What follows belongs to an exercise in optimizing a design on an open flow for a short achievable clock period and few clock cycles; a production flow would make more cautious choices. Function was checked by simulation only, so behaviour that the tests miss may differ from the original. The series may have gaps, and a smaller design here may also do less where the tests do not look. Power is estimated from default activity; no workload was simulated.

### Signal wires by layer, run 1

Only two layers are drawn.
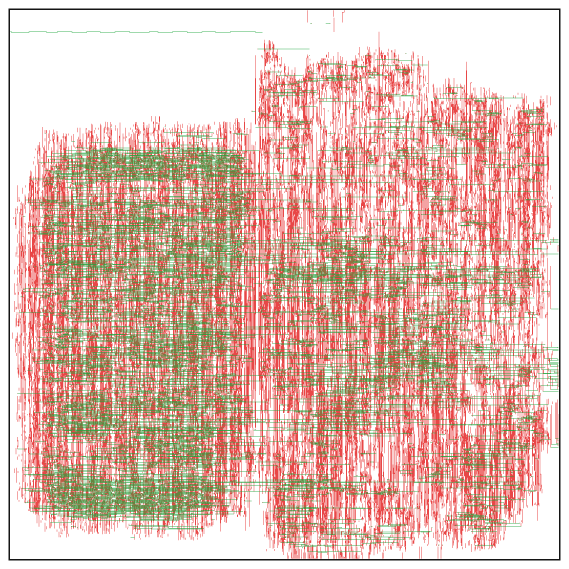
### Top view of the die, run 1

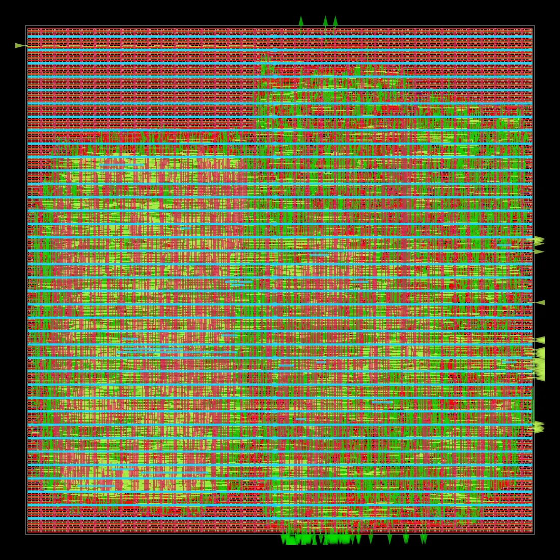
### Where the registers sit, run 1

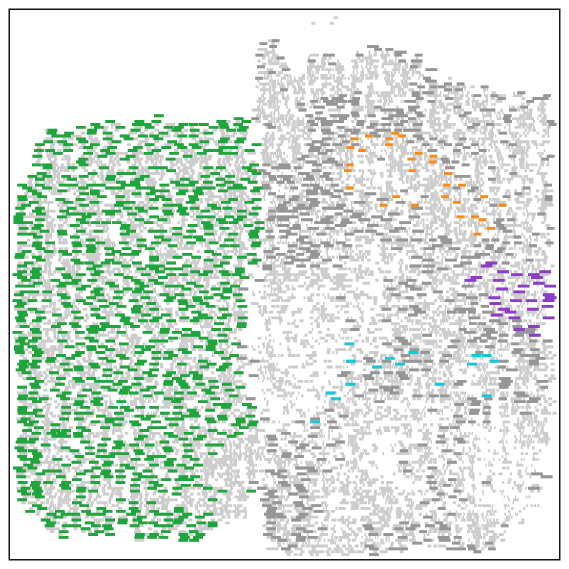
--- flow/design.v ---
module Banco_reg(
    input  wire        Clk,
    input  wire        Reset,
    input  wire        RegWrite,
    input  wire [4:0]  ReadReg1,
    input  wire [4:0]  ReadReg2,
    input  wire [4:0]  WriteReg,
    input  wire [31:0] WriteData,
    output wire [31:0] ReadData1,
    output wire [31:0] ReadData2
);
    reg [31:0] Cluster [0:31];
    integer i;
    assign ReadData1 = Cluster[ReadReg1];
    assign ReadData2 = Cluster[ReadReg2];
    always @(posedge Clk or posedge Reset) begin
        if (Reset) begin
            for (i = 0; i < 32; i = i + 1)
                Cluster[i] <= 32'd0;
        end else if (RegWrite) begin
            Cluster[WriteReg] <= WriteData;
        end
    end
endmodule
module Instr_Reg(
    input  wire        Clk,
    input  wire        Reset,
    input  wire        Load_ir,
    input  wire [31:0] Entrada,
    output reg  [5:0]  Instr31_26,
    output reg  [4:0]  Instr25_21,
    output reg  [4:0]  Instr20_16,
    output reg  [15:0] Instr15_0
);
    always @(posedge Clk or posedge Reset) begin
        if (Reset) begin
            Instr31_26 <= 6'd0;
            Instr25_21 <= 5'd0;
            Instr20_16 <= 5'd0;
            Instr15_0  <= 16'd0;
        end else if (Load_ir) begin
            Instr31_26 <= Entrada[31:26];
            Instr25_21 <= Entrada[25:21];
            Instr20_16 <= Entrada[20:16];
            Instr15_0  <= Entrada[15:0];
        end
    end
endmodule
module LoadSize(
    input  wire [1:0] LoadSize_Ctrl,
    input  wire [31:0] data_in,
    output reg [31:0] write_data  
);
    always @(*) begin
        case(LoadSize_Ctrl)
            2'b00: write_data = data_in;  
            2'b01: write_data = {16'd0, data_in[15:0]};  
            2'b10: write_data = {24'd0, data_in[7:0]};  
            default: write_data = 32'd0;  
        endcase
    end
endmodule
module Registrador(
    input  wire        Clk,
    input  wire        Reset,
    input  wire        Load,
    input  wire [31:0] Entrada,
    output reg  [31:0] Saida
);
    always @(posedge Clk or posedge Reset) begin
        if (Reset)
            Saida <= 32'd0;
        else if (Load)
            Saida <= Entrada;
    end
endmodule
module StoreSize(
    input  wire [1:0]  StoreSize_Ctrl,
    input  wire [31:0] data_in,
    input  wire [31:0] B,
    output reg [31:0] write_data
);
    always @(*) begin
        case(StoreSize_Ctrl)
            2'b00: write_data = B;  
            2'b01: write_data = {data_in[31:16], B[15:0]};  
            2'b10: write_data = {data_in[31:8], B[7:0]};  
            default: write_data = 32'd0;  
        endcase
    end
endmodule 
module ctrl_unit(
    input wire clk,
    input wire reset,
    input wire Gt,
    input wire Eq,
    input wire Lt,
    input wire Ng,
    input wire Zr,
    input wire Ofw,
    input wire DIVQ,  
    input wire [5:0] OPCODE,
    input wire [5:0] Funct,
    output reg PCWrite,
    output reg PCWriteCond,
    output reg [1:0] ExcptCtrl,
    output reg [2:0] IorD,
    output reg [1:0] SSCtrl,
    output reg mult_ctrl,
    output reg DIVASelect,
    output reg DIVBSelect,
    output reg div_ctrl,
    output reg MDSelect,
    output reg MEM_write_or_read,
    output reg HiCtrl,
    output reg LoCtrl,
    output reg DivQuotCtrl,
    output reg DivRemCtrl,
    output reg MDRCtrl,
    output reg IR_Write,
    output reg [1:0] LSCtrl,
    output reg [1:0] RegDst,
    output reg RegWrite,
    output reg AB_Write,
    output reg [1:0] ALUSrcA,
    output reg [1:0] ALUSrcB,
    output reg [2:0] ALUCtrl,
    output reg ALUOutCtrl,
    output reg EPCCtrl,
    output reg [2:0] PCSource,
    output reg [3:0] DataSrc,
    output reg ShiftSrc,
    output reg ShiftAmt,
    output reg [2:0] ShiftCtrl,
    output reg [1:0] Branch_Ctrl,
    output reg reset_out
);
    reg [5:0] COUNTER;
    reg [5:0] STATE;
    parameter ST_COMMON = 6'd0;
    parameter ST_ADD = 6'd1;
    parameter ST_ADDI = 6'd2;
    parameter ST_RESET = 6'd3;
    parameter ST_AND = 6'd4;
    parameter ST_SUB = 6'd5;
    parameter ST_MULT = 6'd6;
    parameter ST_DIV = 6'd7;
    parameter ST_DIVM = 6'd8;
    parameter ST_MFHI = 6'd9;
    parameter ST_MFLO = 6'd10;
    parameter ST_JR = 6'd11;
    parameter ST_SRL = 6'd12;
    parameter ST_SLL = 6'd13;
    parameter ST_SRA = 6'd14;
    parameter ST_SLLV = 6'd15;
    parameter ST_SRAV = 6'd16;
    parameter ST_SLT = 6'd17;
    parameter ST_RTE = 6'd18;
    parameter ST_ADDIU = 6'd19;
    parameter ST_BEQ = 6'd20;
    parameter ST_BNE = 6'd21;
    parameter ST_BLE = 6'd22;
    parameter ST_BGT = 6'd23;
    parameter ST_LUI = 6'd24;
    parameter ST_ADDM = 6'd25;
    parameter ST_SLTI = 6'd26;
    parameter ST_J = 6'd27;
    parameter ST_JAL = 6'd28;
    parameter ST_BREAK = 6'd29;
    parameter ST_LW = 6'd30;
    parameter ST_LH = 6'd31;
    parameter ST_LB = 6'd32;
    parameter ST_SW = 6'd33;
    parameter ST_SH = 6'd34;
    parameter ST_SB = 6'd35;
    parameter ST_EXCP_OPCODE_INEXISTS = 6'd36;
    parameter ST_EXCP_OVERFLOW = 6'd37;
    parameter ST_EXCP_DIVZERO = 6'd38;
    parameter R_TYPE = 6'b000000;
    parameter RESET = 6'b111111;
    parameter ADDI = 6'h8;
    parameter ADDIU = 6'h9;
    parameter BEQ = 6'h4;
    parameter BNE = 6'h5;
    parameter BLE = 6'h6;
    parameter BGT = 6'h7;
    parameter ADDM = 6'h1;  
    parameter LB = 6'h20;
    parameter LH = 6'h21;
    parameter LUI = 6'hf;
    parameter LW = 6'h23;
    parameter SB = 6'h28;
    parameter SH = 6'h29;
    parameter SLTI = 6'ha;
    parameter SW = 6'h2b;
    parameter J = 6'h2;
    parameter JAL = 6'h3;
    parameter ADD = 6'h20;
    parameter AND = 6'h24;
    parameter DIV = 6'h1a;
    parameter MULT = 6'h18;
    parameter JR = 6'h8;
    parameter MFHI = 6'h10;
    parameter MFLO = 6'h12;
    parameter SLL = 6'h0;
    parameter SLLV = 6'h4;
    parameter SLT = 6'h2a;
    parameter SRA = 6'h3;
    parameter SRAV = 6'h7;
    parameter SRL = 6'h2;
    parameter SUB = 6'h22;
    parameter BREAK = 6'hd;
    parameter RTE = 6'h13;
    parameter DIVM = 6'h5;  
    reg [1:0] exceptionCtrl;
    reg [1:0] branchCtrl;
    reg [1:0] lsCtrl;
    reg [1:0] ssCtrl;
    always @(posedge clk) begin
        if (reset == 1'b1) begin
            if (STATE != ST_RESET) begin
                STATE <= ST_RESET;
                PCWrite <= 1'b0;
                PCWriteCond <= 1'b0;
                ExcptCtrl <= 2'b00;
                IorD <= 3'b000;
                SSCtrl <= 2'b00;
                mult_ctrl <= 1'b0;
                DIVASelect <= 1'b0;
                DIVBSelect <= 1'b0;
                div_ctrl <= 1'b0;
                MDSelect <= 1'b0;
                MEM_write_or_read <= 1'b0;
                HiCtrl <= 1'b0;
                LoCtrl <= 1'b0;
                DivQuotCtrl <= 1'b0;
                DivRemCtrl <= 1'b0;
                MDRCtrl <= 1'b0;
                IR_Write <= 1'b0;
                LSCtrl <= 2'b00;
                RegDst <= 2'b00;
                RegWrite <= 1'b0;
                AB_Write <= 1'b0;
                ALUSrcA <= 2'b00;
                ALUSrcB <= 2'b00;
                ALUCtrl <= 3'b000;
                ALUOutCtrl <= 1'b0;
                EPCCtrl <= 1'b0;
                PCSource <= 3'b000;
                DataSrc <= 4'b0000;
                ShiftSrc <= 1'b0;
                ShiftAmt <= 1'b0;
                ShiftCtrl <= 3'b000;
                Branch_Ctrl <= 2'b00;
                reset_out <= 1'b1;
                COUNTER <= 6'b000000;
            end
            else begin
                STATE <= ST_COMMON;
                PCWrite <= 1'b0;
                PCWriteCond <= 1'b0;
                ExcptCtrl <= 2'b00;
                IorD <= 3'b000;
                SSCtrl <= 2'b00;
                mult_ctrl <= 1'b0;
                DIVASelect <= 1'b0;
                DIVBSelect <= 1'b0;
                div_ctrl <= 1'b0;
                MDSelect <= 1'b0;
                MEM_write_or_read <= 1'b0;
                HiCtrl <= 1'b0;
                LoCtrl <= 1'b0;
                DivQuotCtrl <= 1'b0;
                DivRemCtrl <= 1'b0;
                MDRCtrl <= 1'b0;
                IR_Write <= 1'b0;
                LSCtrl <= 2'b00;
                RegDst <= 2'b10;   
                RegWrite <= 1'b1;  
                AB_Write <= 1'b0;
                ALUSrcA <= 2'b00;
                ALUSrcB <= 2'b00;
                ALUCtrl <= 3'b000;
                ALUOutCtrl <= 1'b0;
                EPCCtrl <= 1'b0;
                PCSource <= 3'b000;
                DataSrc <= 4'b1000;  
                ShiftSrc <= 1'b0;
                ShiftAmt <= 1'b0;
                ShiftCtrl <= 3'b000;
                Branch_Ctrl <= 2'b00;
                reset_out <= 1'b0;  
                COUNTER <= 6'b000000;
            end
        end
        else begin
            case (STATE)
                ST_COMMON: begin
                    if (COUNTER == 6'b000000 || COUNTER == 6'b000001 || COUNTER == 6'b000010) begin
                        STATE <= ST_COMMON;
                        PCWrite <= 1'b0;
                        PCWriteCond <= 1'b0;
                        ExcptCtrl <= 2'b00;
                        IorD <= 3'b000;
                        SSCtrl <= 2'b00;
                        mult_ctrl <= 1'b0;
                        DIVASelect <= 1'b0;
                        DIVBSelect <= 1'b0;
                        div_ctrl <= 1'b0;
                        MDSelect <= 1'b0;
                        MEM_write_or_read <= 1'b0;
                        HiCtrl <= 1'b0;
                        LoCtrl <= 1'b0;
                        DivQuotCtrl <= 1'b0;
                        DivRemCtrl <= 1'b0;
                        MDRCtrl <= 1'b0;
                        IR_Write <= 1'b0;
                        LSCtrl <= 2'b00;
                        RegDst <= 2'b00;
                        RegWrite <= 1'b0;
                        AB_Write <= 1'b0;
                        ALUSrcA <= 2'b00;  
                        ALUSrcB <= 2'b01;  
                        ALUCtrl <= 3'b001;  
                        ALUOutCtrl <= 1'b0;
                        EPCCtrl <= 1'b0;
                        PCSource <= 3'b000;
                        DataSrc <= 4'b0000;
                        ShiftSrc <= 1'b0;
                        ShiftAmt <= 1'b0;
                        ShiftCtrl <= 3'b000;
                        Branch_Ctrl <= 2'b00;
                        reset_out <= 1'b0;
                        COUNTER <= COUNTER + 1;
                    end
                    else if (COUNTER == 6'b000011) begin
                        STATE <= ST_COMMON;
                        PCWrite <= 1'b1;  
                        PCWriteCond <= 1'b0;
                        ExcptCtrl <= 2'b00;
                        IorD <= 3'b000;
                        SSCtrl <= 2'b00;
                        mult_ctrl <= 1'b0;
                        DIVASelect <= 1'b0;
                        DIVBSelect <= 1'b0;
                        div_ctrl <= 1'b0;
                        MDSelect <= 1'b0;
                        MEM_write_or_read <= 1'b0; 
                        HiCtrl <= 1'b0;
                        LoCtrl <= 1'b0;
                        DivQuotCtrl <= 1'b0;
                        DivRemCtrl <= 1'b0;
                        MDRCtrl <= 1'b0;
                        IR_Write <= 1'b1; 
                        LSCtrl <= 2'b00;
                        RegDst <= 2'b00;
                        RegWrite <= 1'b0;
                        AB_Write <= 1'b0;
                        ALUSrcA <= 2'b00;
                        ALUSrcB <= 2'b01; 
                        ALUCtrl <= 3'b001;  
                        ALUOutCtrl <= 1'b1;  
                        EPCCtrl <= 1'b0;
                        PCSource <= 3'b000;
                        DataSrc <= 4'b0000;
                        ShiftSrc <= 1'b0;
                        ShiftAmt <= 1'b0;
                        ShiftCtrl <= 3'b000;
                        Branch_Ctrl <= 2'b00;
                        reset_out <= 1'b0;
                        COUNTER <= COUNTER + 1;
                    end
                    else if (COUNTER == 6'b000100) begin
                        STATE <= ST_COMMON;
                        PCWrite <= 1'b0;
                        PCWriteCond <= 1'b0;
                        ExcptCtrl <= 2'b00;
                        IorD <= 3'b000;
                        SSCtrl <= 2'b00;
                        mult_ctrl <= 1'b0;
                        DIVASelect <= 1'b0;
                        DIVBSelect <= 1'b0;
                        div_ctrl <= 1'b0;
                        MDSelect <= 1'b0;
                        MEM_write_or_read <= 1'b0;
                        HiCtrl <= 1'b0;
                        LoCtrl <= 1'b0;
                        DivQuotCtrl <= 1'b0;
                        DivRemCtrl <= 1'b0;
                        MDRCtrl <= 1'b0;
                        IR_Write <= 1'b0;
                        LSCtrl <= 2'b00;
                        RegDst <= 2'b00;
                        RegWrite <= 1'b0;
                        AB_Write <= 1'b1;  
                        ALUSrcA <= 2'b00;
                        ALUSrcB <= 2'b00;
                        ALUCtrl <= 3'b000;
                        ALUOutCtrl <= 1'b0;
                        EPCCtrl <= 1'b0;
                        PCSource <= 3'b000;
                        DataSrc <= 4'b0000;
                        ShiftSrc <= 1'b0;
                        ShiftAmt <= 1'b0;
                        ShiftCtrl <= 3'b000;
                        Branch_Ctrl <= 2'b00;
                        reset_out <= 1'b0;
                        COUNTER <= COUNTER + 1;
                    end
                    else if (COUNTER == 6'b000101) begin
                        case (OPCODE)
                            R_TYPE: begin
                                case(Funct)
                                ADD: begin
                                    STATE <= ST_ADD;
                                end
                                AND: begin
                                    STATE <= ST_AND;
                                end
                                SUB: begin
                                    STATE <= ST_SUB;
                                end
                                MULT: begin
                                    STATE <= ST_MULT;
                                end
                                DIV: begin
                                    STATE <= ST_DIV;
                                end
                                DIVM: begin
                                    STATE <= ST_DIVM;
                                end
                                MFHI: begin
                                    STATE <= ST_MFHI;
                                end
                                MFLO: begin
                                    STATE <= ST_MFLO;
                                end
                                SRL: begin
                                    STATE <= ST_SRL;
                                end
                                SLL: begin
                                    STATE <= ST_SLL;
                                end
                                SRA: begin
                                    STATE <= ST_SRA;
                                end
                                SLLV: begin
                                    STATE <= ST_SLLV;
                                end
                                SRAV: begin
                                    STATE <= ST_SRAV;
                                end
                                SLT: begin
                                    STATE <= ST_SLT;
                                end
                                JR: begin
                                    STATE <= ST_JR;
                                end
                                RTE: begin
                                    STATE <= ST_RTE;
                                end
                                BREAK:begin
                                    STATE <= ST_BREAK;
                                end
                            endcase
                            end
                            ADDI: begin
                                STATE <= ST_ADDI;
                            end
                            ADDIU: begin
                                STATE <= ST_ADDIU;
                            end
                            BEQ: begin
                                STATE <= ST_BEQ;
                            end
                            BNE: begin
                                STATE <= ST_BNE;
                            end
                            BLE: begin
                                STATE <= ST_BLE;
                            end
                            BGT: begin
                                STATE <= ST_BGT;
                            end
                            ADDM: begin
                                STATE <= ST_ADDM;
                            end
                            LB: begin
                                STATE <= ST_LB;
                            end
                            LH: begin
                                STATE <= ST_LH;
                            end
                            LW: begin
                                STATE <= ST_LW;
                            end
                            LUI: begin
                                STATE <= ST_LUI;
                            end
                            SB: begin
                                STATE <= ST_SB;
                            end
                            SH: begin
                                STATE <= ST_SH;
                            end
                            SW: begin
                                STATE <= ST_SW;
                            end
                            SLTI: begin
                                STATE <= ST_SLTI;
                            end
                            J: begin
                                STATE <= ST_J;
                            end
                            JAL: begin
                                STATE <= ST_JAL;
                            end
                            default: begin
                                STATE <= ST_EXCP_OPCODE_INEXISTS;
                            end
                        endcase
                        PCWrite <= 1'b0;
                        PCWriteCond <= 1'b0;
                        ExcptCtrl <= 2'b00;
                        IorD <= 3'b000;
                        SSCtrl <= 2'b00;
                        mult_ctrl <= 1'b0;
                        DIVASelect <= 1'b0;
                        DIVBSelect <= 1'b0;
                        div_ctrl <= 1'b0;
                        MDSelect <= 1'b0;
                        MEM_write_or_read <= 1'b0;
                        HiCtrl <= 1'b0;
                        LoCtrl <= 1'b0;
                        DivQuotCtrl <= 1'b0;
                        DivRemCtrl <= 1'b0;
                        MDRCtrl <= 1'b0;
                        IR_Write <= 1'b0;
                        LSCtrl <= 2'b00;
                        RegDst <= 2'b00;
                        RegWrite <= 1'b0;
                        AB_Write <= 1'b0;
                        ALUSrcA <= 2'b00;
                        ALUSrcB <= 2'b00;
                        ALUCtrl <= 3'b000;
                        ALUOutCtrl <= 1'b0;
                        EPCCtrl <= 1'b0;
                        PCSource <= 3'b000;
                        DataSrc <= 4'b0000;
                        ShiftSrc <= 1'b0;
                        ShiftAmt <= 1'b0;
                        ShiftCtrl <= 3'b000;
                        Branch_Ctrl <= 2'b00;
                        reset_out <= 1'b0;
                        COUNTER <= 6'b000000;
                    end
                end
                ST_ADD: begin
                    if (COUNTER == 6'b000000) begin
                        STATE <= ST_ADD;
                        PCWrite <= 1'b0;
                        PCWriteCond <= 1'b0;
                        ExcptCtrl <= 2'b00;
                        IorD <= 3'b000;
                        SSCtrl <= 2'b00;
                        mult_ctrl <= 1'b0;
                        DIVASelect <= 1'b0;
                        DIVBSelect <= 1'b0;
                        div_ctrl <= 1'b0;
                        MDSelect <= 1'b0;
                        MEM_write_or_read <= 1'b0;
                        HiCtrl <= 1'b0;
                        LoCtrl <= 1'b0;
                        DivQuotCtrl <= 1'b0;
                        DivRemCtrl <= 1'b0;
                        MDRCtrl <= 1'b0;
                        IR_Write <= 1'b0;
                        LSCtrl <= 2'b00;
                        RegDst <= 2'b00;
                        RegWrite <= 1'b0;
                        AB_Write <= 1'b0;
                        ALUSrcA <= 2'b01;  
                        ALUSrcB <= 2'b00;  
                        ALUCtrl <= 3'b001;  
                        ALUOutCtrl <= 1'b1;  
                        EPCCtrl <= 1'b0;
                        PCSource <= 3'b000;
                        DataSrc <= 4'b0000;
                        ShiftSrc <= 1'b0;
                        ShiftAmt <= 1'b0;
                        ShiftCtrl <= 3'b000;
                        Branch_Ctrl <= 2'b00;
                        reset_out <= 1'b0;
                        COUNTER <= COUNTER + 1;
                    end
                    else if (COUNTER == 6'b000001) begin
                        STATE <= ST_ADD;
                        PCWrite <= 1'b0;
                        PCWriteCond <= 1'b0;
                        ExcptCtrl <= 2'b00;
                        IorD <= 3'b000;
                        SSCtrl <= 2'b00;
                        mult_ctrl <= 1'b0;
                        DIVASelect <= 1'b0;
                        DIVBSelect <= 1'b0;
                        div_ctrl <= 1'b0;
                        MDSelect <= 1'b0;
                        MEM_write_or_read <= 1'b0;
                        HiCtrl <= 1'b0;
                        LoCtrl <= 1'b0;
                        DivQuotCtrl <= 1'b0;
                        DivRemCtrl <= 1'b0;
                        MDRCtrl <= 1'b0;
                        IR_Write <= 1'b0;
                        LSCtrl <= 2'b00;
                        RegDst <= 2'b01;  
                        RegWrite <= 1'b1;  
                        AB_Write <= 1'b0;
                        ALUSrcA <= 2'b01;  
                        ALUSrcB <= 2'b00;  
                        ALUCtrl <= 3'b001;  
                        ALUOutCtrl <= 1'b0;
                        EPCCtrl <= 1'b0;
                        PCSource <= 3'b000;
                        DataSrc <= 4'b0000;  
                        ShiftSrc <= 1'b0;
                        ShiftAmt <= 1'b0;
                        ShiftCtrl <= 3'b000;
                        Branch_Ctrl <= 2'b00;
                        reset_out <= 1'b0;
                        COUNTER <= COUNTER + 1;
                        if (Ofw == 1'b1) 
                        begin
                            RegDst <= 2'b00;  
                            RegWrite <= 1'b0;  
                            ALUSrcA <= 2'b00;  
                            ALUCtrl <= 3'b000;  
                            STATE <= ST_EXCP_OVERFLOW;
                            COUNTER <= 6'b000000;
                        end
                    end
                    else if (COUNTER == 6'b000010) begin
                        PCWrite <= 1'b0;
                        PCWriteCond <= 1'b0;
                        ExcptCtrl <= 2'b00;
                        IorD <= 3'b000;
                        SSCtrl <= 2'b00;
                        mult_ctrl <= 1'b0;
                        DIVASelect <= 1'b0;
                        DIVBSelect <= 1'b0;
                        div_ctrl <= 1'b0;
                        MDSelect <= 1'b0;
                        MEM_write_or_read <= 1'b0;
                        HiCtrl <= 1'b0;
                        LoCtrl <= 1'b0;
                        DivQuotCtrl <= 1'b0;
                        DivRemCtrl <= 1'b0;
                        MDRCtrl <= 1'b0;
                        IR_Write <= 1'b0;
                        LSCtrl <= 2'b00;
                        RegDst <= 2'b01;  
                        RegWrite <= 1'b0;  
                        AB_Write <= 1'b0;
                        ALUSrcA <= 2'b01;  
                        ALUSrcB <= 2'b00;  
                        ALUCtrl <= 3'b001;  
                        ALUOutCtrl <= 1'b0;
                        EPCCtrl <= 1'b0;
                        PCSource <= 3'b000;
                        DataSrc <= 4'b0000; 
                        ShiftSrc <= 1'b0;
                        ShiftAmt <= 1'b0;
                        ShiftCtrl <= 3'b000;
                        Branch_Ctrl <= 2'b00;
                        reset_out <= 1'b0;
                        STATE <= ST_COMMON;
                        COUNTER <= 6'b000000;
                    end
                end
                ST_ADDI: begin
                    if (COUNTER == 6'b000000) begin
                        STATE <= ST_ADDI;
                        PCWrite <= 1'b0;
                        PCWriteCond <= 1'b0;
                        ExcptCtrl <= 2'b00;
                        IorD <= 3'b000;
                        SSCtrl <= 2'b00;
                        mult_ctrl <= 1'b0;
                        DIVASelect <= 1'b0;
                        DIVBSelect <= 1'b0;
                        div_ctrl <= 1'b0;
                        MDSelect <= 1'b0;
                        MEM_write_or_read <= 1'b0;
                        HiCtrl <= 1'b0;
                        LoCtrl <= 1'b0;
                        DivQuotCtrl <= 1'b0;
                        DivRemCtrl <= 1'b0;
                        MDRCtrl <= 1'b0;
                        IR_Write <= 1'b0;
                        LSCtrl <= 2'b00;
                        RegDst <= 2'b00;  
                        RegWrite <= 1'b0;
                        AB_Write <= 1'b0;
                        ALUSrcA <= 2'b01;  
                        ALUSrcB <= 2'b10;  
                        ALUCtrl <= 3'b001;  
                        ALUOutCtrl <= 1'b1;  
                        EPCCtrl <= 1'b0;
                        PCSource <= 3'b000;
                        DataSrc <= 4'b0000;
                        ShiftSrc <= 1'b0;
                        ShiftAmt <= 1'b0;
                        ShiftCtrl <= 3'b000;
                        Branch_Ctrl <= 2'b00;
                        reset_out <= 1'b0;
                        COUNTER <= COUNTER + 1;
                    end
                    else if (COUNTER == 6'b000001) begin
                        STATE <= ST_ADDI;
                        PCWrite <= 1'b0;
                        PCWriteCond <= 1'b0;
                        ExcptCtrl <= 2'b00;
                        IorD <= 3'b000;
                        SSCtrl <= 2'b00;
                        mult_ctrl <= 1'b0;
                        DIVASelect <= 1'b0;
                        DIVBSelect <= 1'b0;
                        div_ctrl <= 1'b0;
                        MDSelect <= 1'b0;
                        MEM_write_or_read <= 1'b0;
                        HiCtrl <= 1'b0;
                        LoCtrl <= 1'b0;
                        DivQuotCtrl <= 1'b0;
                        DivRemCtrl <= 1'b0;
                        MDRCtrl <= 1'b0;
                        IR_Write <= 1'b0;
                        LSCtrl <= 2'b00;
                        RegDst <= 2'b00;
                        RegWrite <= 1'b1;  
                        AB_Write <= 1'b0;
                        ALUSrcA <= 2'b01;  
                        ALUSrcB <= 2'b10;  
                        ALUCtrl <= 3'b001;  
                        ALUOutCtrl <= 1'b1;  
                        EPCCtrl <= 1'b0;
                        PCSource <= 3'b000;
                        DataSrc <= 4'b0000;
                        ShiftSrc <= 1'b0;
                        ShiftAmt <= 1'b0;
                        ShiftCtrl <= 3'b000;
                        Branch_Ctrl <= 2'b00;
                        reset_out <= 1'b0;
                        COUNTER <= COUNTER + 1;
                        if (Ofw == 1'b1) 
                        begin
                            RegDst <= 2'b00;  
                            RegWrite <= 1'b0;  
                            ALUSrcA <= 2'b00;  
                            ALUCtrl <= 3'b000;  
                            ALUSrcB <= 2'b00;
                            ALUOutCtrl <= 1'b0;
                            STATE <= ST_EXCP_OVERFLOW;
                            COUNTER <= 6'b000000;
                        end
                    end
                    else if (COUNTER == 6'b000010) begin
                        PCWrite <= 1'b0;
                        PCWriteCond <= 1'b0;
                        ExcptCtrl <= 2'b00;
                        IorD <= 3'b000;
                        SSCtrl <= 2'b00;
                        mult_ctrl <= 1'b0;
                        DIVASelect <= 1'b0;
                        DIVBSelect <= 1'b0;
                        div_ctrl <= 1'b0;
                        MDSelect <= 1'b0;
                        MEM_write_or_read <= 1'b0;
                        HiCtrl <= 1'b0;
                        LoCtrl <= 1'b0;
                        DivQuotCtrl <= 1'b0;
                        DivRemCtrl <= 1'b0;
                        MDRCtrl <= 1'b0;
                        IR_Write <= 1'b0;
                        LSCtrl <= 2'b00;
                        RegDst <= 2'b00;
                        RegWrite <= 1'b0;
                        AB_Write <= 1'b0;
                        ALUSrcA <= 2'b00;
                        ALUSrcB <= 2'b00;
                        ALUCtrl <= 3'b000;
                        ALUOutCtrl <= 1'b0;
                        EPCCtrl <= 1'b0;
                        PCSource <= 3'b000;
                        DataSrc <= 4'b0000;
                        ShiftSrc <= 1'b0;
                        ShiftAmt <= 1'b0;
                        ShiftCtrl <= 3'b000;
                        Branch_Ctrl <= 2'b00;
                        reset_out <= 1'b0;
                        STATE <= ST_COMMON;
                        COUNTER <= 6'b000000;
                    end
                end
                ST_ADDIU: begin
                    if (COUNTER == 6'b000000) begin
                        STATE <= ST_ADDIU;
                        PCWrite <= 1'b0;
                        PCWriteCond <= 1'b0;
                        ExcptCtrl <= 2'b00;
                        IorD <= 3'b000;
                        SSCtrl <= 2'b00;
                        mult_ctrl <= 1'b0;
                        DIVASelect <= 1'b0;
                        DIVBSelect <= 1'b0;
                        div_ctrl <= 1'b0;
                        MDSelect <= 1'b0;
                        MEM_write_or_read <= 1'b0;
                        HiCtrl <= 1'b0;
                        LoCtrl <= 1'b0;
                        DivQuotCtrl <= 1'b0;
                        DivRemCtrl <= 1'b0;
                        MDRCtrl <= 1'b0;
                        IR_Write <= 1'b0;
                        LSCtrl <= 2'b00;
                        RegDst <= 2'b00;  
                        RegWrite <= 1'b0;
                        AB_Write <= 1'b0;
                        ALUSrcA <= 2'b01;  
                        ALUSrcB <= 2'b10;  
                        ALUCtrl <= 3'b001;  
                        ALUOutCtrl <= 1'b1;  
                        EPCCtrl <= 1'b0;
                        PCSource <= 3'b000;
                        DataSrc <= 4'b0000;
                        ShiftSrc <= 1'b0;
                        ShiftAmt <= 1'b0;
                        ShiftCtrl <= 3'b000;
                        Branch_Ctrl <= 2'b00;
                        reset_out <= 1'b0;
                        COUNTER <= COUNTER + 1;
                    end
                    else if (COUNTER == 6'b000001) begin
                        STATE <= ST_ADDIU;
                        PCWrite <= 1'b0;
                        PCWriteCond <= 1'b0;
                        ExcptCtrl <= 2'b00;
                        IorD <= 3'b000;
                        SSCtrl <= 2'b00;
                        mult_ctrl <= 1'b0;
                        DIVASelect <= 1'b0;
                        DIVBSelect <= 1'b0;
                        div_ctrl <= 1'b0;
                        MDSelect <= 1'b0;
                        MEM_write_or_read <= 1'b0;
                        HiCtrl <= 1'b0;
                        LoCtrl <= 1'b0;
                        DivQuotCtrl <= 1'b0;
                        DivRemCtrl <= 1'b0;
                        MDRCtrl <= 1'b0;
                        IR_Write <= 1'b0;
                        LSCtrl <= 2'b00;
                        RegDst <= 2'b00;
                        RegWrite <= 1'b1;  
                        AB_Write <= 1'b0;
                        ALUSrcA <= 2'b01;  
                        ALUSrcB <= 2'b10;  
                        ALUCtrl <= 3'b001;  
                        ALUOutCtrl <= 1'b1;  
                        EPCCtrl <= 1'b0;
                        PCSource <= 3'b000;
                        DataSrc <= 4'b0000;
                        ShiftSrc <= 1'b0;
                        ShiftAmt <= 1'b0;
                        ShiftCtrl <= 3'b000;
                        Branch_Ctrl <= 2'b00;
                        reset_out <= 1'b0;
                        COUNTER <= COUNTER + 1;
                    end
                    else if (COUNTER == 6'b000010) begin
                        PCWrite <= 1'b0;
                        PCWriteCond <= 1'b0;
                        ExcptCtrl <= 2'b00;
                        IorD <= 3'b000;
                        SSCtrl <= 2'b00;
                        mult_ctrl <= 1'b0;
                        DIVASelect <= 1'b0;
                        DIVBSelect <= 1'b0;
                        div_ctrl <= 1'b0;
                        MDSelect <= 1'b0;
                        MEM_write_or_read <= 1'b0;
                        HiCtrl <= 1'b0;
                        LoCtrl <= 1'b0;
                        DivQuotCtrl <= 1'b0;
                        DivRemCtrl <= 1'b0;
                        MDRCtrl <= 1'b0;
                        IR_Write <= 1'b0;
                        LSCtrl <= 2'b00;
                        RegDst <= 2'b00;
                        RegWrite <= 1'b0;
                        AB_Write <= 1'b0;
                        ALUSrcA <= 2'b00;
                        ALUSrcB <= 2'b00;
                        ALUCtrl <= 3'b000;
                        ALUOutCtrl <= 1'b0;
                        EPCCtrl <= 1'b0;
                        PCSource <= 3'b000;
                        DataSrc <= 4'b0000;
                        ShiftSrc <= 1'b0;
                        ShiftAmt <= 1'b0;
                        ShiftCtrl <= 3'b000;
                        Branch_Ctrl <= 2'b00;
                        reset_out <= 1'b0;
                        STATE <= ST_COMMON;
                        COUNTER <= 6'b000000;
                    end
                end
                ST_RESET: begin
                    if (COUNTER == 6'b000000) begin
                        STATE <= ST_RESET;
                        PCWrite <= 1'b0;
                        PCWriteCond <= 1'b0;
                        ExcptCtrl <= 2'b00;
                        IorD <= 3'b000;
                        SSCtrl <= 2'b00;
                        mult_ctrl <= 1'b0;
                        DIVASelect <= 1'b0;
                        DIVBSelect <= 1'b0;
                        div_ctrl <= 1'b0;
                        MDSelect <= 1'b0;
                        MEM_write_or_read <= 1'b0;
                        HiCtrl <= 1'b0;
                        LoCtrl <= 1'b0;
                        DivQuotCtrl <= 1'b0;
                        DivRemCtrl <= 1'b0;
                        MDRCtrl <= 1'b0;
                        IR_Write <= 1'b0;
                        LSCtrl <= 2'b00;
                        RegDst <= 2'b00;
                        RegWrite <= 1'b0;
                        AB_Write <= 1'b0;
                        ALUSrcA <= 2'b00;
                        ALUSrcB <= 2'b00;
                        ALUCtrl <= 3'b000;
                        ALUOutCtrl <= 1'b0;
                        EPCCtrl <= 1'b0;
                        PCSource <= 3'b000;
                        DataSrc <= 4'b0000;
                        ShiftSrc <= 1'b0;
                        ShiftAmt <= 1'b0;
                        ShiftCtrl <= 3'b000;
                        Branch_Ctrl <= 2'b00;
                        reset_out <= 1'b1;
                        COUNTER <= 6'b000000;
                    end
            	end
                ST_AND: begin
                    if (COUNTER == 6'b000000) begin
                        STATE <= ST_AND;
                        PCWrite <= 1'b0;
                        PCWriteCond <= 1'b0;
                        ExcptCtrl <= 2'b00;
                        IorD <= 3'b000;
                        SSCtrl <= 2'b00;
                        mult_ctrl <= 1'b0;
                        DIVASelect <= 1'b0;
                        DIVBSelect <= 1'b0;
                        div_ctrl <= 1'b0;
                        MDSelect <= 1'b0;
                        MEM_write_or_read <= 1'b0;
                        HiCtrl <= 1'b0;
                        LoCtrl <= 1'b0;
                        DivQuotCtrl <= 1'b0;
                        DivRemCtrl <= 1'b0;
                        MDRCtrl <= 1'b0;
                        IR_Write <= 1'b0;
                        LSCtrl <= 2'b00;
                        RegDst <= 2'b00;
                        RegWrite <= 1'b0;
                        AB_Write <= 1'b0;
                        ALUSrcA <= 2'b01;
                        ALUSrcB <= 2'b00;
                        ALUCtrl <= 3'b011;
                        ALUOutCtrl <= 1'b1;
                        EPCCtrl <= 1'b0;
                        PCSource <= 3'b000;
                        DataSrc <= 4'b0000;
                        ShiftSrc <= 1'b0;
                        ShiftAmt <= 1'b0;
                        ShiftCtrl <= 3'b000;
                        Branch_Ctrl <= 2'b00;
                        reset_out <= 1'b0;
                        COUNTER <= COUNTER + 1;
                    end
                    else if (COUNTER == 6'b000001) begin
                        STATE <= ST_AND;
                        PCWrite <= 1'b0;
                        PCWriteCond <= 1'b0;
                        ExcptCtrl <= 2'b00;
                        IorD <= 3'b000;
                        SSCtrl <= 2'b00;
                        mult_ctrl <= 1'b0;
                        DIVASelect <= 1'b0;
                        DIVBSelect <= 1'b0;
                        div_ctrl <= 1'b0;
                        MDSelect <= 1'b0;
                        MEM_write_or_read <= 1'b0;
                        HiCtrl <= 1'b0;
                        LoCtrl <= 1'b0;
                        DivQuotCtrl <= 1'b0;
                        DivRemCtrl <= 1'b0;
                        MDRCtrl <= 1'b0;
                        IR_Write <= 1'b0;
                        LSCtrl <= 2'b00;
                        RegDst <= 2'b01;  
                        RegWrite <= 1'b1;  
                        AB_Write <= 1'b0;
                        ALUSrcA <= 2'b01;  
                        ALUSrcB <= 2'b00;
                        ALUCtrl <= 3'b011;  
                        ALUOutCtrl <= 1'b0;
                        EPCCtrl <= 1'b0;
                        PCSource <= 3'b000;
                        DataSrc <= 4'b0000;
                        ShiftSrc <= 1'b0;
                        ShiftAmt <= 1'b0;
                        ShiftCtrl <= 3'b000;
                        Branch_Ctrl <= 2'b00;
                        reset_out <= 1'b0;
                        COUNTER <= COUNTER + 1;
                    end
                    else if (COUNTER == 6'b000010) begin
                        PCWrite <= 1'b0;
                        PCWriteCond <= 1'b0;
                        ExcptCtrl <= 2'b00;
                        IorD <= 3'b000;
                        SSCtrl <= 2'b00;
                        mult_ctrl <= 1'b0;
                        DIVASelect <= 1'b0;
                        DIVBSelect <= 1'b0;
                        div_ctrl <= 1'b0;
                        MDSelect <= 1'b0;
                        MEM_write_or_read <= 1'b0;
                        HiCtrl <= 1'b0;
                        LoCtrl <= 1'b0;
                        DivQuotCtrl <= 1'b0;
                        DivRemCtrl <= 1'b0;
                        MDRCtrl <= 1'b0;
                        IR_Write <= 1'b0;
                        LSCtrl <= 2'b00;
                        RegDst <= 2'b01;  
                        RegWrite <= 1'b0;
                        AB_Write <= 1'b0;
                        ALUSrcA <= 2'b01;
                        ALUSrcB <= 2'b00;
                        ALUCtrl <= 3'b011;
                        ALUOutCtrl <= 1'b0;
                        EPCCtrl <= 1'b0;
                        PCSource <= 3'b000;
                        DataSrc <= 4'b0000;
                        ShiftSrc <= 1'b0;
                        ShiftAmt <= 1'b0;
                        ShiftCtrl <= 3'b000;
                        Branch_Ctrl <= 2'b00;
                        reset_out <= 1'b0;
                        STATE <= ST_COMMON;
                        COUNTER <= 6'b000000;
                    end
                end
                ST_SUB: begin
                    if (COUNTER == 6'b000000) begin
                        STATE <= ST_SUB;
                        PCWrite <= 1'b0;
                        PCWriteCond <= 1'b0;
                        ExcptCtrl <= 2'b00;
                        IorD <= 3'b000;
                        SSCtrl <= 2'b00;
                        mult_ctrl <= 1'b0;
                        DIVASelect <= 1'b0;
                        DIVBSelect <= 1'b0;
                        div_ctrl <= 1'b0;
                        MDSelect <= 1'b0;
                        MEM_write_or_read <= 1'b0;
                        HiCtrl <= 1'b0;
                        LoCtrl <= 1'b0;
                        DivQuotCtrl <= 1'b0;
                        DivRemCtrl <= 1'b0;
                        MDRCtrl <= 1'b0;
                        IR_Write <= 1'b0;
                        LSCtrl <= 2'b00;
                        RegDst <= 2'b00;
                        RegWrite <= 1'b0;
                        AB_Write <= 1'b0;
                        ALUSrcA <= 2'b01;  
                        ALUSrcB <= 2'b00;  
                        ALUCtrl <= 3'b010;  
                        ALUOutCtrl <= 1'b1;
                        EPCCtrl <= 1'b0;
                        PCSource <= 3'b000;
                        DataSrc <= 4'b0000;
                        ShiftSrc <= 1'b0;
                        ShiftAmt <= 1'b0;
                        ShiftCtrl <= 3'b000;
                        Branch_Ctrl <= 2'b00;
                        reset_out <= 1'b0;
                        COUNTER <= COUNTER + 1;
                    end
                    else if (COUNTER == 6'b000001) begin
                        STATE <= ST_SUB;
                        PCWrite <= 1'b0;
                        PCWriteCond <= 1'b0;
                        ExcptCtrl <= 2'b00;
                        IorD <= 3'b000;
                        SSCtrl <= 2'b00;
                        mult_ctrl <= 1'b0;
                        DIVASelect <= 1'b0;
                        DIVBSelect <= 1'b0;
                        div_ctrl <= 1'b0;
                        MDSelect <= 1'b0;
                        MEM_write_or_read <= 1'b0;
                        HiCtrl <= 1'b0;
                        LoCtrl <= 1'b0;
                        DivQuotCtrl <= 1'b0;
                        DivRemCtrl <= 1'b0;
                        MDRCtrl <= 1'b0;
                        IR_Write <= 1'b0;
                        LSCtrl <= 2'b00;
                        RegDst <= 2'b01;  
                        RegWrite <= 1'b1;  
                        AB_Write <= 1'b0;
                        ALUSrcA <= 2'b01;  
                        ALUSrcB <= 2'b00;  
                        ALUCtrl <= 3'b010;  
                        ALUOutCtrl <= 1'b0;
                        EPCCtrl <= 1'b0;
                        PCSource <= 3'b000;
                        DataSrc <= 4'b0000;
                        ShiftSrc <= 1'b0;
                        ShiftAmt <= 1'b0;
                        ShiftCtrl <= 3'b000;
                        Branch_Ctrl <= 2'b00;
                        reset_out <= 1'b0;
                        COUNTER <= COUNTER + 1;
                        if (Ofw == 1'b1) 
                        begin
                            RegDst <= 2'b00;  
                            RegWrite <= 1'b0;  
                            ALUSrcA <= 2'b00;  
                            ALUCtrl <= 3'b000;  
                            STATE <= ST_EXCP_OVERFLOW;
                            COUNTER <= 6'b000000;
                        end
                    end
                    else if (COUNTER == 6'b000010) begin
                        PCWrite <= 1'b0;
                        PCWriteCond <= 1'b0;
                        ExcptCtrl <= 2'b00;
                        IorD <= 3'b000;
                        SSCtrl <= 2'b00;
                        mult_ctrl <= 1'b0;
                        DIVASelect <= 1'b0;
                        DIVBSelect <= 1'b0;
                        div_ctrl <= 1'b0;
                        MDSelect <= 1'b0;
                        MEM_write_or_read <= 1'b0;
                        HiCtrl <= 1'b0;
                        LoCtrl <= 1'b0;
                        DivQuotCtrl <= 1'b0;
                        DivRemCtrl <= 1'b0;
                        MDRCtrl <= 1'b0;
                        IR_Write <= 1'b0;
                        LSCtrl <= 2'b00;
                        RegDst <= 2'b01;  
                        RegWrite <= 1'b0;
                        AB_Write <= 1'b0;
                        ALUSrcA <= 2'b01;  
                        ALUSrcB <= 2'b00;
                        ALUCtrl <= 3'b010;
                        ALUOutCtrl <= 1'b0;
                        EPCCtrl <= 1'b0;
                        PCSource <= 3'b000;
                        DataSrc <= 4'b0000;
                        ShiftSrc <= 1'b0;
                        ShiftAmt <= 1'b0;
                        ShiftCtrl <= 3'b000;
                        Branch_Ctrl <= 2'b00;
                        reset_out <= 1'b0;
                        STATE <= ST_COMMON;
                        COUNTER <= 6'b000000;
                    end
                end
                ST_MULT:begin
                    if(COUNTER == 6'b100001) begin  
                        PCWrite <= 1'b0;
                        PCWriteCond <= 1'b0;
                        ExcptCtrl <= 2'b00;
                        IorD <= 3'b000;
                        SSCtrl <= 2'b00;
                        mult_ctrl <= 1'b1;
                        DIVASelect <= 1'b0;
                        DIVBSelect <= 1'b0;
                        div_ctrl <= 1'b0;
                        MDSelect <= 1'b1;
                        MEM_write_or_read <= 1'b0;
                        HiCtrl <= 1'b1;
                        LoCtrl <= 1'b1;
                        DivQuotCtrl <= 1'b0;
                        DivRemCtrl <= 1'b0;
                        MDRCtrl <= 1'b0;
                        IR_Write <= 1'b0;
                        LSCtrl <= 2'b00;
                        RegDst <= 2'b00;
                        RegWrite <= 1'b0;
                        AB_Write <= 1'b0;
                        ALUSrcA <= 2'b00;
                        ALUSrcB <= 2'b00;
                        ALUCtrl <= 3'b000;
                        ALUOutCtrl <= 1'b0;
                        EPCCtrl <= 1'b0;
                        PCSource <= 3'b000;
                        DataSrc <= 4'b0000;
                        ShiftSrc <= 1'b0;
                        ShiftAmt <= 1'b0;
                        ShiftCtrl <= 3'b000;
                        Branch_Ctrl <= 2'b00;
                        reset_out <= 1'b0;
                        COUNTER <= 6'b000000;
                        STATE <= ST_COMMON;
                    end
                    else if(COUNTER < 6'b100001) begin  
                        STATE <= ST_MULT;
                        PCWrite <= 1'b0;
                        PCWriteCond <= 1'b0;
                        ExcptCtrl <= 2'b00;
                        IorD <= 3'b000;
                        SSCtrl <= 2'b00;
                        mult_ctrl <= 1'b1;
                        DIVASelect <= 1'b0;
                        DIVBSelect <= 1'b0;
                        div_ctrl <= 1'b0;
                        MDSelect <= 1'b0;
                        MEM_write_or_read <= 1'b0;
                        HiCtrl <= 1'b0;
                        LoCtrl <= 1'b0;
                        DivQuotCtrl <= 1'b0;
                        DivRemCtrl <= 1'b0;
                        MDRCtrl <= 1'b0;
                        IR_Write <= 1'b0;
                        LSCtrl <= 2'b00;
                        RegDst <= 2'b00;
                        RegWrite <= 1'b0;
                        AB_Write <= 1'b0;
                        ALUSrcA <= 2'b00;
                        ALUSrcB <= 2'b00;
                        ALUCtrl <= 3'b000;
                        ALUOutCtrl <= 1'b0;
                        EPCCtrl <= 1'b0;
                        PCSource <= 3'b000;
                        DataSrc <= 4'b0000;
                        ShiftSrc <= 1'b0;
                        ShiftAmt <= 1'b0;
                        ShiftCtrl <= 3'b000;
                        Branch_Ctrl <= 2'b00;
                        reset_out <= 1'b0;
                        COUNTER <= COUNTER + 1;
                    end
                end
                ST_DIV: begin
                    if(COUNTER == 6'b100001) begin      
                        STATE <= ST_COMMON;
                        PCWrite <= 1'b0;
                        PCWriteCond <= 1'b0;
                        ExcptCtrl <= 2'b00;
                        IorD <= 3'b000;
                        SSCtrl <= 2'b00;
                        mult_ctrl <= 1'b0;
                        DIVASelect <= 1'b0;
                        DIVBSelect <= 1'b0;
                        div_ctrl <= 1'b1;    
                        MDSelect <= 1'b0;
                        MEM_write_or_read <= 1'b0;
                        HiCtrl <= 1'b1; 
                        LoCtrl <= 1'b1; 
                        DivQuotCtrl <= 1'b0;
                        DivRemCtrl <= 1'b0;
                        MDRCtrl <= 1'b0;
                        IR_Write <= 1'b0;
                        LSCtrl <= 2'b00;
                        RegDst <= 2'b00;
                        RegWrite <= 1'b0;
                        AB_Write <= 1'b0;
                        ALUSrcA <= 2'b00;
                        ALUSrcB <= 2'b00;
                        ALUCtrl <= 3'b000;
                        ALUOutCtrl <= 1'b0;
                        EPCCtrl <= 1'b0;
                        PCSource <= 3'b000;
                        DataSrc <= 4'b0000;
                        ShiftSrc <= 1'b0;
                        ShiftAmt <= 1'b0;
                        ShiftCtrl <= 3'b000;
                        Branch_Ctrl <= 2'b00;
                        reset_out <= 1'b0;
                        COUNTER <= 6'b000000;
                        STATE <= ST_COMMON;
                    end
                    else begin       
                        STATE <= ST_DIV;
                        PCWrite <= 1'b0;
                        PCWriteCond <= 1'b0;
                        ExcptCtrl <= 2'b00;
                        IorD <= 3'b000;
                        SSCtrl <= 2'b00;
                        mult_ctrl <= 1'b0;
                        DIVASelect <= 1'b0;
                        DIVBSelect <= 1'b0;
                        div_ctrl <= 1'b1;  
                        MDSelect <= 1'b0;
                        MEM_write_or_read <= 1'b0;
                        HiCtrl <= 1'b0;  
                        LoCtrl <= 1'b0;  
                        DivQuotCtrl <= 1'b0;
                        DivRemCtrl <= 1'b0;
                        MDRCtrl <= 1'b0;
                        IR_Write <= 1'b0;
                        LSCtrl <= 2'b00;
                        RegDst <= 2'b00;
                        RegWrite <= 1'b0;
                        AB_Write <= 1'b0;
                        ALUSrcA <= 2'b00;
                        ALUSrcB <= 2'b00;
                        ALUCtrl <= 3'b000;
                        ALUOutCtrl <= 1'b0;
                        EPCCtrl <= 1'b0;
                        PCSource <= 3'b000;
                        DataSrc <= 4'b0000;
                        ShiftSrc <= 1'b0;
                        ShiftAmt <= 1'b0;
                        ShiftCtrl <= 3'b000;
                        Branch_Ctrl <= 2'b00;
                        reset_out <= 1'b0;
                        COUNTER <= COUNTER + 1;
                        if(DIVQ)begin
                            div_ctrl <= 1'b0;
                            RegDst <= 2'b00;  
                            RegWrite <= 1'b0;  
                            ALUSrcA <= 2'b00;  
                            ALUCtrl <= 3'b000;  
                            ALUSrcB <= 2'b00;
                            ALUOutCtrl <= 1'b0;
                            STATE <= ST_EXCP_DIVZERO;
                            COUNTER <= 6'b000000; 
                        end
                    end
                end    
                ST_EXCP_OPCODE_INEXISTS, ST_EXCP_OVERFLOW, ST_EXCP_DIVZERO: begin
                    if (COUNTER == 6'b000000) begin
                        case (STATE)
                        ST_EXCP_OPCODE_INEXISTS: exceptionCtrl = 2'b00;
                        ST_EXCP_OVERFLOW: exceptionCtrl = 2'b01;
                        ST_EXCP_DIVZERO: exceptionCtrl = 2'b10;
                        endcase
                        PCWrite <= 1'b0;
                        PCWriteCond <= 1'b0;
                        ExcptCtrl <= exceptionCtrl;  
                        IorD <= 3'b011;  
                        SSCtrl <= 2'b00;
                        mult_ctrl <= 1'b0;
                        DIVASelect <= 1'b0;
                        DIVBSelect <= 1'b0;
                        div_ctrl <= 1'b0;
                        MDSelect <= 1'b0;
                        MEM_write_or_read <= 1'b0;  
                        HiCtrl <= 1'b0;
                        LoCtrl <= 1'b0;
                        DivQuotCtrl <= 1'b0;
                        DivRemCtrl <= 1'b0;
                        MDRCtrl <= 1'b0;
                        IR_Write <= 1'b0;
                        LSCtrl <= 2'b00;
                        RegDst <= 2'b00;
                        RegWrite <= 1'b0;
                        AB_Write <= 1'b0;
                        ALUSrcA <= 2'b00;  
                        ALUSrcB <= 2'b01;  
                        ALUCtrl <= 3'b010;  
                        ALUOutCtrl <= 1'b0;
                        EPCCtrl <= 1'b1;  
                        PCSource <= 3'b000;
                        DataSrc <= 4'b0000;
                        ShiftSrc <= 1'b0;
                        ShiftAmt <= 1'b0;
                        ShiftCtrl <= 3'b000;
                        Branch_Ctrl <= 2'b00;
                        COUNTER <= COUNTER + 1;
                    end
                    else if (COUNTER == 6'b000001 || COUNTER == 6'b000010) begin
                        case (STATE)
                        ST_EXCP_OPCODE_INEXISTS: exceptionCtrl = 2'b00;
                        ST_EXCP_OVERFLOW: exceptionCtrl = 2'b01;
                        ST_EXCP_DIVZERO: exceptionCtrl = 2'b10;
                        endcase
                        PCWrite <= 1'b0;
                        PCWriteCond <= 1'b0;
                        ExcptCtrl <= exceptionCtrl;  
                        IorD <= 3'b011;  
                        SSCtrl <= 2'b00;
                        mult_ctrl <= 1'b0;
                        DIVASelect <= 1'b0;
                        DIVBSelect <= 1'b0;
                        div_ctrl <= 1'b0;
                        MDSelect <= 1'b0;
                        MEM_write_or_read <= 1'b0;  
                        HiCtrl <= 1'b0;
                        LoCtrl <= 1'b0;
                        DivQuotCtrl <= 1'b0;
                        DivRemCtrl <= 1'b0;
                        MDRCtrl <= 1'b1;  
                        IR_Write <= 1'b0;
                        LSCtrl <= 2'b00;
                        RegDst <= 2'b00;
                        RegWrite <= 1'b0;
                        AB_Write <= 1'b0;
                        ALUSrcA <= 2'b00;  
                        ALUSrcB <= 2'b00;  
                        ALUCtrl <= 3'b000;  
                        ALUOutCtrl <= 1'b0;
                        EPCCtrl <= 1'b0;  
                        PCSource <= 3'b000;
                        DataSrc <= 4'b0000;
                        ShiftSrc <= 1'b0;
                        ShiftAmt <= 1'b0;
                        ShiftCtrl <= 3'b000;
                        Branch_Ctrl <= 2'b00;
                        COUNTER <= COUNTER + 1;
                    end
                    else if (COUNTER == 6'd3) begin
                        PCWrite <= 1'b1;  
                        PCWriteCond <= 1'b0;
                        ExcptCtrl <= 1'b0;  
                        IorD <= 3'b000;  
                        SSCtrl <= 2'b00;
                        mult_ctrl <= 1'b0;
                        DIVASelect <= 1'b0;
                        DIVBSelect <= 1'b0;
                        div_ctrl <= 1'b0;
                        MDSelect <= 1'b0;
                        MEM_write_or_read <= 1'b0;  
                        HiCtrl <= 1'b0;
                        LoCtrl <= 1'b0;
                        DivQuotCtrl <= 1'b0;
                        DivRemCtrl <= 1'b0;
                        MDRCtrl <= 1'b0;  
                        IR_Write <= 1'b0;
                        LSCtrl <= 2'b00;
                        RegDst <= 2'b00;
                        RegWrite <= 1'b0;
                        AB_Write <= 1'b0;
                        ALUSrcA <= 2'b00;  
                        ALUSrcB <= 2'b00;  
                        ALUCtrl <= 3'b000;  
                        ALUOutCtrl <= 1'b0;
                        EPCCtrl <= 1'b0;  
                        PCSource <= 3'b011;  
                        DataSrc <= 4'b0000;
                        ShiftSrc <= 1'b0;
                        ShiftAmt <= 1'b0;
                        ShiftCtrl <= 3'b000;
                        Branch_Ctrl <= 2'b00;
                        COUNTER <= COUNTER + 1;
                    end
                    else if (COUNTER == 6'd4) begin
                        STATE <= ST_COMMON;
                        COUNTER <= 6'b000000;
                    end
                end
                ST_MFHI: begin
                    if(COUNTER == 6'b000000) begin
                        STATE <= ST_MFHI;
                        PCWrite <= 1'b0;
                        PCWriteCond <= 1'b0;
                        ExcptCtrl <= 2'b00;
                        IorD <= 3'b000;
                        SSCtrl <= 2'b00;
                        mult_ctrl <= 1'b0;
                        DIVASelect <= 1'b0;
                        DIVBSelect <= 1'b0;
                        div_ctrl <= 1'b0;
                        MDSelect <= 1'b0;
                        MEM_write_or_read <= 1'b0;
                        HiCtrl <= 1'b1;
                        LoCtrl <= 1'b0;
                        DivQuotCtrl <= 1'b0;
                        DivRemCtrl <= 1'b0;
                        MDRCtrl <= 1'b0;
                        IR_Write <= 1'b0;
                        LSCtrl <= 2'b00;
                        RegDst <= 2'b01;
                        RegWrite <= 1'b1;
                        AB_Write <= 1'b0;
                        ALUSrcA <= 2'b00;
                        ALUSrcB <= 2'b00;
                        ALUCtrl <= 3'b000;
                        ALUOutCtrl <= 1'b0;
                        EPCCtrl <= 1'b0;
                        PCSource <= 3'b000;
                        DataSrc <= 4'b0010;
                        ShiftSrc <= 1'b0;
                        ShiftAmt <= 1'b0;
                        ShiftCtrl <= 3'b000;
                        Branch_Ctrl <= 2'b00;
                        reset_out <= 1'b0;
                        COUNTER <= COUNTER + 1;
                    end
                    else if(COUNTER == 6'b000001)begin
                        PCWrite <= 1'b0;
                        PCWriteCond <= 1'b0;
                        ExcptCtrl <= 2'b00;
                        IorD <= 3'b000;
                        SSCtrl <= 2'b00;
                        mult_ctrl <= 1'b0;
                        DIVASelect <= 1'b0;
                        DIVBSelect <= 1'b0;
                        div_ctrl <= 1'b0;
                        MDSelect <= 1'b0;
                        MEM_write_or_read <= 1'b0;
                        HiCtrl <= 1'b0;
                        LoCtrl <= 1'b0;
                        DivQuotCtrl <= 1'b0;
                        DivRemCtrl <= 1'b0;
                        MDRCtrl <= 1'b0;
                        IR_Write <= 1'b0;
                        LSCtrl <= 2'b00;
                        RegDst <= 2'b01;
                        RegWrite <= 1'b0;
                        AB_Write <= 1'b0;
                        ALUSrcA <= 2'b00;
                        ALUSrcB <= 2'b00;
                        ALUCtrl <= 3'b000;
                        ALUOutCtrl <= 1'b0;
                        EPCCtrl <= 1'b0;
                        PCSource <= 3'b000;
                        DataSrc <= 4'b0010;
                        ShiftSrc <= 1'b0;
                        ShiftAmt <= 1'b0;
                        ShiftCtrl <= 3'b000;
                        Branch_Ctrl <= 2'b00;
                        reset_out <= 1'b0;
                        STATE <= ST_COMMON;
                        COUNTER <= 6'b000000;
                    end
                end
                ST_MFLO: begin
                    if(COUNTER == 6'b000000) begin
                        STATE <= ST_MFLO;
                        PCWrite <= 1'b0;
                        PCWriteCond <= 1'b0;
                        ExcptCtrl <= 2'b00;
                        IorD <= 3'b000;
                        SSCtrl <= 2'b00;
                        mult_ctrl <= 1'b0;
                        DIVASelect <= 1'b0;
                        DIVBSelect <= 1'b0;
                        div_ctrl <= 1'b0;
                        MDSelect <= 1'b0;
                        MEM_write_or_read <= 1'b0;
                        HiCtrl <= 1'b0;
                        LoCtrl <= 1'b1;
                        DivQuotCtrl <= 1'b0;
                        DivRemCtrl <= 1'b0;
                        MDRCtrl <= 1'b0;
                        IR_Write <= 1'b0;
                        LSCtrl <= 2'b00;
                        RegDst <= 2'b01;
                        RegWrite <= 1'b1;
                        AB_Write <= 1'b0;
                        ALUSrcA <= 2'b00;
                        ALUSrcB <= 2'b00;
                        ALUCtrl <= 3'b000;
                        ALUOutCtrl <= 1'b0;
                        EPCCtrl <= 1'b0;
                        PCSource <= 3'b000;
                        DataSrc <= 4'b0011;
                        ShiftSrc <= 1'b0;
                        ShiftAmt <= 1'b0;
                        ShiftCtrl <= 3'b000;
                        Branch_Ctrl <= 2'b00;
                        reset_out <= 1'b0;
                        COUNTER <= COUNTER + 1;
                    end
                    else if(COUNTER == 6'b000001)begin
                        PCWrite <= 1'b0;
                        PCWriteCond <= 1'b0;
                        ExcptCtrl <= 2'b00;
                        IorD <= 3'b000;
                        SSCtrl <= 2'b00;
                        mult_ctrl <= 1'b0;
                        DIVASelect <= 1'b0;
                        DIVBSelect <= 1'b0;
                        div_ctrl <= 1'b0;
                        MDSelect <= 1'b0;
                        MEM_write_or_read <= 1'b0;
                        HiCtrl <= 1'b0;
                        LoCtrl <= 1'b0;
                        DivQuotCtrl <= 1'b0;
                        DivRemCtrl <= 1'b0;
                        MDRCtrl <= 1'b0;
                        IR_Write <= 1'b0;
                        LSCtrl <= 2'b00;
                        RegDst <= 2'b01;
                        RegWrite <= 1'b0;
                        AB_Write <= 1'b0;
                        ALUSrcA <= 2'b00;
                        ALUSrcB <= 2'b00;
                        ALUCtrl <= 3'b000;
                        ALUOutCtrl <= 1'b0;
                        EPCCtrl <= 1'b0;
                        PCSource <= 3'b000;
                        DataSrc <= 4'b0011;
                        ShiftSrc <= 1'b0;
                        ShiftAmt <= 1'b0;
                        ShiftCtrl <= 3'b000;
                        Branch_Ctrl <= 2'b00;
                        reset_out <= 1'b0;
                        STATE <= ST_COMMON;
                        COUNTER <= 6'b000000;
                    end
                end
                ST_BEQ, ST_BNE, ST_BLE, ST_BGT: begin
                    if (COUNTER == 6'd0) begin
                        PCWrite <= 1'b0;
                        PCWriteCond <= 1'b0;
                        ExcptCtrl <= 2'b00;
                        IorD <= 3'b000;
                        SSCtrl <= 2'b00;
                        mult_ctrl <= 1'b0;
                        DIVASelect <= 1'b0;
                        DIVBSelect <= 1'b0;
                        div_ctrl <= 1'b0;
                        MDSelect <= 1'b0;
                        MEM_write_or_read <= 1'b0;
                        HiCtrl <= 1'b0;
                        LoCtrl <= 1'b0;
                        DivQuotCtrl <= 1'b0;
                        DivRemCtrl <= 1'b0;
                        MDRCtrl <= 1'b0;
                        IR_Write <= 1'b0;
                        LSCtrl <= 2'b00;
                        RegDst <= 2'b00;
                        RegWrite <= 1'b0;
                        AB_Write <= 1'b0;
                        ALUSrcA <= 2'b00;  
                        ALUSrcB <= 2'b11;  
                        ALUCtrl <= 3'b001;  
                        ALUOutCtrl <= 1'b1;  
                        EPCCtrl <= 1'b0;
                        PCSource <= 3'b000;
                        DataSrc <= 4'b0000;
                        ShiftSrc <= 1'b0;
                        ShiftAmt <= 1'b0;
                        ShiftCtrl <= 3'b000;
                        Branch_Ctrl <= 2'b00;
                        reset_out <= 1'b0;
                        COUNTER <= COUNTER +1;
                    end
                    else if (COUNTER == 6'd1) begin
                        case (STATE)
                        ST_BEQ: branchCtrl = 2'b00;
                        ST_BNE: branchCtrl = 2'b01;
                        ST_BLE: branchCtrl = 2'b10;
                        ST_BGT: branchCtrl = 2'b11;
                        endcase
                        PCWrite <= 1'b0;
                        PCWriteCond <= 1'b1;  
                        ExcptCtrl <= 2'b00;
                        IorD <= 3'b000;
                        SSCtrl <= 2'b00;
                        mult_ctrl <= 1'b0;
                        DIVASelect <= 1'b0;
                        DIVBSelect <= 1'b0;
                        div_ctrl <= 1'b0;
                        MDSelect <= 1'b0;
                        MEM_write_or_read <= 1'b0;
                        HiCtrl <= 1'b0;
                        LoCtrl <= 1'b0;
                        DivQuotCtrl <= 1'b0;
                        DivRemCtrl <= 1'b0;
                        MDRCtrl <= 1'b0;
                        IR_Write <= 1'b0;
                        LSCtrl <= 2'b00;
                        RegDst <= 2'b00;
                        RegWrite <= 1'b0;
                        AB_Write <= 1'b0;
                        ALUSrcA <= 2'b01;  
                        ALUSrcB <= 2'b00;  
                        ALUCtrl <= 3'b111;  
                        ALUOutCtrl <= 1'b0;  
                        EPCCtrl <= 1'b0;
                        PCSource <= 3'b001;  
                        DataSrc <= 4'b0000;
                        ShiftSrc <= 1'b0;
                        ShiftAmt <= 1'b0;
                        ShiftCtrl <= 3'b000;
                        Branch_Ctrl <= branchCtrl;
                        reset_out <= 1'b0;
                        COUNTER <= 6'd0;
                        STATE <= ST_COMMON;
                    end
                end
                ST_JR: begin
                    if(COUNTER == 6'b000000) begin
                        STATE <= ST_JR;
                        PCWrite <= 1'b1;
                        PCWriteCond <= 1'b0;
                        ExcptCtrl <= 2'b00;
                        IorD <= 3'b000;
                        SSCtrl <= 2'b00;
                        mult_ctrl <= 1'b0;
                        DIVASelect <= 1'b0;
                        DIVBSelect <= 1'b0;
                        div_ctrl <= 1'b0;
                        MDSelect <= 1'b0;
                        MEM_write_or_read <= 1'b0;
                        HiCtrl <= 1'b0;
                        LoCtrl <= 1'b0;
                        DivQuotCtrl <= 1'b0;
                        DivRemCtrl <= 1'b0;
                        MDRCtrl <= 1'b0;
                        IR_Write <= 1'b0;
                        LSCtrl <= 2'b00;
                        RegDst <= 2'b00;
                        RegWrite <= 1'b0;
                        AB_Write <= 1'b0;
                        ALUSrcA <= 2'b01;
                        ALUSrcB <= 2'b00;
                        ALUCtrl <= 3'b000;
                        ALUOutCtrl <= 1'b0;
                        EPCCtrl <= 1'b0;
                        PCSource <= 3'b000;
                        DataSrc <= 4'b0000;
                        ShiftSrc <= 1'b0;
                        ShiftAmt <= 1'b0;
                        ShiftCtrl <= 3'b000;
                        Branch_Ctrl <= 2'b00;
                        reset_out <= 1'b0;
                        COUNTER <= COUNTER + 1;
                    end
                    else if(COUNTER == 6'b000001) begin
                        STATE <= ST_JR;
                        PCWrite <= 1'b1;
                        PCWriteCond <= 1'b0;
                        ExcptCtrl <= 2'b00;
                        IorD <= 3'b000;
                        SSCtrl <= 2'b00;
                        mult_ctrl <= 1'b0;
                        DIVASelect <= 1'b0;
                        DIVBSelect <= 1'b0;
                        div_ctrl <= 1'b0;
                        MDSelect <= 1'b0;
                        MEM_write_or_read <= 1'b0;
                        HiCtrl <= 1'b0;
                        LoCtrl <= 1'b0;
                        DivQuotCtrl <= 1'b0;
                        DivRemCtrl <= 1'b0;
                        MDRCtrl <= 1'b0;
                        IR_Write <= 1'b0;
                        LSCtrl <= 2'b00;
                        RegDst <= 2'b00;
                        RegWrite <= 1'b0;
                        AB_Write <= 1'b0;
                        ALUSrcA <= 2'b01;
                        ALUSrcB <= 2'b00;
                        ALUCtrl <= 3'b000;
                        ALUOutCtrl <= 1'b0;
                        EPCCtrl <= 1'b0;
                        PCSource <= 3'b000;
                        DataSrc <= 4'b0000;
                        ShiftSrc <= 1'b0;
                        ShiftAmt <= 1'b0;
                        ShiftCtrl <= 3'b000;
                        Branch_Ctrl <= 2'b00;
                        reset_out <= 1'b0;
                        STATE <= ST_COMMON;
                        COUNTER <= 6'b000000;
                    end
                end
                ST_J: begin
                    if (COUNTER == 6'd0) begin
                        PCWrite <= 1'b1;  
                        PCWriteCond <= 1'b0;
                        ExcptCtrl <= 2'b00;
                        IorD <= 3'b000;
                        SSCtrl <= 2'b00;
                        mult_ctrl <= 1'b0;
                        DIVASelect <= 1'b0;
                        DIVBSelect <= 1'b0;
                        div_ctrl <= 1'b0;
                        MDSelect <= 1'b0;
                        MEM_write_or_read <= 1'b0;
                        HiCtrl <= 1'b0;
                        LoCtrl <= 1'b0;
                        DivQuotCtrl <= 1'b0;
                        DivRemCtrl <= 1'b0;
                        MDRCtrl <= 1'b0;
                        IR_Write <= 1'b0;
                        LSCtrl <= 2'b00;
                        RegDst <= 2'b00;
                        RegWrite <= 1'b0;
                        AB_Write <= 1'b0;
                        ALUSrcA <= 2'b00;
                        ALUSrcB <= 2'b00;
                        ALUCtrl <= 3'b000;
                        ALUOutCtrl <= 1'b0;
                        EPCCtrl <= 1'b0;
                        PCSource <= 3'b010;  
                        DataSrc <= 4'b0000;
                        ShiftSrc <= 1'b0;
                        ShiftAmt <= 1'b0;
                        ShiftCtrl <= 3'b000;
                        Branch_Ctrl <= 2'b00;
                        reset_out <= 1'b0;
                        COUNTER <= 6'd0;
                        STATE <= ST_COMMON;
                    end
                end
                ST_SRL: begin
                    if(COUNTER == 6'b000000) begin
                        STATE <= ST_SRL;
                        PCWrite <= 1'b0;
                        PCWriteCond <= 1'b0;
                        ExcptCtrl <= 2'b00;
                        IorD <= 3'b000;
                        SSCtrl <= 2'b00;
                        mult_ctrl <= 1'b0;
                        DIVASelect <= 1'b0;
                        DIVBSelect <= 1'b0;
                        div_ctrl <= 1'b0;
                        MDSelect <= 1'b0;
                        MEM_write_or_read <= 1'b0;
                        HiCtrl <= 1'b0;
                        LoCtrl <= 1'b0;
                        DivQuotCtrl <= 1'b0;
                        DivRemCtrl <= 1'b0;
                        MDRCtrl <= 1'b0;
                        IR_Write <= 1'b0;
                        LSCtrl <= 2'b00;
                        RegDst <= 2'b00;
                        RegWrite <= 1'b0;
                        AB_Write <= 1'b0;
                        ALUSrcA <= 2'b00;
                        ALUSrcB <= 2'b00;
                        ALUCtrl <= 3'b000;
                        ALUOutCtrl <= 1'b0;
                        EPCCtrl <= 1'b0;
                        PCSource <= 3'b000;
                        DataSrc <= 4'b0000;
                        ShiftSrc <= 1'b1; 
                        ShiftAmt <= 1'b1; 
                        ShiftCtrl <= 3'b001; 
                        Branch_Ctrl <= 2'b00;
                        reset_out <= 1'b0;
                        COUNTER <= COUNTER + 1;
                    end
                    else if(COUNTER == 6'b000001) begin
                        STATE <= ST_SRL;
                        PCWrite <= 1'b0;
                        PCWriteCond <= 1'b0;
                        ExcptCtrl <= 2'b00;
                        IorD <= 3'b000;
                        SSCtrl <= 2'b00;
                        mult_ctrl <= 1'b0;
                        DIVASelect <= 1'b0;
                        DIVBSelect <= 1'b0;
                        div_ctrl <= 1'b0;
                        MDSelect <= 1'b0;
                        MEM_write_or_read <= 1'b0;
                        HiCtrl <= 1'b0;
                        LoCtrl <= 1'b0;
                        DivQuotCtrl <= 1'b0;
                        DivRemCtrl <= 1'b0;
                        MDRCtrl <= 1'b0;
                        IR_Write <= 1'b0;
                        LSCtrl <= 2'b00;
                        RegDst <= 2'b00;
                        RegWrite <= 1'b0; 
                        AB_Write <= 1'b0;
                        ALUSrcA <= 2'b00;
                        ALUSrcB <= 2'b00;
                        ALUCtrl <= 3'b000;
                        ALUOutCtrl <= 1'b0;
                        EPCCtrl <= 1'b0;
                        PCSource <= 3'b000;
                        DataSrc <= 4'b0000;
                        ShiftSrc <= 1'b1; 
                        ShiftAmt <= 1'b1; 
                        ShiftCtrl <= 3'b011; 
                        Branch_Ctrl <= 2'b00;
                        reset_out <= 1'b0;
                        COUNTER <= COUNTER + 1;
                    end
                    else if(COUNTER == 6'b000010) begin
                        STATE <= ST_SRL;
                        PCWrite <= 1'b0;
                        PCWriteCond <= 1'b0;
                        ExcptCtrl <= 2'b00;
                        IorD <= 3'b000;
                        SSCtrl <= 2'b00;
                        mult_ctrl <= 1'b0;
                        DIVASelect <= 1'b0;
                        DIVBSelect <= 1'b0;
                        div_ctrl <= 1'b0;
                        MDSelect <= 1'b0;
                        MEM_write_or_read <= 1'b0;
                        HiCtrl <= 1'b0;
                        LoCtrl <= 1'b0;
                        DivQuotCtrl <= 1'b0;
                        DivRemCtrl <= 1'b0;
                        MDRCtrl <= 1'b0;
                        IR_Write <= 1'b0;
                        LSCtrl <= 2'b00;
                        RegDst <= 2'b01;
                        RegWrite <= 1'b1; 
                        AB_Write <= 1'b0;
                        ALUSrcA <= 2'b00;
                        ALUSrcB <= 2'b00;
                        ALUCtrl <= 3'b000;
                        ALUOutCtrl <= 1'b0;
                        EPCCtrl <= 1'b0;
                        PCSource <= 3'b000;
                        DataSrc <= 4'b0111; 
                        ShiftSrc <= 1'b1; 
                        ShiftAmt <= 1'b1; 
                        ShiftCtrl <= 3'b011; 
                        Branch_Ctrl <= 2'b00;
                        reset_out <= 1'b0;
                        COUNTER <= 6'd0;
                        STATE <= ST_COMMON;
                    end
                end
                ST_SLL: begin
                    if(COUNTER == 6'b000000) begin
                        STATE <= ST_SLL;
                        PCWrite <= 1'b0;
                        PCWriteCond <= 1'b0;
                        ExcptCtrl <= 2'b00;
                        IorD <= 3'b000;
                        SSCtrl <= 2'b00;
                        mult_ctrl <= 1'b0;
                        DIVASelect <= 1'b0;
                        DIVBSelect <= 1'b0;
                        div_ctrl <= 1'b0;
                        MDSelect <= 1'b0;
                        MEM_write_or_read <= 1'b0;
                        HiCtrl <= 1'b0;
                        LoCtrl <= 1'b0;
                        DivQuotCtrl <= 1'b0;
                        DivRemCtrl <= 1'b0;
                        MDRCtrl <= 1'b0;
                        IR_Write <= 1'b0;
                        LSCtrl <= 2'b00;
                        RegDst <= 2'b00;
                        RegWrite <= 1'b0; 
                        AB_Write <= 1'b0;
                        ALUSrcA <= 2'b00;
                        ALUSrcB <= 2'b00;
                        ALUCtrl <= 3'b000;
                        ALUOutCtrl <= 1'b0;
                        EPCCtrl <= 1'b0;
                        PCSource <= 3'b000;
                        DataSrc <= 4'b0000;
                        ShiftSrc <= 1'b1; 
                        ShiftAmt <= 1'b1; 
                        ShiftCtrl <= 3'b001; 
                        Branch_Ctrl <= 2'b00;
                        reset_out <= 1'b0;
                        COUNTER <= COUNTER + 1;
                    end
                    else if(COUNTER == 6'b000001) begin
                        STATE <= ST_SLL;
                        PCWrite <= 1'b0;
                        PCWriteCond <= 1'b0;
                        ExcptCtrl <= 2'b00;
                        IorD <= 3'b000;
                        SSCtrl <= 2'b00;
                        mult_ctrl <= 1'b0;
                        DIVASelect <= 1'b0;
                        DIVBSelect <= 1'b0;
                        div_ctrl <= 1'b0;
                        MDSelect <= 1'b0;
                        MEM_write_or_read <= 1'b0;
                        HiCtrl <= 1'b0;
                        LoCtrl <= 1'b0;
                        DivQuotCtrl <= 1'b0;
                        DivRemCtrl <= 1'b0;
                        MDRCtrl <= 1'b0;
                        IR_Write <= 1'b0;
                        LSCtrl <= 2'b00;
                        RegDst <= 2'b00;
                        RegWrite <= 1'b0; 
                        AB_Write <= 1'b0;
                        ALUSrcA <= 2'b00;
                        ALUSrcB <= 2'b00;
                        ALUCtrl <= 3'b000;
                        ALUOutCtrl <= 1'b0;
                        EPCCtrl <= 1'b0;
                        PCSource <= 3'b000;
                        DataSrc <= 4'b0000;
                        ShiftSrc <= 1'b1; 
                        ShiftAmt <= 1'b1; 
                        ShiftCtrl <= 3'b010;
                        Branch_Ctrl <= 2'b00;
                        reset_out <= 1'b0;
                        COUNTER <= COUNTER + 1;
                    end
                    else if(COUNTER == 6'b000010) begin
                        STATE <= ST_SLL;
                        PCWrite <= 1'b0;
                        PCWriteCond <= 1'b0;
                        ExcptCtrl <= 2'b00;
                        IorD <= 3'b000;
                        SSCtrl <= 2'b00;
                        mult_ctrl <= 1'b0;
                        DIVASelect <= 1'b0;
                        DIVBSelect <= 1'b0;
                        div_ctrl <= 1'b0;
                        MDSelect <= 1'b0;
                        MEM_write_or_read <= 1'b0;
                        HiCtrl <= 1'b0;
                        LoCtrl <= 1'b0;
                        DivQuotCtrl <= 1'b0;
                        DivRemCtrl <= 1'b0;
                        MDRCtrl <= 1'b0;
                        IR_Write <= 1'b0;
                        LSCtrl <= 2'b00;
                        RegDst <= 2'b01; 
                        RegWrite <= 1'b1;
                        AB_Write <= 1'b1;
                        ALUSrcA <= 2'b00;
                        ALUSrcB <= 2'b00;
                        ALUCtrl <= 3'b000;
                        ALUOutCtrl <= 1'b0;
                        EPCCtrl <= 1'b0;
                        PCSource <= 3'b000;
                        DataSrc <= 4'b0111; 
                        ShiftSrc <= 1'b1;
                        ShiftAmt <= 1'b1;
                        ShiftCtrl <= 3'b010;
                        Branch_Ctrl <= 2'b00;
                        reset_out <= 1'b0;
                        STATE <= ST_COMMON;
                        COUNTER <= 6'b000000;
                    end
                end
                ST_SRA: begin
                    if(COUNTER == 6'b000000) begin
                        STATE <= ST_SRA;
                        PCWrite <= 1'b0;
                        PCWriteCond <= 1'b0;
                        ExcptCtrl <= 2'b00;
                        IorD <= 3'b000;
                        SSCtrl <= 2'b00;
                        mult_ctrl <= 1'b0;
                        DIVASelect <= 1'b0;
                        DIVBSelect <= 1'b0;
                        div_ctrl <= 1'b0;
                        MDSelect <= 1'b0;
                        MEM_write_or_read <= 1'b0;
                        HiCtrl <= 1'b0;
                        LoCtrl <= 1'b0;
                        DivQuotCtrl <= 1'b0;
                        DivRemCtrl <= 1'b0;
                        MDRCtrl <= 1'b0;
                        IR_Write <= 1'b0;
                        LSCtrl <= 2'b00;
                        RegDst <= 2'b00;
                        RegWrite <= 1'b0;
                        AB_Write <= 1'b0;
                        ALUSrcA <= 2'b00;
                        ALUSrcB <= 2'b00;
                        ALUCtrl <= 3'b000;
                        ALUOutCtrl <= 1'b0;
                        EPCCtrl <= 1'b0;
                        PCSource <= 3'b000;
                        DataSrc <= 4'b0000;
                        ShiftSrc <= 1'b1; 
                        ShiftAmt <= 1'b1; 
                        ShiftCtrl <= 3'b001; 
                        Branch_Ctrl <= 2'b00;
                        reset_out <= 1'b0;
                        COUNTER <= COUNTER + 1;
                    end
                    else if(COUNTER == 6'b000001) begin
                        STATE <= ST_SRA;
                        PCWrite <= 1'b0;
                        PCWriteCond <= 1'b0;
                        ExcptCtrl <= 2'b00;
                        IorD <= 3'b000;
                        SSCtrl <= 2'b00;
                        mult_ctrl <= 1'b0;
                        DIVASelect <= 1'b0;
                        DIVBSelect <= 1'b0;
                        div_ctrl <= 1'b0;
                        MDSelect <= 1'b0;
                        MEM_write_or_read <= 1'b0;
                        HiCtrl <= 1'b0;
                        LoCtrl <= 1'b0;
                        DivQuotCtrl <= 1'b0;
                        DivRemCtrl <= 1'b0;
                        MDRCtrl <= 1'b0;
                        IR_Write <= 1'b0;
                        LSCtrl <= 2'b00;
                        RegDst <= 2'b00;
                        RegWrite <= 1'b0;
                        AB_Write <= 1'b0;
                        ALUSrcA <= 2'b00;
                        ALUSrcB <= 2'b00;
                        ALUCtrl <= 3'b000;
                        ALUOutCtrl <= 1'b0;
                        EPCCtrl <= 1'b0;
                        PCSource <= 3'b000;
                        DataSrc <= 4'b0000;
                        ShiftSrc <= 1'b1; 
                        ShiftAmt <= 1'b1; 
                        ShiftCtrl <= 3'b100; 
                        Branch_Ctrl <= 2'b00;
                        reset_out <= 1'b0;
                        COUNTER <= COUNTER + 1;
                    end
                    else if(COUNTER == 6'b000010) begin
                        STATE <= ST_SRA;
                        PCWrite <= 1'b0;
                        PCWriteCond <= 1'b0;
                        ExcptCtrl <= 2'b00;
                        IorD <= 3'b000;
                        SSCtrl <= 2'b00;
                        mult_ctrl <= 1'b0;
                        DIVASelect <= 1'b0;
                        DIVBSelect <= 1'b0;
                        div_ctrl <= 1'b0;
                        MDSelect <= 1'b0;
                        MEM_write_or_read <= 1'b0;
                        HiCtrl <= 1'b0;
                        LoCtrl <= 1'b0;
                        DivQuotCtrl <= 1'b0;
                        DivRemCtrl <= 1'b0;
                        MDRCtrl <= 1'b0;
                        IR_Write <= 1'b0;
                        LSCtrl <= 2'b00;
                        RegDst <= 2'b01;
                        RegWrite <= 1'b1; 
                        AB_Write <= 1'b0;
                        ALUSrcA <= 2'b00;
                        ALUSrcB <= 2'b00;
                        ALUCtrl <= 3'b000;
                        ALUOutCtrl <= 1'b0;
                        EPCCtrl <= 1'b0;
                        PCSource <= 3'b000;
                        DataSrc <= 4'b0111; 
                        ShiftSrc <= 1'b1; 
                        ShiftAmt <= 1'b1; 
                        ShiftCtrl <= 3'b100; 
                        Branch_Ctrl <= 2'b00;
                        reset_out <= 1'b0;
                        COUNTER <= 6'd0;
                        STATE <= ST_COMMON;
                    end
                end              
                ST_SLLV: begin
                    if(COUNTER == 6'b000000) begin
                        STATE <= ST_SLLV;
                        PCWrite <= 1'b0;
                        PCWriteCond <= 1'b0;
                        ExcptCtrl <= 2'b00;
                        IorD <= 3'b000;
                        SSCtrl <= 2'b00;
                        mult_ctrl <= 1'b0;
                        DIVASelect <= 1'b0;
                        DIVBSelect <= 1'b0;
                        div_ctrl <= 1'b0;
                        MDSelect <= 1'b0;
                        MEM_write_or_read <= 1'b0;
                        HiCtrl <= 1'b0;
                        LoCtrl <= 1'b0;
                        DivQuotCtrl <= 1'b0;
                        DivRemCtrl <= 1'b0;
                        MDRCtrl <= 1'b0;
                        IR_Write <= 1'b0;
                        LSCtrl <= 2'b00;
                        RegDst <= 2'b00;
                        RegWrite <= 1'b0;
                        AB_Write <= 1'b0;
                        ALUSrcA <= 2'b00;
                        ALUSrcB <= 2'b00;
                        ALUCtrl <= 3'b000;
                        ALUOutCtrl <= 1'b0;
                        EPCCtrl <= 1'b0;
                        PCSource <= 3'b000;
                        DataSrc <= 4'b0000;
                        ShiftSrc <= 1'b0; 
                        ShiftAmt <= 1'b0; 
                        ShiftCtrl <= 3'b001; 
                        Branch_Ctrl <= 2'b00;
                        reset_out <= 1'b0;
                        COUNTER <= COUNTER + 1;
                    end
                    else if(COUNTER == 6'b000001) begin
                        STATE <= ST_SLLV;
                        PCWrite <= 1'b0;
                        PCWriteCond <= 1'b0;
                        ExcptCtrl <= 2'b00;
                        IorD <= 3'b000;
                        SSCtrl <= 2'b00;
                        mult_ctrl <= 1'b0;
                        DIVASelect <= 1'b0;
                        DIVBSelect <= 1'b0;
                        div_ctrl <= 1'b0;
                        MDSelect <= 1'b0;
                        MEM_write_or_read <= 1'b0;
                        HiCtrl <= 1'b0;
                        LoCtrl <= 1'b0;
                        DivQuotCtrl <= 1'b0;
                        DivRemCtrl <= 1'b0;
                        MDRCtrl <= 1'b0;
                        IR_Write <= 1'b0;
                        LSCtrl <= 2'b00;
                        RegDst <= 2'b00;
                        RegWrite <= 1'b0;
                        AB_Write <= 1'b0;
                        ALUSrcA <= 2'b00;
                        ALUSrcB <= 2'b00;
                        ALUCtrl <= 3'b000;
                        ALUOutCtrl <= 1'b0;
                        EPCCtrl <= 1'b0;
                        PCSource <= 3'b000;
                        DataSrc <= 4'b0000;
                        ShiftSrc <= 1'b0; 
                        ShiftAmt <= 1'b0; 
                        ShiftCtrl <= 3'b010; 
                        Branch_Ctrl <= 2'b00;
                        reset_out <= 1'b0;
                        COUNTER <= COUNTER + 1;
                    end
                    else if(COUNTER == 6'b000010) begin
                        STATE <= ST_SLLV;
                        PCWrite <= 1'b0;
                        PCWriteCond <= 1'b0;
                        ExcptCtrl <= 2'b00;
                        IorD <= 3'b000;
                        SSCtrl <= 2'b00;
                        mult_ctrl <= 1'b0;
                        DIVASelect <= 1'b0;
                        DIVBSelect <= 1'b0;
                        div_ctrl <= 1'b0;
                        MDSelect <= 1'b0;
                        MEM_write_or_read <= 1'b0;
                        HiCtrl <= 1'b0;
                        LoCtrl <= 1'b0;
                        DivQuotCtrl <= 1'b0;
                        DivRemCtrl <= 1'b0;
                        MDRCtrl <= 1'b0;
                        IR_Write <= 1'b0;
                        LSCtrl <= 2'b00;
                        RegDst <= 2'b01;
                        RegWrite <= 1'b1; 
                        AB_Write <= 1'b0;
                        ALUSrcA <= 2'b00;
                        ALUSrcB <= 2'b00;
                        ALUCtrl <= 3'b000;
                        ALUOutCtrl <= 1'b0;
                        EPCCtrl <= 1'b0;
                        PCSource <= 3'b000;
                        DataSrc <= 4'b0111; 
                        ShiftSrc <= 1'b0; 
                        ShiftAmt <= 1'b0; 
                        ShiftCtrl <= 3'b010; 
                        Branch_Ctrl <= 2'b00;
                        reset_out <= 1'b0;
                        COUNTER <= 6'd0;
                        STATE <= ST_COMMON;
                    end
                end
                ST_SRAV: begin
                    if(COUNTER == 6'b000000) begin
                        STATE <= ST_SRAV;
                        PCWrite <= 1'b0;
                        PCWriteCond <= 1'b0;
                        ExcptCtrl <= 2'b00;
                        IorD <= 3'b000;
                        SSCtrl <= 2'b00;
                        mult_ctrl <= 1'b0;
                        DIVASelect <= 1'b0;
                        DIVBSelect <= 1'b0;
                        div_ctrl <= 1'b0;
                        MDSelect <= 1'b0;
                        MEM_write_or_read <= 1'b0;
                        HiCtrl <= 1'b0;
                        LoCtrl <= 1'b0;
                        DivQuotCtrl <= 1'b0;
                        DivRemCtrl <= 1'b0;
                        MDRCtrl <= 1'b0;
                        IR_Write <= 1'b0;
                        LSCtrl <= 2'b00;
                        RegDst <= 2'b00;
                        RegWrite <= 1'b0;
                        AB_Write <= 1'b0;
                        ALUSrcA <= 2'b00;
                        ALUSrcB <= 2'b00;
                        ALUCtrl <= 3'b000;
                        ALUOutCtrl <= 1'b0;
                        EPCCtrl <= 1'b0;
                        PCSource <= 3'b000;
                        DataSrc <= 4'b0000;
                        ShiftSrc <= 1'b0; 
                        ShiftAmt <= 1'b0; 
                        ShiftCtrl <= 3'b001; 
                        Branch_Ctrl <= 2'b00;
                        reset_out <= 1'b0;
                        COUNTER <= COUNTER + 1;
                    end
                    else if(COUNTER == 6'b000001) begin
                        STATE <= ST_SRAV;
                        PCWrite <= 1'b0;
                        PCWriteCond <= 1'b0;
                        ExcptCtrl <= 2'b00;
                        IorD <= 3'b000;
                        SSCtrl <= 2'b00;
                        mult_ctrl <= 1'b0;
                        DIVASelect <= 1'b0;
                        DIVBSelect <= 1'b0;
                        div_ctrl <= 1'b0;
                        MDSelect <= 1'b0;
                        MEM_write_or_read <= 1'b0;
                        HiCtrl <= 1'b0;
                        LoCtrl <= 1'b0;
                        DivQuotCtrl <= 1'b0;
                        DivRemCtrl <= 1'b0;
                        MDRCtrl <= 1'b0;
                        IR_Write <= 1'b0;
                        LSCtrl <= 2'b00;
                        RegDst <= 2'b00;
                        RegWrite <= 1'b0; 
                        AB_Write <= 1'b0;
                        ALUSrcA <= 2'b00;
                        ALUSrcB <= 2'b00;
                        ALUCtrl <= 3'b000;
                        ALUOutCtrl <= 1'b0;
                        EPCCtrl <= 1'b0;
                        PCSource <= 3'b000;
                        DataSrc <= 4'b0000; 
                        ShiftSrc <= 1'b0; 
                        ShiftAmt <= 1'b0; 
                        ShiftCtrl <= 3'b100; 
                        Branch_Ctrl <= 2'b00;
                        reset_out <= 1'b0;
                        COUNTER <= COUNTER + 1;
                    end
                    else if(COUNTER == 6'b000010) begin
                        STATE <= ST_SRAV;
                        PCWrite <= 1'b0;
                        PCWriteCond <= 1'b0;
                        ExcptCtrl <= 2'b00;
                        IorD <= 3'b000;
                        SSCtrl <= 2'b00;
                        mult_ctrl <= 1'b0;
                        DIVASelect <= 1'b0;
                        DIVBSelect <= 1'b0;
                        div_ctrl <= 1'b0;
                        MDSelect <= 1'b0;
                        MEM_write_or_read <= 1'b0;
                        HiCtrl <= 1'b0;
                        LoCtrl <= 1'b0;
                        DivQuotCtrl <= 1'b0;
                        DivRemCtrl <= 1'b0;
                        MDRCtrl <= 1'b0;
                        IR_Write <= 1'b0;
                        LSCtrl <= 2'b00;
                        RegDst <= 2'b01; 
                        RegWrite <= 1'b1; 
                        AB_Write <= 1'b0; 
                        ALUSrcA <= 2'b00;
                        ALUSrcB <= 2'b00;
                        ALUCtrl <= 3'b000;
                        ALUOutCtrl <= 1'b0;
                        EPCCtrl <= 1'b0;
                        PCSource <= 3'b000;
                        DataSrc <= 4'b0111; 
                        ShiftSrc <= 1'b0; 
                        ShiftAmt <= 1'b0; 
                        ShiftCtrl <= 3'b100; 
                        Branch_Ctrl <= 2'b00;
                        reset_out <= 1'b0;
                        COUNTER <= 6'd0;
                        STATE <= ST_COMMON;
                    end
                end
                ST_SLT: begin
                    if(COUNTER == 6'b000000)begin
                        STATE <= ST_SLT;
                        PCWrite <= 1'b0;
                        PCWriteCond <= 1'b0;
                        ExcptCtrl <= 2'b00;
                        IorD <= 3'b000;
                        SSCtrl <= 2'b00;
                        mult_ctrl <= 1'b0;
                        DIVASelect <= 1'b0;
                        DIVBSelect <= 1'b0;
                        div_ctrl <= 1'b0;
                        MDSelect <= 1'b0;
                        MEM_write_or_read <= 1'b0;
                        HiCtrl <= 1'b0;
                        LoCtrl <= 1'b0;
                        DivQuotCtrl <= 1'b0;
                        DivRemCtrl <= 1'b0;
                        MDRCtrl <= 1'b0;
                        IR_Write <= 1'b0;
                        LSCtrl <= 2'b00;
                        RegDst <= 2'b01;
                        RegWrite <= 1'b1;
                        AB_Write <= 1'b1;
                        ALUSrcA <= 2'b01;
                        ALUSrcB <= 2'b00;
                        ALUCtrl <= 3'b111;
                        ALUOutCtrl <= 1'b0;
                        EPCCtrl <= 1'b0;
                        PCSource <= 3'b000;
                        DataSrc <= 4'b0100;
                        ShiftSrc <= 1'b0;
                        ShiftAmt <= 1'b0;
                        ShiftCtrl <= 3'b000;
                        Branch_Ctrl <= 2'b00;
                        reset_out <= 1'b0;
                        COUNTER <= COUNTER + 1;
                    end
                    else if(COUNTER == 6'b000001) begin
                        STATE <= ST_SLT;
                        PCWrite <= 1'b0;
                        PCWriteCond <= 1'b0;
                        ExcptCtrl <= 2'b00;
                        IorD <= 3'b000;
                        SSCtrl <= 2'b00;
                        mult_ctrl <= 1'b0;
                        DIVASelect <= 1'b0;
                        DIVBSelect <= 1'b0;
                        div_ctrl <= 1'b0;
                        MDSelect <= 1'b0;
                        MEM_write_or_read <= 1'b0;
                        HiCtrl <= 1'b0;
                        LoCtrl <= 1'b0;
                        DivQuotCtrl <= 1'b0;
                        DivRemCtrl <= 1'b0;
                        MDRCtrl <= 1'b0;
                        IR_Write <= 1'b0;
                        LSCtrl <= 2'b00;
                        RegDst <= 2'b01;
                        RegWrite <= 1'b1;
                        AB_Write <= 1'b1;
                        ALUSrcA <= 2'b01;
                        ALUSrcB <= 2'b00;
                        ALUCtrl <= 3'b111;
                        ALUOutCtrl <= 1'b0;
                        EPCCtrl <= 1'b0;
                        PCSource <= 3'b000;
                        DataSrc <= 4'b0100;
                        ShiftSrc <= 1'b0;
                        ShiftAmt <= 1'b0;
                        ShiftCtrl <= 3'b000;
                        Branch_Ctrl <= 2'b00;
                        reset_out <= 1'b0;
                        COUNTER <= COUNTER + 1;
                    end
                    else if(COUNTER == 6'b000010) begin
                        STATE <= ST_SLT;
                        PCWrite <= 1'b0;
                        PCWriteCond <= 1'b0;
                        ExcptCtrl <= 2'b00;
                        IorD <= 3'b000;
                        SSCtrl <= 2'b00;
                        mult_ctrl <= 1'b0;
                        DIVASelect <= 1'b0;
                        DIVBSelect <= 1'b0;
                        div_ctrl <= 1'b0;
                        MDSelect <= 1'b0;
                        MEM_write_or_read <= 1'b0;
                        HiCtrl <= 1'b0;
                        LoCtrl <= 1'b0;
                        DivQuotCtrl <= 1'b0;
                        DivRemCtrl <= 1'b0;
                        MDRCtrl <= 1'b0;
                        IR_Write <= 1'b0;
                        LSCtrl <= 2'b00;
                        RegDst <= 2'b01;
                        RegWrite <= 1'b1;
                        AB_Write <= 1'b1;
                        ALUSrcA <= 2'b01;
                        ALUSrcB <= 2'b00;
                        ALUCtrl <= 3'b111;
                        ALUOutCtrl <= 1'b0;
                        EPCCtrl <= 1'b0;
                        PCSource <= 3'b000;
                        DataSrc <= 4'b0100;
                        ShiftSrc <= 1'b0;
                        ShiftAmt <= 1'b0;
                        ShiftCtrl <= 3'b000;
                        Branch_Ctrl <= 2'b00;
                        reset_out <= 1'b0;
                        STATE <= ST_COMMON;
                        COUNTER <= 6'b000000;
                    end     
                end
                ST_SLTI: begin
                    if(COUNTER == 6'b000000)begin
                        STATE <= ST_SLTI;
                        PCWrite <= 1'b0;
                        PCWriteCond <= 1'b0;
                        ExcptCtrl <= 2'b00;
                        IorD <= 3'b000;
                        SSCtrl <= 2'b00;
                        mult_ctrl <= 1'b0;
                        DIVASelect <= 1'b0;
                        DIVBSelect <= 1'b0;
                        div_ctrl <= 1'b0;
                        MDSelect <= 1'b0;
                        MEM_write_or_read <= 1'b0;
                        HiCtrl <= 1'b0;
                        LoCtrl <= 1'b0;
                        DivQuotCtrl <= 1'b0;
                        DivRemCtrl <= 1'b0;
                        MDRCtrl <= 1'b0;
                        IR_Write <= 1'b0;
                        LSCtrl <= 2'b00;
                        RegDst <= 2'b00;
                        RegWrite <= 1'b1;
                        AB_Write <= 1'b1;
                        ALUSrcA <= 2'b01;
                        ALUSrcB <= 2'b10;
                        ALUCtrl <= 3'b111;
                        ALUOutCtrl <= 1'b0;
                        EPCCtrl <= 1'b0;
                        PCSource <= 3'b000;
                        DataSrc <= 4'b0100;
                        ShiftSrc <= 1'b0;
                        ShiftAmt <= 1'b0;
                        ShiftCtrl <= 3'b000;
                        Branch_Ctrl <= 2'b00;
                        reset_out <= 1'b0;
                        COUNTER <= COUNTER + 1;
                    end
                    else if(COUNTER == 6'b000001) begin
                        STATE <= ST_SLTI;
                        PCWrite <= 1'b0;
                        PCWriteCond <= 1'b0;
                        ExcptCtrl <= 2'b00;
                        IorD <= 3'b000;
                        SSCtrl <= 2'b00;
                        mult_ctrl <= 1'b0;
                        DIVASelect <= 1'b0;
                        DIVBSelect <= 1'b0;
                        div_ctrl <= 1'b0;
                        MDSelect <= 1'b0;
                        MEM_write_or_read <= 1'b0;
                        HiCtrl <= 1'b0;
                        LoCtrl <= 1'b0;
                        DivQuotCtrl <= 1'b0;
                        DivRemCtrl <= 1'b0;
                        MDRCtrl <= 1'b0;
                        IR_Write <= 1'b0;
                        LSCtrl <= 2'b00;
                        RegDst <= 2'b00;
                        RegWrite <= 1'b1;
                        AB_Write <= 1'b1;
                        ALUSrcA <= 2'b01;
                        ALUSrcB <= 2'b10;
                        ALUCtrl <= 3'b111;
                        ALUOutCtrl <= 1'b0;
                        EPCCtrl <= 1'b0;
                        PCSource <= 3'b000;
                        DataSrc <= 4'b0100;
                        ShiftSrc <= 1'b0;
                        ShiftAmt <= 1'b0;
                        ShiftCtrl <= 3'b000;
                        Branch_Ctrl <= 2'b00;
                        reset_out <= 1'b0;
                        COUNTER <= COUNTER + 1;
                    end
                    else if(COUNTER == 6'b000010) begin
                        STATE <= ST_SLTI;
                        PCWrite <= 1'b0;
                        PCWriteCond <= 1'b0;
                        ExcptCtrl <= 2'b00;
                        IorD <= 3'b000;
                        SSCtrl <= 2'b00;
                        mult_ctrl <= 1'b0;
                        DIVASelect <= 1'b0;
                        DIVBSelect <= 1'b0;
                        div_ctrl <= 1'b0;
                        MDSelect <= 1'b0;
                        MEM_write_or_read <= 1'b0;
                        HiCtrl <= 1'b0;
                        LoCtrl <= 1'b0;
                        DivQuotCtrl <= 1'b0;
                        DivRemCtrl <= 1'b0;
                        MDRCtrl <= 1'b0;
                        IR_Write <= 1'b0;
                        LSCtrl <= 2'b00;
                        RegDst <= 2'b00;
                        RegWrite <= 1'b1;
                        AB_Write <= 1'b1;
                        ALUSrcA <= 2'b01;
                        ALUSrcB <= 2'b10;
                        ALUCtrl <= 3'b111;
                        ALUOutCtrl <= 1'b0;
                        EPCCtrl <= 1'b0;
                        PCSource <= 3'b000;
                        DataSrc <= 4'b0100;
                        ShiftSrc <= 1'b0;
                        ShiftAmt <= 1'b0;
                        ShiftCtrl <= 3'b000;
                        Branch_Ctrl <= 2'b00;
                        reset_out <= 1'b0;
                        STATE <= ST_COMMON;
                        COUNTER <= 6'b000000;
                    end  
                end
                ST_RTE: begin
                    STATE <= ST_RTE;
                    PCWrite <= 1'b1;
                    PCWriteCond <= 1'b0;
                    ExcptCtrl <= 2'b00;
                    IorD <= 3'b000;
                    SSCtrl <= 2'b00;
                    mult_ctrl <= 1'b0;
                    DIVASelect <= 1'b0;
                    DIVBSelect <= 1'b0;
                    div_ctrl <= 1'b0;
                    MDSelect <= 1'b0;
                    MEM_write_or_read <= 1'b0;
                    HiCtrl <= 1'b0;
                    LoCtrl <= 1'b0;
                    DivQuotCtrl <= 1'b0;
                    DivRemCtrl <= 1'b0;
                    MDRCtrl <= 1'b0;
                    IR_Write <= 1'b0;
                    LSCtrl <= 2'b00;
                    RegDst <= 2'b00;
                    RegWrite <= 1'b0;
                    AB_Write <= 1'b0;
                    ALUSrcA <= 2'b00;
                    ALUSrcB <= 2'b00;
                    ALUCtrl <= 3'b000;
                    ALUOutCtrl <= 1'b0;
                    EPCCtrl <= 1'b0;
                    PCSource <= 3'b101;
                    DataSrc <= 4'b0000;
                    ShiftSrc <= 1'b0;
                    ShiftAmt <= 1'b0;
                    ShiftCtrl <= 3'b000;
                    Branch_Ctrl <= 2'b00;
                    reset_out <= 1'b0;
                    STATE <= ST_COMMON;
                    COUNTER <= 6'b000000;
                end 
                ST_LUI: begin
                   if(COUNTER == 6'b000000) begin
                        STATE <= ST_LUI;
                        PCWrite <= 1'b0;
                        PCWriteCond <= 1'b0;
                        ExcptCtrl <= 2'b00;
                        IorD <= 3'b000;
                        SSCtrl <= 2'b00;
                        mult_ctrl <= 1'b0;
                        DIVASelect <= 1'b0;
                        DIVBSelect <= 1'b0;
                        div_ctrl <= 1'b0;
                        MDSelect <= 1'b0;
                        MEM_write_or_read <= 1'b0;
                        HiCtrl <= 1'b0;
                        LoCtrl <= 1'b0;
                        DivQuotCtrl <= 1'b0;
                        DivRemCtrl <= 1'b0;
                        MDRCtrl <= 1'b0;
                        IR_Write <= 1'b0;
                        LSCtrl <= 2'b00;
                        RegDst <= 2'b00;
                        RegWrite <= 1'b1;
                        AB_Write <= 1'b0;
                        ALUSrcA <= 2'b00;
                        ALUSrcB <= 2'b00;
                        ALUCtrl <= 3'b000;
                        ALUOutCtrl <= 1'b0;
                        EPCCtrl <= 1'b0;
                        PCSource <= 3'b000;
                        DataSrc <= 4'b0110;
                        ShiftSrc <= 1'b0;
                        ShiftAmt <= 1'b0;
                        ShiftCtrl <= 3'b000;
                        Branch_Ctrl <= 2'b00;
                        reset_out <= 1'b0;
                        COUNTER <= 6'd0;
                        STATE <= ST_COMMON; 
                   end
                end
                ST_ADDM: begin
                    if(COUNTER == 6'b000000) begin
                        STATE <= ST_ADDM;
                        PCWrite <= 1'b0;
                        PCWriteCond <= 1'b0;
                        ExcptCtrl <= 2'b00;
                        IorD <= 3'b000;
                        SSCtrl <= 2'b00;
                        mult_ctrl <= 1'b0;
                        DIVASelect <= 1'b0;
                        DIVBSelect <= 1'b0;
                        div_ctrl <= 1'b0;
                        MDSelect <= 1'b0;
                        MEM_write_or_read <= 1'b0;
                        HiCtrl <= 1'b0;
                        LoCtrl <= 1'b0;
                        MDRCtrl <= 1'b0;
                        IR_Write <= 1'b0;
                        LSCtrl <= 2'b00;
                        RegDst <= 2'b00;
                        RegWrite <= 1'b0;
                        AB_Write <= 1'b0;
                        ALUSrcA <= 2'b01;
                        ALUSrcB <= 2'b10;
                        ALUCtrl <= 3'b001;
                        ALUOutCtrl <= 1'b1;
                        EPCCtrl <= 1'b0;
                        PCSource <= 3'b000;
                        DataSrc <= 4'b0000;
                        ShiftSrc <= 1'b0;
                        ShiftAmt <= 1'b0;
                        ShiftCtrl <= 3'b000;
                        Branch_Ctrl <= 2'b00;
                        reset_out <= 1'b0;
                        COUNTER <= COUNTER + 1;
                    end
                    else if(COUNTER == 6'b000001) begin
                        STATE <= ST_ADDM;
                        PCWrite <= 1'b0;
                        PCWriteCond <= 1'b0;
                        ExcptCtrl <= 2'b00;
                        IorD <= 3'b010;
                        SSCtrl <= 2'b00;
                        mult_ctrl <= 1'b0;
                        DIVASelect <= 1'b0;
                        DIVBSelect <= 1'b0;
                        div_ctrl <= 1'b0;
                        MDSelect <= 1'b0;
                        MEM_write_or_read <= 1'b0;
                        HiCtrl <= 1'b0;
                        LoCtrl <= 1'b0;
                        MDRCtrl <= 1'b1;
                        IR_Write <= 1'b0;
                        LSCtrl <= 2'b00;
                        RegDst <= 2'b00;
                        RegWrite <= 1'b0;
                        AB_Write <= 1'b0;
                        ALUSrcA <= 2'b01;
                        ALUSrcB <= 2'b10;
                        ALUCtrl <= 3'b001;
                        ALUOutCtrl <= 1'b0;
                        EPCCtrl <= 1'b0;
                        PCSource <= 3'b000;
                        DataSrc <= 4'b0000;
                        ShiftSrc <= 1'b0;
                        ShiftAmt <= 1'b0;
                        ShiftCtrl <= 3'b000;
                        Branch_Ctrl <= 2'b00;
                        reset_out <= 1'b0;
                        COUNTER <= COUNTER + 1;
                    end
                    else if(COUNTER == 6'b000010) begin
                        STATE <= ST_ADDM;
                        PCWrite <= 1'b0;
                        PCWriteCond <= 1'b0;
                        ExcptCtrl <= 2'b00;
                        IorD <= 3'b010;
                        SSCtrl <= 2'b00;
                        mult_ctrl <= 1'b0;
                        DIVASelect <= 1'b0;
                        DIVBSelect <= 1'b0;
                        div_ctrl <= 1'b0;
                        MDSelect <= 1'b0;
                        MEM_write_or_read <= 1'b0;
                        HiCtrl <= 1'b0;
                        LoCtrl <= 1'b0;
                        MDRCtrl <= 1'b1;
                        IR_Write <= 1'b0;
                        LSCtrl <= 2'b00;
                        RegDst <= 2'b00;
                        RegWrite <= 1'b0;
                        AB_Write <= 1'b0;
                        ALUSrcA <= 2'b10;
                        ALUSrcB <= 2'b00;
                        ALUCtrl <= 3'b001;
                        ALUOutCtrl <= 1'b1;
                        EPCCtrl <= 1'b0;
                        PCSource <= 3'b000;
                        DataSrc <= 4'b0000;
                        ShiftSrc <= 1'b0;
                        ShiftAmt <= 1'b0;
                        ShiftCtrl <= 3'b000;
                        Branch_Ctrl <= 2'b00;
                        reset_out <= 1'b0;
                        COUNTER <= COUNTER + 1;
                    end
                    else if(COUNTER == 6'b000011) begin
                        STATE <= ST_ADDM;
                        PCWrite <= 1'b0;
                        PCWriteCond <= 1'b0;
                        ExcptCtrl <= 2'b00;
                        IorD <= 3'b010;
                        SSCtrl <= 2'b00;
                        mult_ctrl <= 1'b0;
                        DIVASelect <= 1'b0;
                        DIVBSelect <= 1'b0;
                        div_ctrl <= 1'b0;
                        MDSelect <= 1'b0;
                        MEM_write_or_read <= 1'b0;
                        HiCtrl <= 1'b0;
                        LoCtrl <= 1'b0;
                        MDRCtrl <= 1'b1;
                        IR_Write <= 1'b0;
                        LSCtrl <= 2'b00;
                        RegDst <= 2'b00;
                        RegWrite <= 1'b1;
                        AB_Write <= 1'b0;
                        ALUSrcA <= 2'b01;
                        ALUSrcB <= 2'b10;
                        ALUCtrl <= 3'b001;
                        ALUOutCtrl <= 1'b0;
                        EPCCtrl <= 1'b0;
                        PCSource <= 3'b000;
                        DataSrc <= 4'b0000;
                        ShiftSrc <= 1'b0;
                        ShiftAmt <= 1'b0;
                        ShiftCtrl <= 3'b000;
                        Branch_Ctrl <= 2'b00;
                        reset_out <= 1'b0;
                        COUNTER <= COUNTER + 1;
                    end
                    else if(COUNTER == 6'b000100) begin
                        STATE <= ST_ADDM;
                        PCWrite <= 1'b0;
                        PCWriteCond <= 1'b0;
                        ExcptCtrl <= 2'b00;
                        IorD <= 3'b010;
                        SSCtrl <= 2'b00;
                        mult_ctrl <= 1'b0;
                        DIVASelect <= 1'b0;
                        DIVBSelect <= 1'b0;
                        div_ctrl <= 1'b0;
                        MDSelect <= 1'b0;
                        MEM_write_or_read <= 1'b0;
                        HiCtrl <= 1'b0;
                        LoCtrl <= 1'b0;
                        MDRCtrl <= 1'b1;
                        IR_Write <= 1'b0;
                        LSCtrl <= 2'b00;
                        RegDst <= 2'b00;
                        RegWrite <= 1'b0;
                        AB_Write <= 1'b0;
                        ALUSrcA <= 2'b10;
                        ALUSrcB <= 2'b00;
                        ALUCtrl <= 3'b001;
                        ALUOutCtrl <= 1'b0;
                        EPCCtrl <= 1'b0;
                        PCSource <= 3'b000;
                        DataSrc <= 4'b0000;
                        ShiftSrc <= 1'b0;
                        ShiftAmt <= 1'b0;
                        ShiftCtrl <= 3'b000;
                        Branch_Ctrl <= 2'b00;
                        reset_out <= 1'b0;
                        COUNTER <= COUNTER + 1;
                    end
                    else if(COUNTER == 6'b000101)begin
                        STATE <= ST_ADDM;
                        PCWrite <= 1'b0;
                        PCWriteCond <= 1'b0;
                        ExcptCtrl <= 2'b00;
                        IorD <= 3'b010;
                        SSCtrl <= 2'b00;
                        mult_ctrl <= 1'b0;
                        DIVASelect <= 1'b0;
                        DIVBSelect <= 1'b0;
                        div_ctrl <= 1'b0;
                        MDSelect <= 1'b0;
                        MEM_write_or_read <= 1'b0;
                        HiCtrl <= 1'b0;
                        LoCtrl <= 1'b0;
                        MDRCtrl <= 1'b0;
                        IR_Write <= 1'b0;
                        LSCtrl <= 2'b00;
                        RegDst <= 2'b00;
                        RegWrite <= 1'b0;
                        AB_Write <= 1'b0;
                        ALUSrcA <= 2'b10;
                        ALUSrcB <= 2'b00;
                        ALUCtrl <= 3'b001;
                        ALUOutCtrl <= 1'b1;
                        EPCCtrl <= 1'b0;
                        PCSource <= 3'b000;
                        DataSrc <= 4'b0000;
                        ShiftSrc <= 1'b0;
                        ShiftAmt <= 1'b0;
                        ShiftCtrl <= 3'b000;
                        Branch_Ctrl <= 2'b00;
                        reset_out <= 1'b0;
                        COUNTER <= COUNTER + 1;
                    end
                    else if(COUNTER == 6'b000110) begin
                        STATE <= ST_ADDM;
                        PCWrite <= 1'b0;
                        PCWriteCond <= 1'b0;
                        ExcptCtrl <= 2'b00;
                        IorD <= 3'b010;
                        SSCtrl <= 2'b00;
                        mult_ctrl <= 1'b0;
                        DIVASelect <= 1'b0;
                        DIVBSelect <= 1'b0;
                        div_ctrl <= 1'b0;
                        MDSelect <= 1'b0;
                        MEM_write_or_read <= 1'b0;
                        HiCtrl <= 1'b0;
                        LoCtrl <= 1'b0;
                        MDRCtrl <= 1'b0;
                        IR_Write <= 1'b0;
                        LSCtrl <= 2'b00;
                        RegDst <= 2'b00;
                        RegWrite <= 1'b0;
                        AB_Write <= 1'b0;
                        ALUSrcA <= 2'b10;
                        ALUSrcB <= 2'b00;
                        ALUCtrl <= 3'b001;
                        ALUOutCtrl <= 1'b1;
                        EPCCtrl <= 1'b0;
                        PCSource <= 3'b000;
                        DataSrc <= 4'b0000;
                        ShiftSrc <= 1'b0;
                        ShiftAmt <= 1'b0;
                        ShiftCtrl <= 3'b000;
                        Branch_Ctrl <= 2'b00;
                        reset_out <= 1'b0;
                        COUNTER <= COUNTER + 1;
                    end
                    else if(COUNTER == 6'b000111) begin
                        STATE <= ST_ADDM;
                        PCWrite <= 1'b0;
                        PCWriteCond <= 1'b0;
                        ExcptCtrl <= 2'b00;
                        IorD <= 3'b010;
                        SSCtrl <= 2'b00;
                        mult_ctrl <= 1'b0;
                        DIVASelect <= 1'b0;
                        DIVBSelect <= 1'b0;
                        div_ctrl <= 1'b0;
                        MDSelect <= 1'b0;
                        MEM_write_or_read <= 1'b0;
                        HiCtrl <= 1'b0;
                        LoCtrl <= 1'b0;
                        MDRCtrl <= 1'b0;
                        IR_Write <= 1'b0;
                        LSCtrl <= 2'b00;
                        RegDst <= 2'b00;
                        RegWrite <= 1'b1;
                        AB_Write <= 1'b0;
                        ALUSrcA <= 2'b10;
                        ALUSrcB <= 2'b00;
                        ALUCtrl <= 3'b001;
                        ALUOutCtrl <= 1'b0;
                        EPCCtrl <= 1'b0;
                        PCSource <= 3'b000;
                        DataSrc <= 4'b0000;
                        ShiftSrc <= 1'b0;
                        ShiftAmt <= 1'b0;
                        ShiftCtrl <= 3'b000;
                        Branch_Ctrl <= 2'b00;
                        reset_out <= 1'b0;
                        COUNTER <= COUNTER + 1;
                    end
                    else if(COUNTER == 6'b001000) begin
                        STATE <= ST_ADDM;
                        PCWrite <= 1'b0;
                        PCWriteCond <= 1'b0;
                        ExcptCtrl <= 2'b00;
                        IorD <= 3'b010;
                        SSCtrl <= 2'b00;
                        mult_ctrl <= 1'b0;
                        DIVASelect <= 1'b0;
                        DIVBSelect <= 1'b0;
                        div_ctrl <= 1'b0;
                        MDSelect <= 1'b0;
                        MEM_write_or_read <= 1'b0;
                        HiCtrl <= 1'b0;
                        LoCtrl <= 1'b0;
                        MDRCtrl <= 1'b0;
                        IR_Write <= 1'b0;
                        LSCtrl <= 2'b00;
                        RegDst <= 2'b00;
                        RegWrite <= 1'b1;
                        AB_Write <= 1'b0;
                        ALUSrcA <= 2'b10;
                        ALUSrcB <= 2'b00;
                        ALUCtrl <= 3'b001;
                        ALUOutCtrl <= 1'b0;
                        EPCCtrl <= 1'b0;
                        PCSource <= 3'b000;
                        DataSrc <= 4'b0000;
                        ShiftSrc <= 1'b0;
                        ShiftAmt <= 1'b0;
                        ShiftCtrl <= 3'b000;
                        Branch_Ctrl <= 2'b00;
                        reset_out <= 1'b0;
                        STATE <= ST_COMMON;
                        COUNTER <= 6'b000000;
                    end   
                end
                ST_JAL: begin
                    if (COUNTER == 6'd0) begin
                        STATE <= ST_JAL;
                        PCWrite <= 1'b0;
                        PCWriteCond <= 1'b0;
                        ExcptCtrl <= 2'b00;
                        IorD <= 3'b000;
                        SSCtrl <= 2'b00;
                        mult_ctrl <= 1'b0;
                        DIVASelect <= 1'b0;
                        DIVBSelect <= 1'b0;
                        div_ctrl <= 1'b0;
                        MDSelect <= 1'b0;
                        MEM_write_or_read <= 1'b0;
                        HiCtrl <= 1'b0;
                        LoCtrl <= 1'b0;
                        DivQuotCtrl <= 1'b0;
                        DivRemCtrl <= 1'b0;
                        MDRCtrl <= 1'b0;
                        IR_Write <= 1'b0;
                        LSCtrl <= 2'b00;
                        RegDst <= 2'b00;
                        RegWrite <= 1'b0;
                        AB_Write <= 1'b0;
                        ALUSrcA <= 2'b00;  
                        ALUSrcB <= 2'b00;
                        ALUCtrl <= 3'b000;  
                        ALUOutCtrl <= 1'b1;  
                        EPCCtrl <= 1'b0;
                        PCSource <= 3'b000;
                        DataSrc <= 4'b0000;
                        ShiftSrc <= 1'b0;
                        ShiftAmt <= 1'b0;
                        ShiftCtrl <= 3'b000;
                        Branch_Ctrl <= 2'b00;
                        reset_out <= 1'b0;
                        COUNTER <= COUNTER +1;
                    end
                    else if (COUNTER == 6'd1) begin
                        PCWrite <= 1'b1;  
                        PCWriteCond <= 1'b0;
                        ExcptCtrl <= 2'b00;
                        IorD <= 3'b000;
                        SSCtrl <= 2'b00;
                        mult_ctrl <= 1'b0;
                        DIVASelect <= 1'b0;
                        DIVBSelect <= 1'b0;
                        div_ctrl <= 1'b0;
                        MDSelect <= 1'b0;
                        MEM_write_or_read <= 1'b0;
                        HiCtrl <= 1'b0;
                        LoCtrl <= 1'b0;
                        DivQuotCtrl <= 1'b0;
                        DivRemCtrl <= 1'b0;
                        MDRCtrl <= 1'b0;
                        IR_Write <= 1'b0;
                        LSCtrl <= 2'b00;
                        RegDst <= 2'b11;  
                        RegWrite <= 1'b1;  
                        AB_Write <= 1'b0;
                        ALUSrcA <= 2'b00;
                        ALUSrcB <= 2'b00;
                        ALUCtrl <= 3'b000;
                        ALUOutCtrl <= 1'b0;  
                        EPCCtrl <= 1'b0;
                        PCSource <= 3'b010;  
                        DataSrc <= 4'b0000;  
                        ShiftSrc <= 1'b0;
                        ShiftAmt <= 1'b0;
                        ShiftCtrl <= 3'b000;
                        Branch_Ctrl <= 2'b00;
                        reset_out <= 1'b0;
                        COUNTER <= 6'd0;
                        STATE <= ST_COMMON;
                    end
                end
                ST_BREAK:begin
                    STATE <= ST_COMMON;
                    COUNTER <= 6'd0;
                    PCWrite <= 1'b1;
                    PCWriteCond <= 1'b0;
                    ExcptCtrl <= 2'b00;
                    IorD <= 3'b000; 
                    SSCtrl <= 2'b00;
                    mult_ctrl <= 1'b0;
                    DIVASelect <= 1'b0;
                    DIVBSelect <= 1'b0;
                    div_ctrl <= 1'b0;
                    MDSelect <= 1'b0;
                    MEM_write_or_read <= 1'b0; 
                    HiCtrl <= 1'b0;
                    LoCtrl <= 1'b0;
                    MDRCtrl <= 1'b0;
                    IR_Write <= 1'b0;
                    LSCtrl <= 2'b00;
                    RegDst <= 2'b00;
                    RegWrite <= 1'b0;
                    AB_Write <= 1'b0;
                    ALUSrcA <= 2'b00; 
                    ALUSrcB <= 2'b01; 
                    ALUCtrl <= 3'b010; 
                    ALUOutCtrl <= 1'b0; 
                    EPCCtrl <= 1'b0;
                    PCSource <= 3'b000;
                    DataSrc <= 4'b0000;
                    ShiftSrc <= 1'b0;
                    ShiftAmt <= 1'b0;
                    ShiftCtrl <= 3'b000;
                    Branch_Ctrl <= 2'b00;
                    reset_out <= 1'b0;
                end
                ST_LW, ST_LH, ST_LB, ST_SW, ST_SH, ST_SB: begin
                    if (COUNTER == 6'd0) begin  
                        PCWrite <= 1'b0;
                        PCWriteCond <= 1'b0;
                        ExcptCtrl <= 2'b00;
                        IorD <= 3'b001;  
                        SSCtrl <= 2'b00;
                        mult_ctrl <= 1'b0;
                        DIVASelect <= 1'b0;
                        DIVBSelect <= 1'b0;
                        div_ctrl <= 1'b0;
                        MDSelect <= 1'b0;
                        MEM_write_or_read <= 1'b0;  
                        HiCtrl <= 1'b0;
                        LoCtrl <= 1'b0;
                        MDRCtrl <= 1'b0;
                        IR_Write <= 1'b0;
                        LSCtrl <= 2'b00;
                        RegDst <= 2'b00;
                        RegWrite <= 1'b0;
                        AB_Write <= 1'b0;
                        ALUSrcA <= 2'b01;  
                        ALUSrcB <= 2'b10;  
                        ALUCtrl <= 3'b001;  
                        ALUOutCtrl <= 1'b1;  
                        EPCCtrl <= 1'b0;
                        PCSource <= 3'b000;
                        DataSrc <= 4'b0000;
                        ShiftSrc <= 1'b0;
                        ShiftAmt <= 1'b0;
                        ShiftCtrl <= 3'b000;
                        Branch_Ctrl <= 2'b00;
                        reset_out <= 1'b0;
                        COUNTER <= COUNTER +1;
                    end
                    else if (COUNTER == 6'd1) begin  
                        PCWrite <= 1'b0;
                        PCWriteCond <= 1'b0;
                        ExcptCtrl <= 2'b00;
                        IorD <= 3'b001;  
                        SSCtrl <= 2'b00;
                        mult_ctrl <= 1'b0;
                        DIVASelect <= 1'b0;
                        DIVBSelect <= 1'b0;
                        div_ctrl <= 1'b0;
                        MDSelect <= 1'b0;
                        MEM_write_or_read <= 1'b0;  
                        HiCtrl <= 1'b0;
                        LoCtrl <= 1'b0;
                        MDRCtrl <= 1'b0;
                        IR_Write <= 1'b0;
                        LSCtrl <= 2'b00;
                        RegDst <= 2'b00;
                        RegWrite <= 1'b0;
                        AB_Write <= 1'b0;
                        ALUSrcA <= 2'b01;  
                        ALUSrcB <= 2'b10;  
                        ALUCtrl <= 3'b001;  
                        ALUOutCtrl <= 1'b0;  
                        EPCCtrl <= 1'b0;
                        PCSource <= 3'b000;
                        DataSrc <= 4'b0000;
                        ShiftSrc <= 1'b0;
                        ShiftAmt <= 1'b0;
                        ShiftCtrl <= 3'b000;
                        Branch_Ctrl <= 2'b00;
                        reset_out <= 1'b0;
                        COUNTER <= COUNTER +1;
                    end
                    else if (COUNTER == 6'd2) begin  
                        case(STATE)
                            ST_LW: begin
                                lsCtrl = 2'b00;
                                ssCtrl = 2'b00;
                            end
                            ST_LH: begin
                                lsCtrl = 2'b01;
                                ssCtrl = 2'b00;
                            end
                            ST_LB: begin
                                lsCtrl = 2'b10;
                                ssCtrl = 2'b00;
                            end
                            ST_SW: begin
                                lsCtrl = 2'b00;
                                ssCtrl = 2'b00;
                            end
                            ST_SH: begin
                                lsCtrl = 2'b00;
                                ssCtrl = 2'b01;
                            end
                            ST_SB: begin
                                lsCtrl = 2'b00;
                                ssCtrl = 2'b10;
                            end
                        endcase
                        PCWrite <= 1'b0;
                        PCWriteCond <= 1'b0;
                        ExcptCtrl <= 2'b00;
                        IorD <= 3'b001;
                        SSCtrl <= ssCtrl;
                        mult_ctrl <= 1'b0;
                        DIVASelect <= 1'b0;
                        DIVBSelect <= 1'b0;
                        div_ctrl <= 1'b0;
                        MDSelect <= 1'b0;
                        MEM_write_or_read <= 1'b0;
                        HiCtrl <= 1'b0;
                        LoCtrl <= 1'b0;
                        MDRCtrl <= 1'b1;  
                        IR_Write <= 1'b0;
                        LSCtrl <= lsCtrl;
                        RegDst <= 2'b00;
                        RegWrite <= 1'b0;
                        AB_Write <= 1'b0;
                        ALUSrcA <= 2'b01;  
                        ALUSrcB <= 2'b10;  
                        ALUCtrl <= 3'b001;  
                        ALUOutCtrl <= 1'b0;
                        EPCCtrl <= 1'b0;
                        PCSource <= 3'b000;
                        DataSrc <= 4'b0000;
                        ShiftSrc <= 1'b0;
                        ShiftAmt <= 1'b0;
                        ShiftCtrl <= 3'b000;
                        Branch_Ctrl <= 2'b00;
                        reset_out <= 1'b0;
                        COUNTER <= COUNTER +1;
                    end
                    else if (COUNTER == 6'd3) begin
                        case(STATE)
                        ST_SW, ST_SH, ST_SB: begin
                            PCWrite <= 1'b0;
                            PCWriteCond <= 1'b0;
                            ExcptCtrl <= 2'b00;
                            IorD <= 3'b010;  
                            SSCtrl <= ssCtrl;  
                            mult_ctrl <= 1'b0;
                            DIVASelect <= 1'b0;
                            DIVBSelect <= 1'b0;
                            div_ctrl <= 1'b0;
                            MDSelect <= 1'b0;
                            MEM_write_or_read <= 1'b1;  
                            HiCtrl <= 1'b0;
                            LoCtrl <= 1'b0;
                            MDRCtrl <= 1'b0;  
                            IR_Write <= 1'b0;
                            LSCtrl <= 2'b00;  
                            RegDst <= 2'b00;
                            RegWrite <= 1'b0;
                            AB_Write <= 1'b0;
                            ALUSrcA <= 2'b00;
                            ALUSrcB <= 2'b00;
                            ALUCtrl <= 3'b000;
                            ALUOutCtrl <= 1'b0;
                            EPCCtrl <= 1'b0;
                            PCSource <= 3'b000;
                            DataSrc <= 4'b0000;
                            ShiftSrc <= 1'b0;
                            ShiftAmt <= 1'b0;
                            ShiftCtrl <= 3'b000;
                            Branch_Ctrl <= 2'b00;
                            reset_out <= 1'b0;
                            COUNTER <= 6'd0;
                            STATE <= ST_COMMON;
                        end
                        ST_LW, ST_LH, ST_LB: begin
                            PCWrite <= 1'b0;
                            PCWriteCond <= 1'b0;
                            ExcptCtrl <= 2'b00;
                            IorD <= 3'b000;
                            SSCtrl <= 2'b00;  
                            mult_ctrl <= 1'b0;
                            DIVASelect <= 1'b0;
                            DIVBSelect <= 1'b0;
                            div_ctrl <= 1'b0;
                            MDSelect <= 1'b0;
                            MEM_write_or_read <= 1'b0;
                            HiCtrl <= 1'b0;
                            LoCtrl <= 1'b0;
                            MDRCtrl <= 1'b0;  
                            IR_Write <= 1'b0;
                            LSCtrl <= lsCtrl;  
                            RegDst <= 2'b00;  
                            RegWrite <= 1'b1;   
                            AB_Write <= 1'b0;
                            ALUSrcA <= 2'b00;
                            ALUSrcB <= 2'b00;
                            ALUCtrl <= 3'b000;
                            ALUOutCtrl <= 1'b0;
                            EPCCtrl <= 1'b0;
                            PCSource <= 3'b000;
                            DataSrc <= 4'b0001;  
                            ShiftSrc <= 1'b0;
                            ShiftAmt <= 1'b0;
                            ShiftCtrl <= 3'b000;
                            Branch_Ctrl <= 2'b00;
                            reset_out <= 1'b0;
                            COUNTER <= 6'd0;
                            STATE <= ST_COMMON;
                        end
                        endcase
                    end
                end
	        endcase
        end      
    end
endmodule
module div(
    input wire clk,
    input wire reset,
    input wire div_ctrl,  
    input wire [31:0] a,
    input wire [31:0] b,
    output reg [31:0] resto,
    output reg [31:0] quociente,
    output reg DIVQ  
);
    reg [31:0] aux_a;
    reg [31:0] aux_b;
    reg [31:0] comp_b;
    reg sinal_a;
    reg sinal_b;
    reg div_start;
    reg div_end;
    reg [31:0] aux_quociente;
    reg [31:0] aux_resto;
    reg [32:0] aux_diff;
    integer counter_div;
    always @(posedge clk)begin
        if(div_ctrl == 1'b0)begin
            sinal_a = 1'b0;  
            sinal_b = 1'b0;  
            div_start = 1'b0;
            DIVQ <= 1'b0;
            div_end = 1'b0;
            aux_quociente = 32'b0;
            aux_resto = 32'b0;
            aux_diff = 33'b0;
            counter_div = 31;
            quociente <= 32'b0;
            resto <= 32'b0;
        end
        if (div_ctrl == 1'b1)
            begin
                if (reset)
                begin
                    quociente <= 32'b0;
                    resto <= 32'b0;
                    DIVQ <= 1'b0;
                    div_start = 1'b0;
                    div_end = 1'b1;
                    sinal_a = 1'b0;
                    sinal_b = 1'b0;
                    aux_quociente = 32'b0;
                    aux_resto = 32'b0;
                    aux_diff = 32'b0;
                    counter_div = 0;
                end
                if (!div_end)
                begin
                    if (!div_start)
                    begin
                        if (b == 32'b0)
                        begin
                            DIVQ <= 1'b1;
                            div_end = 1'b1;
                        end
                        else
                        begin 
                            if (a[31])
                            begin
                                aux_a = (~a + 1'b1);
                                sinal_a = 1'b1;
                            end
                            else
                            begin
                                aux_a = a; 
                            end
                            if (b[31])
                            begin
                                aux_b = (~b + 1'b1);
                                sinal_b = 1'b1;
                            end
                            else
                            begin
                                aux_b = b; 
                            end
                        end
                        div_start = 1'b1;
                    end
                    if (div_start)
                    begin
                        aux_resto = aux_resto << 1; 
                        aux_resto[0] = aux_a[counter_div];
                        comp_b = (~aux_b + 1'b1);
                        aux_diff = aux_resto + comp_b; 
                        if (aux_diff[32]) 
                        begin
                            aux_resto = aux_diff[31:0];
                        end
                        aux_quociente[counter_div] = aux_diff[32]; 
                        counter_div = counter_div - 1;
                        if (counter_div == -1)
                        begin
                            if (sinal_a ^ sinal_b)  
                            begin
                                quociente <= (~aux_quociente + 1'b1);
                            end
                            else
                            begin
                                quociente <= aux_quociente;
                            end
                            if (sinal_a)
                            begin
                                resto <= (~aux_resto + 1'b1);
                            end
                            else
                            begin
                                resto <= aux_resto;
                            end
                            div_end = 1'b1;
                        end
                    end
                end
            end
        end
endmodule
module mult(
    input wire clk,
    input wire mult_ctrl,
    input wire reset,
    input wire [31:0] a,
    input wire [31:0] b,
    output reg [31:0] Hi,
    output reg [31:0] Lo
);
    reg [31:0] M; 
    reg [31:0] Q;   
    reg Q1;
    reg [31:0] A;
    reg [5:0] counter;
    always @ (posedge clk)begin
        if(mult_ctrl == 1'b0)begin
            counter = 6'b000000;
            Q = 32'b00000000000000000000000000000000;
            M = 32'b00000000000000000000000000000000;
            Q1 = 1'b0;
            A = 32'b00000000000000000000000000000000;
        end
        else begin
            if(counter == 6'b000000) begin
                Q = a;
                M = b;
                counter = counter + 1;
            end
            else begin 
                if(Q[0] == 1'b1 && Q1 == 1'b0) begin
                    A = A - M;
                end 
                else if(Q[0] == 1'b0 && Q1 == 1'b1) begin
                    A = A + M;
                end 
                {A, Q, Q1} = {A, Q, Q1} >> 1'b1;
                if(A[30] == 1'b1)begin
                    A[31] = 1'b1; 
                end
                counter = counter + 1'b1;
            end
            if(counter == 6'b100001) begin
                Hi <= A;
                Lo <= Q;
            end
        end
    end
endmodule
module mux_2_to_1(
    input wire sel,
    input wire [31:0] a,
    input wire [31:0] b,
    output reg [31:0] out
);
  always@(*) begin
    case (sel)
      1'b0: out = a;
      1'b1: out = b;
    endcase
  end
endmodule
module mux_branch_ctrl(
    input wire [1:0] branch_ctrl,
    input wire gt,
    input wire eq,
    input wire PCWrite,
    input wire PCWriteCond,
    output reg out
);
always@(*) begin
    case (branch_ctrl)
        2'b00: out = (eq & PCWriteCond) | PCWrite ;  
        2'b01: out = (~eq & PCWriteCond) | PCWrite;  
        2'b10: out = (~gt & PCWriteCond) | PCWrite;  
        2'b11: out = (gt & PCWriteCond) | PCWrite ;  
    endcase
  end
endmodule
module mux_datasrc(
    input wire [3:0] sel,
    input wire [31:0] ALUOut,
    input wire [31:0] LS,
    input wire [31:0] Hi,
    input wire [31:0] Lo,
    input wire [31:0] Sign_extend_1_32,
    input wire [31:0] Sign_extend_16_32,
    input wire [31:0] Shift_left,
    input wire [31:0] Reg_shift,
    output reg [31:0] Write_data
);
always@(*) begin
    case (sel)
        4'b0000: Write_data = ALUOut;
        4'b0001: Write_data = LS;
        4'b0010: Write_data = Hi;
        4'b0011: Write_data = Lo;
        4'b0100: Write_data = Sign_extend_1_32;
        4'b0101: Write_data = Sign_extend_16_32;
        4'b0110: Write_data = Shift_left;
        4'b0111: Write_data = Reg_shift;
        4'b1000: Write_data = 32'b11100011;  
        4'b1001: Write_data = 32'b0;
        4'b1010: Write_data = 32'b0;
        4'b1011: Write_data = 32'b0;
        4'b1100: Write_data = 32'b0;
        4'b1101: Write_data = 32'b0;
        4'b1110: Write_data = 32'b0;
        4'b1111: Write_data = 32'b0;
    endcase
  end
endmodule
module mux_excpt_ctrl(
    input wire [1:0]sel,
    output reg [31:0] out
);
    always@(*) begin
        case (sel)
            2'b00: out = 32'b11111101;  
            2'b01: out = 32'b11111110;  
            2'b10: out = 32'b11111111;  
            2'b11: out = 32'b0;
        endcase
    end
endmodule
module mux_iord(
  input wire [2:0] sel,
  input wire [31:0] PC,
  input wire [31:0] RES,
  input wire [31:0] ALUOut,
  input wire [31:0] Excpt,
  input wire [31:0] Reg_A,
  input wire [31:0] Reg_B,
  output reg [31:0] addr
);
  always@(*) begin
    case (sel)
      3'b000: addr = PC;
      3'b001: addr = RES;
      3'b010: addr = ALUOut;
      3'b011: addr = Excpt;
      3'b100: addr = Reg_A;
      3'b101: addr = Reg_B;
      3'b110: addr = 32'b0;
      3'b111: addr = 32'b0;
    endcase
  end
endmodule
module mux_pcsource(
  input wire [2:0] sel,
  input wire [31:0] RES,
  input wire [31:0] ALUOut,
  input wire [31:0] Seila,
  input wire [31:0] Seila2,
  input wire [31:0] MDR,
  input wire [31:0] EPC,
  output reg [31:0] PC_in
);
  always@(*) begin
    case (sel)
      3'b000: PC_in = RES;
      3'b001: PC_in = ALUOut;
      3'b010: PC_in = Seila;  
      3'b011: PC_in = Seila2;  
      3'b100: PC_in = MDR;
      3'b101: PC_in = EPC;
      3'b110: PC_in = 32'b0;
      3'b111: PC_in = 32'b0;
    endcase
  end
endmodule
module mux_regdst(
  input wire [1:0] sel,
  input wire [4:0] instruction_20_16,  
  input wire [4:0] instruction_15_11,  
  output reg [4:0] WriteReg
);
  always@(*) begin
    case (sel)
      2'b00: WriteReg = instruction_20_16;  
      2'b01: WriteReg = instruction_15_11;  
      2'b10: WriteReg = 5'b11101;  
      2'b11: WriteReg = 5'b11111;  
    endcase
  end
endmodule
module mux_shift_amount(
    input wire ShiftAmt,
    input wire [31:0]Reg_B,
    input wire [4:0]instruction_10_6,
    output reg [4:0]out
);
always@(*) begin
    case (ShiftAmt)
        1'b0: out = Reg_B[4:0];
        1'b1: out = instruction_10_6;
    endcase
  end
endmodule
module mux_ulaA(
    input wire [1:0] sel,
    input wire [31:0] PC,
    input wire [31:0] Reg_A,
    input wire [31:0] MDR,
    output reg [31:0] Scr_A
);
    always@(*) begin
        case (sel)
        2'b00: Scr_A = PC;
        2'b01: Scr_A = Reg_A;
        2'b10: Scr_A = MDR;
        default: Scr_A = 32'd0;
        endcase
    end
endmodule
module mux_ulaB(
    input wire [1:0] sel,
    input wire [31:0] Reg_B,
    input wire [31:0] sign_extend_16_32,
    input wire [31:0] sign_extend_shift_left,
    output reg [31:0] Scr_B
);
    always@(*) begin
        case (sel)
        2'b00: Scr_B = Reg_B;
        2'b01: Scr_B = 32'b100;
        2'b10: Scr_B = sign_extend_16_32;
        2'b11: Scr_B = sign_extend_shift_left;
        endcase
    end
endmodule
module reg_shift(
    input wire [2:0] sel,
    input wire [31:0] src,
    input wire [4:0] amt,
    output reg [31:0] out
);
    always @(*) begin
        case (sel)
            3'b011: out <= src >> amt;
            3'b010: out <= src << amt;
            3'b100: out <= src >>> amt;
            default: out <= 32'd0;
        endcase
    end
endmodule
module shift_left_16 (
  input wire [15:0] data_in,  
  output wire [31:0] data_out  
);
  assign data_out = {data_in, 16'b0};  
endmodule
module shift_left_2 (
  input wire [31:0] data_in,  
  output wire [31:0] data_out  
);
  assign data_out = data_in << 2;  
endmodule
module shift_left_2_PC (
  input wire [31:0] pc, 
  input wire [4:0] rs,
  input wire [4:0] rt,
  input wire [15:0] offset,  
  output wire [31:0] data_out  
);
  wire [3:0] pc_4most;
  assign pc_4most = pc[31:28];
  wire [25:0] data_in;
  assign data_in = {rs, rt, offset};
  assign data_out = {pc_4most, data_in, {2{1'b0}}};  
endmodule
module sign_extend_16_32 (
  input wire [15:0] Data_in,
  output wire [31:0] Data_out
);
  assign Data_out = (Data_in[15]) ? {{16{1'b1}}, Data_in} : {{16{1'b0}}, Data_in};
endmodule
module sign_extend_1_32 (
    input wire Data_in,
    output wire [31:0] Data_out
);
    assign Data_out = {31'b0, Data_in};
endmodule
module sign_extend_8_32 (
  input wire [31:0] Data_in,
  output wire [31:0] Data_out
);
  assign Data_out ={{24{1'b0}}, Data_in[7:0]};  
endmodule
module ula32(
    input  wire [31:0] A,
    input  wire [31:0] B,
    input  wire [2:0]  Seletor,
    output wire [31:0] S,
    output wire        Overflow,
    output wire        Negativo,
    output wire        z,
    output wire        Igual,
    output wire        Maior,
    output wire        Menor
);
    reg  [31:0] s_temp;
    reg  [31:0] novo_B;
    wire [31:0] soma_temp;
    wire [31:0] carry_temp;
    wire        overflow_temp;
    wire        igual_temp;
    always @(*) begin
        case (Seletor)
            3'b000:  s_temp = A;             
            3'b001:  s_temp = soma_temp;     
            3'b010:  s_temp = soma_temp;     
            3'b011:  s_temp = A & B;         
            3'b110:  s_temp = A ^ B;         
            3'b101:  s_temp = ~A;            
            3'b100:  s_temp = soma_temp;     
            default: s_temp = 32'd0;
        endcase
    end
    always @(*) begin
        case (Seletor)
            3'b001:  novo_B = B;
            3'b100:  novo_B = 32'd1;
            default: novo_B = ~B;
        endcase
    end
    assign soma_temp[0]  = A[0] ^ novo_B[0] ^ Seletor[1];
    assign carry_temp[0] = (Seletor[1] & (A[0] | novo_B[0])) | (A[0] & novo_B[0]);
    genvar k;
    generate
        for (k = 1; k < 32; k = k + 1) begin : g_add
            assign soma_temp[k]  = A[k] ^ novo_B[k] ^ carry_temp[k-1];
            assign carry_temp[k] = (carry_temp[k-1] & (A[k] | novo_B[k])) | (A[k] & novo_B[k]);
        end
    endgenerate
    assign overflow_temp = carry_temp[31] ^ carry_temp[30];
    assign Overflow = overflow_temp;
    assign S        = s_temp;
    assign Negativo = s_temp[31];
    assign z        = (s_temp == 32'd0);
    assign igual_temp = (soma_temp == 32'd0) ? ~overflow_temp : 1'b0;
    assign Igual    = igual_temp;
    assign Maior    = ((~soma_temp[31] & ~overflow_temp) | (overflow_temp & ~A[31])) & ~igual_temp;
    assign Menor    = (soma_temp[31] & ~overflow_temp) | (overflow_temp & A[31]);
endmodule
module cpu_add(
    input clk,
    input reset,
    output [31:0] mem_addr,
    output mem_wr,
    output [31:0] mem_wdata,
    input  [31:0] mem_rdata
);
    wire reset_out;
    wire rst = reset | reset_out;
    wire Gt;
    wire Eq;
    wire Lt;
    wire Ng;
    wire Zr;
    wire Ofw;
    wire PCWrite;
    wire PCWriteCond;
    wire [1:0] ExcptCtrl;
    wire [2:0] IorD;
    wire [1:0] SSCtrl;
    wire mult_ctrl;
    wire DIVASelect;
    wire DIVBSelect;
    wire div_ctrl;
    wire MDSelect;
    wire MEM_write_or_read;
    wire HiCtrl;
    wire LoCtrl;
    wire DivQuotCtrl;
    wire DivRemCtrl;
    wire MDRCtrl;
    wire IR_Write;
    wire [1:0] LSCtrl;
    wire [1:0] RegDst;
    wire RegWrite;
    wire AB_Write;
    wire [1:0] ALUSrcA;
    wire [1:0] ALUSrcB;
    wire [2:0] ALUCtrl;
    wire ALUOutCtrl;
    wire EPCCtrl;
    wire [2:0] PCSource;
    wire [3:0] DataSrc;
    wire ShiftSrc;
    wire ShiftAmt;
    wire [2:0] ShiftCtrl;
    wire [1:0] Branch_Ctrl;
    wire [31:0] PC_in;
    wire [31:0] PC_out;
    wire PCCtrl;
    wire [31:0] RES;
    wire [31:0] ALUOut;
    wire [31:0] Excpt;
    wire [31:0] addr;
    wire [31:0] Write_data_Reg;
    wire [31:0] Write_data_Mem;
    wire [31:0] Mem_data;
    wire [5:0] OPCODE;
    wire [4:0] RS;
    wire [4:0] RT;
    wire [15:0] OFFSET;  
    wire [4:0] RD = OFFSET[15:11];
    wire [5:0] Funct = OFFSET[5:0];
    wire [4:0] shamt = OFFSET[10:6];
    wire [4:0] Write_Reg;
    wire [31:0] Read_data1;
    wire [31:0] Read_data2;
    wire [31:0] A_Out;
    wire [31:0] B_Out;
    wire [31:0] Src_A;
    wire [31:0] Src_B;
    wire [31:0] SignExtend16to32;  
    wire [31:0] SignExtendShiftLeft;
    wire [31:0] Sign_extend_1_32_out;
    wire [31:0] Shift_left;
    wire [31:0] shift_left_2_pc_out;
    wire [31:0] sign_extend_8_32_out;
    wire [31:0] EPC;
    wire [31:0] RegShift_out;
    wire [31:0] MultHi;
    wire [31:0] MultLo;
    wire [31:0] DIV_A_in;
    wire [31:0] DIV_B_in;
    wire [31:0] DivHi;
    wire [31:0] DivLo;
    wire DIVQ;
    wire [31:0] DivQuot_out;
    wire [31:0] DivRem_out;
    wire [31:0] Hi_in;
    wire [31:0] Hi_out;
    wire [31:0] Lo_in;
    wire [31:0] Lo_out;
    wire [31:0] MDR_out;
    wire [31:0] LS_out;
    wire [31:0] EPC_out;
    wire [31:0] ShiftSrc_in;
    wire[4:0] Shamt_in;
    sign_extend_16_32 signExt16to32(
        OFFSET,
        SignExtend16to32
    );
    sign_extend_8_32 signExt8to32(
        MDR_out,
        sign_extend_8_32_out
    );
    mux_excpt_ctrl MuxExcpt_(
        ExcptCtrl,
        Excpt
    );
    mux_iord MuxIord_(
        IorD,
        PC_out,
        RES,
        ALUOut,
        Excpt,
        A_Out,
        B_Out,
        addr
    );
    mux_2_to_1 MuxDivASelect_(
        DIVASelect,
        A_Out,
        MDR_out,
        DIV_A_in
    );
    mux_2_to_1 MuxDivBSelect_(
        DIVBSelect,
        B_Out,
        MDR_out,
        DIV_B_in
    );
    mux_2_to_1 MuxHi_(
        MDSelect,
        DivHi,
        MultHi,
        Hi_in
    );
    mux_2_to_1 MuxLo_(
        MDSelect,
        DivLo,
        MultLo,
        Lo_in
    );
    mux_regdst MuxRegDst_(
        RegDst,
        RT,
        RD,
        Write_Reg
    );
    mux_datasrc MuxDataSrc_(
        DataSrc,
        ALUOut,
        LS_out,
        Hi_out,
        Lo_out,
        Sign_extend_1_32_out,
        SignExtend16to32,
        Shift_left,
        RegShift_out,
        Write_data_Reg
    );
    mux_ulaA MuxA_(
        ALUSrcA,
        PC_out,
        A_Out,
        MDR_out,
        Src_A
    );
    mux_ulaB MuxB_(
        ALUSrcB,
        B_Out,
        SignExtend16to32,
        SignExtendShiftLeft,
	    Src_B
    );
    mux_pcsource MuxPC_(
        PCSource,
        RES,
        ALUOut,
        shift_left_2_pc_out,
        sign_extend_8_32_out,
        MDR_out,
        EPC_out,
        PC_in
    );
    Registrador PC_(
        clk,
        rst,
        PCCtrl,
        PC_in,
        PC_out
    );
    StoreSize SS_(
        SSCtrl,
        MDR_out,
        B_Out,
        Write_data_Mem
    );
    mult Mult_(
        clk,
        mult_ctrl,
        rst,
        A_Out,
        B_Out,
        MultHi,
        MultLo
    );
    div Div_(
        clk,
        rst,
        div_ctrl,
        DIV_A_in,
        DIV_B_in,
        DivHi,
        DivLo,
        DIVQ
    );
    Registrador DivQuot_(
        clk,
        rst,
        DivQuotCtrl,
        DivHi,
        DivQuot_out
    );
    Registrador DivRem_(
        clk,
        rst,
        DivRemCtrl,
        DivLo,
        DivRem_out
    );
    Registrador Hi_(
        clk,
        rst,
        HiCtrl,
        Hi_in,
        Hi_out
    );
    Registrador Lo_(
        clk,
        rst,
        LoCtrl,
        Lo_in,
        Lo_out
    );
    Registrador MDR_(
        clk,
        rst,
        MDRCtrl,
        Mem_data,
        MDR_out
    );
    Instr_Reg IR_(
        clk,
        rst,
        IR_Write,
        Mem_data,
        OPCODE,
        RS,
        RT,
        OFFSET
    );
    LoadSize LS_(
        LSCtrl,
        MDR_out,
        LS_out
    );
    Banco_reg Regs_(
        clk,
        rst,
        RegWrite,
        RS,
        RT,
        Write_Reg,
        Write_data_Reg,
        Read_data1,
        Read_data2
    );
    Registrador A_(
        clk,
        rst,
        AB_Write,
        Read_data1,
        A_Out
    );
    Registrador B_(
        clk,
        rst,
        AB_Write,
        Read_data2,
        B_Out
    );
    ula32 ULA_(
        Src_A,
        Src_B,
        ALUCtrl,
        RES,
        Ofw,
        Ng,
        Zr,
        Eq,
        Gt,
        Lt
    );
    Registrador ALUOUT(
        clk,
        rst,
        ALUOutCtrl,
        RES,
        ALUOut
    );
    Registrador EPC_(
        clk,
        rst,
        EPCCtrl,
        RES,
        EPC_out
    );
    ctrl_unit Ctrl_(
        clk,
        rst,
        Gt,
        Eq,
        Lt,
        Ng,
        Zr,
        Ofw,
        DIVQ,
        OPCODE,
        Funct,
        PCWrite,
        PCWriteCond,
        ExcptCtrl,
        IorD,
        SSCtrl,
        mult_ctrl,
        DIVASelect,
        DIVBSelect,
        div_ctrl,
        MDSelect,
        MEM_write_or_read,
        HiCtrl,
        LoCtrl,
        DivQuotCtrl,
        DivRemCtrl,
        MDRCtrl,
        IR_Write,
        LSCtrl,
        RegDst,
        RegWrite,
        AB_Write,
        ALUSrcA,
        ALUSrcB,
        ALUCtrl,
        ALUOutCtrl,
        EPCCtrl,
        PCSource,
        DataSrc,
        ShiftSrc,
        ShiftAmt,
        ShiftCtrl,
        Branch_Ctrl,
        reset_out
    );
    mux_2_to_1 mux_shift_src(
        ShiftSrc,
        A_Out,
        B_Out,
        ShiftSrc_in
    );
    mux_shift_amount mux_shift_amt(
        ShiftAmt,
        B_Out,
        shamt,
        Shamt_in
    );
    reg_shift RegShift_(
        ShiftCtrl,
        ShiftSrc_in,
        Shamt_in,
        RegShift_out
    );
    mux_branch_ctrl mux_branch_ctrl (
        Branch_Ctrl,
        Gt,
        Eq,
        PCWrite,
        PCWriteCond,
        PCCtrl
    );
    shift_left_2_PC shift_left_2_PC(
        PC_out,
        RS,
        RT,
        OFFSET,
        shift_left_2_pc_out
    );
    sign_extend_1_32 sign_extend_1_32(
        Lt,
        Sign_extend_1_32_out 
    );
    shift_left_2 shift_left_2(
        SignExtend16to32,
        SignExtendShiftLeft
    );
    shift_left_16 shift_left_16(
        OFFSET,
        Shift_left
    );
    assign mem_addr = addr;
    assign mem_wr = MEM_write_or_read;
    assign mem_wdata = Write_data_Mem;
    assign Mem_data = mem_rdata;
endmodule
--- flow/run.sh ---
#!/bin/bash
# synth_recipe.tcl (not shown) runs the flow's synth.tcl, then flattens the netlist and writes it again
# the make line also repeats each setting of config.mk as NAME=value (left out here)
make -C /OpenROAD-flow-scripts/flow DESIGN_CONFIG=/design/flow/config.mk WORK_HOME=/design/flow/orfs CLKGATE_MAP_FILE= SYNTH_SCRIPT=/design/flow/synth_recipe.tcl finish
--- flow/config.mk ---
export PLATFORM = sky130hd
export DESIGN_NAME = cpu_add
export DESIGN_NICKNAME = cpu_add
export VERILOG_FILES = /design/flow/design.v
export SDC_FILE = /design/flow/constraint.sdc
export NUM_CORES = 8
export LEC_CHECK = 0
export CAP_MARGIN = 20
export CORE_MARGIN = 2
export CORE_UTILIZATION = 40
export SLEW_MARGIN = 20
--- flow/constraint.sdc ---
create_clock -name core_clock -period 18.0 [get_ports {clk}]
set_input_delay 3.6000 -clock core_clock [delete_from_list [all_inputs] [get_ports {clk}]]
set_output_delay 3.6000 -clock core_clock [all_outputs]
set_load 0.01 [all_outputs]
==> flow_summary_export.csv, run 1 <==
group,metric,value,unit
worst_setup_path,crit_buf_inv,5,
synthesis,yosysUniqueCellTypes,109,
detailed_routing,drt_iter0_markers,15727,
clock_tree,cts_buffer_depth,4,
synthesis,syn_nets,11212,
worst_setup_path,crit_arrival,13.91,ns
synthesis,avgSynthCellArea,9.58,µm²
worst_setup_path,critPathKind,"reg -> out",
die,core_area,0.262,mm²
hold_path,hold_class,"reg -> reg",
synthesis,synth_edf_count,146,
sta,maxSlewHeadroom,7.73,%
place,hpwlAfterDp,336000,µm
final_layout,final_area,0.118,mm²
synthesis,synth_top_area_cell,"dfrtp_1",
sta,worstMarginPinSlew,1.38,ns
place,place_area,0.111,mm²
sta,fmax,57.1,MHz
clock_tree,clkSinkCount,1771,
die,die_w,517,µm
die,row_count,188,
detailed_routing,drt-vias-per-instance,7.03,
place,place_congestion,1.06,
die,initial_core_util,40.2,%
final_layout,fin_nets,10891,
worst_setup_path,cpLargestDelayFamily,"adder cells",
sta,grt_setup_unrepaired,"no",
global_routing,grt.total_usage,38.3,%
synthesis,synth-main-ff-cell,"dfrtp_1",
sta,drv_slew,0,
synthesis,synth_most_common_cell,"dfrtp_1",
power,irDropWorstVdd,0.112,mV
worst_setup_path,crit_slowest_cell,"fa_1",
clock_tree,clk_pin_slew,0.07,ns
clock_tree,clock_latency,0.95,ns
synthesis,synth.area.top_cells,"dfrtp_1 (31%), mux2_2 (11%), dfxtp_1 (5.9%)",
detailed_routing,firstDrtPassIters,10,
run_status,run_status,"timing/DRC/antenna clean",
clock_tree,cts_tree,"yes",
global_routing,grt_first_pass_wirelength,734000,µm
global_routing,grt_overflow,0,
run,drv_cap,0,
sta,whs,0.455,ns
synthesis,async_flop_share,74.1,%
detailed_routing,wl,529000,µm
power,power,17.5,mW
detailed_routing,routedWlPerCell,36.8,µm
final_layout,syn_to_final_growth,11.9,%
place,portBuffers,98,
power,pwr_density_cell,149,mW/mm²
place,dp_slack,1.23,ns
synthesis,netlist_instances,10998,
sta,fin_crit_sh,97.3,%
Testbench counts for the RTL of run 1, summed over its fixed seeds: cycles 104,955.
-- 'Signal wires by layer' (at the start) --
Green shows metal 3, wire length 74.4 mm. Red shows metal 2, wire length 215 mm.

-- 'Top view of the die' (at the start) --
fin cells: 14388
Die Height: 517 µm
Ports: 99
final core occ: 45.0%
die area: 0.267 mm²

-- 'Where the registers sit' (at the start) --
Green shows Regs_.Cluster, placed flops 1024. Cyan shows IR_.Instr15_0, placed flops 16. Orange shows Div_.aux_resto, placed flops 31. Purple shows Div_.aux_a, placed flops 32, where right middle.
Another 668 sequential cells are not coloured.

## run 1: worst min-delay path, cell delays in order, from the launching register on
cell,delay [ns]
dfxtp_1,0.31
nand2_1,0.05
o21ai_1,0.05
## run 1: flip-flops by register name, summed over array words and instances, names as in the netlist, 16 cells and up
register / count
Div_.quociente: 32
A_.Saida: 32
MDR_.Saida: 32
EPC_.Saida: 32
Div_.aux_quociente: 32
Mult_.Hi: 32
Div_.aux_b: 32
Lo_.Saida: 32
Regs_.Cluster: 1024
PC_.Saida: 32
Mult_.Q: 32
Div_.counter_div: 32
Div_.aux_resto: 31
B_.Saida: 32
Div_.resto: 32
IR_.Instr15_0: 16
Mult_.A: 32
Hi_.Saida: 32
Mult_.Lo: 32
Mult_.M: 32
Div_.aux_a: 32
ALUOUT.Saida: 32
## run 1: cell type report
type                       count  area, µm²
inverter                     257        976
antenna                       40        100
multi-input combinational   7969      58200
tap                         3515       4400
fill                       24960     144000
timing repair buffer         476       3950
sequential                  1771      43500
clock buffer                 277       5780
clock inverter                83        982
## run 1: placed cells by master, fill, tap and decap left out, types with 144 or more instances in the layout
cell / count
o21ai_0: 685
mux2_2: 1053
a22o_1: 481
ha_1: 144
dfxtp_1: 291
clkbuf_16: 208
nand2_1: 957
edfxtp_1: 146
inv_1: 252
a221oi_1: 545
dfrtp_1: 1311
mux2i_1: 361
nor3_1: 189
a21oi_1: 640
buf_4: 362
nor2_1: 874
nand4_1: 189
## run 1: kinds of logic after synthesis
logic type | Yosys count | share of synthesized area, %
buffers and inverters | 1258 | 4.53
flip-flops | 1771 | 41.3
adder cells (fa/ha/maj) | 181 | 2.40
AO/OA/AOI/OAI | 3189 | 21.0
AND/OR/NAND/NOR | 2890 | 12.5
XOR/XNOR | 209 | 1.74
multiplexers | 1500 | 16.5
## run 1: metal layers
layer	wire [µm]	vias up	track usage, %
li1	-	40542	-
met1	190000	49663	46.3
met2	215000	8253	54.5
met3	74400	2709	15.8
met4	49600	40	27.7
met5	517	-	1.24
## run 1: final timing paths
kind                                          startpoint                           endpoint  slack, ns  cells after the start
min in group asynchronous      Ctrl_.reset_out$_DFFE_PP_          Hi_.Saida[17]$_DFFE_PN0P_       1.19                      2
min                               Div_.resto[21]$_DFF_P_             Div_.resto[21]$_DFF_P_       0.46                      2
max                        Ctrl_.ALUSrcB[1]$_SDFFE_PN0P_                       mem_addr[31]       0.49                     49
max reg2reg                Ctrl_.ALUSrcB[1]$_SDFFE_PN0P_          PC_.Saida[31]$_DFFE_PN0P_       3.31                     51
min reg2reg                       Div_.resto[21]$_DFF_P_             Div_.resto[21]$_DFF_P_       0.46                      2
max in group asynchronous                          reset  Regs_.Cluster[13][29]$_DFFE_PN0P_      10.04                      8
## run 1: power by group
group	internal [mW]	switching (mW)
Sequential	4.96	1.14
Combinational	2.41	4.65
Clock	2.51	1.85
Total	9.88	7.65
## run 1: timing repair
| item | 4_1_cts | 5_1_grt |
|---|---|---|
| hold buffers | 0 | 0 |
| setup buffers | 0 | 1 |
| endpoints found under the setup margin | 0 | 1 |
| resized for setup | 0 | 9 |
### Critical path on the layout, run 1

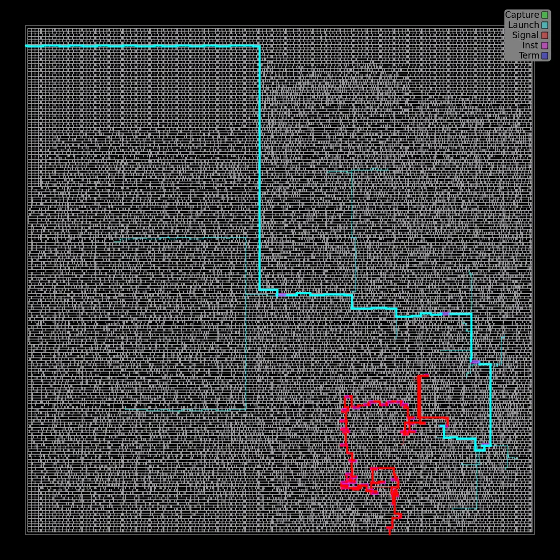

## Run 2: files that changed since run 1, shown whole
removed: flow/run.sh
==> flow/design.v <==
module div (
    input  wire        clk,
    input  wire        reset,
    input  wire        start,
    input  wire [31:0] a,
    input  wire [31:0] b,
    output wire        busy,
    output reg         done,
    output reg  [31:0] quo,
    output reg  [31:0] rem
);
    localparam IDLE = 3'd0, N1 = 3'd1, N2 = 3'd2, ITER = 3'd3, FIX = 3'd4;
    reg [2:0]  st;
    reg [31:0] ua, ud;      
    reg        nq, nr;      
    reg [31:0] r, dd, q;
    reg [5:0]  cnt;         
    reg [5:0]  steps;
    assign busy = (st != IDLE);
    function [5:0] blen(input [31:0] x);
        integer i;
        begin
            blen = 6'd0;
            for (i = 0; i < 32; i = i + 1)
                if (x[i]) blen = i + 1;
        end
    endfunction
    wire [5:0] na = blen(ua);
    wire [5:0] nd = blen(ud);
    wire [63:0] ush = {32'd0, ua} >> steps;
    wire [63:0] dsh = {ua, 32'd0} >> steps;
    wire [32:0] t;
    div_sub u_sub (.a({r, dd[31]}), .b(ud), .d(t));
    always @(posedge clk or posedge reset) begin
        if (reset) begin
            st <= IDLE; done <= 1'b0;
        end else begin
            done <= 1'b0;
            case (st)
            IDLE: if (start) st <= N1;
            N1:   st <= N2;
            N2:   st <= (steps == 6'd0) ? FIX : ITER;
            ITER: if (cnt == 6'd1) st <= FIX;
            FIX:  begin st <= IDLE; done <= 1'b1; end
            default: st <= IDLE;
            endcase
        end
    end
    always @(posedge clk) begin
        case (st)
        IDLE: begin
            ua <= a[31] ? (~a + 32'd1) : a;
            ud <= b[31] ? (~b + 32'd1) : b;
            nq <= a[31] ^ b[31];
            nr <= a[31];
        end
        N1: steps <= (na >= nd) ? (na - nd + 6'd1) : 6'd0;
        N2: begin
            r <= ush[31:0]; dd <= dsh[31:0]; q <= 32'd0; cnt <= steps;
        end
        ITER: begin
            r  <= t[32] ? {r[30:0], dd[31]} : t[31:0];
            q  <= {q[30:0], !t[32]};
            dd <= {dd[30:0], 1'b0};
            cnt <= cnt - 6'd1;
        end
        FIX: begin
            quo <= nq ? (~q + 32'd1) : q;
            rem <= nr ? (~r + 32'd1) : r;
        end
        default: ;
        endcase
    end
endmodule
module div_sub (
    input  wire [32:0] a,
    input  wire [31:0] b,
    output wire [32:0] d
);
    assign d = a - {1'b0, b};
endmodule
module mult(
    input  wire        clk,
    input  wire        reset,
    input  wire        start,
    input  wire [31:0] a,
    input  wire [31:0] b,
    output reg         v1,
    output reg         v2,
    output reg         v3,
    output wire [63:0] p
);
    reg [31:0] ra, rb;
    wire sb = rb[31] & (|rb[30:0]);
    wire [34:0] y = {sb, sb, rb, 1'b0};    
    wire [63:0] xs = {{32{ra[31]}}, ra};
    wire b0_neg = y[2] & ~(y[1] & y[0]);
    wire b0_one = y[1] ^ y[0];
    wire b0_two = (y[2] & ~y[1] & ~y[0]) | (~y[2] & y[1] & y[0]);
    wire [63:0] b0_mag = b0_one ? xs : (b0_two ? {xs[62:0], 1'b0} : 64'd0);
    wire [63:0] b0_t = b0_mag ^ {64{b0_neg}};
    wire [63:0] r0 = b0_t;
    wire b1_neg = y[4] & ~(y[3] & y[2]);
    wire b1_one = y[3] ^ y[2];
    wire b1_two = (y[4] & ~y[3] & ~y[2]) | (~y[4] & y[3] & y[2]);
    wire [63:0] b1_mag = b1_one ? xs : (b1_two ? {xs[62:0], 1'b0} : 64'd0);
    wire [63:0] b1_t = b1_mag ^ {64{b1_neg}};
    wire [63:0] r1 = {b1_t[61:0], 2'd0};
    wire b2_neg = y[6] & ~(y[5] & y[4]);
    wire b2_one = y[5] ^ y[4];
    wire b2_two = (y[6] & ~y[5] & ~y[4]) | (~y[6] & y[5] & y[4]);
    wire [63:0] b2_mag = b2_one ? xs : (b2_two ? {xs[62:0], 1'b0} : 64'd0);
    wire [63:0] b2_t = b2_mag ^ {64{b2_neg}};
    wire [63:0] r2 = {b2_t[59:0], 4'd0};
    wire b3_neg = y[8] & ~(y[7] & y[6]);
    wire b3_one = y[7] ^ y[6];
    wire b3_two = (y[8] & ~y[7] & ~y[6]) | (~y[8] & y[7] & y[6]);
    wire [63:0] b3_mag = b3_one ? xs : (b3_two ? {xs[62:0], 1'b0} : 64'd0);
    wire [63:0] b3_t = b3_mag ^ {64{b3_neg}};
    wire [63:0] r3 = {b3_t[57:0], 6'd0};
    wire b4_neg = y[10] & ~(y[9] & y[8]);
    wire b4_one = y[9] ^ y[8];
    wire b4_two = (y[10] & ~y[9] & ~y[8]) | (~y[10] & y[9] & y[8]);
    wire [63:0] b4_mag = b4_one ? xs : (b4_two ? {xs[62:0], 1'b0} : 64'd0);
    wire [63:0] b4_t = b4_mag ^ {64{b4_neg}};
    wire [63:0] r4 = {b4_t[55:0], 8'd0};
    wire b5_neg = y[12] & ~(y[11] & y[10]);
    wire b5_one = y[11] ^ y[10];
    wire b5_two = (y[12] & ~y[11] & ~y[10]) | (~y[12] & y[11] & y[10]);
    wire [63:0] b5_mag = b5_one ? xs : (b5_two ? {xs[62:0], 1'b0} : 64'd0);
    wire [63:0] b5_t = b5_mag ^ {64{b5_neg}};
    wire [63:0] r5 = {b5_t[53:0], 10'd0};
    wire b6_neg = y[14] & ~(y[13] & y[12]);
    wire b6_one = y[13] ^ y[12];
    wire b6_two = (y[14] & ~y[13] & ~y[12]) | (~y[14] & y[13] & y[12]);
    wire [63:0] b6_mag = b6_one ? xs : (b6_two ? {xs[62:0], 1'b0} : 64'd0);
    wire [63:0] b6_t = b6_mag ^ {64{b6_neg}};
    wire [63:0] r6 = {b6_t[51:0], 12'd0};
    wire b7_neg = y[16] & ~(y[15] & y[14]);
    wire b7_one = y[15] ^ y[14];
    wire b7_two = (y[16] & ~y[15] & ~y[14]) | (~y[16] & y[15] & y[14]);
    wire [63:0] b7_mag = b7_one ? xs : (b7_two ? {xs[62:0], 1'b0} : 64'd0);
    wire [63:0] b7_t = b7_mag ^ {64{b7_neg}};
    wire [63:0] r7 = {b7_t[49:0], 14'd0};
    wire b8_neg = y[18] & ~(y[17] & y[16]);
    wire b8_one = y[17] ^ y[16];
    wire b8_two = (y[18] & ~y[17] & ~y[16]) | (~y[18] & y[17] & y[16]);
    wire [63:0] b8_mag = b8_one ? xs : (b8_two ? {xs[62:0], 1'b0} : 64'd0);
    wire [63:0] b8_t = b8_mag ^ {64{b8_neg}};
    wire [63:0] r8 = {b8_t[47:0], 16'd0};
    wire b9_neg = y[20] & ~(y[19] & y[18]);
    wire b9_one = y[19] ^ y[18];
    wire b9_two = (y[20] & ~y[19] & ~y[18]) | (~y[20] & y[19] & y[18]);
    wire [63:0] b9_mag = b9_one ? xs : (b9_two ? {xs[62:0], 1'b0} : 64'd0);
    wire [63:0] b9_t = b9_mag ^ {64{b9_neg}};
    wire [63:0] r9 = {b9_t[45:0], 18'd0};
    wire b10_neg = y[22] & ~(y[21] & y[20]);
    wire b10_one = y[21] ^ y[20];
    wire b10_two = (y[22] & ~y[21] & ~y[20]) | (~y[22] & y[21] & y[20]);
    wire [63:0] b10_mag = b10_one ? xs : (b10_two ? {xs[62:0], 1'b0} : 64'd0);
    wire [63:0] b10_t = b10_mag ^ {64{b10_neg}};
    wire [63:0] r10 = {b10_t[43:0], 20'd0};
    wire b11_neg = y[24] & ~(y[23] & y[22]);
    wire b11_one = y[23] ^ y[22];
    wire b11_two = (y[24] & ~y[23] & ~y[22]) | (~y[24] & y[23] & y[22]);
    wire [63:0] b11_mag = b11_one ? xs : (b11_two ? {xs[62:0], 1'b0} : 64'd0);
    wire [63:0] b11_t = b11_mag ^ {64{b11_neg}};
    wire [63:0] r11 = {b11_t[41:0], 22'd0};
    wire b12_neg = y[26] & ~(y[25] & y[24]);
    wire b12_one = y[25] ^ y[24];
    wire b12_two = (y[26] & ~y[25] & ~y[24]) | (~y[26] & y[25] & y[24]);
    wire [63:0] b12_mag = b12_one ? xs : (b12_two ? {xs[62:0], 1'b0} : 64'd0);
    wire [63:0] b12_t = b12_mag ^ {64{b12_neg}};
    wire [63:0] r12 = {b12_t[39:0], 24'd0};
    wire b13_neg = y[28] & ~(y[27] & y[26]);
    wire b13_one = y[27] ^ y[26];
    wire b13_two = (y[28] & ~y[27] & ~y[26]) | (~y[28] & y[27] & y[26]);
    wire [63:0] b13_mag = b13_one ? xs : (b13_two ? {xs[62:0], 1'b0} : 64'd0);
    wire [63:0] b13_t = b13_mag ^ {64{b13_neg}};
    wire [63:0] r13 = {b13_t[37:0], 26'd0};
    wire b14_neg = y[30] & ~(y[29] & y[28]);
    wire b14_one = y[29] ^ y[28];
    wire b14_two = (y[30] & ~y[29] & ~y[28]) | (~y[30] & y[29] & y[28]);
    wire [63:0] b14_mag = b14_one ? xs : (b14_two ? {xs[62:0], 1'b0} : 64'd0);
    wire [63:0] b14_t = b14_mag ^ {64{b14_neg}};
    wire [63:0] r14 = {b14_t[35:0], 28'd0};
    wire b15_neg = y[32] & ~(y[31] & y[30]);
    wire b15_one = y[31] ^ y[30];
    wire b15_two = (y[32] & ~y[31] & ~y[30]) | (~y[32] & y[31] & y[30]);
    wire [63:0] b15_mag = b15_one ? xs : (b15_two ? {xs[62:0], 1'b0} : 64'd0);
    wire [63:0] b15_t = b15_mag ^ {64{b15_neg}};
    wire [63:0] r15 = {b15_t[33:0], 30'd0};
    wire b16_neg = y[34] & ~(y[33] & y[32]);
    wire b16_one = y[33] ^ y[32];
    wire b16_two = (y[34] & ~y[33] & ~y[32]) | (~y[34] & y[33] & y[32]);
    wire [63:0] b16_mag = b16_one ? xs : (b16_two ? {xs[62:0], 1'b0} : 64'd0);
    wire [63:0] b16_t = b16_mag ^ {64{b16_neg}};
    wire [63:0] r16 = {b16_t[31:0], 32'd0};
    wire [63:0] rc = ({63'd0, b0_neg} << 0) | ({63'd0, b1_neg} << 2) | ({63'd0, b2_neg} << 4) | ({63'd0, b3_neg} << 6) | ({63'd0, b4_neg} << 8) | ({63'd0, b5_neg} << 10) | ({63'd0, b6_neg} << 12) | ({63'd0, b7_neg} << 14) | ({63'd0, b8_neg} << 16) | ({63'd0, b9_neg} << 18) | ({63'd0, b10_neg} << 20) | ({63'd0, b11_neg} << 22) | ({63'd0, b12_neg} << 24) | ({63'd0, b13_neg} << 26) | ({63'd0, b14_neg} << 28) | ({63'd0, b15_neg} << 30) | ({63'd0, b16_neg} << 32);
    wire [63:0] s0_0 = r0 ^ r1 ^ r2;
    wire [63:0] m0_0 = (r0 & r1) | (r0 & r2) | (r1 & r2);
    wire [63:0] c0_0 = {m0_0[62:0], 1'b0};
    wire [63:0] s0_1 = r3 ^ r4 ^ r5;
    wire [63:0] m0_1 = (r3 & r4) | (r3 & r5) | (r4 & r5);
    wire [63:0] c0_1 = {m0_1[62:0], 1'b0};
    wire [63:0] s0_2 = r6 ^ r7 ^ r8;
    wire [63:0] m0_2 = (r6 & r7) | (r6 & r8) | (r7 & r8);
    wire [63:0] c0_2 = {m0_2[62:0], 1'b0};
    wire [63:0] s0_3 = r9 ^ r10 ^ r11;
    wire [63:0] m0_3 = (r9 & r10) | (r9 & r11) | (r10 & r11);
    wire [63:0] c0_3 = {m0_3[62:0], 1'b0};
    wire [63:0] s0_4 = r12 ^ r13 ^ r14;
    wire [63:0] m0_4 = (r12 & r13) | (r12 & r14) | (r13 & r14);
    wire [63:0] c0_4 = {m0_4[62:0], 1'b0};
    wire [63:0] s0_5 = r15 ^ r16 ^ rc;
    wire [63:0] m0_5 = (r15 & r16) | (r15 & rc) | (r16 & rc);
    wire [63:0] c0_5 = {m0_5[62:0], 1'b0};
    wire [63:0] s1_6 = s0_0 ^ c0_0 ^ s0_1;
    wire [63:0] m1_6 = (s0_0 & c0_0) | (s0_0 & s0_1) | (c0_0 & s0_1);
    wire [63:0] c1_6 = {m1_6[62:0], 1'b0};
    wire [63:0] s1_7 = c0_1 ^ s0_2 ^ c0_2;
    wire [63:0] m1_7 = (c0_1 & s0_2) | (c0_1 & c0_2) | (s0_2 & c0_2);
    wire [63:0] c1_7 = {m1_7[62:0], 1'b0};
    wire [63:0] s1_8 = s0_3 ^ c0_3 ^ s0_4;
    wire [63:0] m1_8 = (s0_3 & c0_3) | (s0_3 & s0_4) | (c0_3 & s0_4);
    wire [63:0] c1_8 = {m1_8[62:0], 1'b0};
    wire [63:0] s1_9 = c0_4 ^ s0_5 ^ c0_5;
    wire [63:0] m1_9 = (c0_4 & s0_5) | (c0_4 & c0_5) | (s0_5 & c0_5);
    wire [63:0] c1_9 = {m1_9[62:0], 1'b0};
    wire [63:0] s2_10 = s1_6 ^ c1_6 ^ s1_7;
    wire [63:0] m2_10 = (s1_6 & c1_6) | (s1_6 & s1_7) | (c1_6 & s1_7);
    wire [63:0] c2_10 = {m2_10[62:0], 1'b0};
    wire [63:0] s2_11 = c1_7 ^ s1_8 ^ c1_8;
    wire [63:0] m2_11 = (c1_7 & s1_8) | (c1_7 & c1_8) | (s1_8 & c1_8);
    wire [63:0] c2_11 = {m2_11[62:0], 1'b0};
    reg [63:0] m0_q;
    reg [63:0] m1_q;
    reg [63:0] m2_q;
    reg [63:0] m3_q;
    reg [63:0] m4_q;
    reg [63:0] m5_q;
    wire [63:0] s3_12 = m0_q ^ m1_q ^ m2_q;
    wire [63:0] m3_12 = (m0_q & m1_q) | (m0_q & m2_q) | (m1_q & m2_q);
    wire [63:0] c3_12 = {m3_12[62:0], 1'b0};
    wire [63:0] s3_13 = m3_q ^ m4_q ^ m5_q;
    wire [63:0] m3_13 = (m3_q & m4_q) | (m3_q & m5_q) | (m4_q & m5_q);
    wire [63:0] c3_13 = {m3_13[62:0], 1'b0};
    wire [63:0] s4_14 = s3_12 ^ c3_12 ^ s3_13;
    wire [63:0] m4_14 = (s3_12 & c3_12) | (s3_12 & s3_13) | (c3_12 & s3_13);
    wire [63:0] c4_14 = {m4_14[62:0], 1'b0};
    wire [63:0] s5_15 = s4_14 ^ c4_14 ^ c3_13;
    wire [63:0] m5_15 = (s4_14 & c4_14) | (s4_14 & c3_13) | (c4_14 & c3_13);
    wire [63:0] c5_15 = {m5_15[62:0], 1'b0};
    reg [63:0] ps, pc;
    always @(posedge clk or posedge reset) begin
        if (reset) begin v1 <= 1'b0; v2 <= 1'b0; v3 <= 1'b0; end
        else begin v1 <= start; v2 <= v1; v3 <= v2; end
    end
    always @(posedge clk) begin
        ra <= a; rb <= b;
        m0_q <= s2_10;
        m1_q <= c2_10;
        m2_q <= s2_11;
        m3_q <= c2_11;
        m4_q <= s1_9;
        m5_q <= c1_9;
        ps <= s5_15; pc <= c5_15;
    end
    assign p = ps + pc;
endmodule
module ula_add(
    input  wire [31:0] a,
    input  wire [31:0] b,
    input  wire        ci,
    output wire [31:0] s
);
    assign s = a + b + {31'd0, ci};
endmodule
module ula_lt(
    input  wire [31:0] a,
    input  wire [31:0] b,
    output wire        lt
);
    assign lt = (a[31] != b[31]) ? a[31] : (a[30:0] < b[30:0]);
endmodule
module ula_eq(
    input  wire [31:0] a,
    input  wire [31:0] b,
    output wire        eq
);
    assign eq = (a == b);
endmodule
module cpu_add(
    input clk,
    input reset,
    output [31:0] mem_addr,
    output mem_wr,
    output [31:0] mem_wdata,
    input  [31:0] mem_rdata
);
    localparam QD = 6;           
    localparam K_NONE = 3'd0, K_LOAD = 3'd1, K_ADDM = 3'd2, K_SHSB = 3'd3, K_TRAP = 3'd4;
    reg  [31:0] ma;
    reg         mwr;
    reg  [31:0] mwd;
    assign mem_addr  = ma;
    assign mem_wr    = mwr;
    assign mem_wdata = mwd;
    reg         s0v, s1v, s2v;
    reg  [31:0] s0pc, s1pc, s2pc;
    reg  [7:0]  s1pg, s1pgm, s1pgp, s2pg, s2pgm, s2pgp;
    reg  [31:0] ras;             
    reg         s1bt, s2bt;      
    reg  [15:0] s1bi, s2bi;      
    localparam NB = 4;
    reg  [NB-1:0] bv;
    reg  [29:0] btag [0:NB-1];
    reg  [15:0] bimm [0:NB-1];
    reg  [31:0] btgt [0:NB-1];
    reg  [1:0]  brr;
    reg  [1:0]  skc;
    reg  [2:0]  d0k, d1k, d2k;
    reg  [4:0]  d0r, d1r, d2r;   
    reg  [1:0]  d0z, d1z, d2z;   
    reg  [31:0] d0b, d1b, d2b;   
    reg  [31:0] d0a, d1a, d2a;   
    reg         amv;
    reg  [4:0]  amr;
    reg  [31:0] amd, amb;
    reg         tfl;
    reg         tpend;
    reg  [1:0]  tk;
    reg  [31:0] xpc_d;           
    reg  [31:0] R [0:31];
    reg  [31:0] rv;
    reg  [31:0] HI_r, LO_r, EPC_r;
    reg         hv, lv, ev;
    wire [31:0] HI  = hv ? HI_r : 32'd0;
    wire [31:0] LO  = lv ? LO_r : 32'd0;
    wire [31:0] EPC = ev ? EPC_r : 32'd0;
    reg  [31:0] q_ir  [0:QD-1];
    reg  [31:0] q_pc  [0:QD-1];
    reg  [31:0] q_jt  [0:QD-1];
    reg         q_pt  [0:QD-1];
    reg  [9:0]  q_pd  [0:QD-1];    
    reg  [31:0] q_rso [0:QD-1];    
    reg  [31:0] q_rto [0:QD-1];
    reg  [7:0]  q_pg  [0:QD-1];    
    reg  [7:0]  q_pgm [0:QD-1];
    reg  [7:0]  q_pgp [0:QD-1];
    reg  [QD-1:0] qv;              
    reg  [QD-1:0] qho, qto;        
    reg         prv;
    reg  [31:0] pr_ir, pr_pc, pr_jt, pr_p8, pr_p12, pr_p16;
    reg         pr_bt;
    reg  [15:0] pr_bi;
    reg         dv;
    reg  [31:0] d_ir, d_pc, d_jt, d_rso, d_rto;
    reg  [7:0]  d_pg, d_pgm, d_pgp;
    reg  [9:0]  d_pd;
    reg         d_pt;
    reg         xv;
    reg  [31:0] xA_r, xB_r, xBx_r, x_pc, x_pc4, x_tgt, x_jt, x_kres, x_sh_r;
    reg  [7:0]  x_pg, x_pgm, x_pgp;
    reg  [15:0] x_imm;
    reg  [4:0]  x_amt_r, x_dst;
    reg         x_fa, x_fb, x_fbx, x_fsh, x_famt;
    reg         x_pt;
    reg         x_wr, x_add, x_addt, x_sub, x_and, x_slt, x_slti, x_shl, x_shr, x_k,
                x_mfhi, x_mflo, x_mult, x_div, x_br, x_jr, x_rte, x_bad,
                x_load, x_sw, x_shsb, x_addm, x_half, x_byte;
    reg  [1:0]  x_bop;
    reg         x_rdrs, x_rdrt, x_rtrs, x_igt1, x_igt0;
    reg         wbv;
    reg  [4:0]  wbr;
    reg  [31:0] wbd;
    wire [31:0] xA  = x_fa  ? wbd : xA_r;
    wire [31:0] xB  = x_fb  ? wbd : xB_r;
    wire [31:0] xBx = x_fbx ? wbd : xBx_r;
    wire [31:0] x_sh = x_fsh ? wbd : x_sh_r;
    wire [4:0]  x_amt = x_famt ? wbd[4:0] : x_amt_r;
    function [31:0] onehot5(input [4:0] r);
        onehot5 = 32'd1 << r;
    endfunction
    function [9:0] pdec(input [31:0] w);
        reg [5:0] o, f;
        reg rt_, jal_, j_, ld_, st_, am_, ali_, hl_, sh_, wrd_, nors_;
        begin
            o = w[31:26]; f = w[5:0];
            rt_  = (o == 6'h00);
            jal_ = (o == 6'h03);
            j_   = (o == 6'h02);
            ld_  = (o == 6'h23) || (o == 6'h21) || (o == 6'h20);
            st_  = (o == 6'h2b) || (o == 6'h29) || (o == 6'h28);
            am_  = (o == 6'h01);
            ali_ = (o == 6'h08) || (o == 6'h09) || (o == 6'h0a) || (o == 6'h0f);
            hl_  = rt_ && (f == 6'h10 || f == 6'h12 || f == 6'h18 || f == 6'h1a);
            sh_  = rt_ && (f == 6'h00 || f == 6'h02 || f == 6'h03);
            wrd_ = rt_ && (f == 6'h20 || f == 6'h22 || f == 6'h24 || f == 6'h2a || f == 6'h00 ||
                           f == 6'h02 || f == 6'h03 || f == 6'h04 || f == 6'h07 || f == 6'h10 || f == 6'h12);
            nors_ = sh_ || (o == 6'h0f) || (rt_ && (f == 6'h10 || f == 6'h12 || f == 6'h13)) || j_ || jal_;
            pdec[9] = !nors_;
            pdec[8] = (rt_ && (f == 6'h20 || f == 6'h22 || f == 6'h24 || f == 6'h2a || f == 6'h00 ||
                               f == 6'h02 || f == 6'h03 || f == 6'h04 || f == 6'h07 || f == 6'h18 || f == 6'h1a)) ||
                      (o[5:2] == 4'b0001) || st_ || am_;
            pdec[7] = wrd_ || ali_ || jal_ || ld_ || am_;
            pdec[6:2] = jal_ ? 5'd31 : (wrd_ ? w[15:11] : w[20:16]);
            pdec[1] = hl_;
            pdec[0] = ld_ || st_ || am_;
        end
    endfunction
    wire [31:0] rdw   = mem_rdata;
    wire a_bpt = (rdw[31:28] == 4'b0001) && ((rdw[31:26] == 6'h05) || rdw[15]);
    wire [5:0]  pr_op  = pr_ir[31:26];
    wire pr_isj   = (pr_op == 6'h02) || (pr_op == 6'h03);
    wire pr_isjal = (pr_op == 6'h03);
    wire pr_isjr  = (pr_op == 6'h00) && (pr_ir[5:0] == 6'h08);
    wire pr_isbrk = (pr_op == 6'h00) && (pr_ir[5:0] == 6'h0d);
    wire pr_bpt   = (pr_op[5:2] == 4'b0001) && ((pr_op == 6'h05) || pr_ir[15]);
    wire [31:0] pr_pc4 = pr_pc + 32'd4;
    wire [31:0] pr_btgt;
    ula_add u_prt (.a(pr_pc4), .b({{14{pr_ir[15]}}, pr_ir[15:0], 2'b00}), .ci(1'b0), .s(pr_btgt));
    wire pr_jmp = pr_isj | pr_isjr | pr_isbrk | pr_bpt;
    wire [25:0] pr_ji = pr_ir[25:0];
    wire pr_j1 = (pr_ji == pr_p8[27:2])  && (pr_p8[31:28]  == pr_pc4[31:28]);
    wire pr_j2 = (pr_ji == pr_p12[27:2]) && (pr_p12[31:28] == pr_pc4[31:28]);
    wire pr_j3 = (pr_ji == pr_p16[27:2]) && (pr_p16[31:28] == pr_pc4[31:28]);
    wire pr_j0 = (pr_ji == pr_pc4[27:2]);
    wire pr_bsh = (pr_ir[15:2] == 14'd0);
    wire pr_short = (pr_bpt & pr_bsh) | (pr_isj & (pr_j0 | pr_j1 | pr_j2 | pr_j3));
    wire [1:0] pr_sk = pr_bpt ? pr_ir[1:0] : (pr_j1 ? 2'd1 : pr_j2 ? 2'd2 : pr_j3 ? 2'd3 : 2'd0);
    wire pr_btok = pr_bpt & pr_ir[15] & (pr_ir[15:0] == pr_bi);
    wire [31:0] pr_tgt = pr_isj ? {pr_pc4[31:28], pr_ir[25:0], 2'b00} :
                         pr_isjr ? pr_jt : pr_isbrk ? pr_pc : pr_btgt;
    wire [5:0]  op  = d_ir[31:26];
    wire [4:0]  rs  = d_ir[25:21];
    wire [4:0]  rt  = d_ir[20:16];
    wire [4:0]  rd  = d_ir[15:11];
    wire [4:0]  sha = d_ir[10:6];
    wire [5:0]  fn  = d_ir[5:0];
    wire [15:0] imm = d_ir[15:0];
    wire [31:0] simm = {{16{imm[15]}}, imm};
    wire rtype   = (op == 6'h00);
    wire i_add   = rtype && fn == 6'h20;
    wire i_sub   = rtype && fn == 6'h22;
    wire i_and   = rtype && fn == 6'h24;
    wire i_slt   = rtype && fn == 6'h2a;
    wire i_sll   = rtype && fn == 6'h00;
    wire i_srl   = rtype && (fn == 6'h02 || fn == 6'h03);
    wire i_sllv  = rtype && fn == 6'h04;
    wire i_srlv  = rtype && fn == 6'h07;
    wire i_mult  = rtype && fn == 6'h18;
    wire i_div   = rtype && fn == 6'h1a;
    wire i_mfhi  = rtype && fn == 6'h10;
    wire i_mflo  = rtype && fn == 6'h12;
    wire i_jr    = rtype && fn == 6'h08;
    wire i_rte   = rtype && fn == 6'h13;
    wire i_addi  = (op == 6'h08);
    wire i_addiu = (op == 6'h09);
    wire i_slti  = (op == 6'h0a);
    wire i_lui   = (op == 6'h0f);
    wire i_br    = (op[5:2] == 4'b0001);
    wire i_lw    = (op == 6'h23);
    wire i_lh    = (op == 6'h21);
    wire i_lb    = (op == 6'h20);
    wire i_sw    = (op == 6'h2b);
    wire i_sh    = (op == 6'h29);
    wire i_sb    = (op == 6'h28);
    wire i_addm  = (op == 6'h01);
    wire i_jal   = (op == 6'h03);
    wire i_j     = (op == 6'h02);
    wire i_load  = i_lw | i_lh | i_lb;
    wire i_shsb  = i_sh | i_sb;
    wire i_mem   = i_load | i_sw | i_shsb | i_addm;
    wire i_bad   = !(rtype | i_addi | i_addiu | i_slti | i_lui | i_br | i_load | i_sw |
                     i_shsb | i_addm | i_jal | i_j);
    wire wr_rd   = i_add | i_sub | i_and | i_slt | i_sll | i_srl | i_sllv | i_srlv | i_mfhi | i_mflo;
    wire wr_rt   = i_addi | i_addiu | i_slti | i_lui;
    wire d_wr    = wr_rd | wr_rt | i_jal;
    wire [4:0] d_dst = i_jal ? 5'd31 : (wr_rd ? rd : rt);
    wire use_rs  = !(i_sll | i_srl | i_lui | i_mfhi | i_mflo | i_j | i_jal | i_rte);
    wire use_rt  = i_add | i_sub | i_and | i_slt | i_sll | i_srl | i_sllv | i_srlv | i_mult | i_div |
                   i_br | i_sw | i_shsb | i_addm;
    wire has_dst = d_wr | i_load | i_addm;
    wire [4:0] h_dst = (i_load | i_addm) ? rt : d_dst;
    wire [31:0] sum, dif;
    wire lt, eq;
    ula_add u_sum (.a(xA), .b(xBx),  .ci(1'b0), .s(sum));
    ula_add u_dif (.a(xA), .b(~xBx), .ci(1'b1), .s(dif));
    ula_lt  u_lt  (.a(xA), .b(xBx), .lt(lt));       
    ula_eq  u_eq  (.a(xA), .b(xB),  .eq(eq));
    wire ovf_add = (xA[31] == xBx[31]) && (sum[31] != xA[31]);
    wire ovf_sub = (xA[31] != xBx[31]) && (dif[31] != xA[31]);
    wire b_gt1 = !xB[31] && (|xB[31:1]);
    wire b_gt0 = !xB[31] && (|xB);
    wire a_le0 = xA[31] || (xA == 32'd0);
    reg slt_res;
    always @(*) begin
        if (x_rdrs && x_rdrt)  slt_res = 1'b0;
        else if (x_rdrs)       slt_res = lt ? b_gt1 : b_gt0;
        else if (x_rdrt)       slt_res = lt ? a_le0 : xA[31];
        else                   slt_res = lt;
    end
    wire slti_res = x_rtrs ? (lt ? x_igt1 : x_igt0) : lt;
    wire [31:0] shl = x_sh << x_amt;
    wire [31:0] shr = x_sh >> x_amt;
    wire [31:0] x_res = ({32{x_add}}  & sum) |
                        ({32{x_sub}}  & dif) |
                        ({32{x_and}}  & (xA & xB)) |
                        ({32{x_slt}}  & {31'd0, slt_res}) |
                        ({32{x_slti}} & {31'd0, slti_res}) |
                        ({32{x_shl}}  & shl) |
                        ({32{x_shr}}  & shr) |
                        ({32{x_k}}    & x_kres) |
                        ({32{x_mfhi}} & HI) |
                        ({32{x_mflo}} & LO);
    reg  [7:0] smc_pgn;           
    reg        smc_act;           
    wire [7:0] bpg = ~smc_pgn;
    function near(input [7:0] p, input [7:0] pm, input [7:0] pp);
        near = (bpg == p) || (bpg == pm) || (bpg == pp);
    endfunction
    reg smc_q;
    integer qi;
    always @(*) begin
        smc_q = 1'b0;
        for (qi = 0; qi < QD; qi = qi + 1)
            if (qv[qi] && near(q_pg[qi], q_pgm[qi], q_pgp[qi])) smc_q = 1'b1;
    end
    wire smc_hit = smc_act && ((xv && near(x_pg, x_pgm, x_pgp)) || (dv && near(d_pg, d_pgm, d_pgp)) ||
                               smc_q || (s2v && near(s2pg, s2pgm, s2pgp)) ||
                               (s1v && near(s1pg, s1pgm, s1pgp)));
    reg [31:0] h_ir, h_pc, h_jt, h_rso, h_rto;
    reg [7:0]  h_pg, h_pgm, h_pgp;
    reg [9:0]  h_pd;
    reg        h_pt;
    integer hi;
    always @(*) begin
        h_ir = 32'd0; h_pc = 32'd0; h_jt = 32'd0; h_rso = 32'd0; h_rto = 32'd0;
        h_pg = 8'd0; h_pgm = 8'd0; h_pgp = 8'd0; h_pt = 1'b0; h_pd = 10'd0;
        for (hi = 0; hi < QD; hi = hi + 1) begin
            h_ir  = h_ir  | ({32{qho[hi]}} & q_ir[hi]);
            h_pc  = h_pc  | ({32{qho[hi]}} & q_pc[hi]);
            h_jt  = h_jt  | ({32{qho[hi]}} & q_jt[hi]);
            h_rso = h_rso | ({32{qho[hi]}} & q_rso[hi]);
            h_rto = h_rto | ({32{qho[hi]}} & q_rto[hi]);
            h_pg  = h_pg  | ({8{qho[hi]}} & q_pg[hi]);
            h_pgm = h_pgm | ({8{qho[hi]}} & q_pgm[hi]);
            h_pgp = h_pgp | ({8{qho[hi]}} & q_pgp[hi]);
            h_pt  = h_pt  | (qho[hi] & q_pt[hi]);
            h_pd  = h_pd  | ({10{qho[hi]}} & q_pd[hi]);
        end
    end
    wire q_ne = |qv;
    wire [31:0] q_head_pc = h_pc;
    reg  [NB-1:0] bhit;
    reg  [31:0] bh_tgt;
    reg  [15:0] bh_imm;
    integer bi;
    always @(*) begin
        bh_tgt = 32'd0; bh_imm = 16'd0;
        for (bi = 0; bi < NB; bi = bi + 1) begin
            bhit[bi] = bv[bi] && (btag[bi] == s0pc[31:2]);
            bh_tgt = bh_tgt | ({32{bhit[bi]}} & btgt[bi]);
            bh_imm = bh_imm | ({16{bhit[bi]}} & bimm[bi]);
        end
    end
    wire b_any = |bhit;
    wire [31:0] seq = s0v ? (b_any ? bh_tgt : s0pc + 32'd4) : s0pc;
    wire [31:0] smc_pc = xv ? x_pc : (dv ? d_pc : (q_ne ? q_head_pc :
                         (s2v ? s2pc : (s1v ? s1pc : seq))));
    wire x_ok   = xv & !smc_hit & !tfl;
    wire t_ovf  = (x_addt & ovf_add) | (x_sub & ovf_sub);
    wire t_dz   = x_div & (xB == 32'd0);
    wire trap   = x_ok & (t_ovf | t_dz | x_bad);
    wire [1:0] trap_k = x_bad ? 2'd0 : (t_ovf ? 2'd1 : 2'd2);
    wire br_tk = (x_bop == 2'b00) ? eq : (x_bop == 2'b01) ? !eq :
                 (x_bop == 2'b10) ? (lt | eq) : !(lt | eq);
    wire mis_br = x_br && (br_tk != x_pt) && (x_imm != 16'd0);    
    wire mis_jr = x_jr && (xA != x_jt);
    wire x_redir = x_ok & (mis_br | mis_jr | x_rte);
    wire [31:0] x_rtgt = x_rte ? EPC : (x_jr ? xA : (br_tk ? x_tgt : x_pc4));
    wire x_memop = x_ok & (x_load | x_sw | x_shsb | x_addm);
    reg x_bhit;
    integer xbi;
    always @(*) begin
        x_bhit = 1'b0;
        for (xbi = 0; xbi < NB; xbi = xbi + 1)
            if (bv[xbi] && btag[xbi] == x_pc[31:2]) x_bhit = 1'b1;
    end
    wire ld0 = (d0k == K_LOAD) || (d0k == K_ADDM);
    wire ld1 = (d1k == K_LOAD) || (d1k == K_ADDM);
    wire am2 = (d2k == K_ADDM);
    wire xld = xv && (x_load || x_addm);
    wire xw  = xv && x_wr;
    function hit5(input u, input [4:0] r, input v, input [4:0] p);
        hit5 = u && v && (r == p);
    endfunction
    wire p_urs = d_pd[9], p_urt = d_pd[8], p_hd = d_pd[7];
    wire [4:0] p_dst = d_pd[6:2];
    wire haz_ld = hit5(p_urs, rs, ld0, d0r) | hit5(p_urs, rs, ld1, d1r) | hit5(p_urs, rs, am2, d2r) |
                  hit5(p_urs, rs, xld, x_dst) | hit5(p_urs, rs, amv, amr) |
                  hit5(p_urt, rt, ld0, d0r) | hit5(p_urt, rt, ld1, d1r) | hit5(p_urt, rt, am2, d2r) |
                  hit5(p_urt, rt, xld, x_dst) | hit5(p_urt, rt, amv, amr) |
                  hit5(p_hd, p_dst, ld0, d0r) | hit5(p_hd, p_dst, ld1, d1r) |
                  hit5(p_hd, p_dst, am2, d2r) | hit5(p_hd, p_dst, xld, x_dst);
    wire haz_ld_old = hit5(use_rs, rs, ld0, d0r) | hit5(use_rs, rs, ld1, d1r) | hit5(use_rs, rs, am2, d2r) |
                  hit5(use_rs, rs, xld, x_dst) | hit5(use_rs, rs, xw, x_dst) | hit5(use_rs, rs, amv, amr) |
                  hit5(use_rt, rt, ld0, d0r) | hit5(use_rt, rt, ld1, d1r) | hit5(use_rt, rt, am2, d2r) |
                  hit5(use_rt, rt, xld, x_dst) | hit5(use_rt, rt, xw, x_dst) | hit5(use_rt, rt, amv, amr) |
                  hit5(has_dst, h_dst, ld0, d0r) | hit5(has_dst, h_dst, ld1, d1r) |
                  hit5(has_dst, h_dst, am2, d2r) | hit5(has_dst, h_dst, xld, x_dst);
    wire shsb_pend = (d0k == K_SHSB) || (d1k == K_SHSB) || (xv && x_shsb);
    wire haz_mem = d_pd[0] && (shsb_pend || tpend);
    wire m_v1, m_v2, m_v3;
    wire dv_busy, dv_done;
    wire [63:0] m_p;
    wire [31:0] dv_q, dv_r;
    wire hilo_busy = m_v1 | m_v2 | m_v3 | dv_busy | dv_done | (xv & (x_mult | x_div));
    wire haz_hl = hilo_busy & d_pd[1];
    wire d_stall = haz_ld | haz_hl | haz_mem;
    wire [31:0] ld_val = (d2z == 2'd1) ? {16'd0, rdw[15:0]} :
                         (d2z == 2'd2) ? {24'd0, rdw[7:0]} : rdw;
    reg [31:0] rf_a, rf_b;
    integer ri;
    always @(*) begin
        rf_a = 32'd0; rf_b = 32'd0;
        for (ri = 0; ri < 32; ri = ri + 1) begin
            rf_a = rf_a | ({32{d_rso[ri]}} & (rv[ri] ? R[ri] : ((ri == 29) ? 32'd227 : 32'd0)));
            rf_b = rf_b | ({32{d_rto[ri]}} & (rv[ri] ? R[ri] : ((ri == 29) ? 32'd227 : 32'd0)));
        end
    end
    wire fw_a = xw && (x_dst == rs);
    wire fw_b = xw && (x_dst == rt);
    wire [31:0] opA = ((d2k == K_LOAD) && d2r == rs) ? ld_val :
                      (wbv && wbr == rs) ? wbd : rf_a;
    wire [31:0] opB = ((d2k == K_LOAD) && d2r == rt) ? ld_val :
                      (wbv && wbr == rt) ? wbd : rf_b;
    wire we_ld   = (d2k == K_LOAD);
    wire shsb_wr = (d2k == K_SHSB);
    wire [31:0] shsb_data = (d2z == 2'd1) ? {rdw[31:16], d2b[15:0]} : {rdw[31:8], d2b[7:0]};
    wire trapv = (d2k == K_TRAP);
    wire [31:0] am_sum = amd + amb;
    wire x_flush  = x_redir | tfl | smc_hit;
    wire pr_redir = prv & !x_flush & (pr_bt ? !pr_btok : (pr_jmp & !pr_short));
    wire [31:0] pr_rtgt = (pr_bt & !pr_jmp) ? pr_pc4 : pr_tgt;
    wire pr_skip  = prv & !x_flush & !pr_bt & pr_jmp & pr_short;
    wire [1:0] skc_e = pr_skip ? pr_sk : skc;
    wire drop = (skc_e != 2'd0);
    wire a_v = s2v & !x_flush & !pr_redir & !drop;
    wire [31:0] nfa = trapv ? {24'd0, rdw[7:0]} :
                      x_redir ? x_rtgt :
                      smc_hit ? smc_pc :
                      pr_redir ? pr_rtgt : seq;
    wire tvec = tpend & !shsb_wr;                 
    wire x_memraw = xv & !tfl & (x_load | x_sw | x_shsb | x_addm);
    wire port_busy = shsb_wr | tvec | x_memraw;
    wire fetch_blk = tpend | (d0k == K_TRAP) | (d1k == K_TRAP);
    reg  [3:0] qn;
    integer ci;
    always @(*) begin
        qn = 4'd0;
        for (ci = 0; ci < QD; ci = ci + 1) qn = qn + {3'd0, qv[ci]};
    end
    wire [4:0] held = {1'b0, qn} + {4'd0, dv} + {4'd0, s2v} + {4'd0, s0v} + {4'd0, s1v};
    wire room = x_flush ? 1'b1 : (held < QD + 1);
    wire issue = !port_busy && !fetch_blk && room;
    wire kill_s = x_flush | pr_redir;            
    wire [31:0] ma_n = x_memraw ? sum :
                       shsb_wr ? d2a :
                       tvec ? {24'd0, 6'b111111, tk[1] ? 2'b11 : (tk[0] ? 2'b10 : 2'b01)} : nfa;
    wire d_go   = dv & !d_stall & !x_flush;       
    wire d_free = !dv | d_go;
    wire q_pop  = d_free & q_ne & !x_flush;
    wire to_d   = d_free & !x_flush & (q_ne | a_v);
    wire q_push = a_v & !(d_free & !q_ne);
    wire d_ld   = !dv | !d_stall;
    mult u_mult (
        .clk(clk), .reset(reset), .start(x_ok & x_mult), .a(xA), .b(xB),
        .v1(m_v1), .v2(m_v2), .v3(m_v3), .p(m_p)
    );
    div u_div (
        .clk(clk), .reset(reset), .start(x_ok & x_div & !t_dz), .a(xA), .b(xB),
        .busy(dv_busy), .done(dv_done), .quo(dv_q), .rem(dv_r)
    );
    always @(posedge clk or posedge reset) begin
        if (reset) begin
            rv <= 32'd0; hv <= 1'b0; lv <= 1'b0; ev <= 1'b0;
            ma <= 32'd0; mwr <= 1'b0;
            s0v <= 1'b1; s1v <= 1'b0; s2v <= 1'b0;
            s0pc <= 32'd0;
            d0k <= K_NONE; d1k <= K_NONE; d2k <= K_NONE;
            amv <= 1'b0; tpend <= 1'b0; tfl <= 1'b0;
            qv <= {QD{1'b0}}; qho <= {{(QD-1){1'b0}}, 1'b1}; qto <= {{(QD-1){1'b0}}, 1'b1};
            smc_act <= 1'b0;
            prv <= 1'b0; dv <= 1'b0; xv <= 1'b0; wbv <= 1'b0;
            bv <= {NB{1'b0}}; brr <= 2'd0; skc <= 2'd0;
        end else begin
            if (wbv) rv[wbr] <= 1'b1;
            if (we_ld) rv[d2r] <= 1'b1;
            if (amv) rv[amr] <= 1'b1;
            if (m_v3 | dv_done) begin hv <= 1'b1; lv <= 1'b1; end
            if (x_ok & x_mfhi) hv <= 1'b0;
            if (x_ok & x_mflo) lv <= 1'b0;
            if (tfl) ev <= 1'b1;
            amv <= (d2k == K_ADDM);
            tfl <= trap;
            if (trap) tpend <= 1'b1;
            else if (tvec) tpend <= 1'b0;
            ma <= ma_n;
            mwr <= shsb_wr | (x_memop & x_sw);
            d1k <= d0k; d2k <= d1k;
            if (tvec) d0k <= K_TRAP;
            else if (x_memop & !x_sw) d0k <= x_load ? K_LOAD : (x_addm ? K_ADDM : K_SHSB);
            else d0k <= K_NONE;
            s0v <= issue;
            s0pc <= nfa;
            s1v <= s0v & !kill_s;
            s2v <= s1v & !kill_s;
            prv <= a_v;
            skc <= x_flush ? 2'd0 : ((s2v & drop) ? skc_e - 2'd1 : skc_e);
            if (x_ok & x_br & br_tk & x_imm[15] & !x_bhit) begin
                bv[brr] <= 1'b1;
                brr <= brr + 2'd1;
            end
            if (x_flush) begin
                qv <= {QD{1'b0}};
                qho <= {{(QD-1){1'b0}}, 1'b1}; qto <= {{(QD-1){1'b0}}, 1'b1};
            end else begin
                qv <= (qv & ~(q_pop ? qho : {QD{1'b0}})) | (q_push ? qto : {QD{1'b0}});
                if (q_pop) qho <= {qho[QD-2:0], qho[QD-1]};
                if (q_push) qto <= {qto[QD-2:0], qto[QD-1]};
            end
            smc_act <= shsb_wr | (x_memop & (x_sw | x_shsb));
            if (d_free | x_flush) dv <= to_d;
            xv <= d_go;
            wbv <= x_ok & x_wr & !trap;
        end
    end
    integer wi;
    always @(posedge clk) begin
        if (wbv) R[wbr] <= wbd;
        if (we_ld) R[d2r] <= ld_val;
        if (amv) R[amr] <= am_sum;
        if (m_v3) begin HI_r <= m_p[63:32]; LO_r <= m_p[31:0]; end
        if (dv_done) begin HI_r <= dv_r; LO_r <= dv_q; end
        xpc_d <= x_pc;
        if (tfl) EPC_r <= xpc_d;
        if (trap) tk <= trap_k;
        amr <= d2r; amd <= rdw; amb <= d2b;
        mwd <= shsb_wr ? shsb_data : xB;
        d1r <= d0r; d1z <= d0z; d1b <= d0b; d1a <= d0a;
        d2r <= d1r; d2z <= d1z; d2b <= d1b; d2a <= d1a;
        d0r <= x_dst;
        d0z <= x_half ? 2'd1 : (x_byte ? 2'd2 : 2'd0);
        d0b <= xB;
        d0a <= sum;
        s1pc <= s0pc;
        s2pc <= s1pc;
        if (prv & pr_isjal) ras <= pr_pc4;
        pr_ir <= rdw; pr_pc <= s2pc; pr_jt <= ras;
        pr_p8 <= s2pc + 32'd8; pr_p12 <= s2pc + 32'd12; pr_p16 <= s2pc + 32'd16;
        pr_bt <= s2bt; pr_bi <= s2bi;
        s1bt <= s0v & b_any; s1bi <= bh_imm;
        s2bt <= s1bt; s2bi <= s1bi;
        if (x_ok & x_br & br_tk & x_imm[15] & !x_bhit) begin
            btag[brr] <= x_pc[31:2]; bimm[brr] <= x_imm; btgt[brr] <= x_tgt;
        end
        smc_pgn <= ~ma_n[15:8];
        s1pg <= s0pc[15:8]; s1pgm <= s0pc[15:8] - 8'd1; s1pgp <= s0pc[15:8] + 8'd1;
        s2pg <= s1pg; s2pgm <= s1pgm; s2pgp <= s1pgp;
        for (wi = 0; wi < QD; wi = wi + 1)
            if (qto[wi] & !qv[wi]) begin
                q_ir[wi] <= rdw; q_pc[wi] <= s2pc; q_jt[wi] <= ras; q_pt[wi] <= a_bpt;
                q_rso[wi] <= onehot5(rdw[25:21]); q_rto[wi] <= onehot5(rdw[20:16]);
                q_pg[wi] <= s2pg; q_pgm[wi] <= s2pgm; q_pgp[wi] <= s2pgp;
                q_pd[wi] <= pdec(rdw);
            end
        if (d_ld) begin
            if (q_ne) begin
                d_ir <= h_ir; d_pc <= h_pc; d_jt <= h_jt; d_pt <= h_pt;
                d_rso <= h_rso; d_rto <= h_rto;
                d_pg <= h_pg; d_pgm <= h_pgm; d_pgp <= h_pgp; d_pd <= h_pd;
            end else begin
                d_ir <= rdw; d_pc <= s2pc; d_jt <= ras; d_pt <= a_bpt;
                d_rso <= onehot5(rdw[25:21]); d_rto <= onehot5(rdw[20:16]);
                d_pg <= s2pg; d_pgm <= s2pgm; d_pgp <= s2pgp; d_pd <= pdec(rdw);
            end
        end
        xA_r <= opA; xB_r <= opB;
        xBx_r <= (i_addi | i_addiu | i_slti | i_mem) ? simm : opB;
        x_fa <= fw_a; x_fb <= fw_b;
        x_fbx <= fw_b & !(i_addi | i_addiu | i_slti | i_mem);
        x_fsh <= (i_sll | i_srl) ? fw_b : fw_a;
        x_famt <= !(i_sll | i_srl) & fw_b;
        x_pc <= d_pc; x_pc4 <= d_pc + 32'd4;
        x_pg <= d_pg; x_pgm <= d_pgm; x_pgp <= d_pgp;
        x_imm <= imm;
        x_tgt <= d_pc + 32'd4 + {simm[29:0], 2'b00};
        x_jt <= d_jt; x_pt <= d_pt;
        x_kres <= i_jal ? d_pc + 32'd4 : {imm, 16'd0};
        x_sh_r <= (i_sll | i_srl) ? opB : opA;
        x_amt_r <= (i_sll | i_srl) ? sha : opB[4:0];
        x_dst <= h_dst;
        x_wr <= d_wr;
        x_add <= i_add | i_addi | i_addiu;
        x_addt <= i_add | i_addi;
        x_sub <= i_sub;
        x_and <= i_and;
        x_slt <= i_slt;
        x_slti <= i_slti;
        x_shl <= i_sll | i_sllv;
        x_shr <= i_srl | i_srlv;
        x_k <= i_lui | i_jal;
        x_mfhi <= i_mfhi; x_mflo <= i_mflo;
        x_mult <= i_mult; x_div <= i_div;
        x_br <= i_br; x_bop <= op[1:0];
        x_jr <= i_jr; x_rte <= i_rte; x_bad <= i_bad;
        x_load <= i_load; x_sw <= i_sw; x_shsb <= i_shsb; x_addm <= i_addm;
        x_half <= i_lh | i_sh; x_byte <= i_lb | i_sb;
        x_rdrs <= (rd == rs); x_rdrt <= (rd == rt); x_rtrs <= (rt == rs);
        x_igt1 <= !imm[15] && (|imm[15:1]);
        x_igt0 <= !imm[15] && (|imm);
        wbr <= x_dst; wbd <= x_res;
    end
endmodule
==> flow/flow/run.sh <==
#!/bin/bash
# The standard layout, with timing repair asked to leave more setup slack
# than the clock needs (SETUP_SLACK_MARGIN), so it sizes and buffers the
# critical paths. Everything else is the standard flow.
bash standard.sh SETUP_SLACK_MARGIN=12.5 finish > standard.log 2>&1
==> flow/standard.sh <==
#!/bin/bash
# synth_recipe.tcl (not shown) runs the flow's synth.tcl, then flattens the netlist and writes it again
# the make line also repeats each setting of config.mk as NAME=value (left out here)
make -C /OpenROAD-flow-scripts/flow DESIGN_CONFIG=/design/flow/config.mk WORK_HOME=/design/flow/orfs CLKGATE_MAP_FILE= SYNTH_SCRIPT=/design/flow/synth_recipe.tcl "${@:-finish}"
### Critical path on the layout, run 2

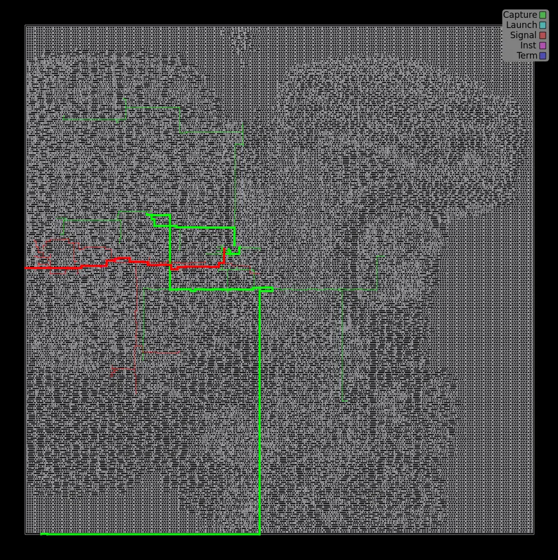
fin cells: 30905
Final min period: 5.68 ns
slack of the critical path: 12.32 ns
Setup TNS: 0 ns
final core occ: 45.2%

### Where the registers sit, run 2

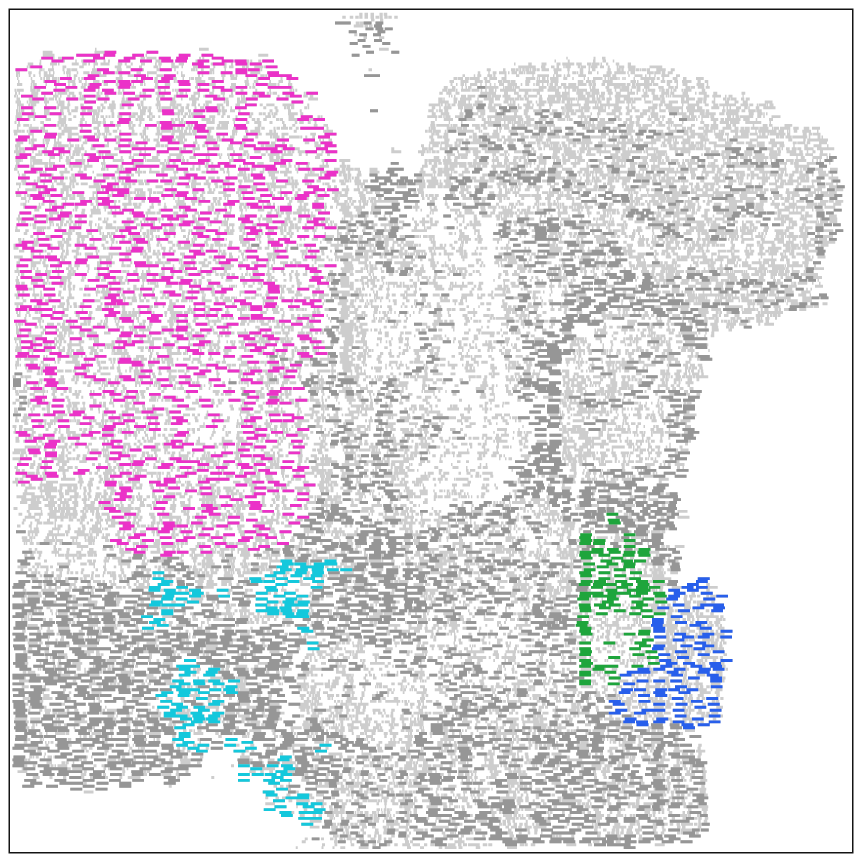
Cyan shows q_ir, placed flops 192, where bottom left. Green shows btgt, placed flops 128. Blue shows btag, placed flops 120, where bottom right. Magenta shows R, placed flops 1024.

==> flow_summary_export.csv, run 2 <==
group,metric,value,unit
final_layout,top_register,"R",
run_status,so.violations,"antenna violations, max-capacitance violations, max-slew violations",
detailed_routing,firstDrtPassIters,15,
synthesis,netlist_instances,22747,
synthesis,synth_top_area_cell,"edfxtp_1",
detailed_routing,ant_nets,3,
sta,drv_slew,26,
run_status,run_status,"complete, but fails checks",
detailed_routing,routedWlPerCell,37.4,µm
sta,whs,0.319,ns
die,ios,99,
die,row_count,286,
final_layout,final_area,0.274,mm²
detailed_routing,wl,1160000,µm
place,hpwlAfterDp,740000,µm
hold_path,min_to,"d2a[19]$_DFF_P_",
synthesis,synth_most_common_cell,"edfxtp_1",
clock_tree,cts_tree,"yes",
final_layout,fin_nets,23219,
synthesis,syn_nets,23797,
sta,maxSlewHeadroom,-32.4,%
worst_setup_path,r2r_end,"ma[27]$_DFF_PP0_",
synthesis,avgSynthCellArea,10.7,µm²
final_layout,syn_to_final_growth,12.7,%
synthesis,yosysUniqueCellTypes,113,
run,drv_cap,2,
detailed_routing,drt-vias-per-instance,6.68,
sta,fmax,176,MHz
hold_path,hold_depth,0,
worst_setup_path,reg2reg_slack,12.50,ns
Testbench counts for the RTL of run 2, summed over its fixed seeds: cycles 17,426.
### I/O nets highlighted, run 2

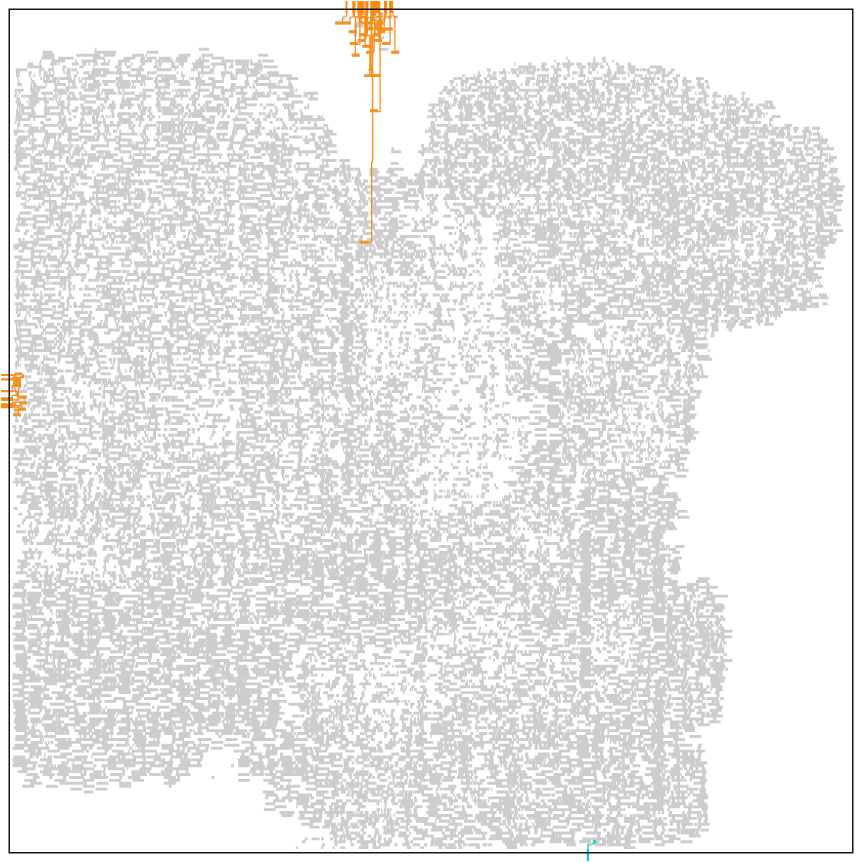
Cyan shows reset, bits 1, direction input, end cells 1, buffers 1, wire 9.80 µm. Orange shows mem_wdata, bits 32, direction output, end cells 32, buffers 32, wire 1210 µm.

[run 2: logic make-up after synthesis]
kind of cell             synth area share (%)
XOR/XNOR                                 6.11
flip-flops                               50.9
adder cells (fa/ha/maj)                  7.01
AND/OR/NAND/NOR                          10.3
multiplexers                             4.81
buffers and inverters                    4.47
AO/OA/AOI/OAI                            16.4
[run 2: through the flow]
step	total power [mW]	util, %
4_1_cts	43.3	45.0
3_5_place_dp	32.1	41.9
6_report	44.1	45.2
5_1_grt	45.4	45.1
3_3_place_gp	32.0	41.8
2_1_floorplan	25.0	-
[run 2: power breakdown]
part	total, mW	switching, mW	leakage [nW]	internal, mW
clock	11.2	4.74	8.49	6.41
combinational	17.3	11.6	49.6	5.70
sequential	15.7	1.89	42.3	13.8
[run 2: worst max path at each step]
| stage | start | endpoint | slack, ns | depth (start not counted) |
|---|---|---|---|---|
| after floorplan | reset | amv$_DFF_PP0_ | 12.47 | 1 |
| after global placement | x_fa$_DFF_P_ | btag[2][12]$_DFFE_PP_ | 10.35 | 16 |
| after detailed placement | x_fa$_DFF_P_ | btag[3][7]$_DFFE_PP_ | 10.22 | 16 |
| after CTS | ma[1]$_DFF_PP0_ | mem_addr[1] | 12.50 | 1 |
| after global routing | x_fa$_DFF_P_ | qto[0]$_DFFE_PP1P_ | 12.46 | 23 |
| final | mem_rdata[14] | x_sh_r[14]$_DFF_P_ | 12.32 | 6 |
[run 2: critical path: cells and delay by family]
kind	cells	cell delay, ns
AOI/OAI and AO/OA	2	1.30
buffers and inverters	2	1.64
and+or+nand+nor	2	0.20
[run 2: what timing repair did]
action	CTS	global route
hold buffers	0	0
pin swaps	13	17
cloned	12	2
setup buffers	36	25
setup endpoints to repair	597	124
gates resized for setup	289	86
[run 2: per-layer routing]
metal  GRT usage [%]  routed length [µm]
met1            44.6              415000
met2            49.9              461000
met3            14.8              161000
met4            27.0              118000
met5            4.18                2320
[run 2: cell type report]
type / instances / area (µm²)
inverters: 801 / 3040
well taps: 8064 / 10100
flip-flops and latches: 4631 / 124000
clock inverters: 244 / 2570
diodes: 246 / 616
clock buffers: 716 / 14900
repair buffers: 934 / 7710
fillers: 55586 / 332000
multi-input cells: 15269 / 111000
### Signal wires by layer, run 2

Only two layers are drawn.
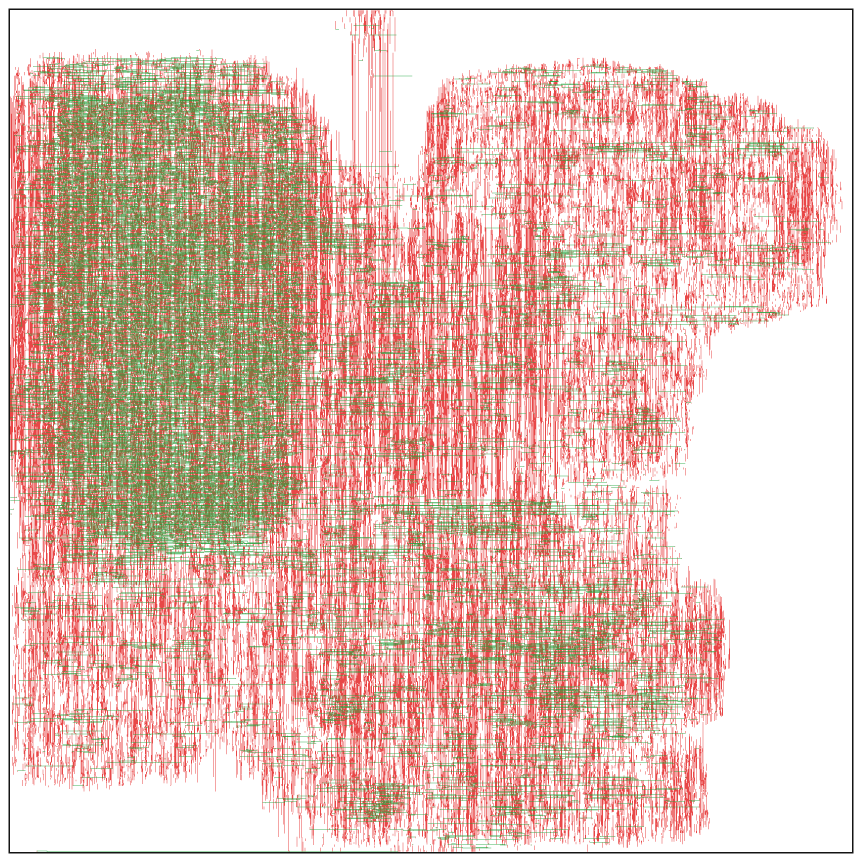

==> run 3: too many edits to list; what changed since run 2 <==
flow/design.v: 826 -> 863 lines; modules unchanged: 5
  mult: edited, 189 -> 193 lines
  cpu_add: edited, 534 -> 567 lines
==> module mult as of run 3 <==
module mult(
    input  wire        clk,
    input  wire        reset,
    input  wire        start,
    input  wire [31:0] a,
    input  wire [31:0] b,
    output reg         v1,
    output reg         v2,
    output reg         v3,
    output wire [63:0] p
);
    reg [31:0] ra, rb;
    wire sb = rb[31] & (|rb[30:0]);
    wire [34:0] y = {sb, sb, rb, 1'b0};    
    wire [33:0] xs = {{2{ra[31]}}, ra};
    wire b0_neg = y[2] & ~(y[1] & y[0]);
    wire b0_one = y[1] ^ y[0];
    wire b0_two = (y[2] & ~y[1] & ~y[0]) | (~y[2] & y[1] & y[0]);
    wire [33:0] b0_mag = b0_one ? xs : (b0_two ? {xs[32:0], 1'b0} : 34'd0);
    wire [33:0] b0_t = (b0_mag ^ {34{b0_neg}}) ^ {1'b1, 33'd0};
    wire [63:0] r0 = {30'd0, b0_t};
    wire b1_neg = y[4] & ~(y[3] & y[2]);
    wire b1_one = y[3] ^ y[2];
    wire b1_two = (y[4] & ~y[3] & ~y[2]) | (~y[4] & y[3] & y[2]);
    wire [33:0] b1_mag = b1_one ? xs : (b1_two ? {xs[32:0], 1'b0} : 34'd0);
    wire [33:0] b1_t = (b1_mag ^ {34{b1_neg}}) ^ {1'b1, 33'd0};
    wire [63:0] r1 = {28'd0, b1_t[33:0], 2'd0};
    wire b2_neg = y[6] & ~(y[5] & y[4]);
    wire b2_one = y[5] ^ y[4];
    wire b2_two = (y[6] & ~y[5] & ~y[4]) | (~y[6] & y[5] & y[4]);
    wire [33:0] b2_mag = b2_one ? xs : (b2_two ? {xs[32:0], 1'b0} : 34'd0);
    wire [33:0] b2_t = (b2_mag ^ {34{b2_neg}}) ^ {1'b1, 33'd0};
    wire [63:0] r2 = {26'd0, b2_t[33:0], 4'd0};
    wire b3_neg = y[8] & ~(y[7] & y[6]);
    wire b3_one = y[7] ^ y[6];
    wire b3_two = (y[8] & ~y[7] & ~y[6]) | (~y[8] & y[7] & y[6]);
    wire [33:0] b3_mag = b3_one ? xs : (b3_two ? {xs[32:0], 1'b0} : 34'd0);
    wire [33:0] b3_t = (b3_mag ^ {34{b3_neg}}) ^ {1'b1, 33'd0};
    wire [63:0] r3 = {24'd0, b3_t[33:0], 6'd0};
    wire b4_neg = y[10] & ~(y[9] & y[8]);
    wire b4_one = y[9] ^ y[8];
    wire b4_two = (y[10] & ~y[9] & ~y[8]) | (~y[10] & y[9] & y[8]);
    wire [33:0] b4_mag = b4_one ? xs : (b4_two ? {xs[32:0], 1'b0} : 34'd0);
    wire [33:0] b4_t = (b4_mag ^ {34{b4_neg}}) ^ {1'b1, 33'd0};
    wire [63:0] r4 = {22'd0, b4_t[33:0], 8'd0};
    wire b5_neg = y[12] & ~(y[11] & y[10]);
    wire b5_one = y[11] ^ y[10];
    wire b5_two = (y[12] & ~y[11] & ~y[10]) | (~y[12] & y[11] & y[10]);
    wire [33:0] b5_mag = b5_one ? xs : (b5_two ? {xs[32:0], 1'b0} : 34'd0);
    wire [33:0] b5_t = (b5_mag ^ {34{b5_neg}}) ^ {1'b1, 33'd0};
    wire [63:0] r5 = {20'd0, b5_t[33:0], 10'd0};
    wire b6_neg = y[14] & ~(y[13] & y[12]);
    wire b6_one = y[13] ^ y[12];
    wire b6_two = (y[14] & ~y[13] & ~y[12]) | (~y[14] & y[13] & y[12]);
    wire [33:0] b6_mag = b6_one ? xs : (b6_two ? {xs[32:0], 1'b0} : 34'd0);
    wire [33:0] b6_t = (b6_mag ^ {34{b6_neg}}) ^ {1'b1, 33'd0};
    wire [63:0] r6 = {18'd0, b6_t[33:0], 12'd0};
    wire b7_neg = y[16] & ~(y[15] & y[14]);
    wire b7_one = y[15] ^ y[14];
    wire b7_two = (y[16] & ~y[15] & ~y[14]) | (~y[16] & y[15] & y[14]);
    wire [33:0] b7_mag = b7_one ? xs : (b7_two ? {xs[32:0], 1'b0} : 34'd0);
    wire [33:0] b7_t = (b7_mag ^ {34{b7_neg}}) ^ {1'b1, 33'd0};
    wire [63:0] r7 = {16'd0, b7_t[33:0], 14'd0};
    wire b8_neg = y[18] & ~(y[17] & y[16]);
    wire b8_one = y[17] ^ y[16];
    wire b8_two = (y[18] & ~y[17] & ~y[16]) | (~y[18] & y[17] & y[16]);
    wire [33:0] b8_mag = b8_one ? xs : (b8_two ? {xs[32:0], 1'b0} : 34'd0);
    wire [33:0] b8_t = (b8_mag ^ {34{b8_neg}}) ^ {1'b1, 33'd0};
    wire [63:0] r8 = {14'd0, b8_t[33:0], 16'd0};
    wire b9_neg = y[20] & ~(y[19] & y[18]);
    wire b9_one = y[19] ^ y[18];
    wire b9_two = (y[20] & ~y[19] & ~y[18]) | (~y[20] & y[19] & y[18]);
    wire [33:0] b9_mag = b9_one ? xs : (b9_two ? {xs[32:0], 1'b0} : 34'd0);
    wire [33:0] b9_t = (b9_mag ^ {34{b9_neg}}) ^ {1'b1, 33'd0};
    wire [63:0] r9 = {12'd0, b9_t[33:0], 18'd0};
    wire b10_neg = y[22] & ~(y[21] & y[20]);
    wire b10_one = y[21] ^ y[20];
    wire b10_two = (y[22] & ~y[21] & ~y[20]) | (~y[22] & y[21] & y[20]);
    wire [33:0] b10_mag = b10_one ? xs : (b10_two ? {xs[32:0], 1'b0} : 34'd0);
    wire [33:0] b10_t = (b10_mag ^ {34{b10_neg}}) ^ {1'b1, 33'd0};
    wire [63:0] r10 = {10'd0, b10_t[33:0], 20'd0};
    wire b11_neg = y[24] & ~(y[23] & y[22]);
    wire b11_one = y[23] ^ y[22];
    wire b11_two = (y[24] & ~y[23] & ~y[22]) | (~y[24] & y[23] & y[22]);
    wire [33:0] b11_mag = b11_one ? xs : (b11_two ? {xs[32:0], 1'b0} : 34'd0);
    wire [33:0] b11_t = (b11_mag ^ {34{b11_neg}}) ^ {1'b1, 33'd0};
    wire [63:0] r11 = {8'd0, b11_t[33:0], 22'd0};
    wire b12_neg = y[26] & ~(y[25] & y[24]);
    wire b12_one = y[25] ^ y[24];
    wire b12_two = (y[26] & ~y[25] & ~y[24]) | (~y[26] & y[25] & y[24]);
    wire [33:0] b12_mag = b12_one ? xs : (b12_two ? {xs[32:0], 1'b0} : 34'd0);
    wire [33:0] b12_t = (b12_mag ^ {34{b12_neg}}) ^ {1'b1, 33'd0};
    wire [63:0] r12 = {6'd0, b12_t[33:0], 24'd0};
    wire b13_neg = y[28] & ~(y[27] & y[26]);
    wire b13_one = y[27] ^ y[26];
    wire b13_two = (y[28] & ~y[27] & ~y[26]) | (~y[28] & y[27] & y[26]);
    wire [33:0] b13_mag = b13_one ? xs : (b13_two ? {xs[32:0], 1'b0} : 34'd0);
    wire [33:0] b13_t = (b13_mag ^ {34{b13_neg}}) ^ {1'b1, 33'd0};
    wire [63:0] r13 = {4'd0, b13_t[33:0], 26'd0};
    wire b14_neg = y[30] & ~(y[29] & y[28]);
    wire b14_one = y[29] ^ y[28];
    wire b14_two = (y[30] & ~y[29] & ~y[28]) | (~y[30] & y[29] & y[28]);
    wire [33:0] b14_mag = b14_one ? xs : (b14_two ? {xs[32:0], 1'b0} : 34'd0);
    wire [33:0] b14_t = (b14_mag ^ {34{b14_neg}}) ^ {1'b1, 33'd0};
    wire [63:0] r14 = {2'd0, b14_t[33:0], 28'd0};
    wire b15_neg = y[32] & ~(y[31] & y[30]);
    wire b15_one = y[31] ^ y[30];
    wire b15_two = (y[32] & ~y[31] & ~y[30]) | (~y[32] & y[31] & y[30]);
    wire [33:0] b15_mag = b15_one ? xs : (b15_two ? {xs[32:0], 1'b0} : 34'd0);
    wire [33:0] b15_t = (b15_mag ^ {34{b15_neg}}) ^ {1'b1, 33'd0};
    wire [63:0] r15 = {b15_t[33:0], 30'd0};
    wire b16_neg = y[34] & ~(y[33] & y[32]);
    wire b16_one = y[33] ^ y[32];
    wire b16_two = (y[34] & ~y[33] & ~y[32]) | (~y[34] & y[33] & y[32]);
    wire [33:0] b16_mag = b16_one ? xs : (b16_two ? {xs[32:0], 1'b0} : 34'd0);
    wire [33:0] b16_t = (b16_mag ^ {34{b16_neg}}) ^ {1'b1, 33'd0};
    wire [63:0] r16 = {b16_t[31:0], 32'd0};
    wire [63:0] rc = ({63'd0, b0_neg} << 0) | ({63'd0, b1_neg} << 2) | ({63'd0, b2_neg} << 4) | ({63'd0, b3_neg} << 6) | ({63'd0, b4_neg} << 8) | ({63'd0, b5_neg} << 10) | ({63'd0, b6_neg} << 12) | ({63'd0, b7_neg} << 14) | ({63'd0, b8_neg} << 16) | ({63'd0, b9_neg} << 18) | ({63'd0, b10_neg} << 20) | ({63'd0, b11_neg} << 22) | ({63'd0, b12_neg} << 24) | ({63'd0, b13_neg} << 26) | ({63'd0, b14_neg} << 28) | ({63'd0, b15_neg} << 30) | ({63'd0, b16_neg} << 32);
    wire [63:0] rk = 64'h5555555600000000;    
    wire [63:0] s0_0 = r0 ^ r1 ^ r2;
    wire [63:0] m0_0 = (r0 & r1) | (r0 & r2) | (r1 & r2);
    wire [63:0] c0_0 = {m0_0[62:0], 1'b0};
    wire [63:0] s0_1 = r3 ^ r4 ^ r5;
    wire [63:0] m0_1 = (r3 & r4) | (r3 & r5) | (r4 & r5);
    wire [63:0] c0_1 = {m0_1[62:0], 1'b0};
    wire [63:0] s0_2 = r6 ^ r7 ^ r8;
    wire [63:0] m0_2 = (r6 & r7) | (r6 & r8) | (r7 & r8);
    wire [63:0] c0_2 = {m0_2[62:0], 1'b0};
    wire [63:0] s0_3 = r9 ^ r10 ^ r11;
    wire [63:0] m0_3 = (r9 & r10) | (r9 & r11) | (r10 & r11);
    wire [63:0] c0_3 = {m0_3[62:0], 1'b0};
    wire [63:0] s0_4 = r12 ^ r13 ^ r14;
    wire [63:0] m0_4 = (r12 & r13) | (r12 & r14) | (r13 & r14);
    wire [63:0] c0_4 = {m0_4[62:0], 1'b0};
    wire [63:0] s0_5 = r15 ^ r16 ^ rc;
    wire [63:0] m0_5 = (r15 & r16) | (r15 & rc) | (r16 & rc);
    wire [63:0] c0_5 = {m0_5[62:0], 1'b0};
    wire [63:0] s1_6 = s0_0 ^ c0_0 ^ s0_1;
    wire [63:0] m1_6 = (s0_0 & c0_0) | (s0_0 & s0_1) | (c0_0 & s0_1);
    wire [63:0] c1_6 = {m1_6[62:0], 1'b0};
    wire [63:0] s1_7 = c0_1 ^ s0_2 ^ c0_2;
    wire [63:0] m1_7 = (c0_1 & s0_2) | (c0_1 & c0_2) | (s0_2 & c0_2);
    wire [63:0] c1_7 = {m1_7[62:0], 1'b0};
    wire [63:0] s1_8 = s0_3 ^ c0_3 ^ s0_4;
    wire [63:0] m1_8 = (s0_3 & c0_3) | (s0_3 & s0_4) | (c0_3 & s0_4);
    wire [63:0] c1_8 = {m1_8[62:0], 1'b0};
    wire [63:0] s1_9 = c0_4 ^ s0_5 ^ c0_5;
    wire [63:0] m1_9 = (c0_4 & s0_5) | (c0_4 & c0_5) | (s0_5 & c0_5);
    wire [63:0] c1_9 = {m1_9[62:0], 1'b0};
    wire [63:0] s2_10 = s1_6 ^ c1_6 ^ s1_7;
    wire [63:0] m2_10 = (s1_6 & c1_6) | (s1_6 & s1_7) | (c1_6 & s1_7);
    wire [63:0] c2_10 = {m2_10[62:0], 1'b0};
    wire [63:0] s2_11 = c1_7 ^ s1_8 ^ c1_8;
    wire [63:0] m2_11 = (c1_7 & s1_8) | (c1_7 & c1_8) | (s1_8 & c1_8);
    wire [63:0] c2_11 = {m2_11[62:0], 1'b0};
    wire [63:0] s2_12 = s1_9 ^ c1_9 ^ rk;
    wire [63:0] m2_12 = (s1_9 & c1_9) | (s1_9 & rk) | (c1_9 & rk);
    wire [63:0] c2_12 = {m2_12[62:0], 1'b0};
    reg [63:0] m0_q;
    reg [63:0] m1_q;
    reg [63:0] m2_q;
    reg [63:0] m3_q;
    reg [63:0] m4_q;
    reg [63:0] m5_q;
    wire [63:0] s3_13 = m0_q ^ m1_q ^ m2_q;
    wire [63:0] m3_13 = (m0_q & m1_q) | (m0_q & m2_q) | (m1_q & m2_q);
    wire [63:0] c3_13 = {m3_13[62:0], 1'b0};
    wire [63:0] s3_14 = m3_q ^ m4_q ^ m5_q;
    wire [63:0] m3_14 = (m3_q & m4_q) | (m3_q & m5_q) | (m4_q & m5_q);
    wire [63:0] c3_14 = {m3_14[62:0], 1'b0};
    wire [63:0] s4_15 = s3_13 ^ c3_13 ^ s3_14;
    wire [63:0] m4_15 = (s3_13 & c3_13) | (s3_13 & s3_14) | (c3_13 & s3_14);
    wire [63:0] c4_15 = {m4_15[62:0], 1'b0};
    wire [63:0] s5_16 = s4_15 ^ c4_15 ^ c3_14;
    wire [63:0] m5_16 = (s4_15 & c4_15) | (s4_15 & c3_14) | (c4_15 & c3_14);
    wire [63:0] c5_16 = {m5_16[62:0], 1'b0};
    reg [63:0] ps, pc;
    always @(posedge clk or posedge reset) begin
        if (reset) begin v1 <= 1'b0; v2 <= 1'b0; v3 <= 1'b0; end
        else begin v1 <= start; v2 <= v1; v3 <= v2; end
    end
    always @(posedge clk) begin
        ra <= a; rb <= b;
        m0_q <= s2_10;
        m1_q <= c2_10;
        m2_q <= s2_11;
        m3_q <= c2_11;
        m4_q <= s2_12;
        m5_q <= c2_12;
        ps <= s5_16; pc <= c5_16;
    end
    assign p = ps + pc;
endmodule
==> flow/flow/run.sh (replaced) <==
#!/bin/bash
# The standard layout, with two settings changed:
#  - timing repair is asked to leave more setup slack than the clock needs
#    (SETUP_SLACK_MARGIN), so that it sizes and buffers the critical paths;
#  - the buffers that the flow puts on every input and output port are
#    sky130_fd_sc_hd__buf_4 instead of the flow's default choice.
bash standard.sh SETUP_SLACK_MARGIN=12.5 "BUFFER_PORTS_ARGS=-buffer_cell sky130_fd_sc_hd__buf_4" finish > standard.log 2>&1
--- a/flow/config.mk
+++ b/flow/config.mk
@@ -6,6 +6,6 @@
 export NUM_CORES = 8
 export LEC_CHECK = 0
-export CAP_MARGIN = 20
+export CAP_MARGIN = 50
 export CORE_MARGIN = 2
-export CORE_UTILIZATION = 40
-export SLEW_MARGIN = 20
+export CORE_UTILIZATION = 45
+export SLEW_MARGIN = 50
### Signal wires by layer, run 3

Only two layers are drawn.
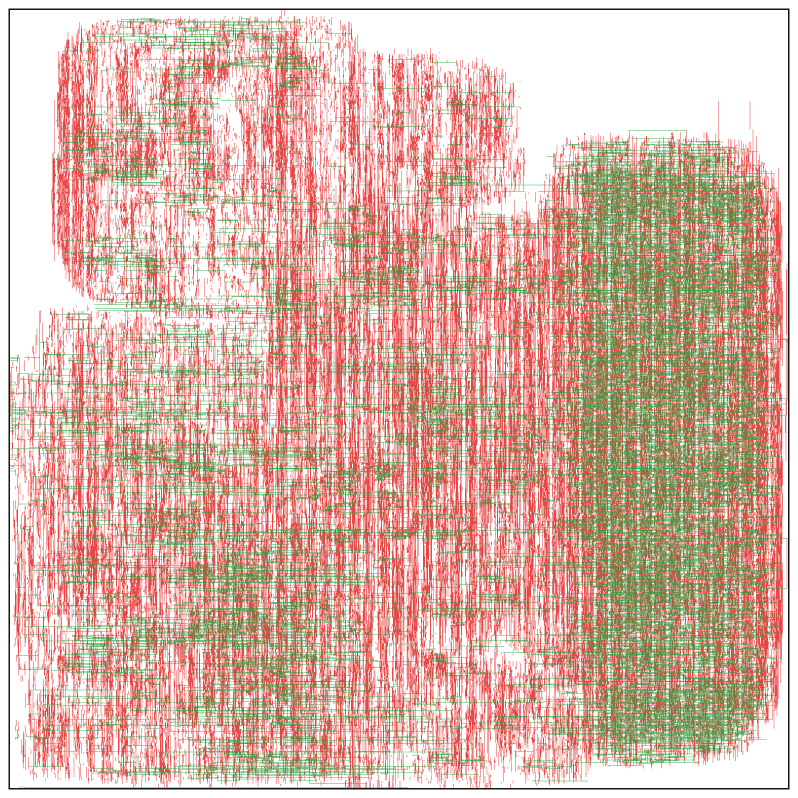
Green shows metal 3, wire length 170 mm. Red shows metal 2, wire length 463 mm.

### I/O nets highlighted, run 3

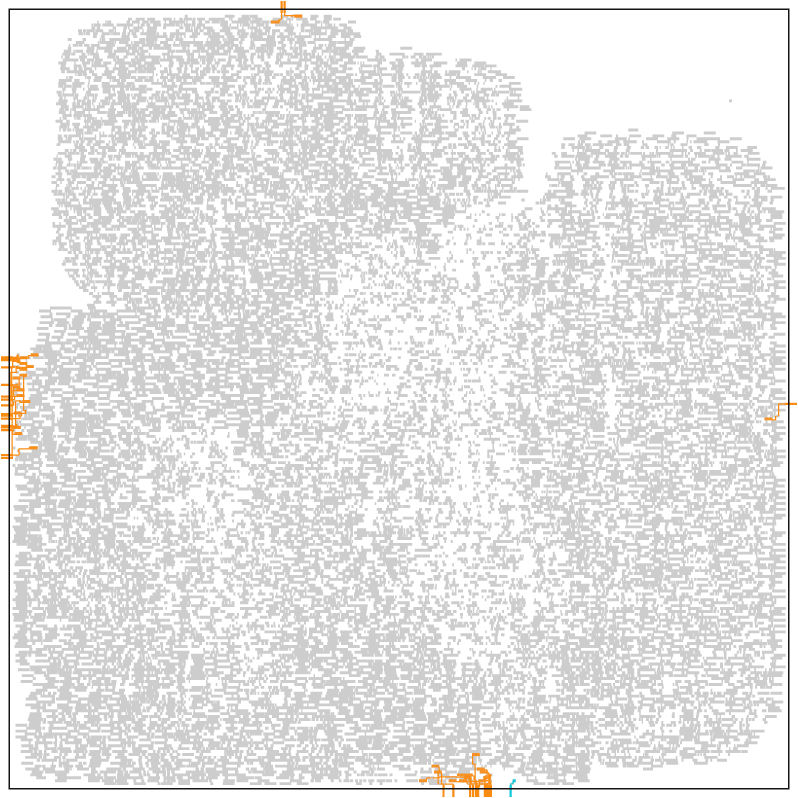
Cyan shows reset, bits 1, direction input, end cells 1, buffers 1, wire 7.20 µm. Orange shows mem_wdata, bits 32, direction output, end cells 32, buffers 32, wire 892 µm.

### Critical path on the layout, run 3

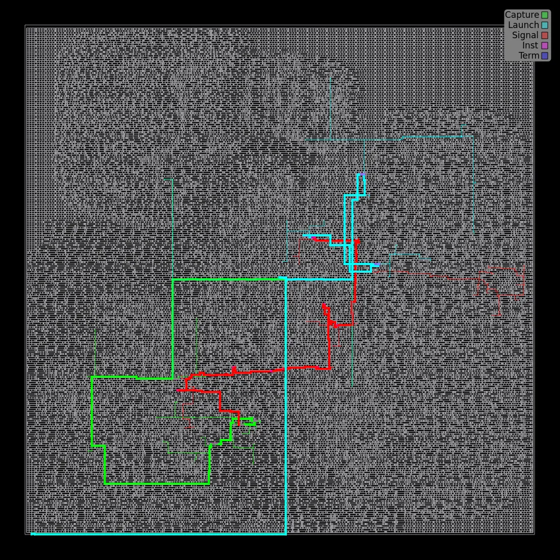
fin cells: 29762
final core occ: 50.9%
slack of the critical path: 12.51 ns

==> flow_summary_export.csv, run 3 <==
group,metric,value,unit
final_layout,syn_to_final_growth,12.6,%
run,drv_cap,0,
run_status,run_status,"complete, but fails checks",
die,ios,99,
die,row_count,264,
synthesis,syn_nets,23935,
die,dieArea,0.526,mm²
place,hpwlAfterDp,781000,µm
detailed_routing,routedWlPerCell,39.5,µm
clock_tree,cts_tree,"yes",
final_layout,top_register,"R",
worst_setup_path,endpoint,"ma_lo[14]$_DFF_PP0_",
detailed_routing,firstDrtPassIters,17,
run_status,so.violations,"antenna violations",
final_layout,multi_input_area,0.114,mm²
sta,maxSlewHeadroom,35.1,%
synthesis,yosysUniqueCellTypes,104,
worst_setup_path,reg2reg_slack,12.51,ns
final_layout,fin_nets,23325,
worst_setup_path,r2r_end,"ma_lo[14]$_DFF_PP0_",
detailed_routing,ant_nets,2,
sta,fmax,182,MHz
synthesis,avgSynthCellArea,10.3,µm²
detailed_routing,wl,1180000,µm
synthesis,netlist_instances,22828,
synthesis,synth_top_area_cell,"edfxtp_1",
clock_tree,cts_hold_buf,0,
sta,period_needed,5.49,ns
worst_setup_path,critPathLaunch,"wbd[14]$_DFF_P_",
detailed_routing,drt-vias-per-instance,6.92,
synthesis,synth_most_common_cell,"edfxtp_1",
sta,drv_slew,0,
sta,final.setup.tns,0,ns
Testbench counts for the RTL of run 3, summed over its fixed seeds: cycles 16,815.
==> run 3: metrics by stage <==
| step | setup WS [ns] | power, mW | cells | hold WS (ns) | instance area, µm² |
|---|---|---|---|---|---|
| after detailed placement | 11.48 | 23.1 | 28637 | 0.312 | 246000 |
| after floorplan | 12.66 | 19.0 | 22828 | 0.310 | 234000 |
| after global routing | 12.50 | 34.5 | 29644 | 0.316 | 263000 |
| after CTS | 12.51 | 33.0 | 29514 | 0.310 | 262000 |
| after global placement | 11.51 | 22.9 | 28543 | 0.310 | 243000 |
| final | 12.51 | 33.5 | 29762 | 0.293 | 264000 |
==> run 3: power by group <==
group | total (mW) | internal [mW] | switching, mW
logic | 10.1 | 3.58 | 6.50
clock network | 10.1 | 5.72 | 4.41
registers | 13.3 | 11.8 | 1.45
total | 33.5 | 21.1 | 12.4
==> run 3: critical path, delay by kind of cell (launching register included) <==
family / cells / cell delay [ns]
DFF: 1 / 0.31
adders and majority gates: 1 / 0.42
and+or+nand+nor: 3 / 0.85
AOI/OAI and AO/OA: 9 / 2.88
muxes: 1 / 0.16
buffers and inverters: 2 / 0.82
==> run 3: final cells by class <==
class / count / area share (%)
diodes: 218 / 0.207
clock buffers: 627 / 4.93
clock inverters: 248 / 1.10
inverters: 864 / 1.24
multi-input cells: 15685 / 43.2
flip-flops and latches: 4278 / 42.8
well taps: 6916 / 3.28
repair buffers: 926 / 3.25
==> run 3: metal layers <==
| metal | share of wire [%] | global-route usage, % | up-vias |
|---|---|---|---|
| met1 | 36 | 53.6 | 99663 |
| met4 | 10 | 33.9 | 95 |
| met2 | 39 | 58.5 | 18556 |
| li1 | - | - | 81877 |
| met5 | 0.23 | 3.17 | - |
| met3 | 14 | 17.3 | 5646 |
==> run 3: worst min-delay path by stage <==
stage / from / end / cells past startpoint
2_1_floorplan: d2b[16]$_DFF_P_ / amb[16]$_DFF_P_ / 0
6_report: d1a[26]$_DFF_P_ / d2a[26]$_DFF_P_ / 0
3_5_place_dp: d2b[31]$_DFF_P_ / amb[31]$_DFF_P_ / 0
3_3_place_gp: d0a[5]$_DFF_P_ / d1a[5]$_DFF_P_ / 0
4_1_cts: d1a[26]$_DFF_P_ / d2a[26]$_DFF_P_ / 0
5_1_grt: d1a[26]$_DFF_P_ / d2a[26]$_DFF_P_ / 0
==> run 3: logic make-up (layout without fill, tap and decap cells) <==
family / after synthesis / after routing / synth area share, %
adder cells (fa/ha/maj): 1073 / 1073 / 7.28
XOR/XNOR: 1935 / 1935 / 7.24
other: 1 / 219 / 0.00160
flip-flops: 4278 / 4278 / 48.1
buffers and inverters: 2865 / 2665 / 4.65
multiplexers: 1025 / 1025 / 4.86
AO/OA/AOI/OAI: 6017 / 6017 / 17.0
AND/OR/NAND/NOR: 5634 / 5634 / 10.9
==> run 3: what timing repair did <==
item | 4_1_cts | 5_1_grt
pin swaps | 0 | 2
gates resized for setup | 18 | 21
hold endpoints to repair | 0 | 0
endpoints found under the setup margin | 179 | 123
buffers inserted | 2 | 2
### Where the registers sit, run 3

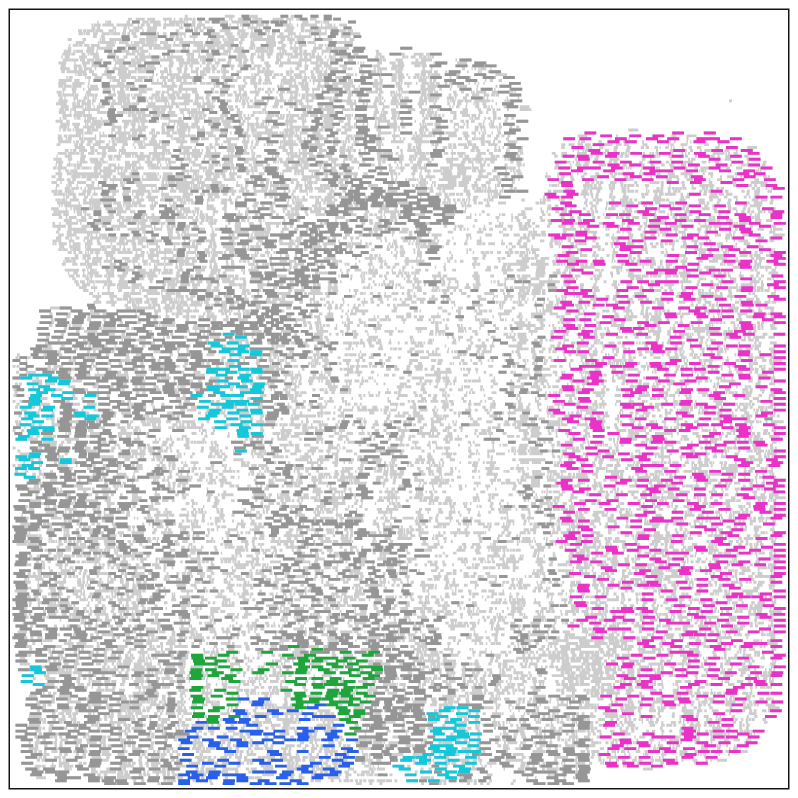

## Run 4: what changed since run 3
==> flow/flow/run.sh (replaced) <==
#!/bin/bash
# The standard layout (standard.sh), with these settings changed:
#  - timing repair is asked to leave more setup slack than the clock needs
#    (SETUP_SLACK_MARGIN), so that it sizes and buffers the critical paths;
#  - the buffers that the flow puts on every input and output port are
#    sky130_fd_sc_hd__buf_4 instead of the flow's default choice;
#  - after global routing, antennas are repaired once more with a ratio
#    margin (flow/grt_antenna.tcl), and the repair after detailed routing may
#    take up to 10 rounds instead of 5.
here=$(pwd)
bash standard.sh SETUP_SLACK_MARGIN=12.5 \
  "BUFFER_PORTS_ARGS=-buffer_cell sky130_fd_sc_hd__buf_4" \
  POST_GLOBAL_ROUTE_TCL=$here/flow/grt_antenna.tcl \
  MAX_REPAIR_ANTENNAS_ITER_DRT=10 \
  finish > standard.log 2>&1
==> flow/flow/grt_antenna.tcl (new file) <==
# Run after global routing (ORFS POST_GLOBAL_ROUTE_TCL hook): repair antennas
# once more with a ratio margin, so that fewer are left for after detailed
# routing, then write the routing guides again for the added diodes.
repair_antennas -iterations 5 -ratio_margin 30
check_antennas -report_file $::env(REPORTS_DIR)/grt_antennas_margin.log
write_guides $::env(RESULTS_DIR)/route.guide
### Where the registers sit, run 4

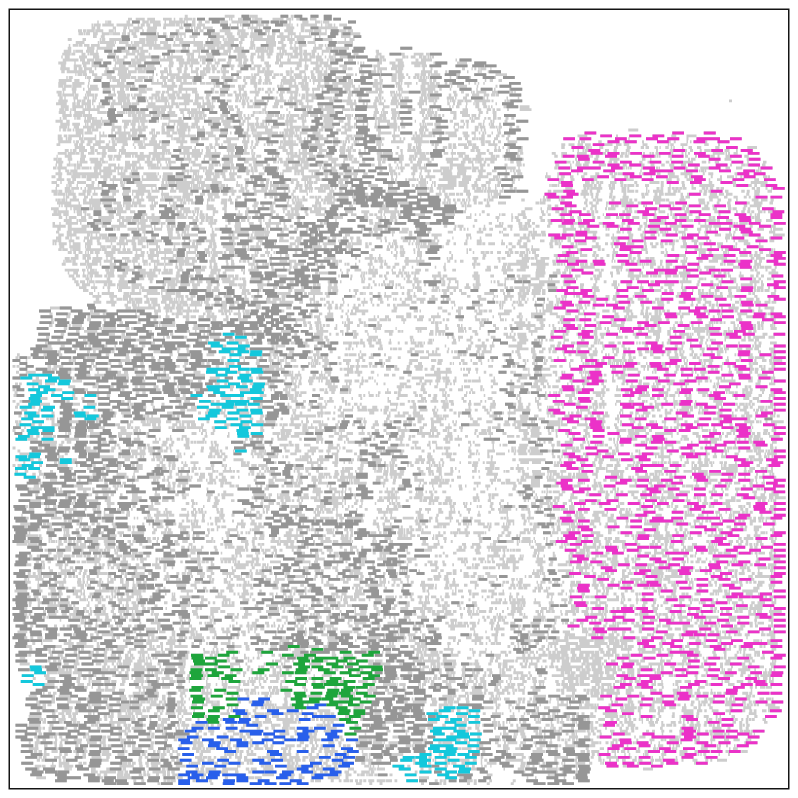
Blue shows btag, placed flops 120. Magenta shows R, placed flops 1024, where a vertical strip on the right. Cyan shows q_ir, placed flops 192. Green shows btgt, placed flops 128, where bottom middle.

### Top view of the die, run 4

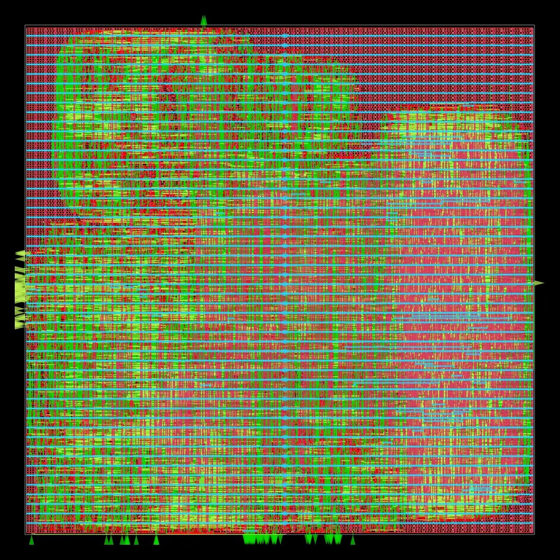
final core occ: 51.0%
Routed WL: 1180000 µm
Die Height: 725 µm

### Critical path on the layout, run 4

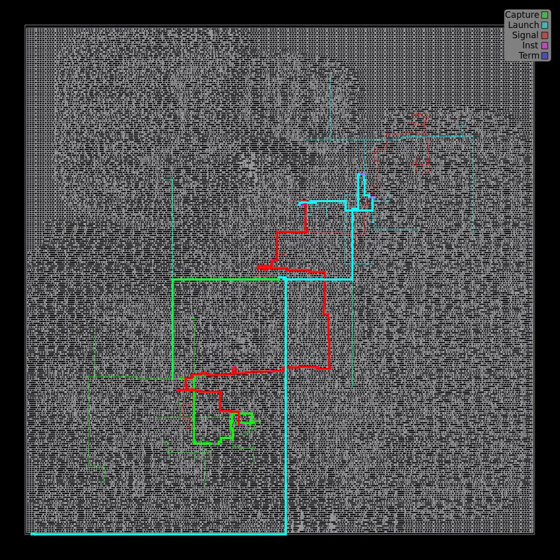
fin cells: 29969
Final min period: 5.51 ns
slack of the critical path: 12.49 ns

==> flow_summary_export.csv, run 4 <==
group,metric,value,unit
run_status,run_status,"timing/DRC/antenna clean",
synthesis,synth.mux.area_fraction,4.86,%
clock_tree,post_cts_resized,18,
clock_tree,cts_hold_buf,0,
synthesis,synth_most_common_cell,"edfxtp_1",
place,portBuffers,98,
synthesis,avgSynthCellArea,10.3,µm²
final_layout,top_register,"R",
synthesis,synth_fa_ha_area_share,7.28,%
clock_tree,cts_tree,"yes",
synthesis,syn_nets,23935,
final_layout,syn_to_final_growth,12.8,%
power,comb_power_share,30.1,%
place,placed_cells,28637,
detailed_routing,firstDrtPassIters,22,
clock_tree,clock_latency,1.14,ns
detailed_routing,routedWlPerCell,39.2,µm
clock_tree,post_cts.repair.setup_buffers,2,
die,row_count,264,
power,p_sw,12.4,mW
place,place_area,0.246,mm²
worst_setup_path,reg2reg_slack,12.49,ns
die,ios,99,
power,seq_power_share,39.6,%
synthesis,yosys.area_share.simple,10.9,%
worst_setup_path,crit_arrival,6.58,ns
place,hpwlAfterDp,781000,µm
power,p_int,21.1,mW
synthesis,synth_xor_area_share,7.24,%
synthesis,syn_area,0.234,mm²
sta,final.setup.tns,0,ns
synthesis,synth_compound_area_share,17.0,%
sta,fmax,182,MHz
sta,drv_slew,0,
final_layout,fin_nets,23325,
worst_setup_path,slowest_delay,0.63,ns
synthesis,yosysUniqueCellTypes,104,
synthesis,netlist_instances,22828,
power,clock_power_share,30.3,%
final_layout,final_area,0.264,mm²
worst_setup_path,crit_buf_inv,2,
worst_setup_path,cpLargestDelayFamily,"compound AO/OA/AOI/OAI gates",
synthesis,synth_top_area_cell,"edfxtp_1",
synthesis,ys_ff_latch,4278,
synthesis,synth_top_family_by_area,"compound AO/OA/AOI/OAI gates",
power,p_sw_share,36.9,%
detailed_routing,ant_nets,0,
detailed_routing,drt-vias-per-instance,6.88,
worst_setup_path,crit_required,19.07,ns
die,dieArea,0.526,mm²
clock_tree,clkSinkCount,4278,
final_layout,largest_register_ffs,1024,
run 4: power groups by stage:
stage,clock [mW],sequential [mW],combinational (mW)
CTS,10.1,13.2,9.74
detailed placement,0,13.4,9.68
floorplan,0,12.5,6.43
finish,10.1,13.3,10.1
global placement,0,13.4,9.52
run 4: cell type report:
| cell class | count | area (µm²) |
|---|---|---|
| inverters | 864 | 3260 |
| diodes | 425 | 1060 |
| clock buffers | 627 | 13000 |
| repair buffers | 926 | 8560 |
| flip-flops and latches | 4278 | 113000 |
| clock inverters | 248 | 2910 |
| fillers | 46002 | 254000 |
| multi-input cells | 15685 | 114000 |
| well taps | 6916 | 8650 |
run 4: per-layer routing:
metal | part of all wire, % | vias up | global-route usage, %
met4 | 10 | 91 | 33.9
met2 | 40 | 18808 | 58.5
met5 | 0.14 | - | 3.17
met1 | 36 | 99518 | 53.6
met3 | 15 | 5564 | 17.3
li1 | - | 82093 | -
run 4: final timing paths:
check | startpoint | end | depth (start not counted)
worst min register to register | d2b[18]$_DFF_P_ | amb[18]$_DFF_P_ | 0
worst min-delay path | d2b[18]$_DFF_P_ | amb[18]$_DFF_P_ | 0
max in group asynchronous | reset | u_div.done$_DFF_PP0_ | 5
worst max register to register | wbd[4]$_DFF_P_ | ma_lo[14]$_DFF_PP0_ | 15
worst max-delay path | wbd[4]$_DFF_P_ | ma_lo[14]$_DFF_PP0_ | 15
min in group asynchronous | reset | mwr$_DFF_PP0_ | 2
run 4: worst reg2reg max path, delay by kind of cell (launching register included):
family / cells / cell delay [ns]
muxes: 1 / 0.17
buffers and inverters: 2 / 0.79
DFF: 1 / 0.33
and+or+nand+nor: 2 / 0.95
adders and majority gates: 1 / 0.43
AOI/OAI and AO/OA: 9 / 2.87
run 4: kinds of logic after synthesis:
| group | after synthesis |
|---|---|
| AOI/OAI and AO/OA | 6017 |
| xor gates and xnor gates | 1935 |
| adders and majority gates | 1073 |
| buffers and inverters | 2865 |
| DFF | 4278 |
| muxes | 1025 |
| other | 1 |
| and+or+nand+nor | 5634 |
run 4: through the flow:
stage          total power, mW  hold slack [ns]  worst slack (ns)
2_1_floorplan             19.0            0.310             12.66
3_3_place_gp              22.9            0.310             11.51
3_5_place_dp              23.1            0.312             11.48
4_1_cts                   33.0            0.310             12.51
6_report                  33.5            0.308             12.49

static timing again, ports no longer ideal:
How much do the figures lean on ideal ports? The routed layouts below were timed once more, with nothing changed but the port constraints.
Step 1, drivers: a clkbuf_16 drives clk and a buf_2 each remaining input, both assumed.
Step 2 times the ports against the registers' clock, not the clock port: input delays grow and output delays shrink by t, the midpoint of the rising clock arrivals with the driver on.
Three values: no drivers, after step 1, after step 2; two values: the first two.
run	t, ns	slack for setup (ns)	slew at the worst register clock pin (ns)	worst slew at a driven data input, ns	pins driven straight from the clock port
run 1	1.001	0.491 / 0.386 / 1.387	0.07 / 0.07	0.06	1
run 2	1.236	12.318 / 12.268 / 11.032	0.08 / 0.08	0.35	1
run 3	1.212	12.508 / 12.380 / 12.025	0.07 / 0.07	0.23	1
run 4	1.208	12.492 / 12.413 / 12.045	0.07 / 0.07	0.20	1
For run 2, which loses most, drivers alone change the setup slack by -0.050 ns; drivers and shift together by -1.286 ns.
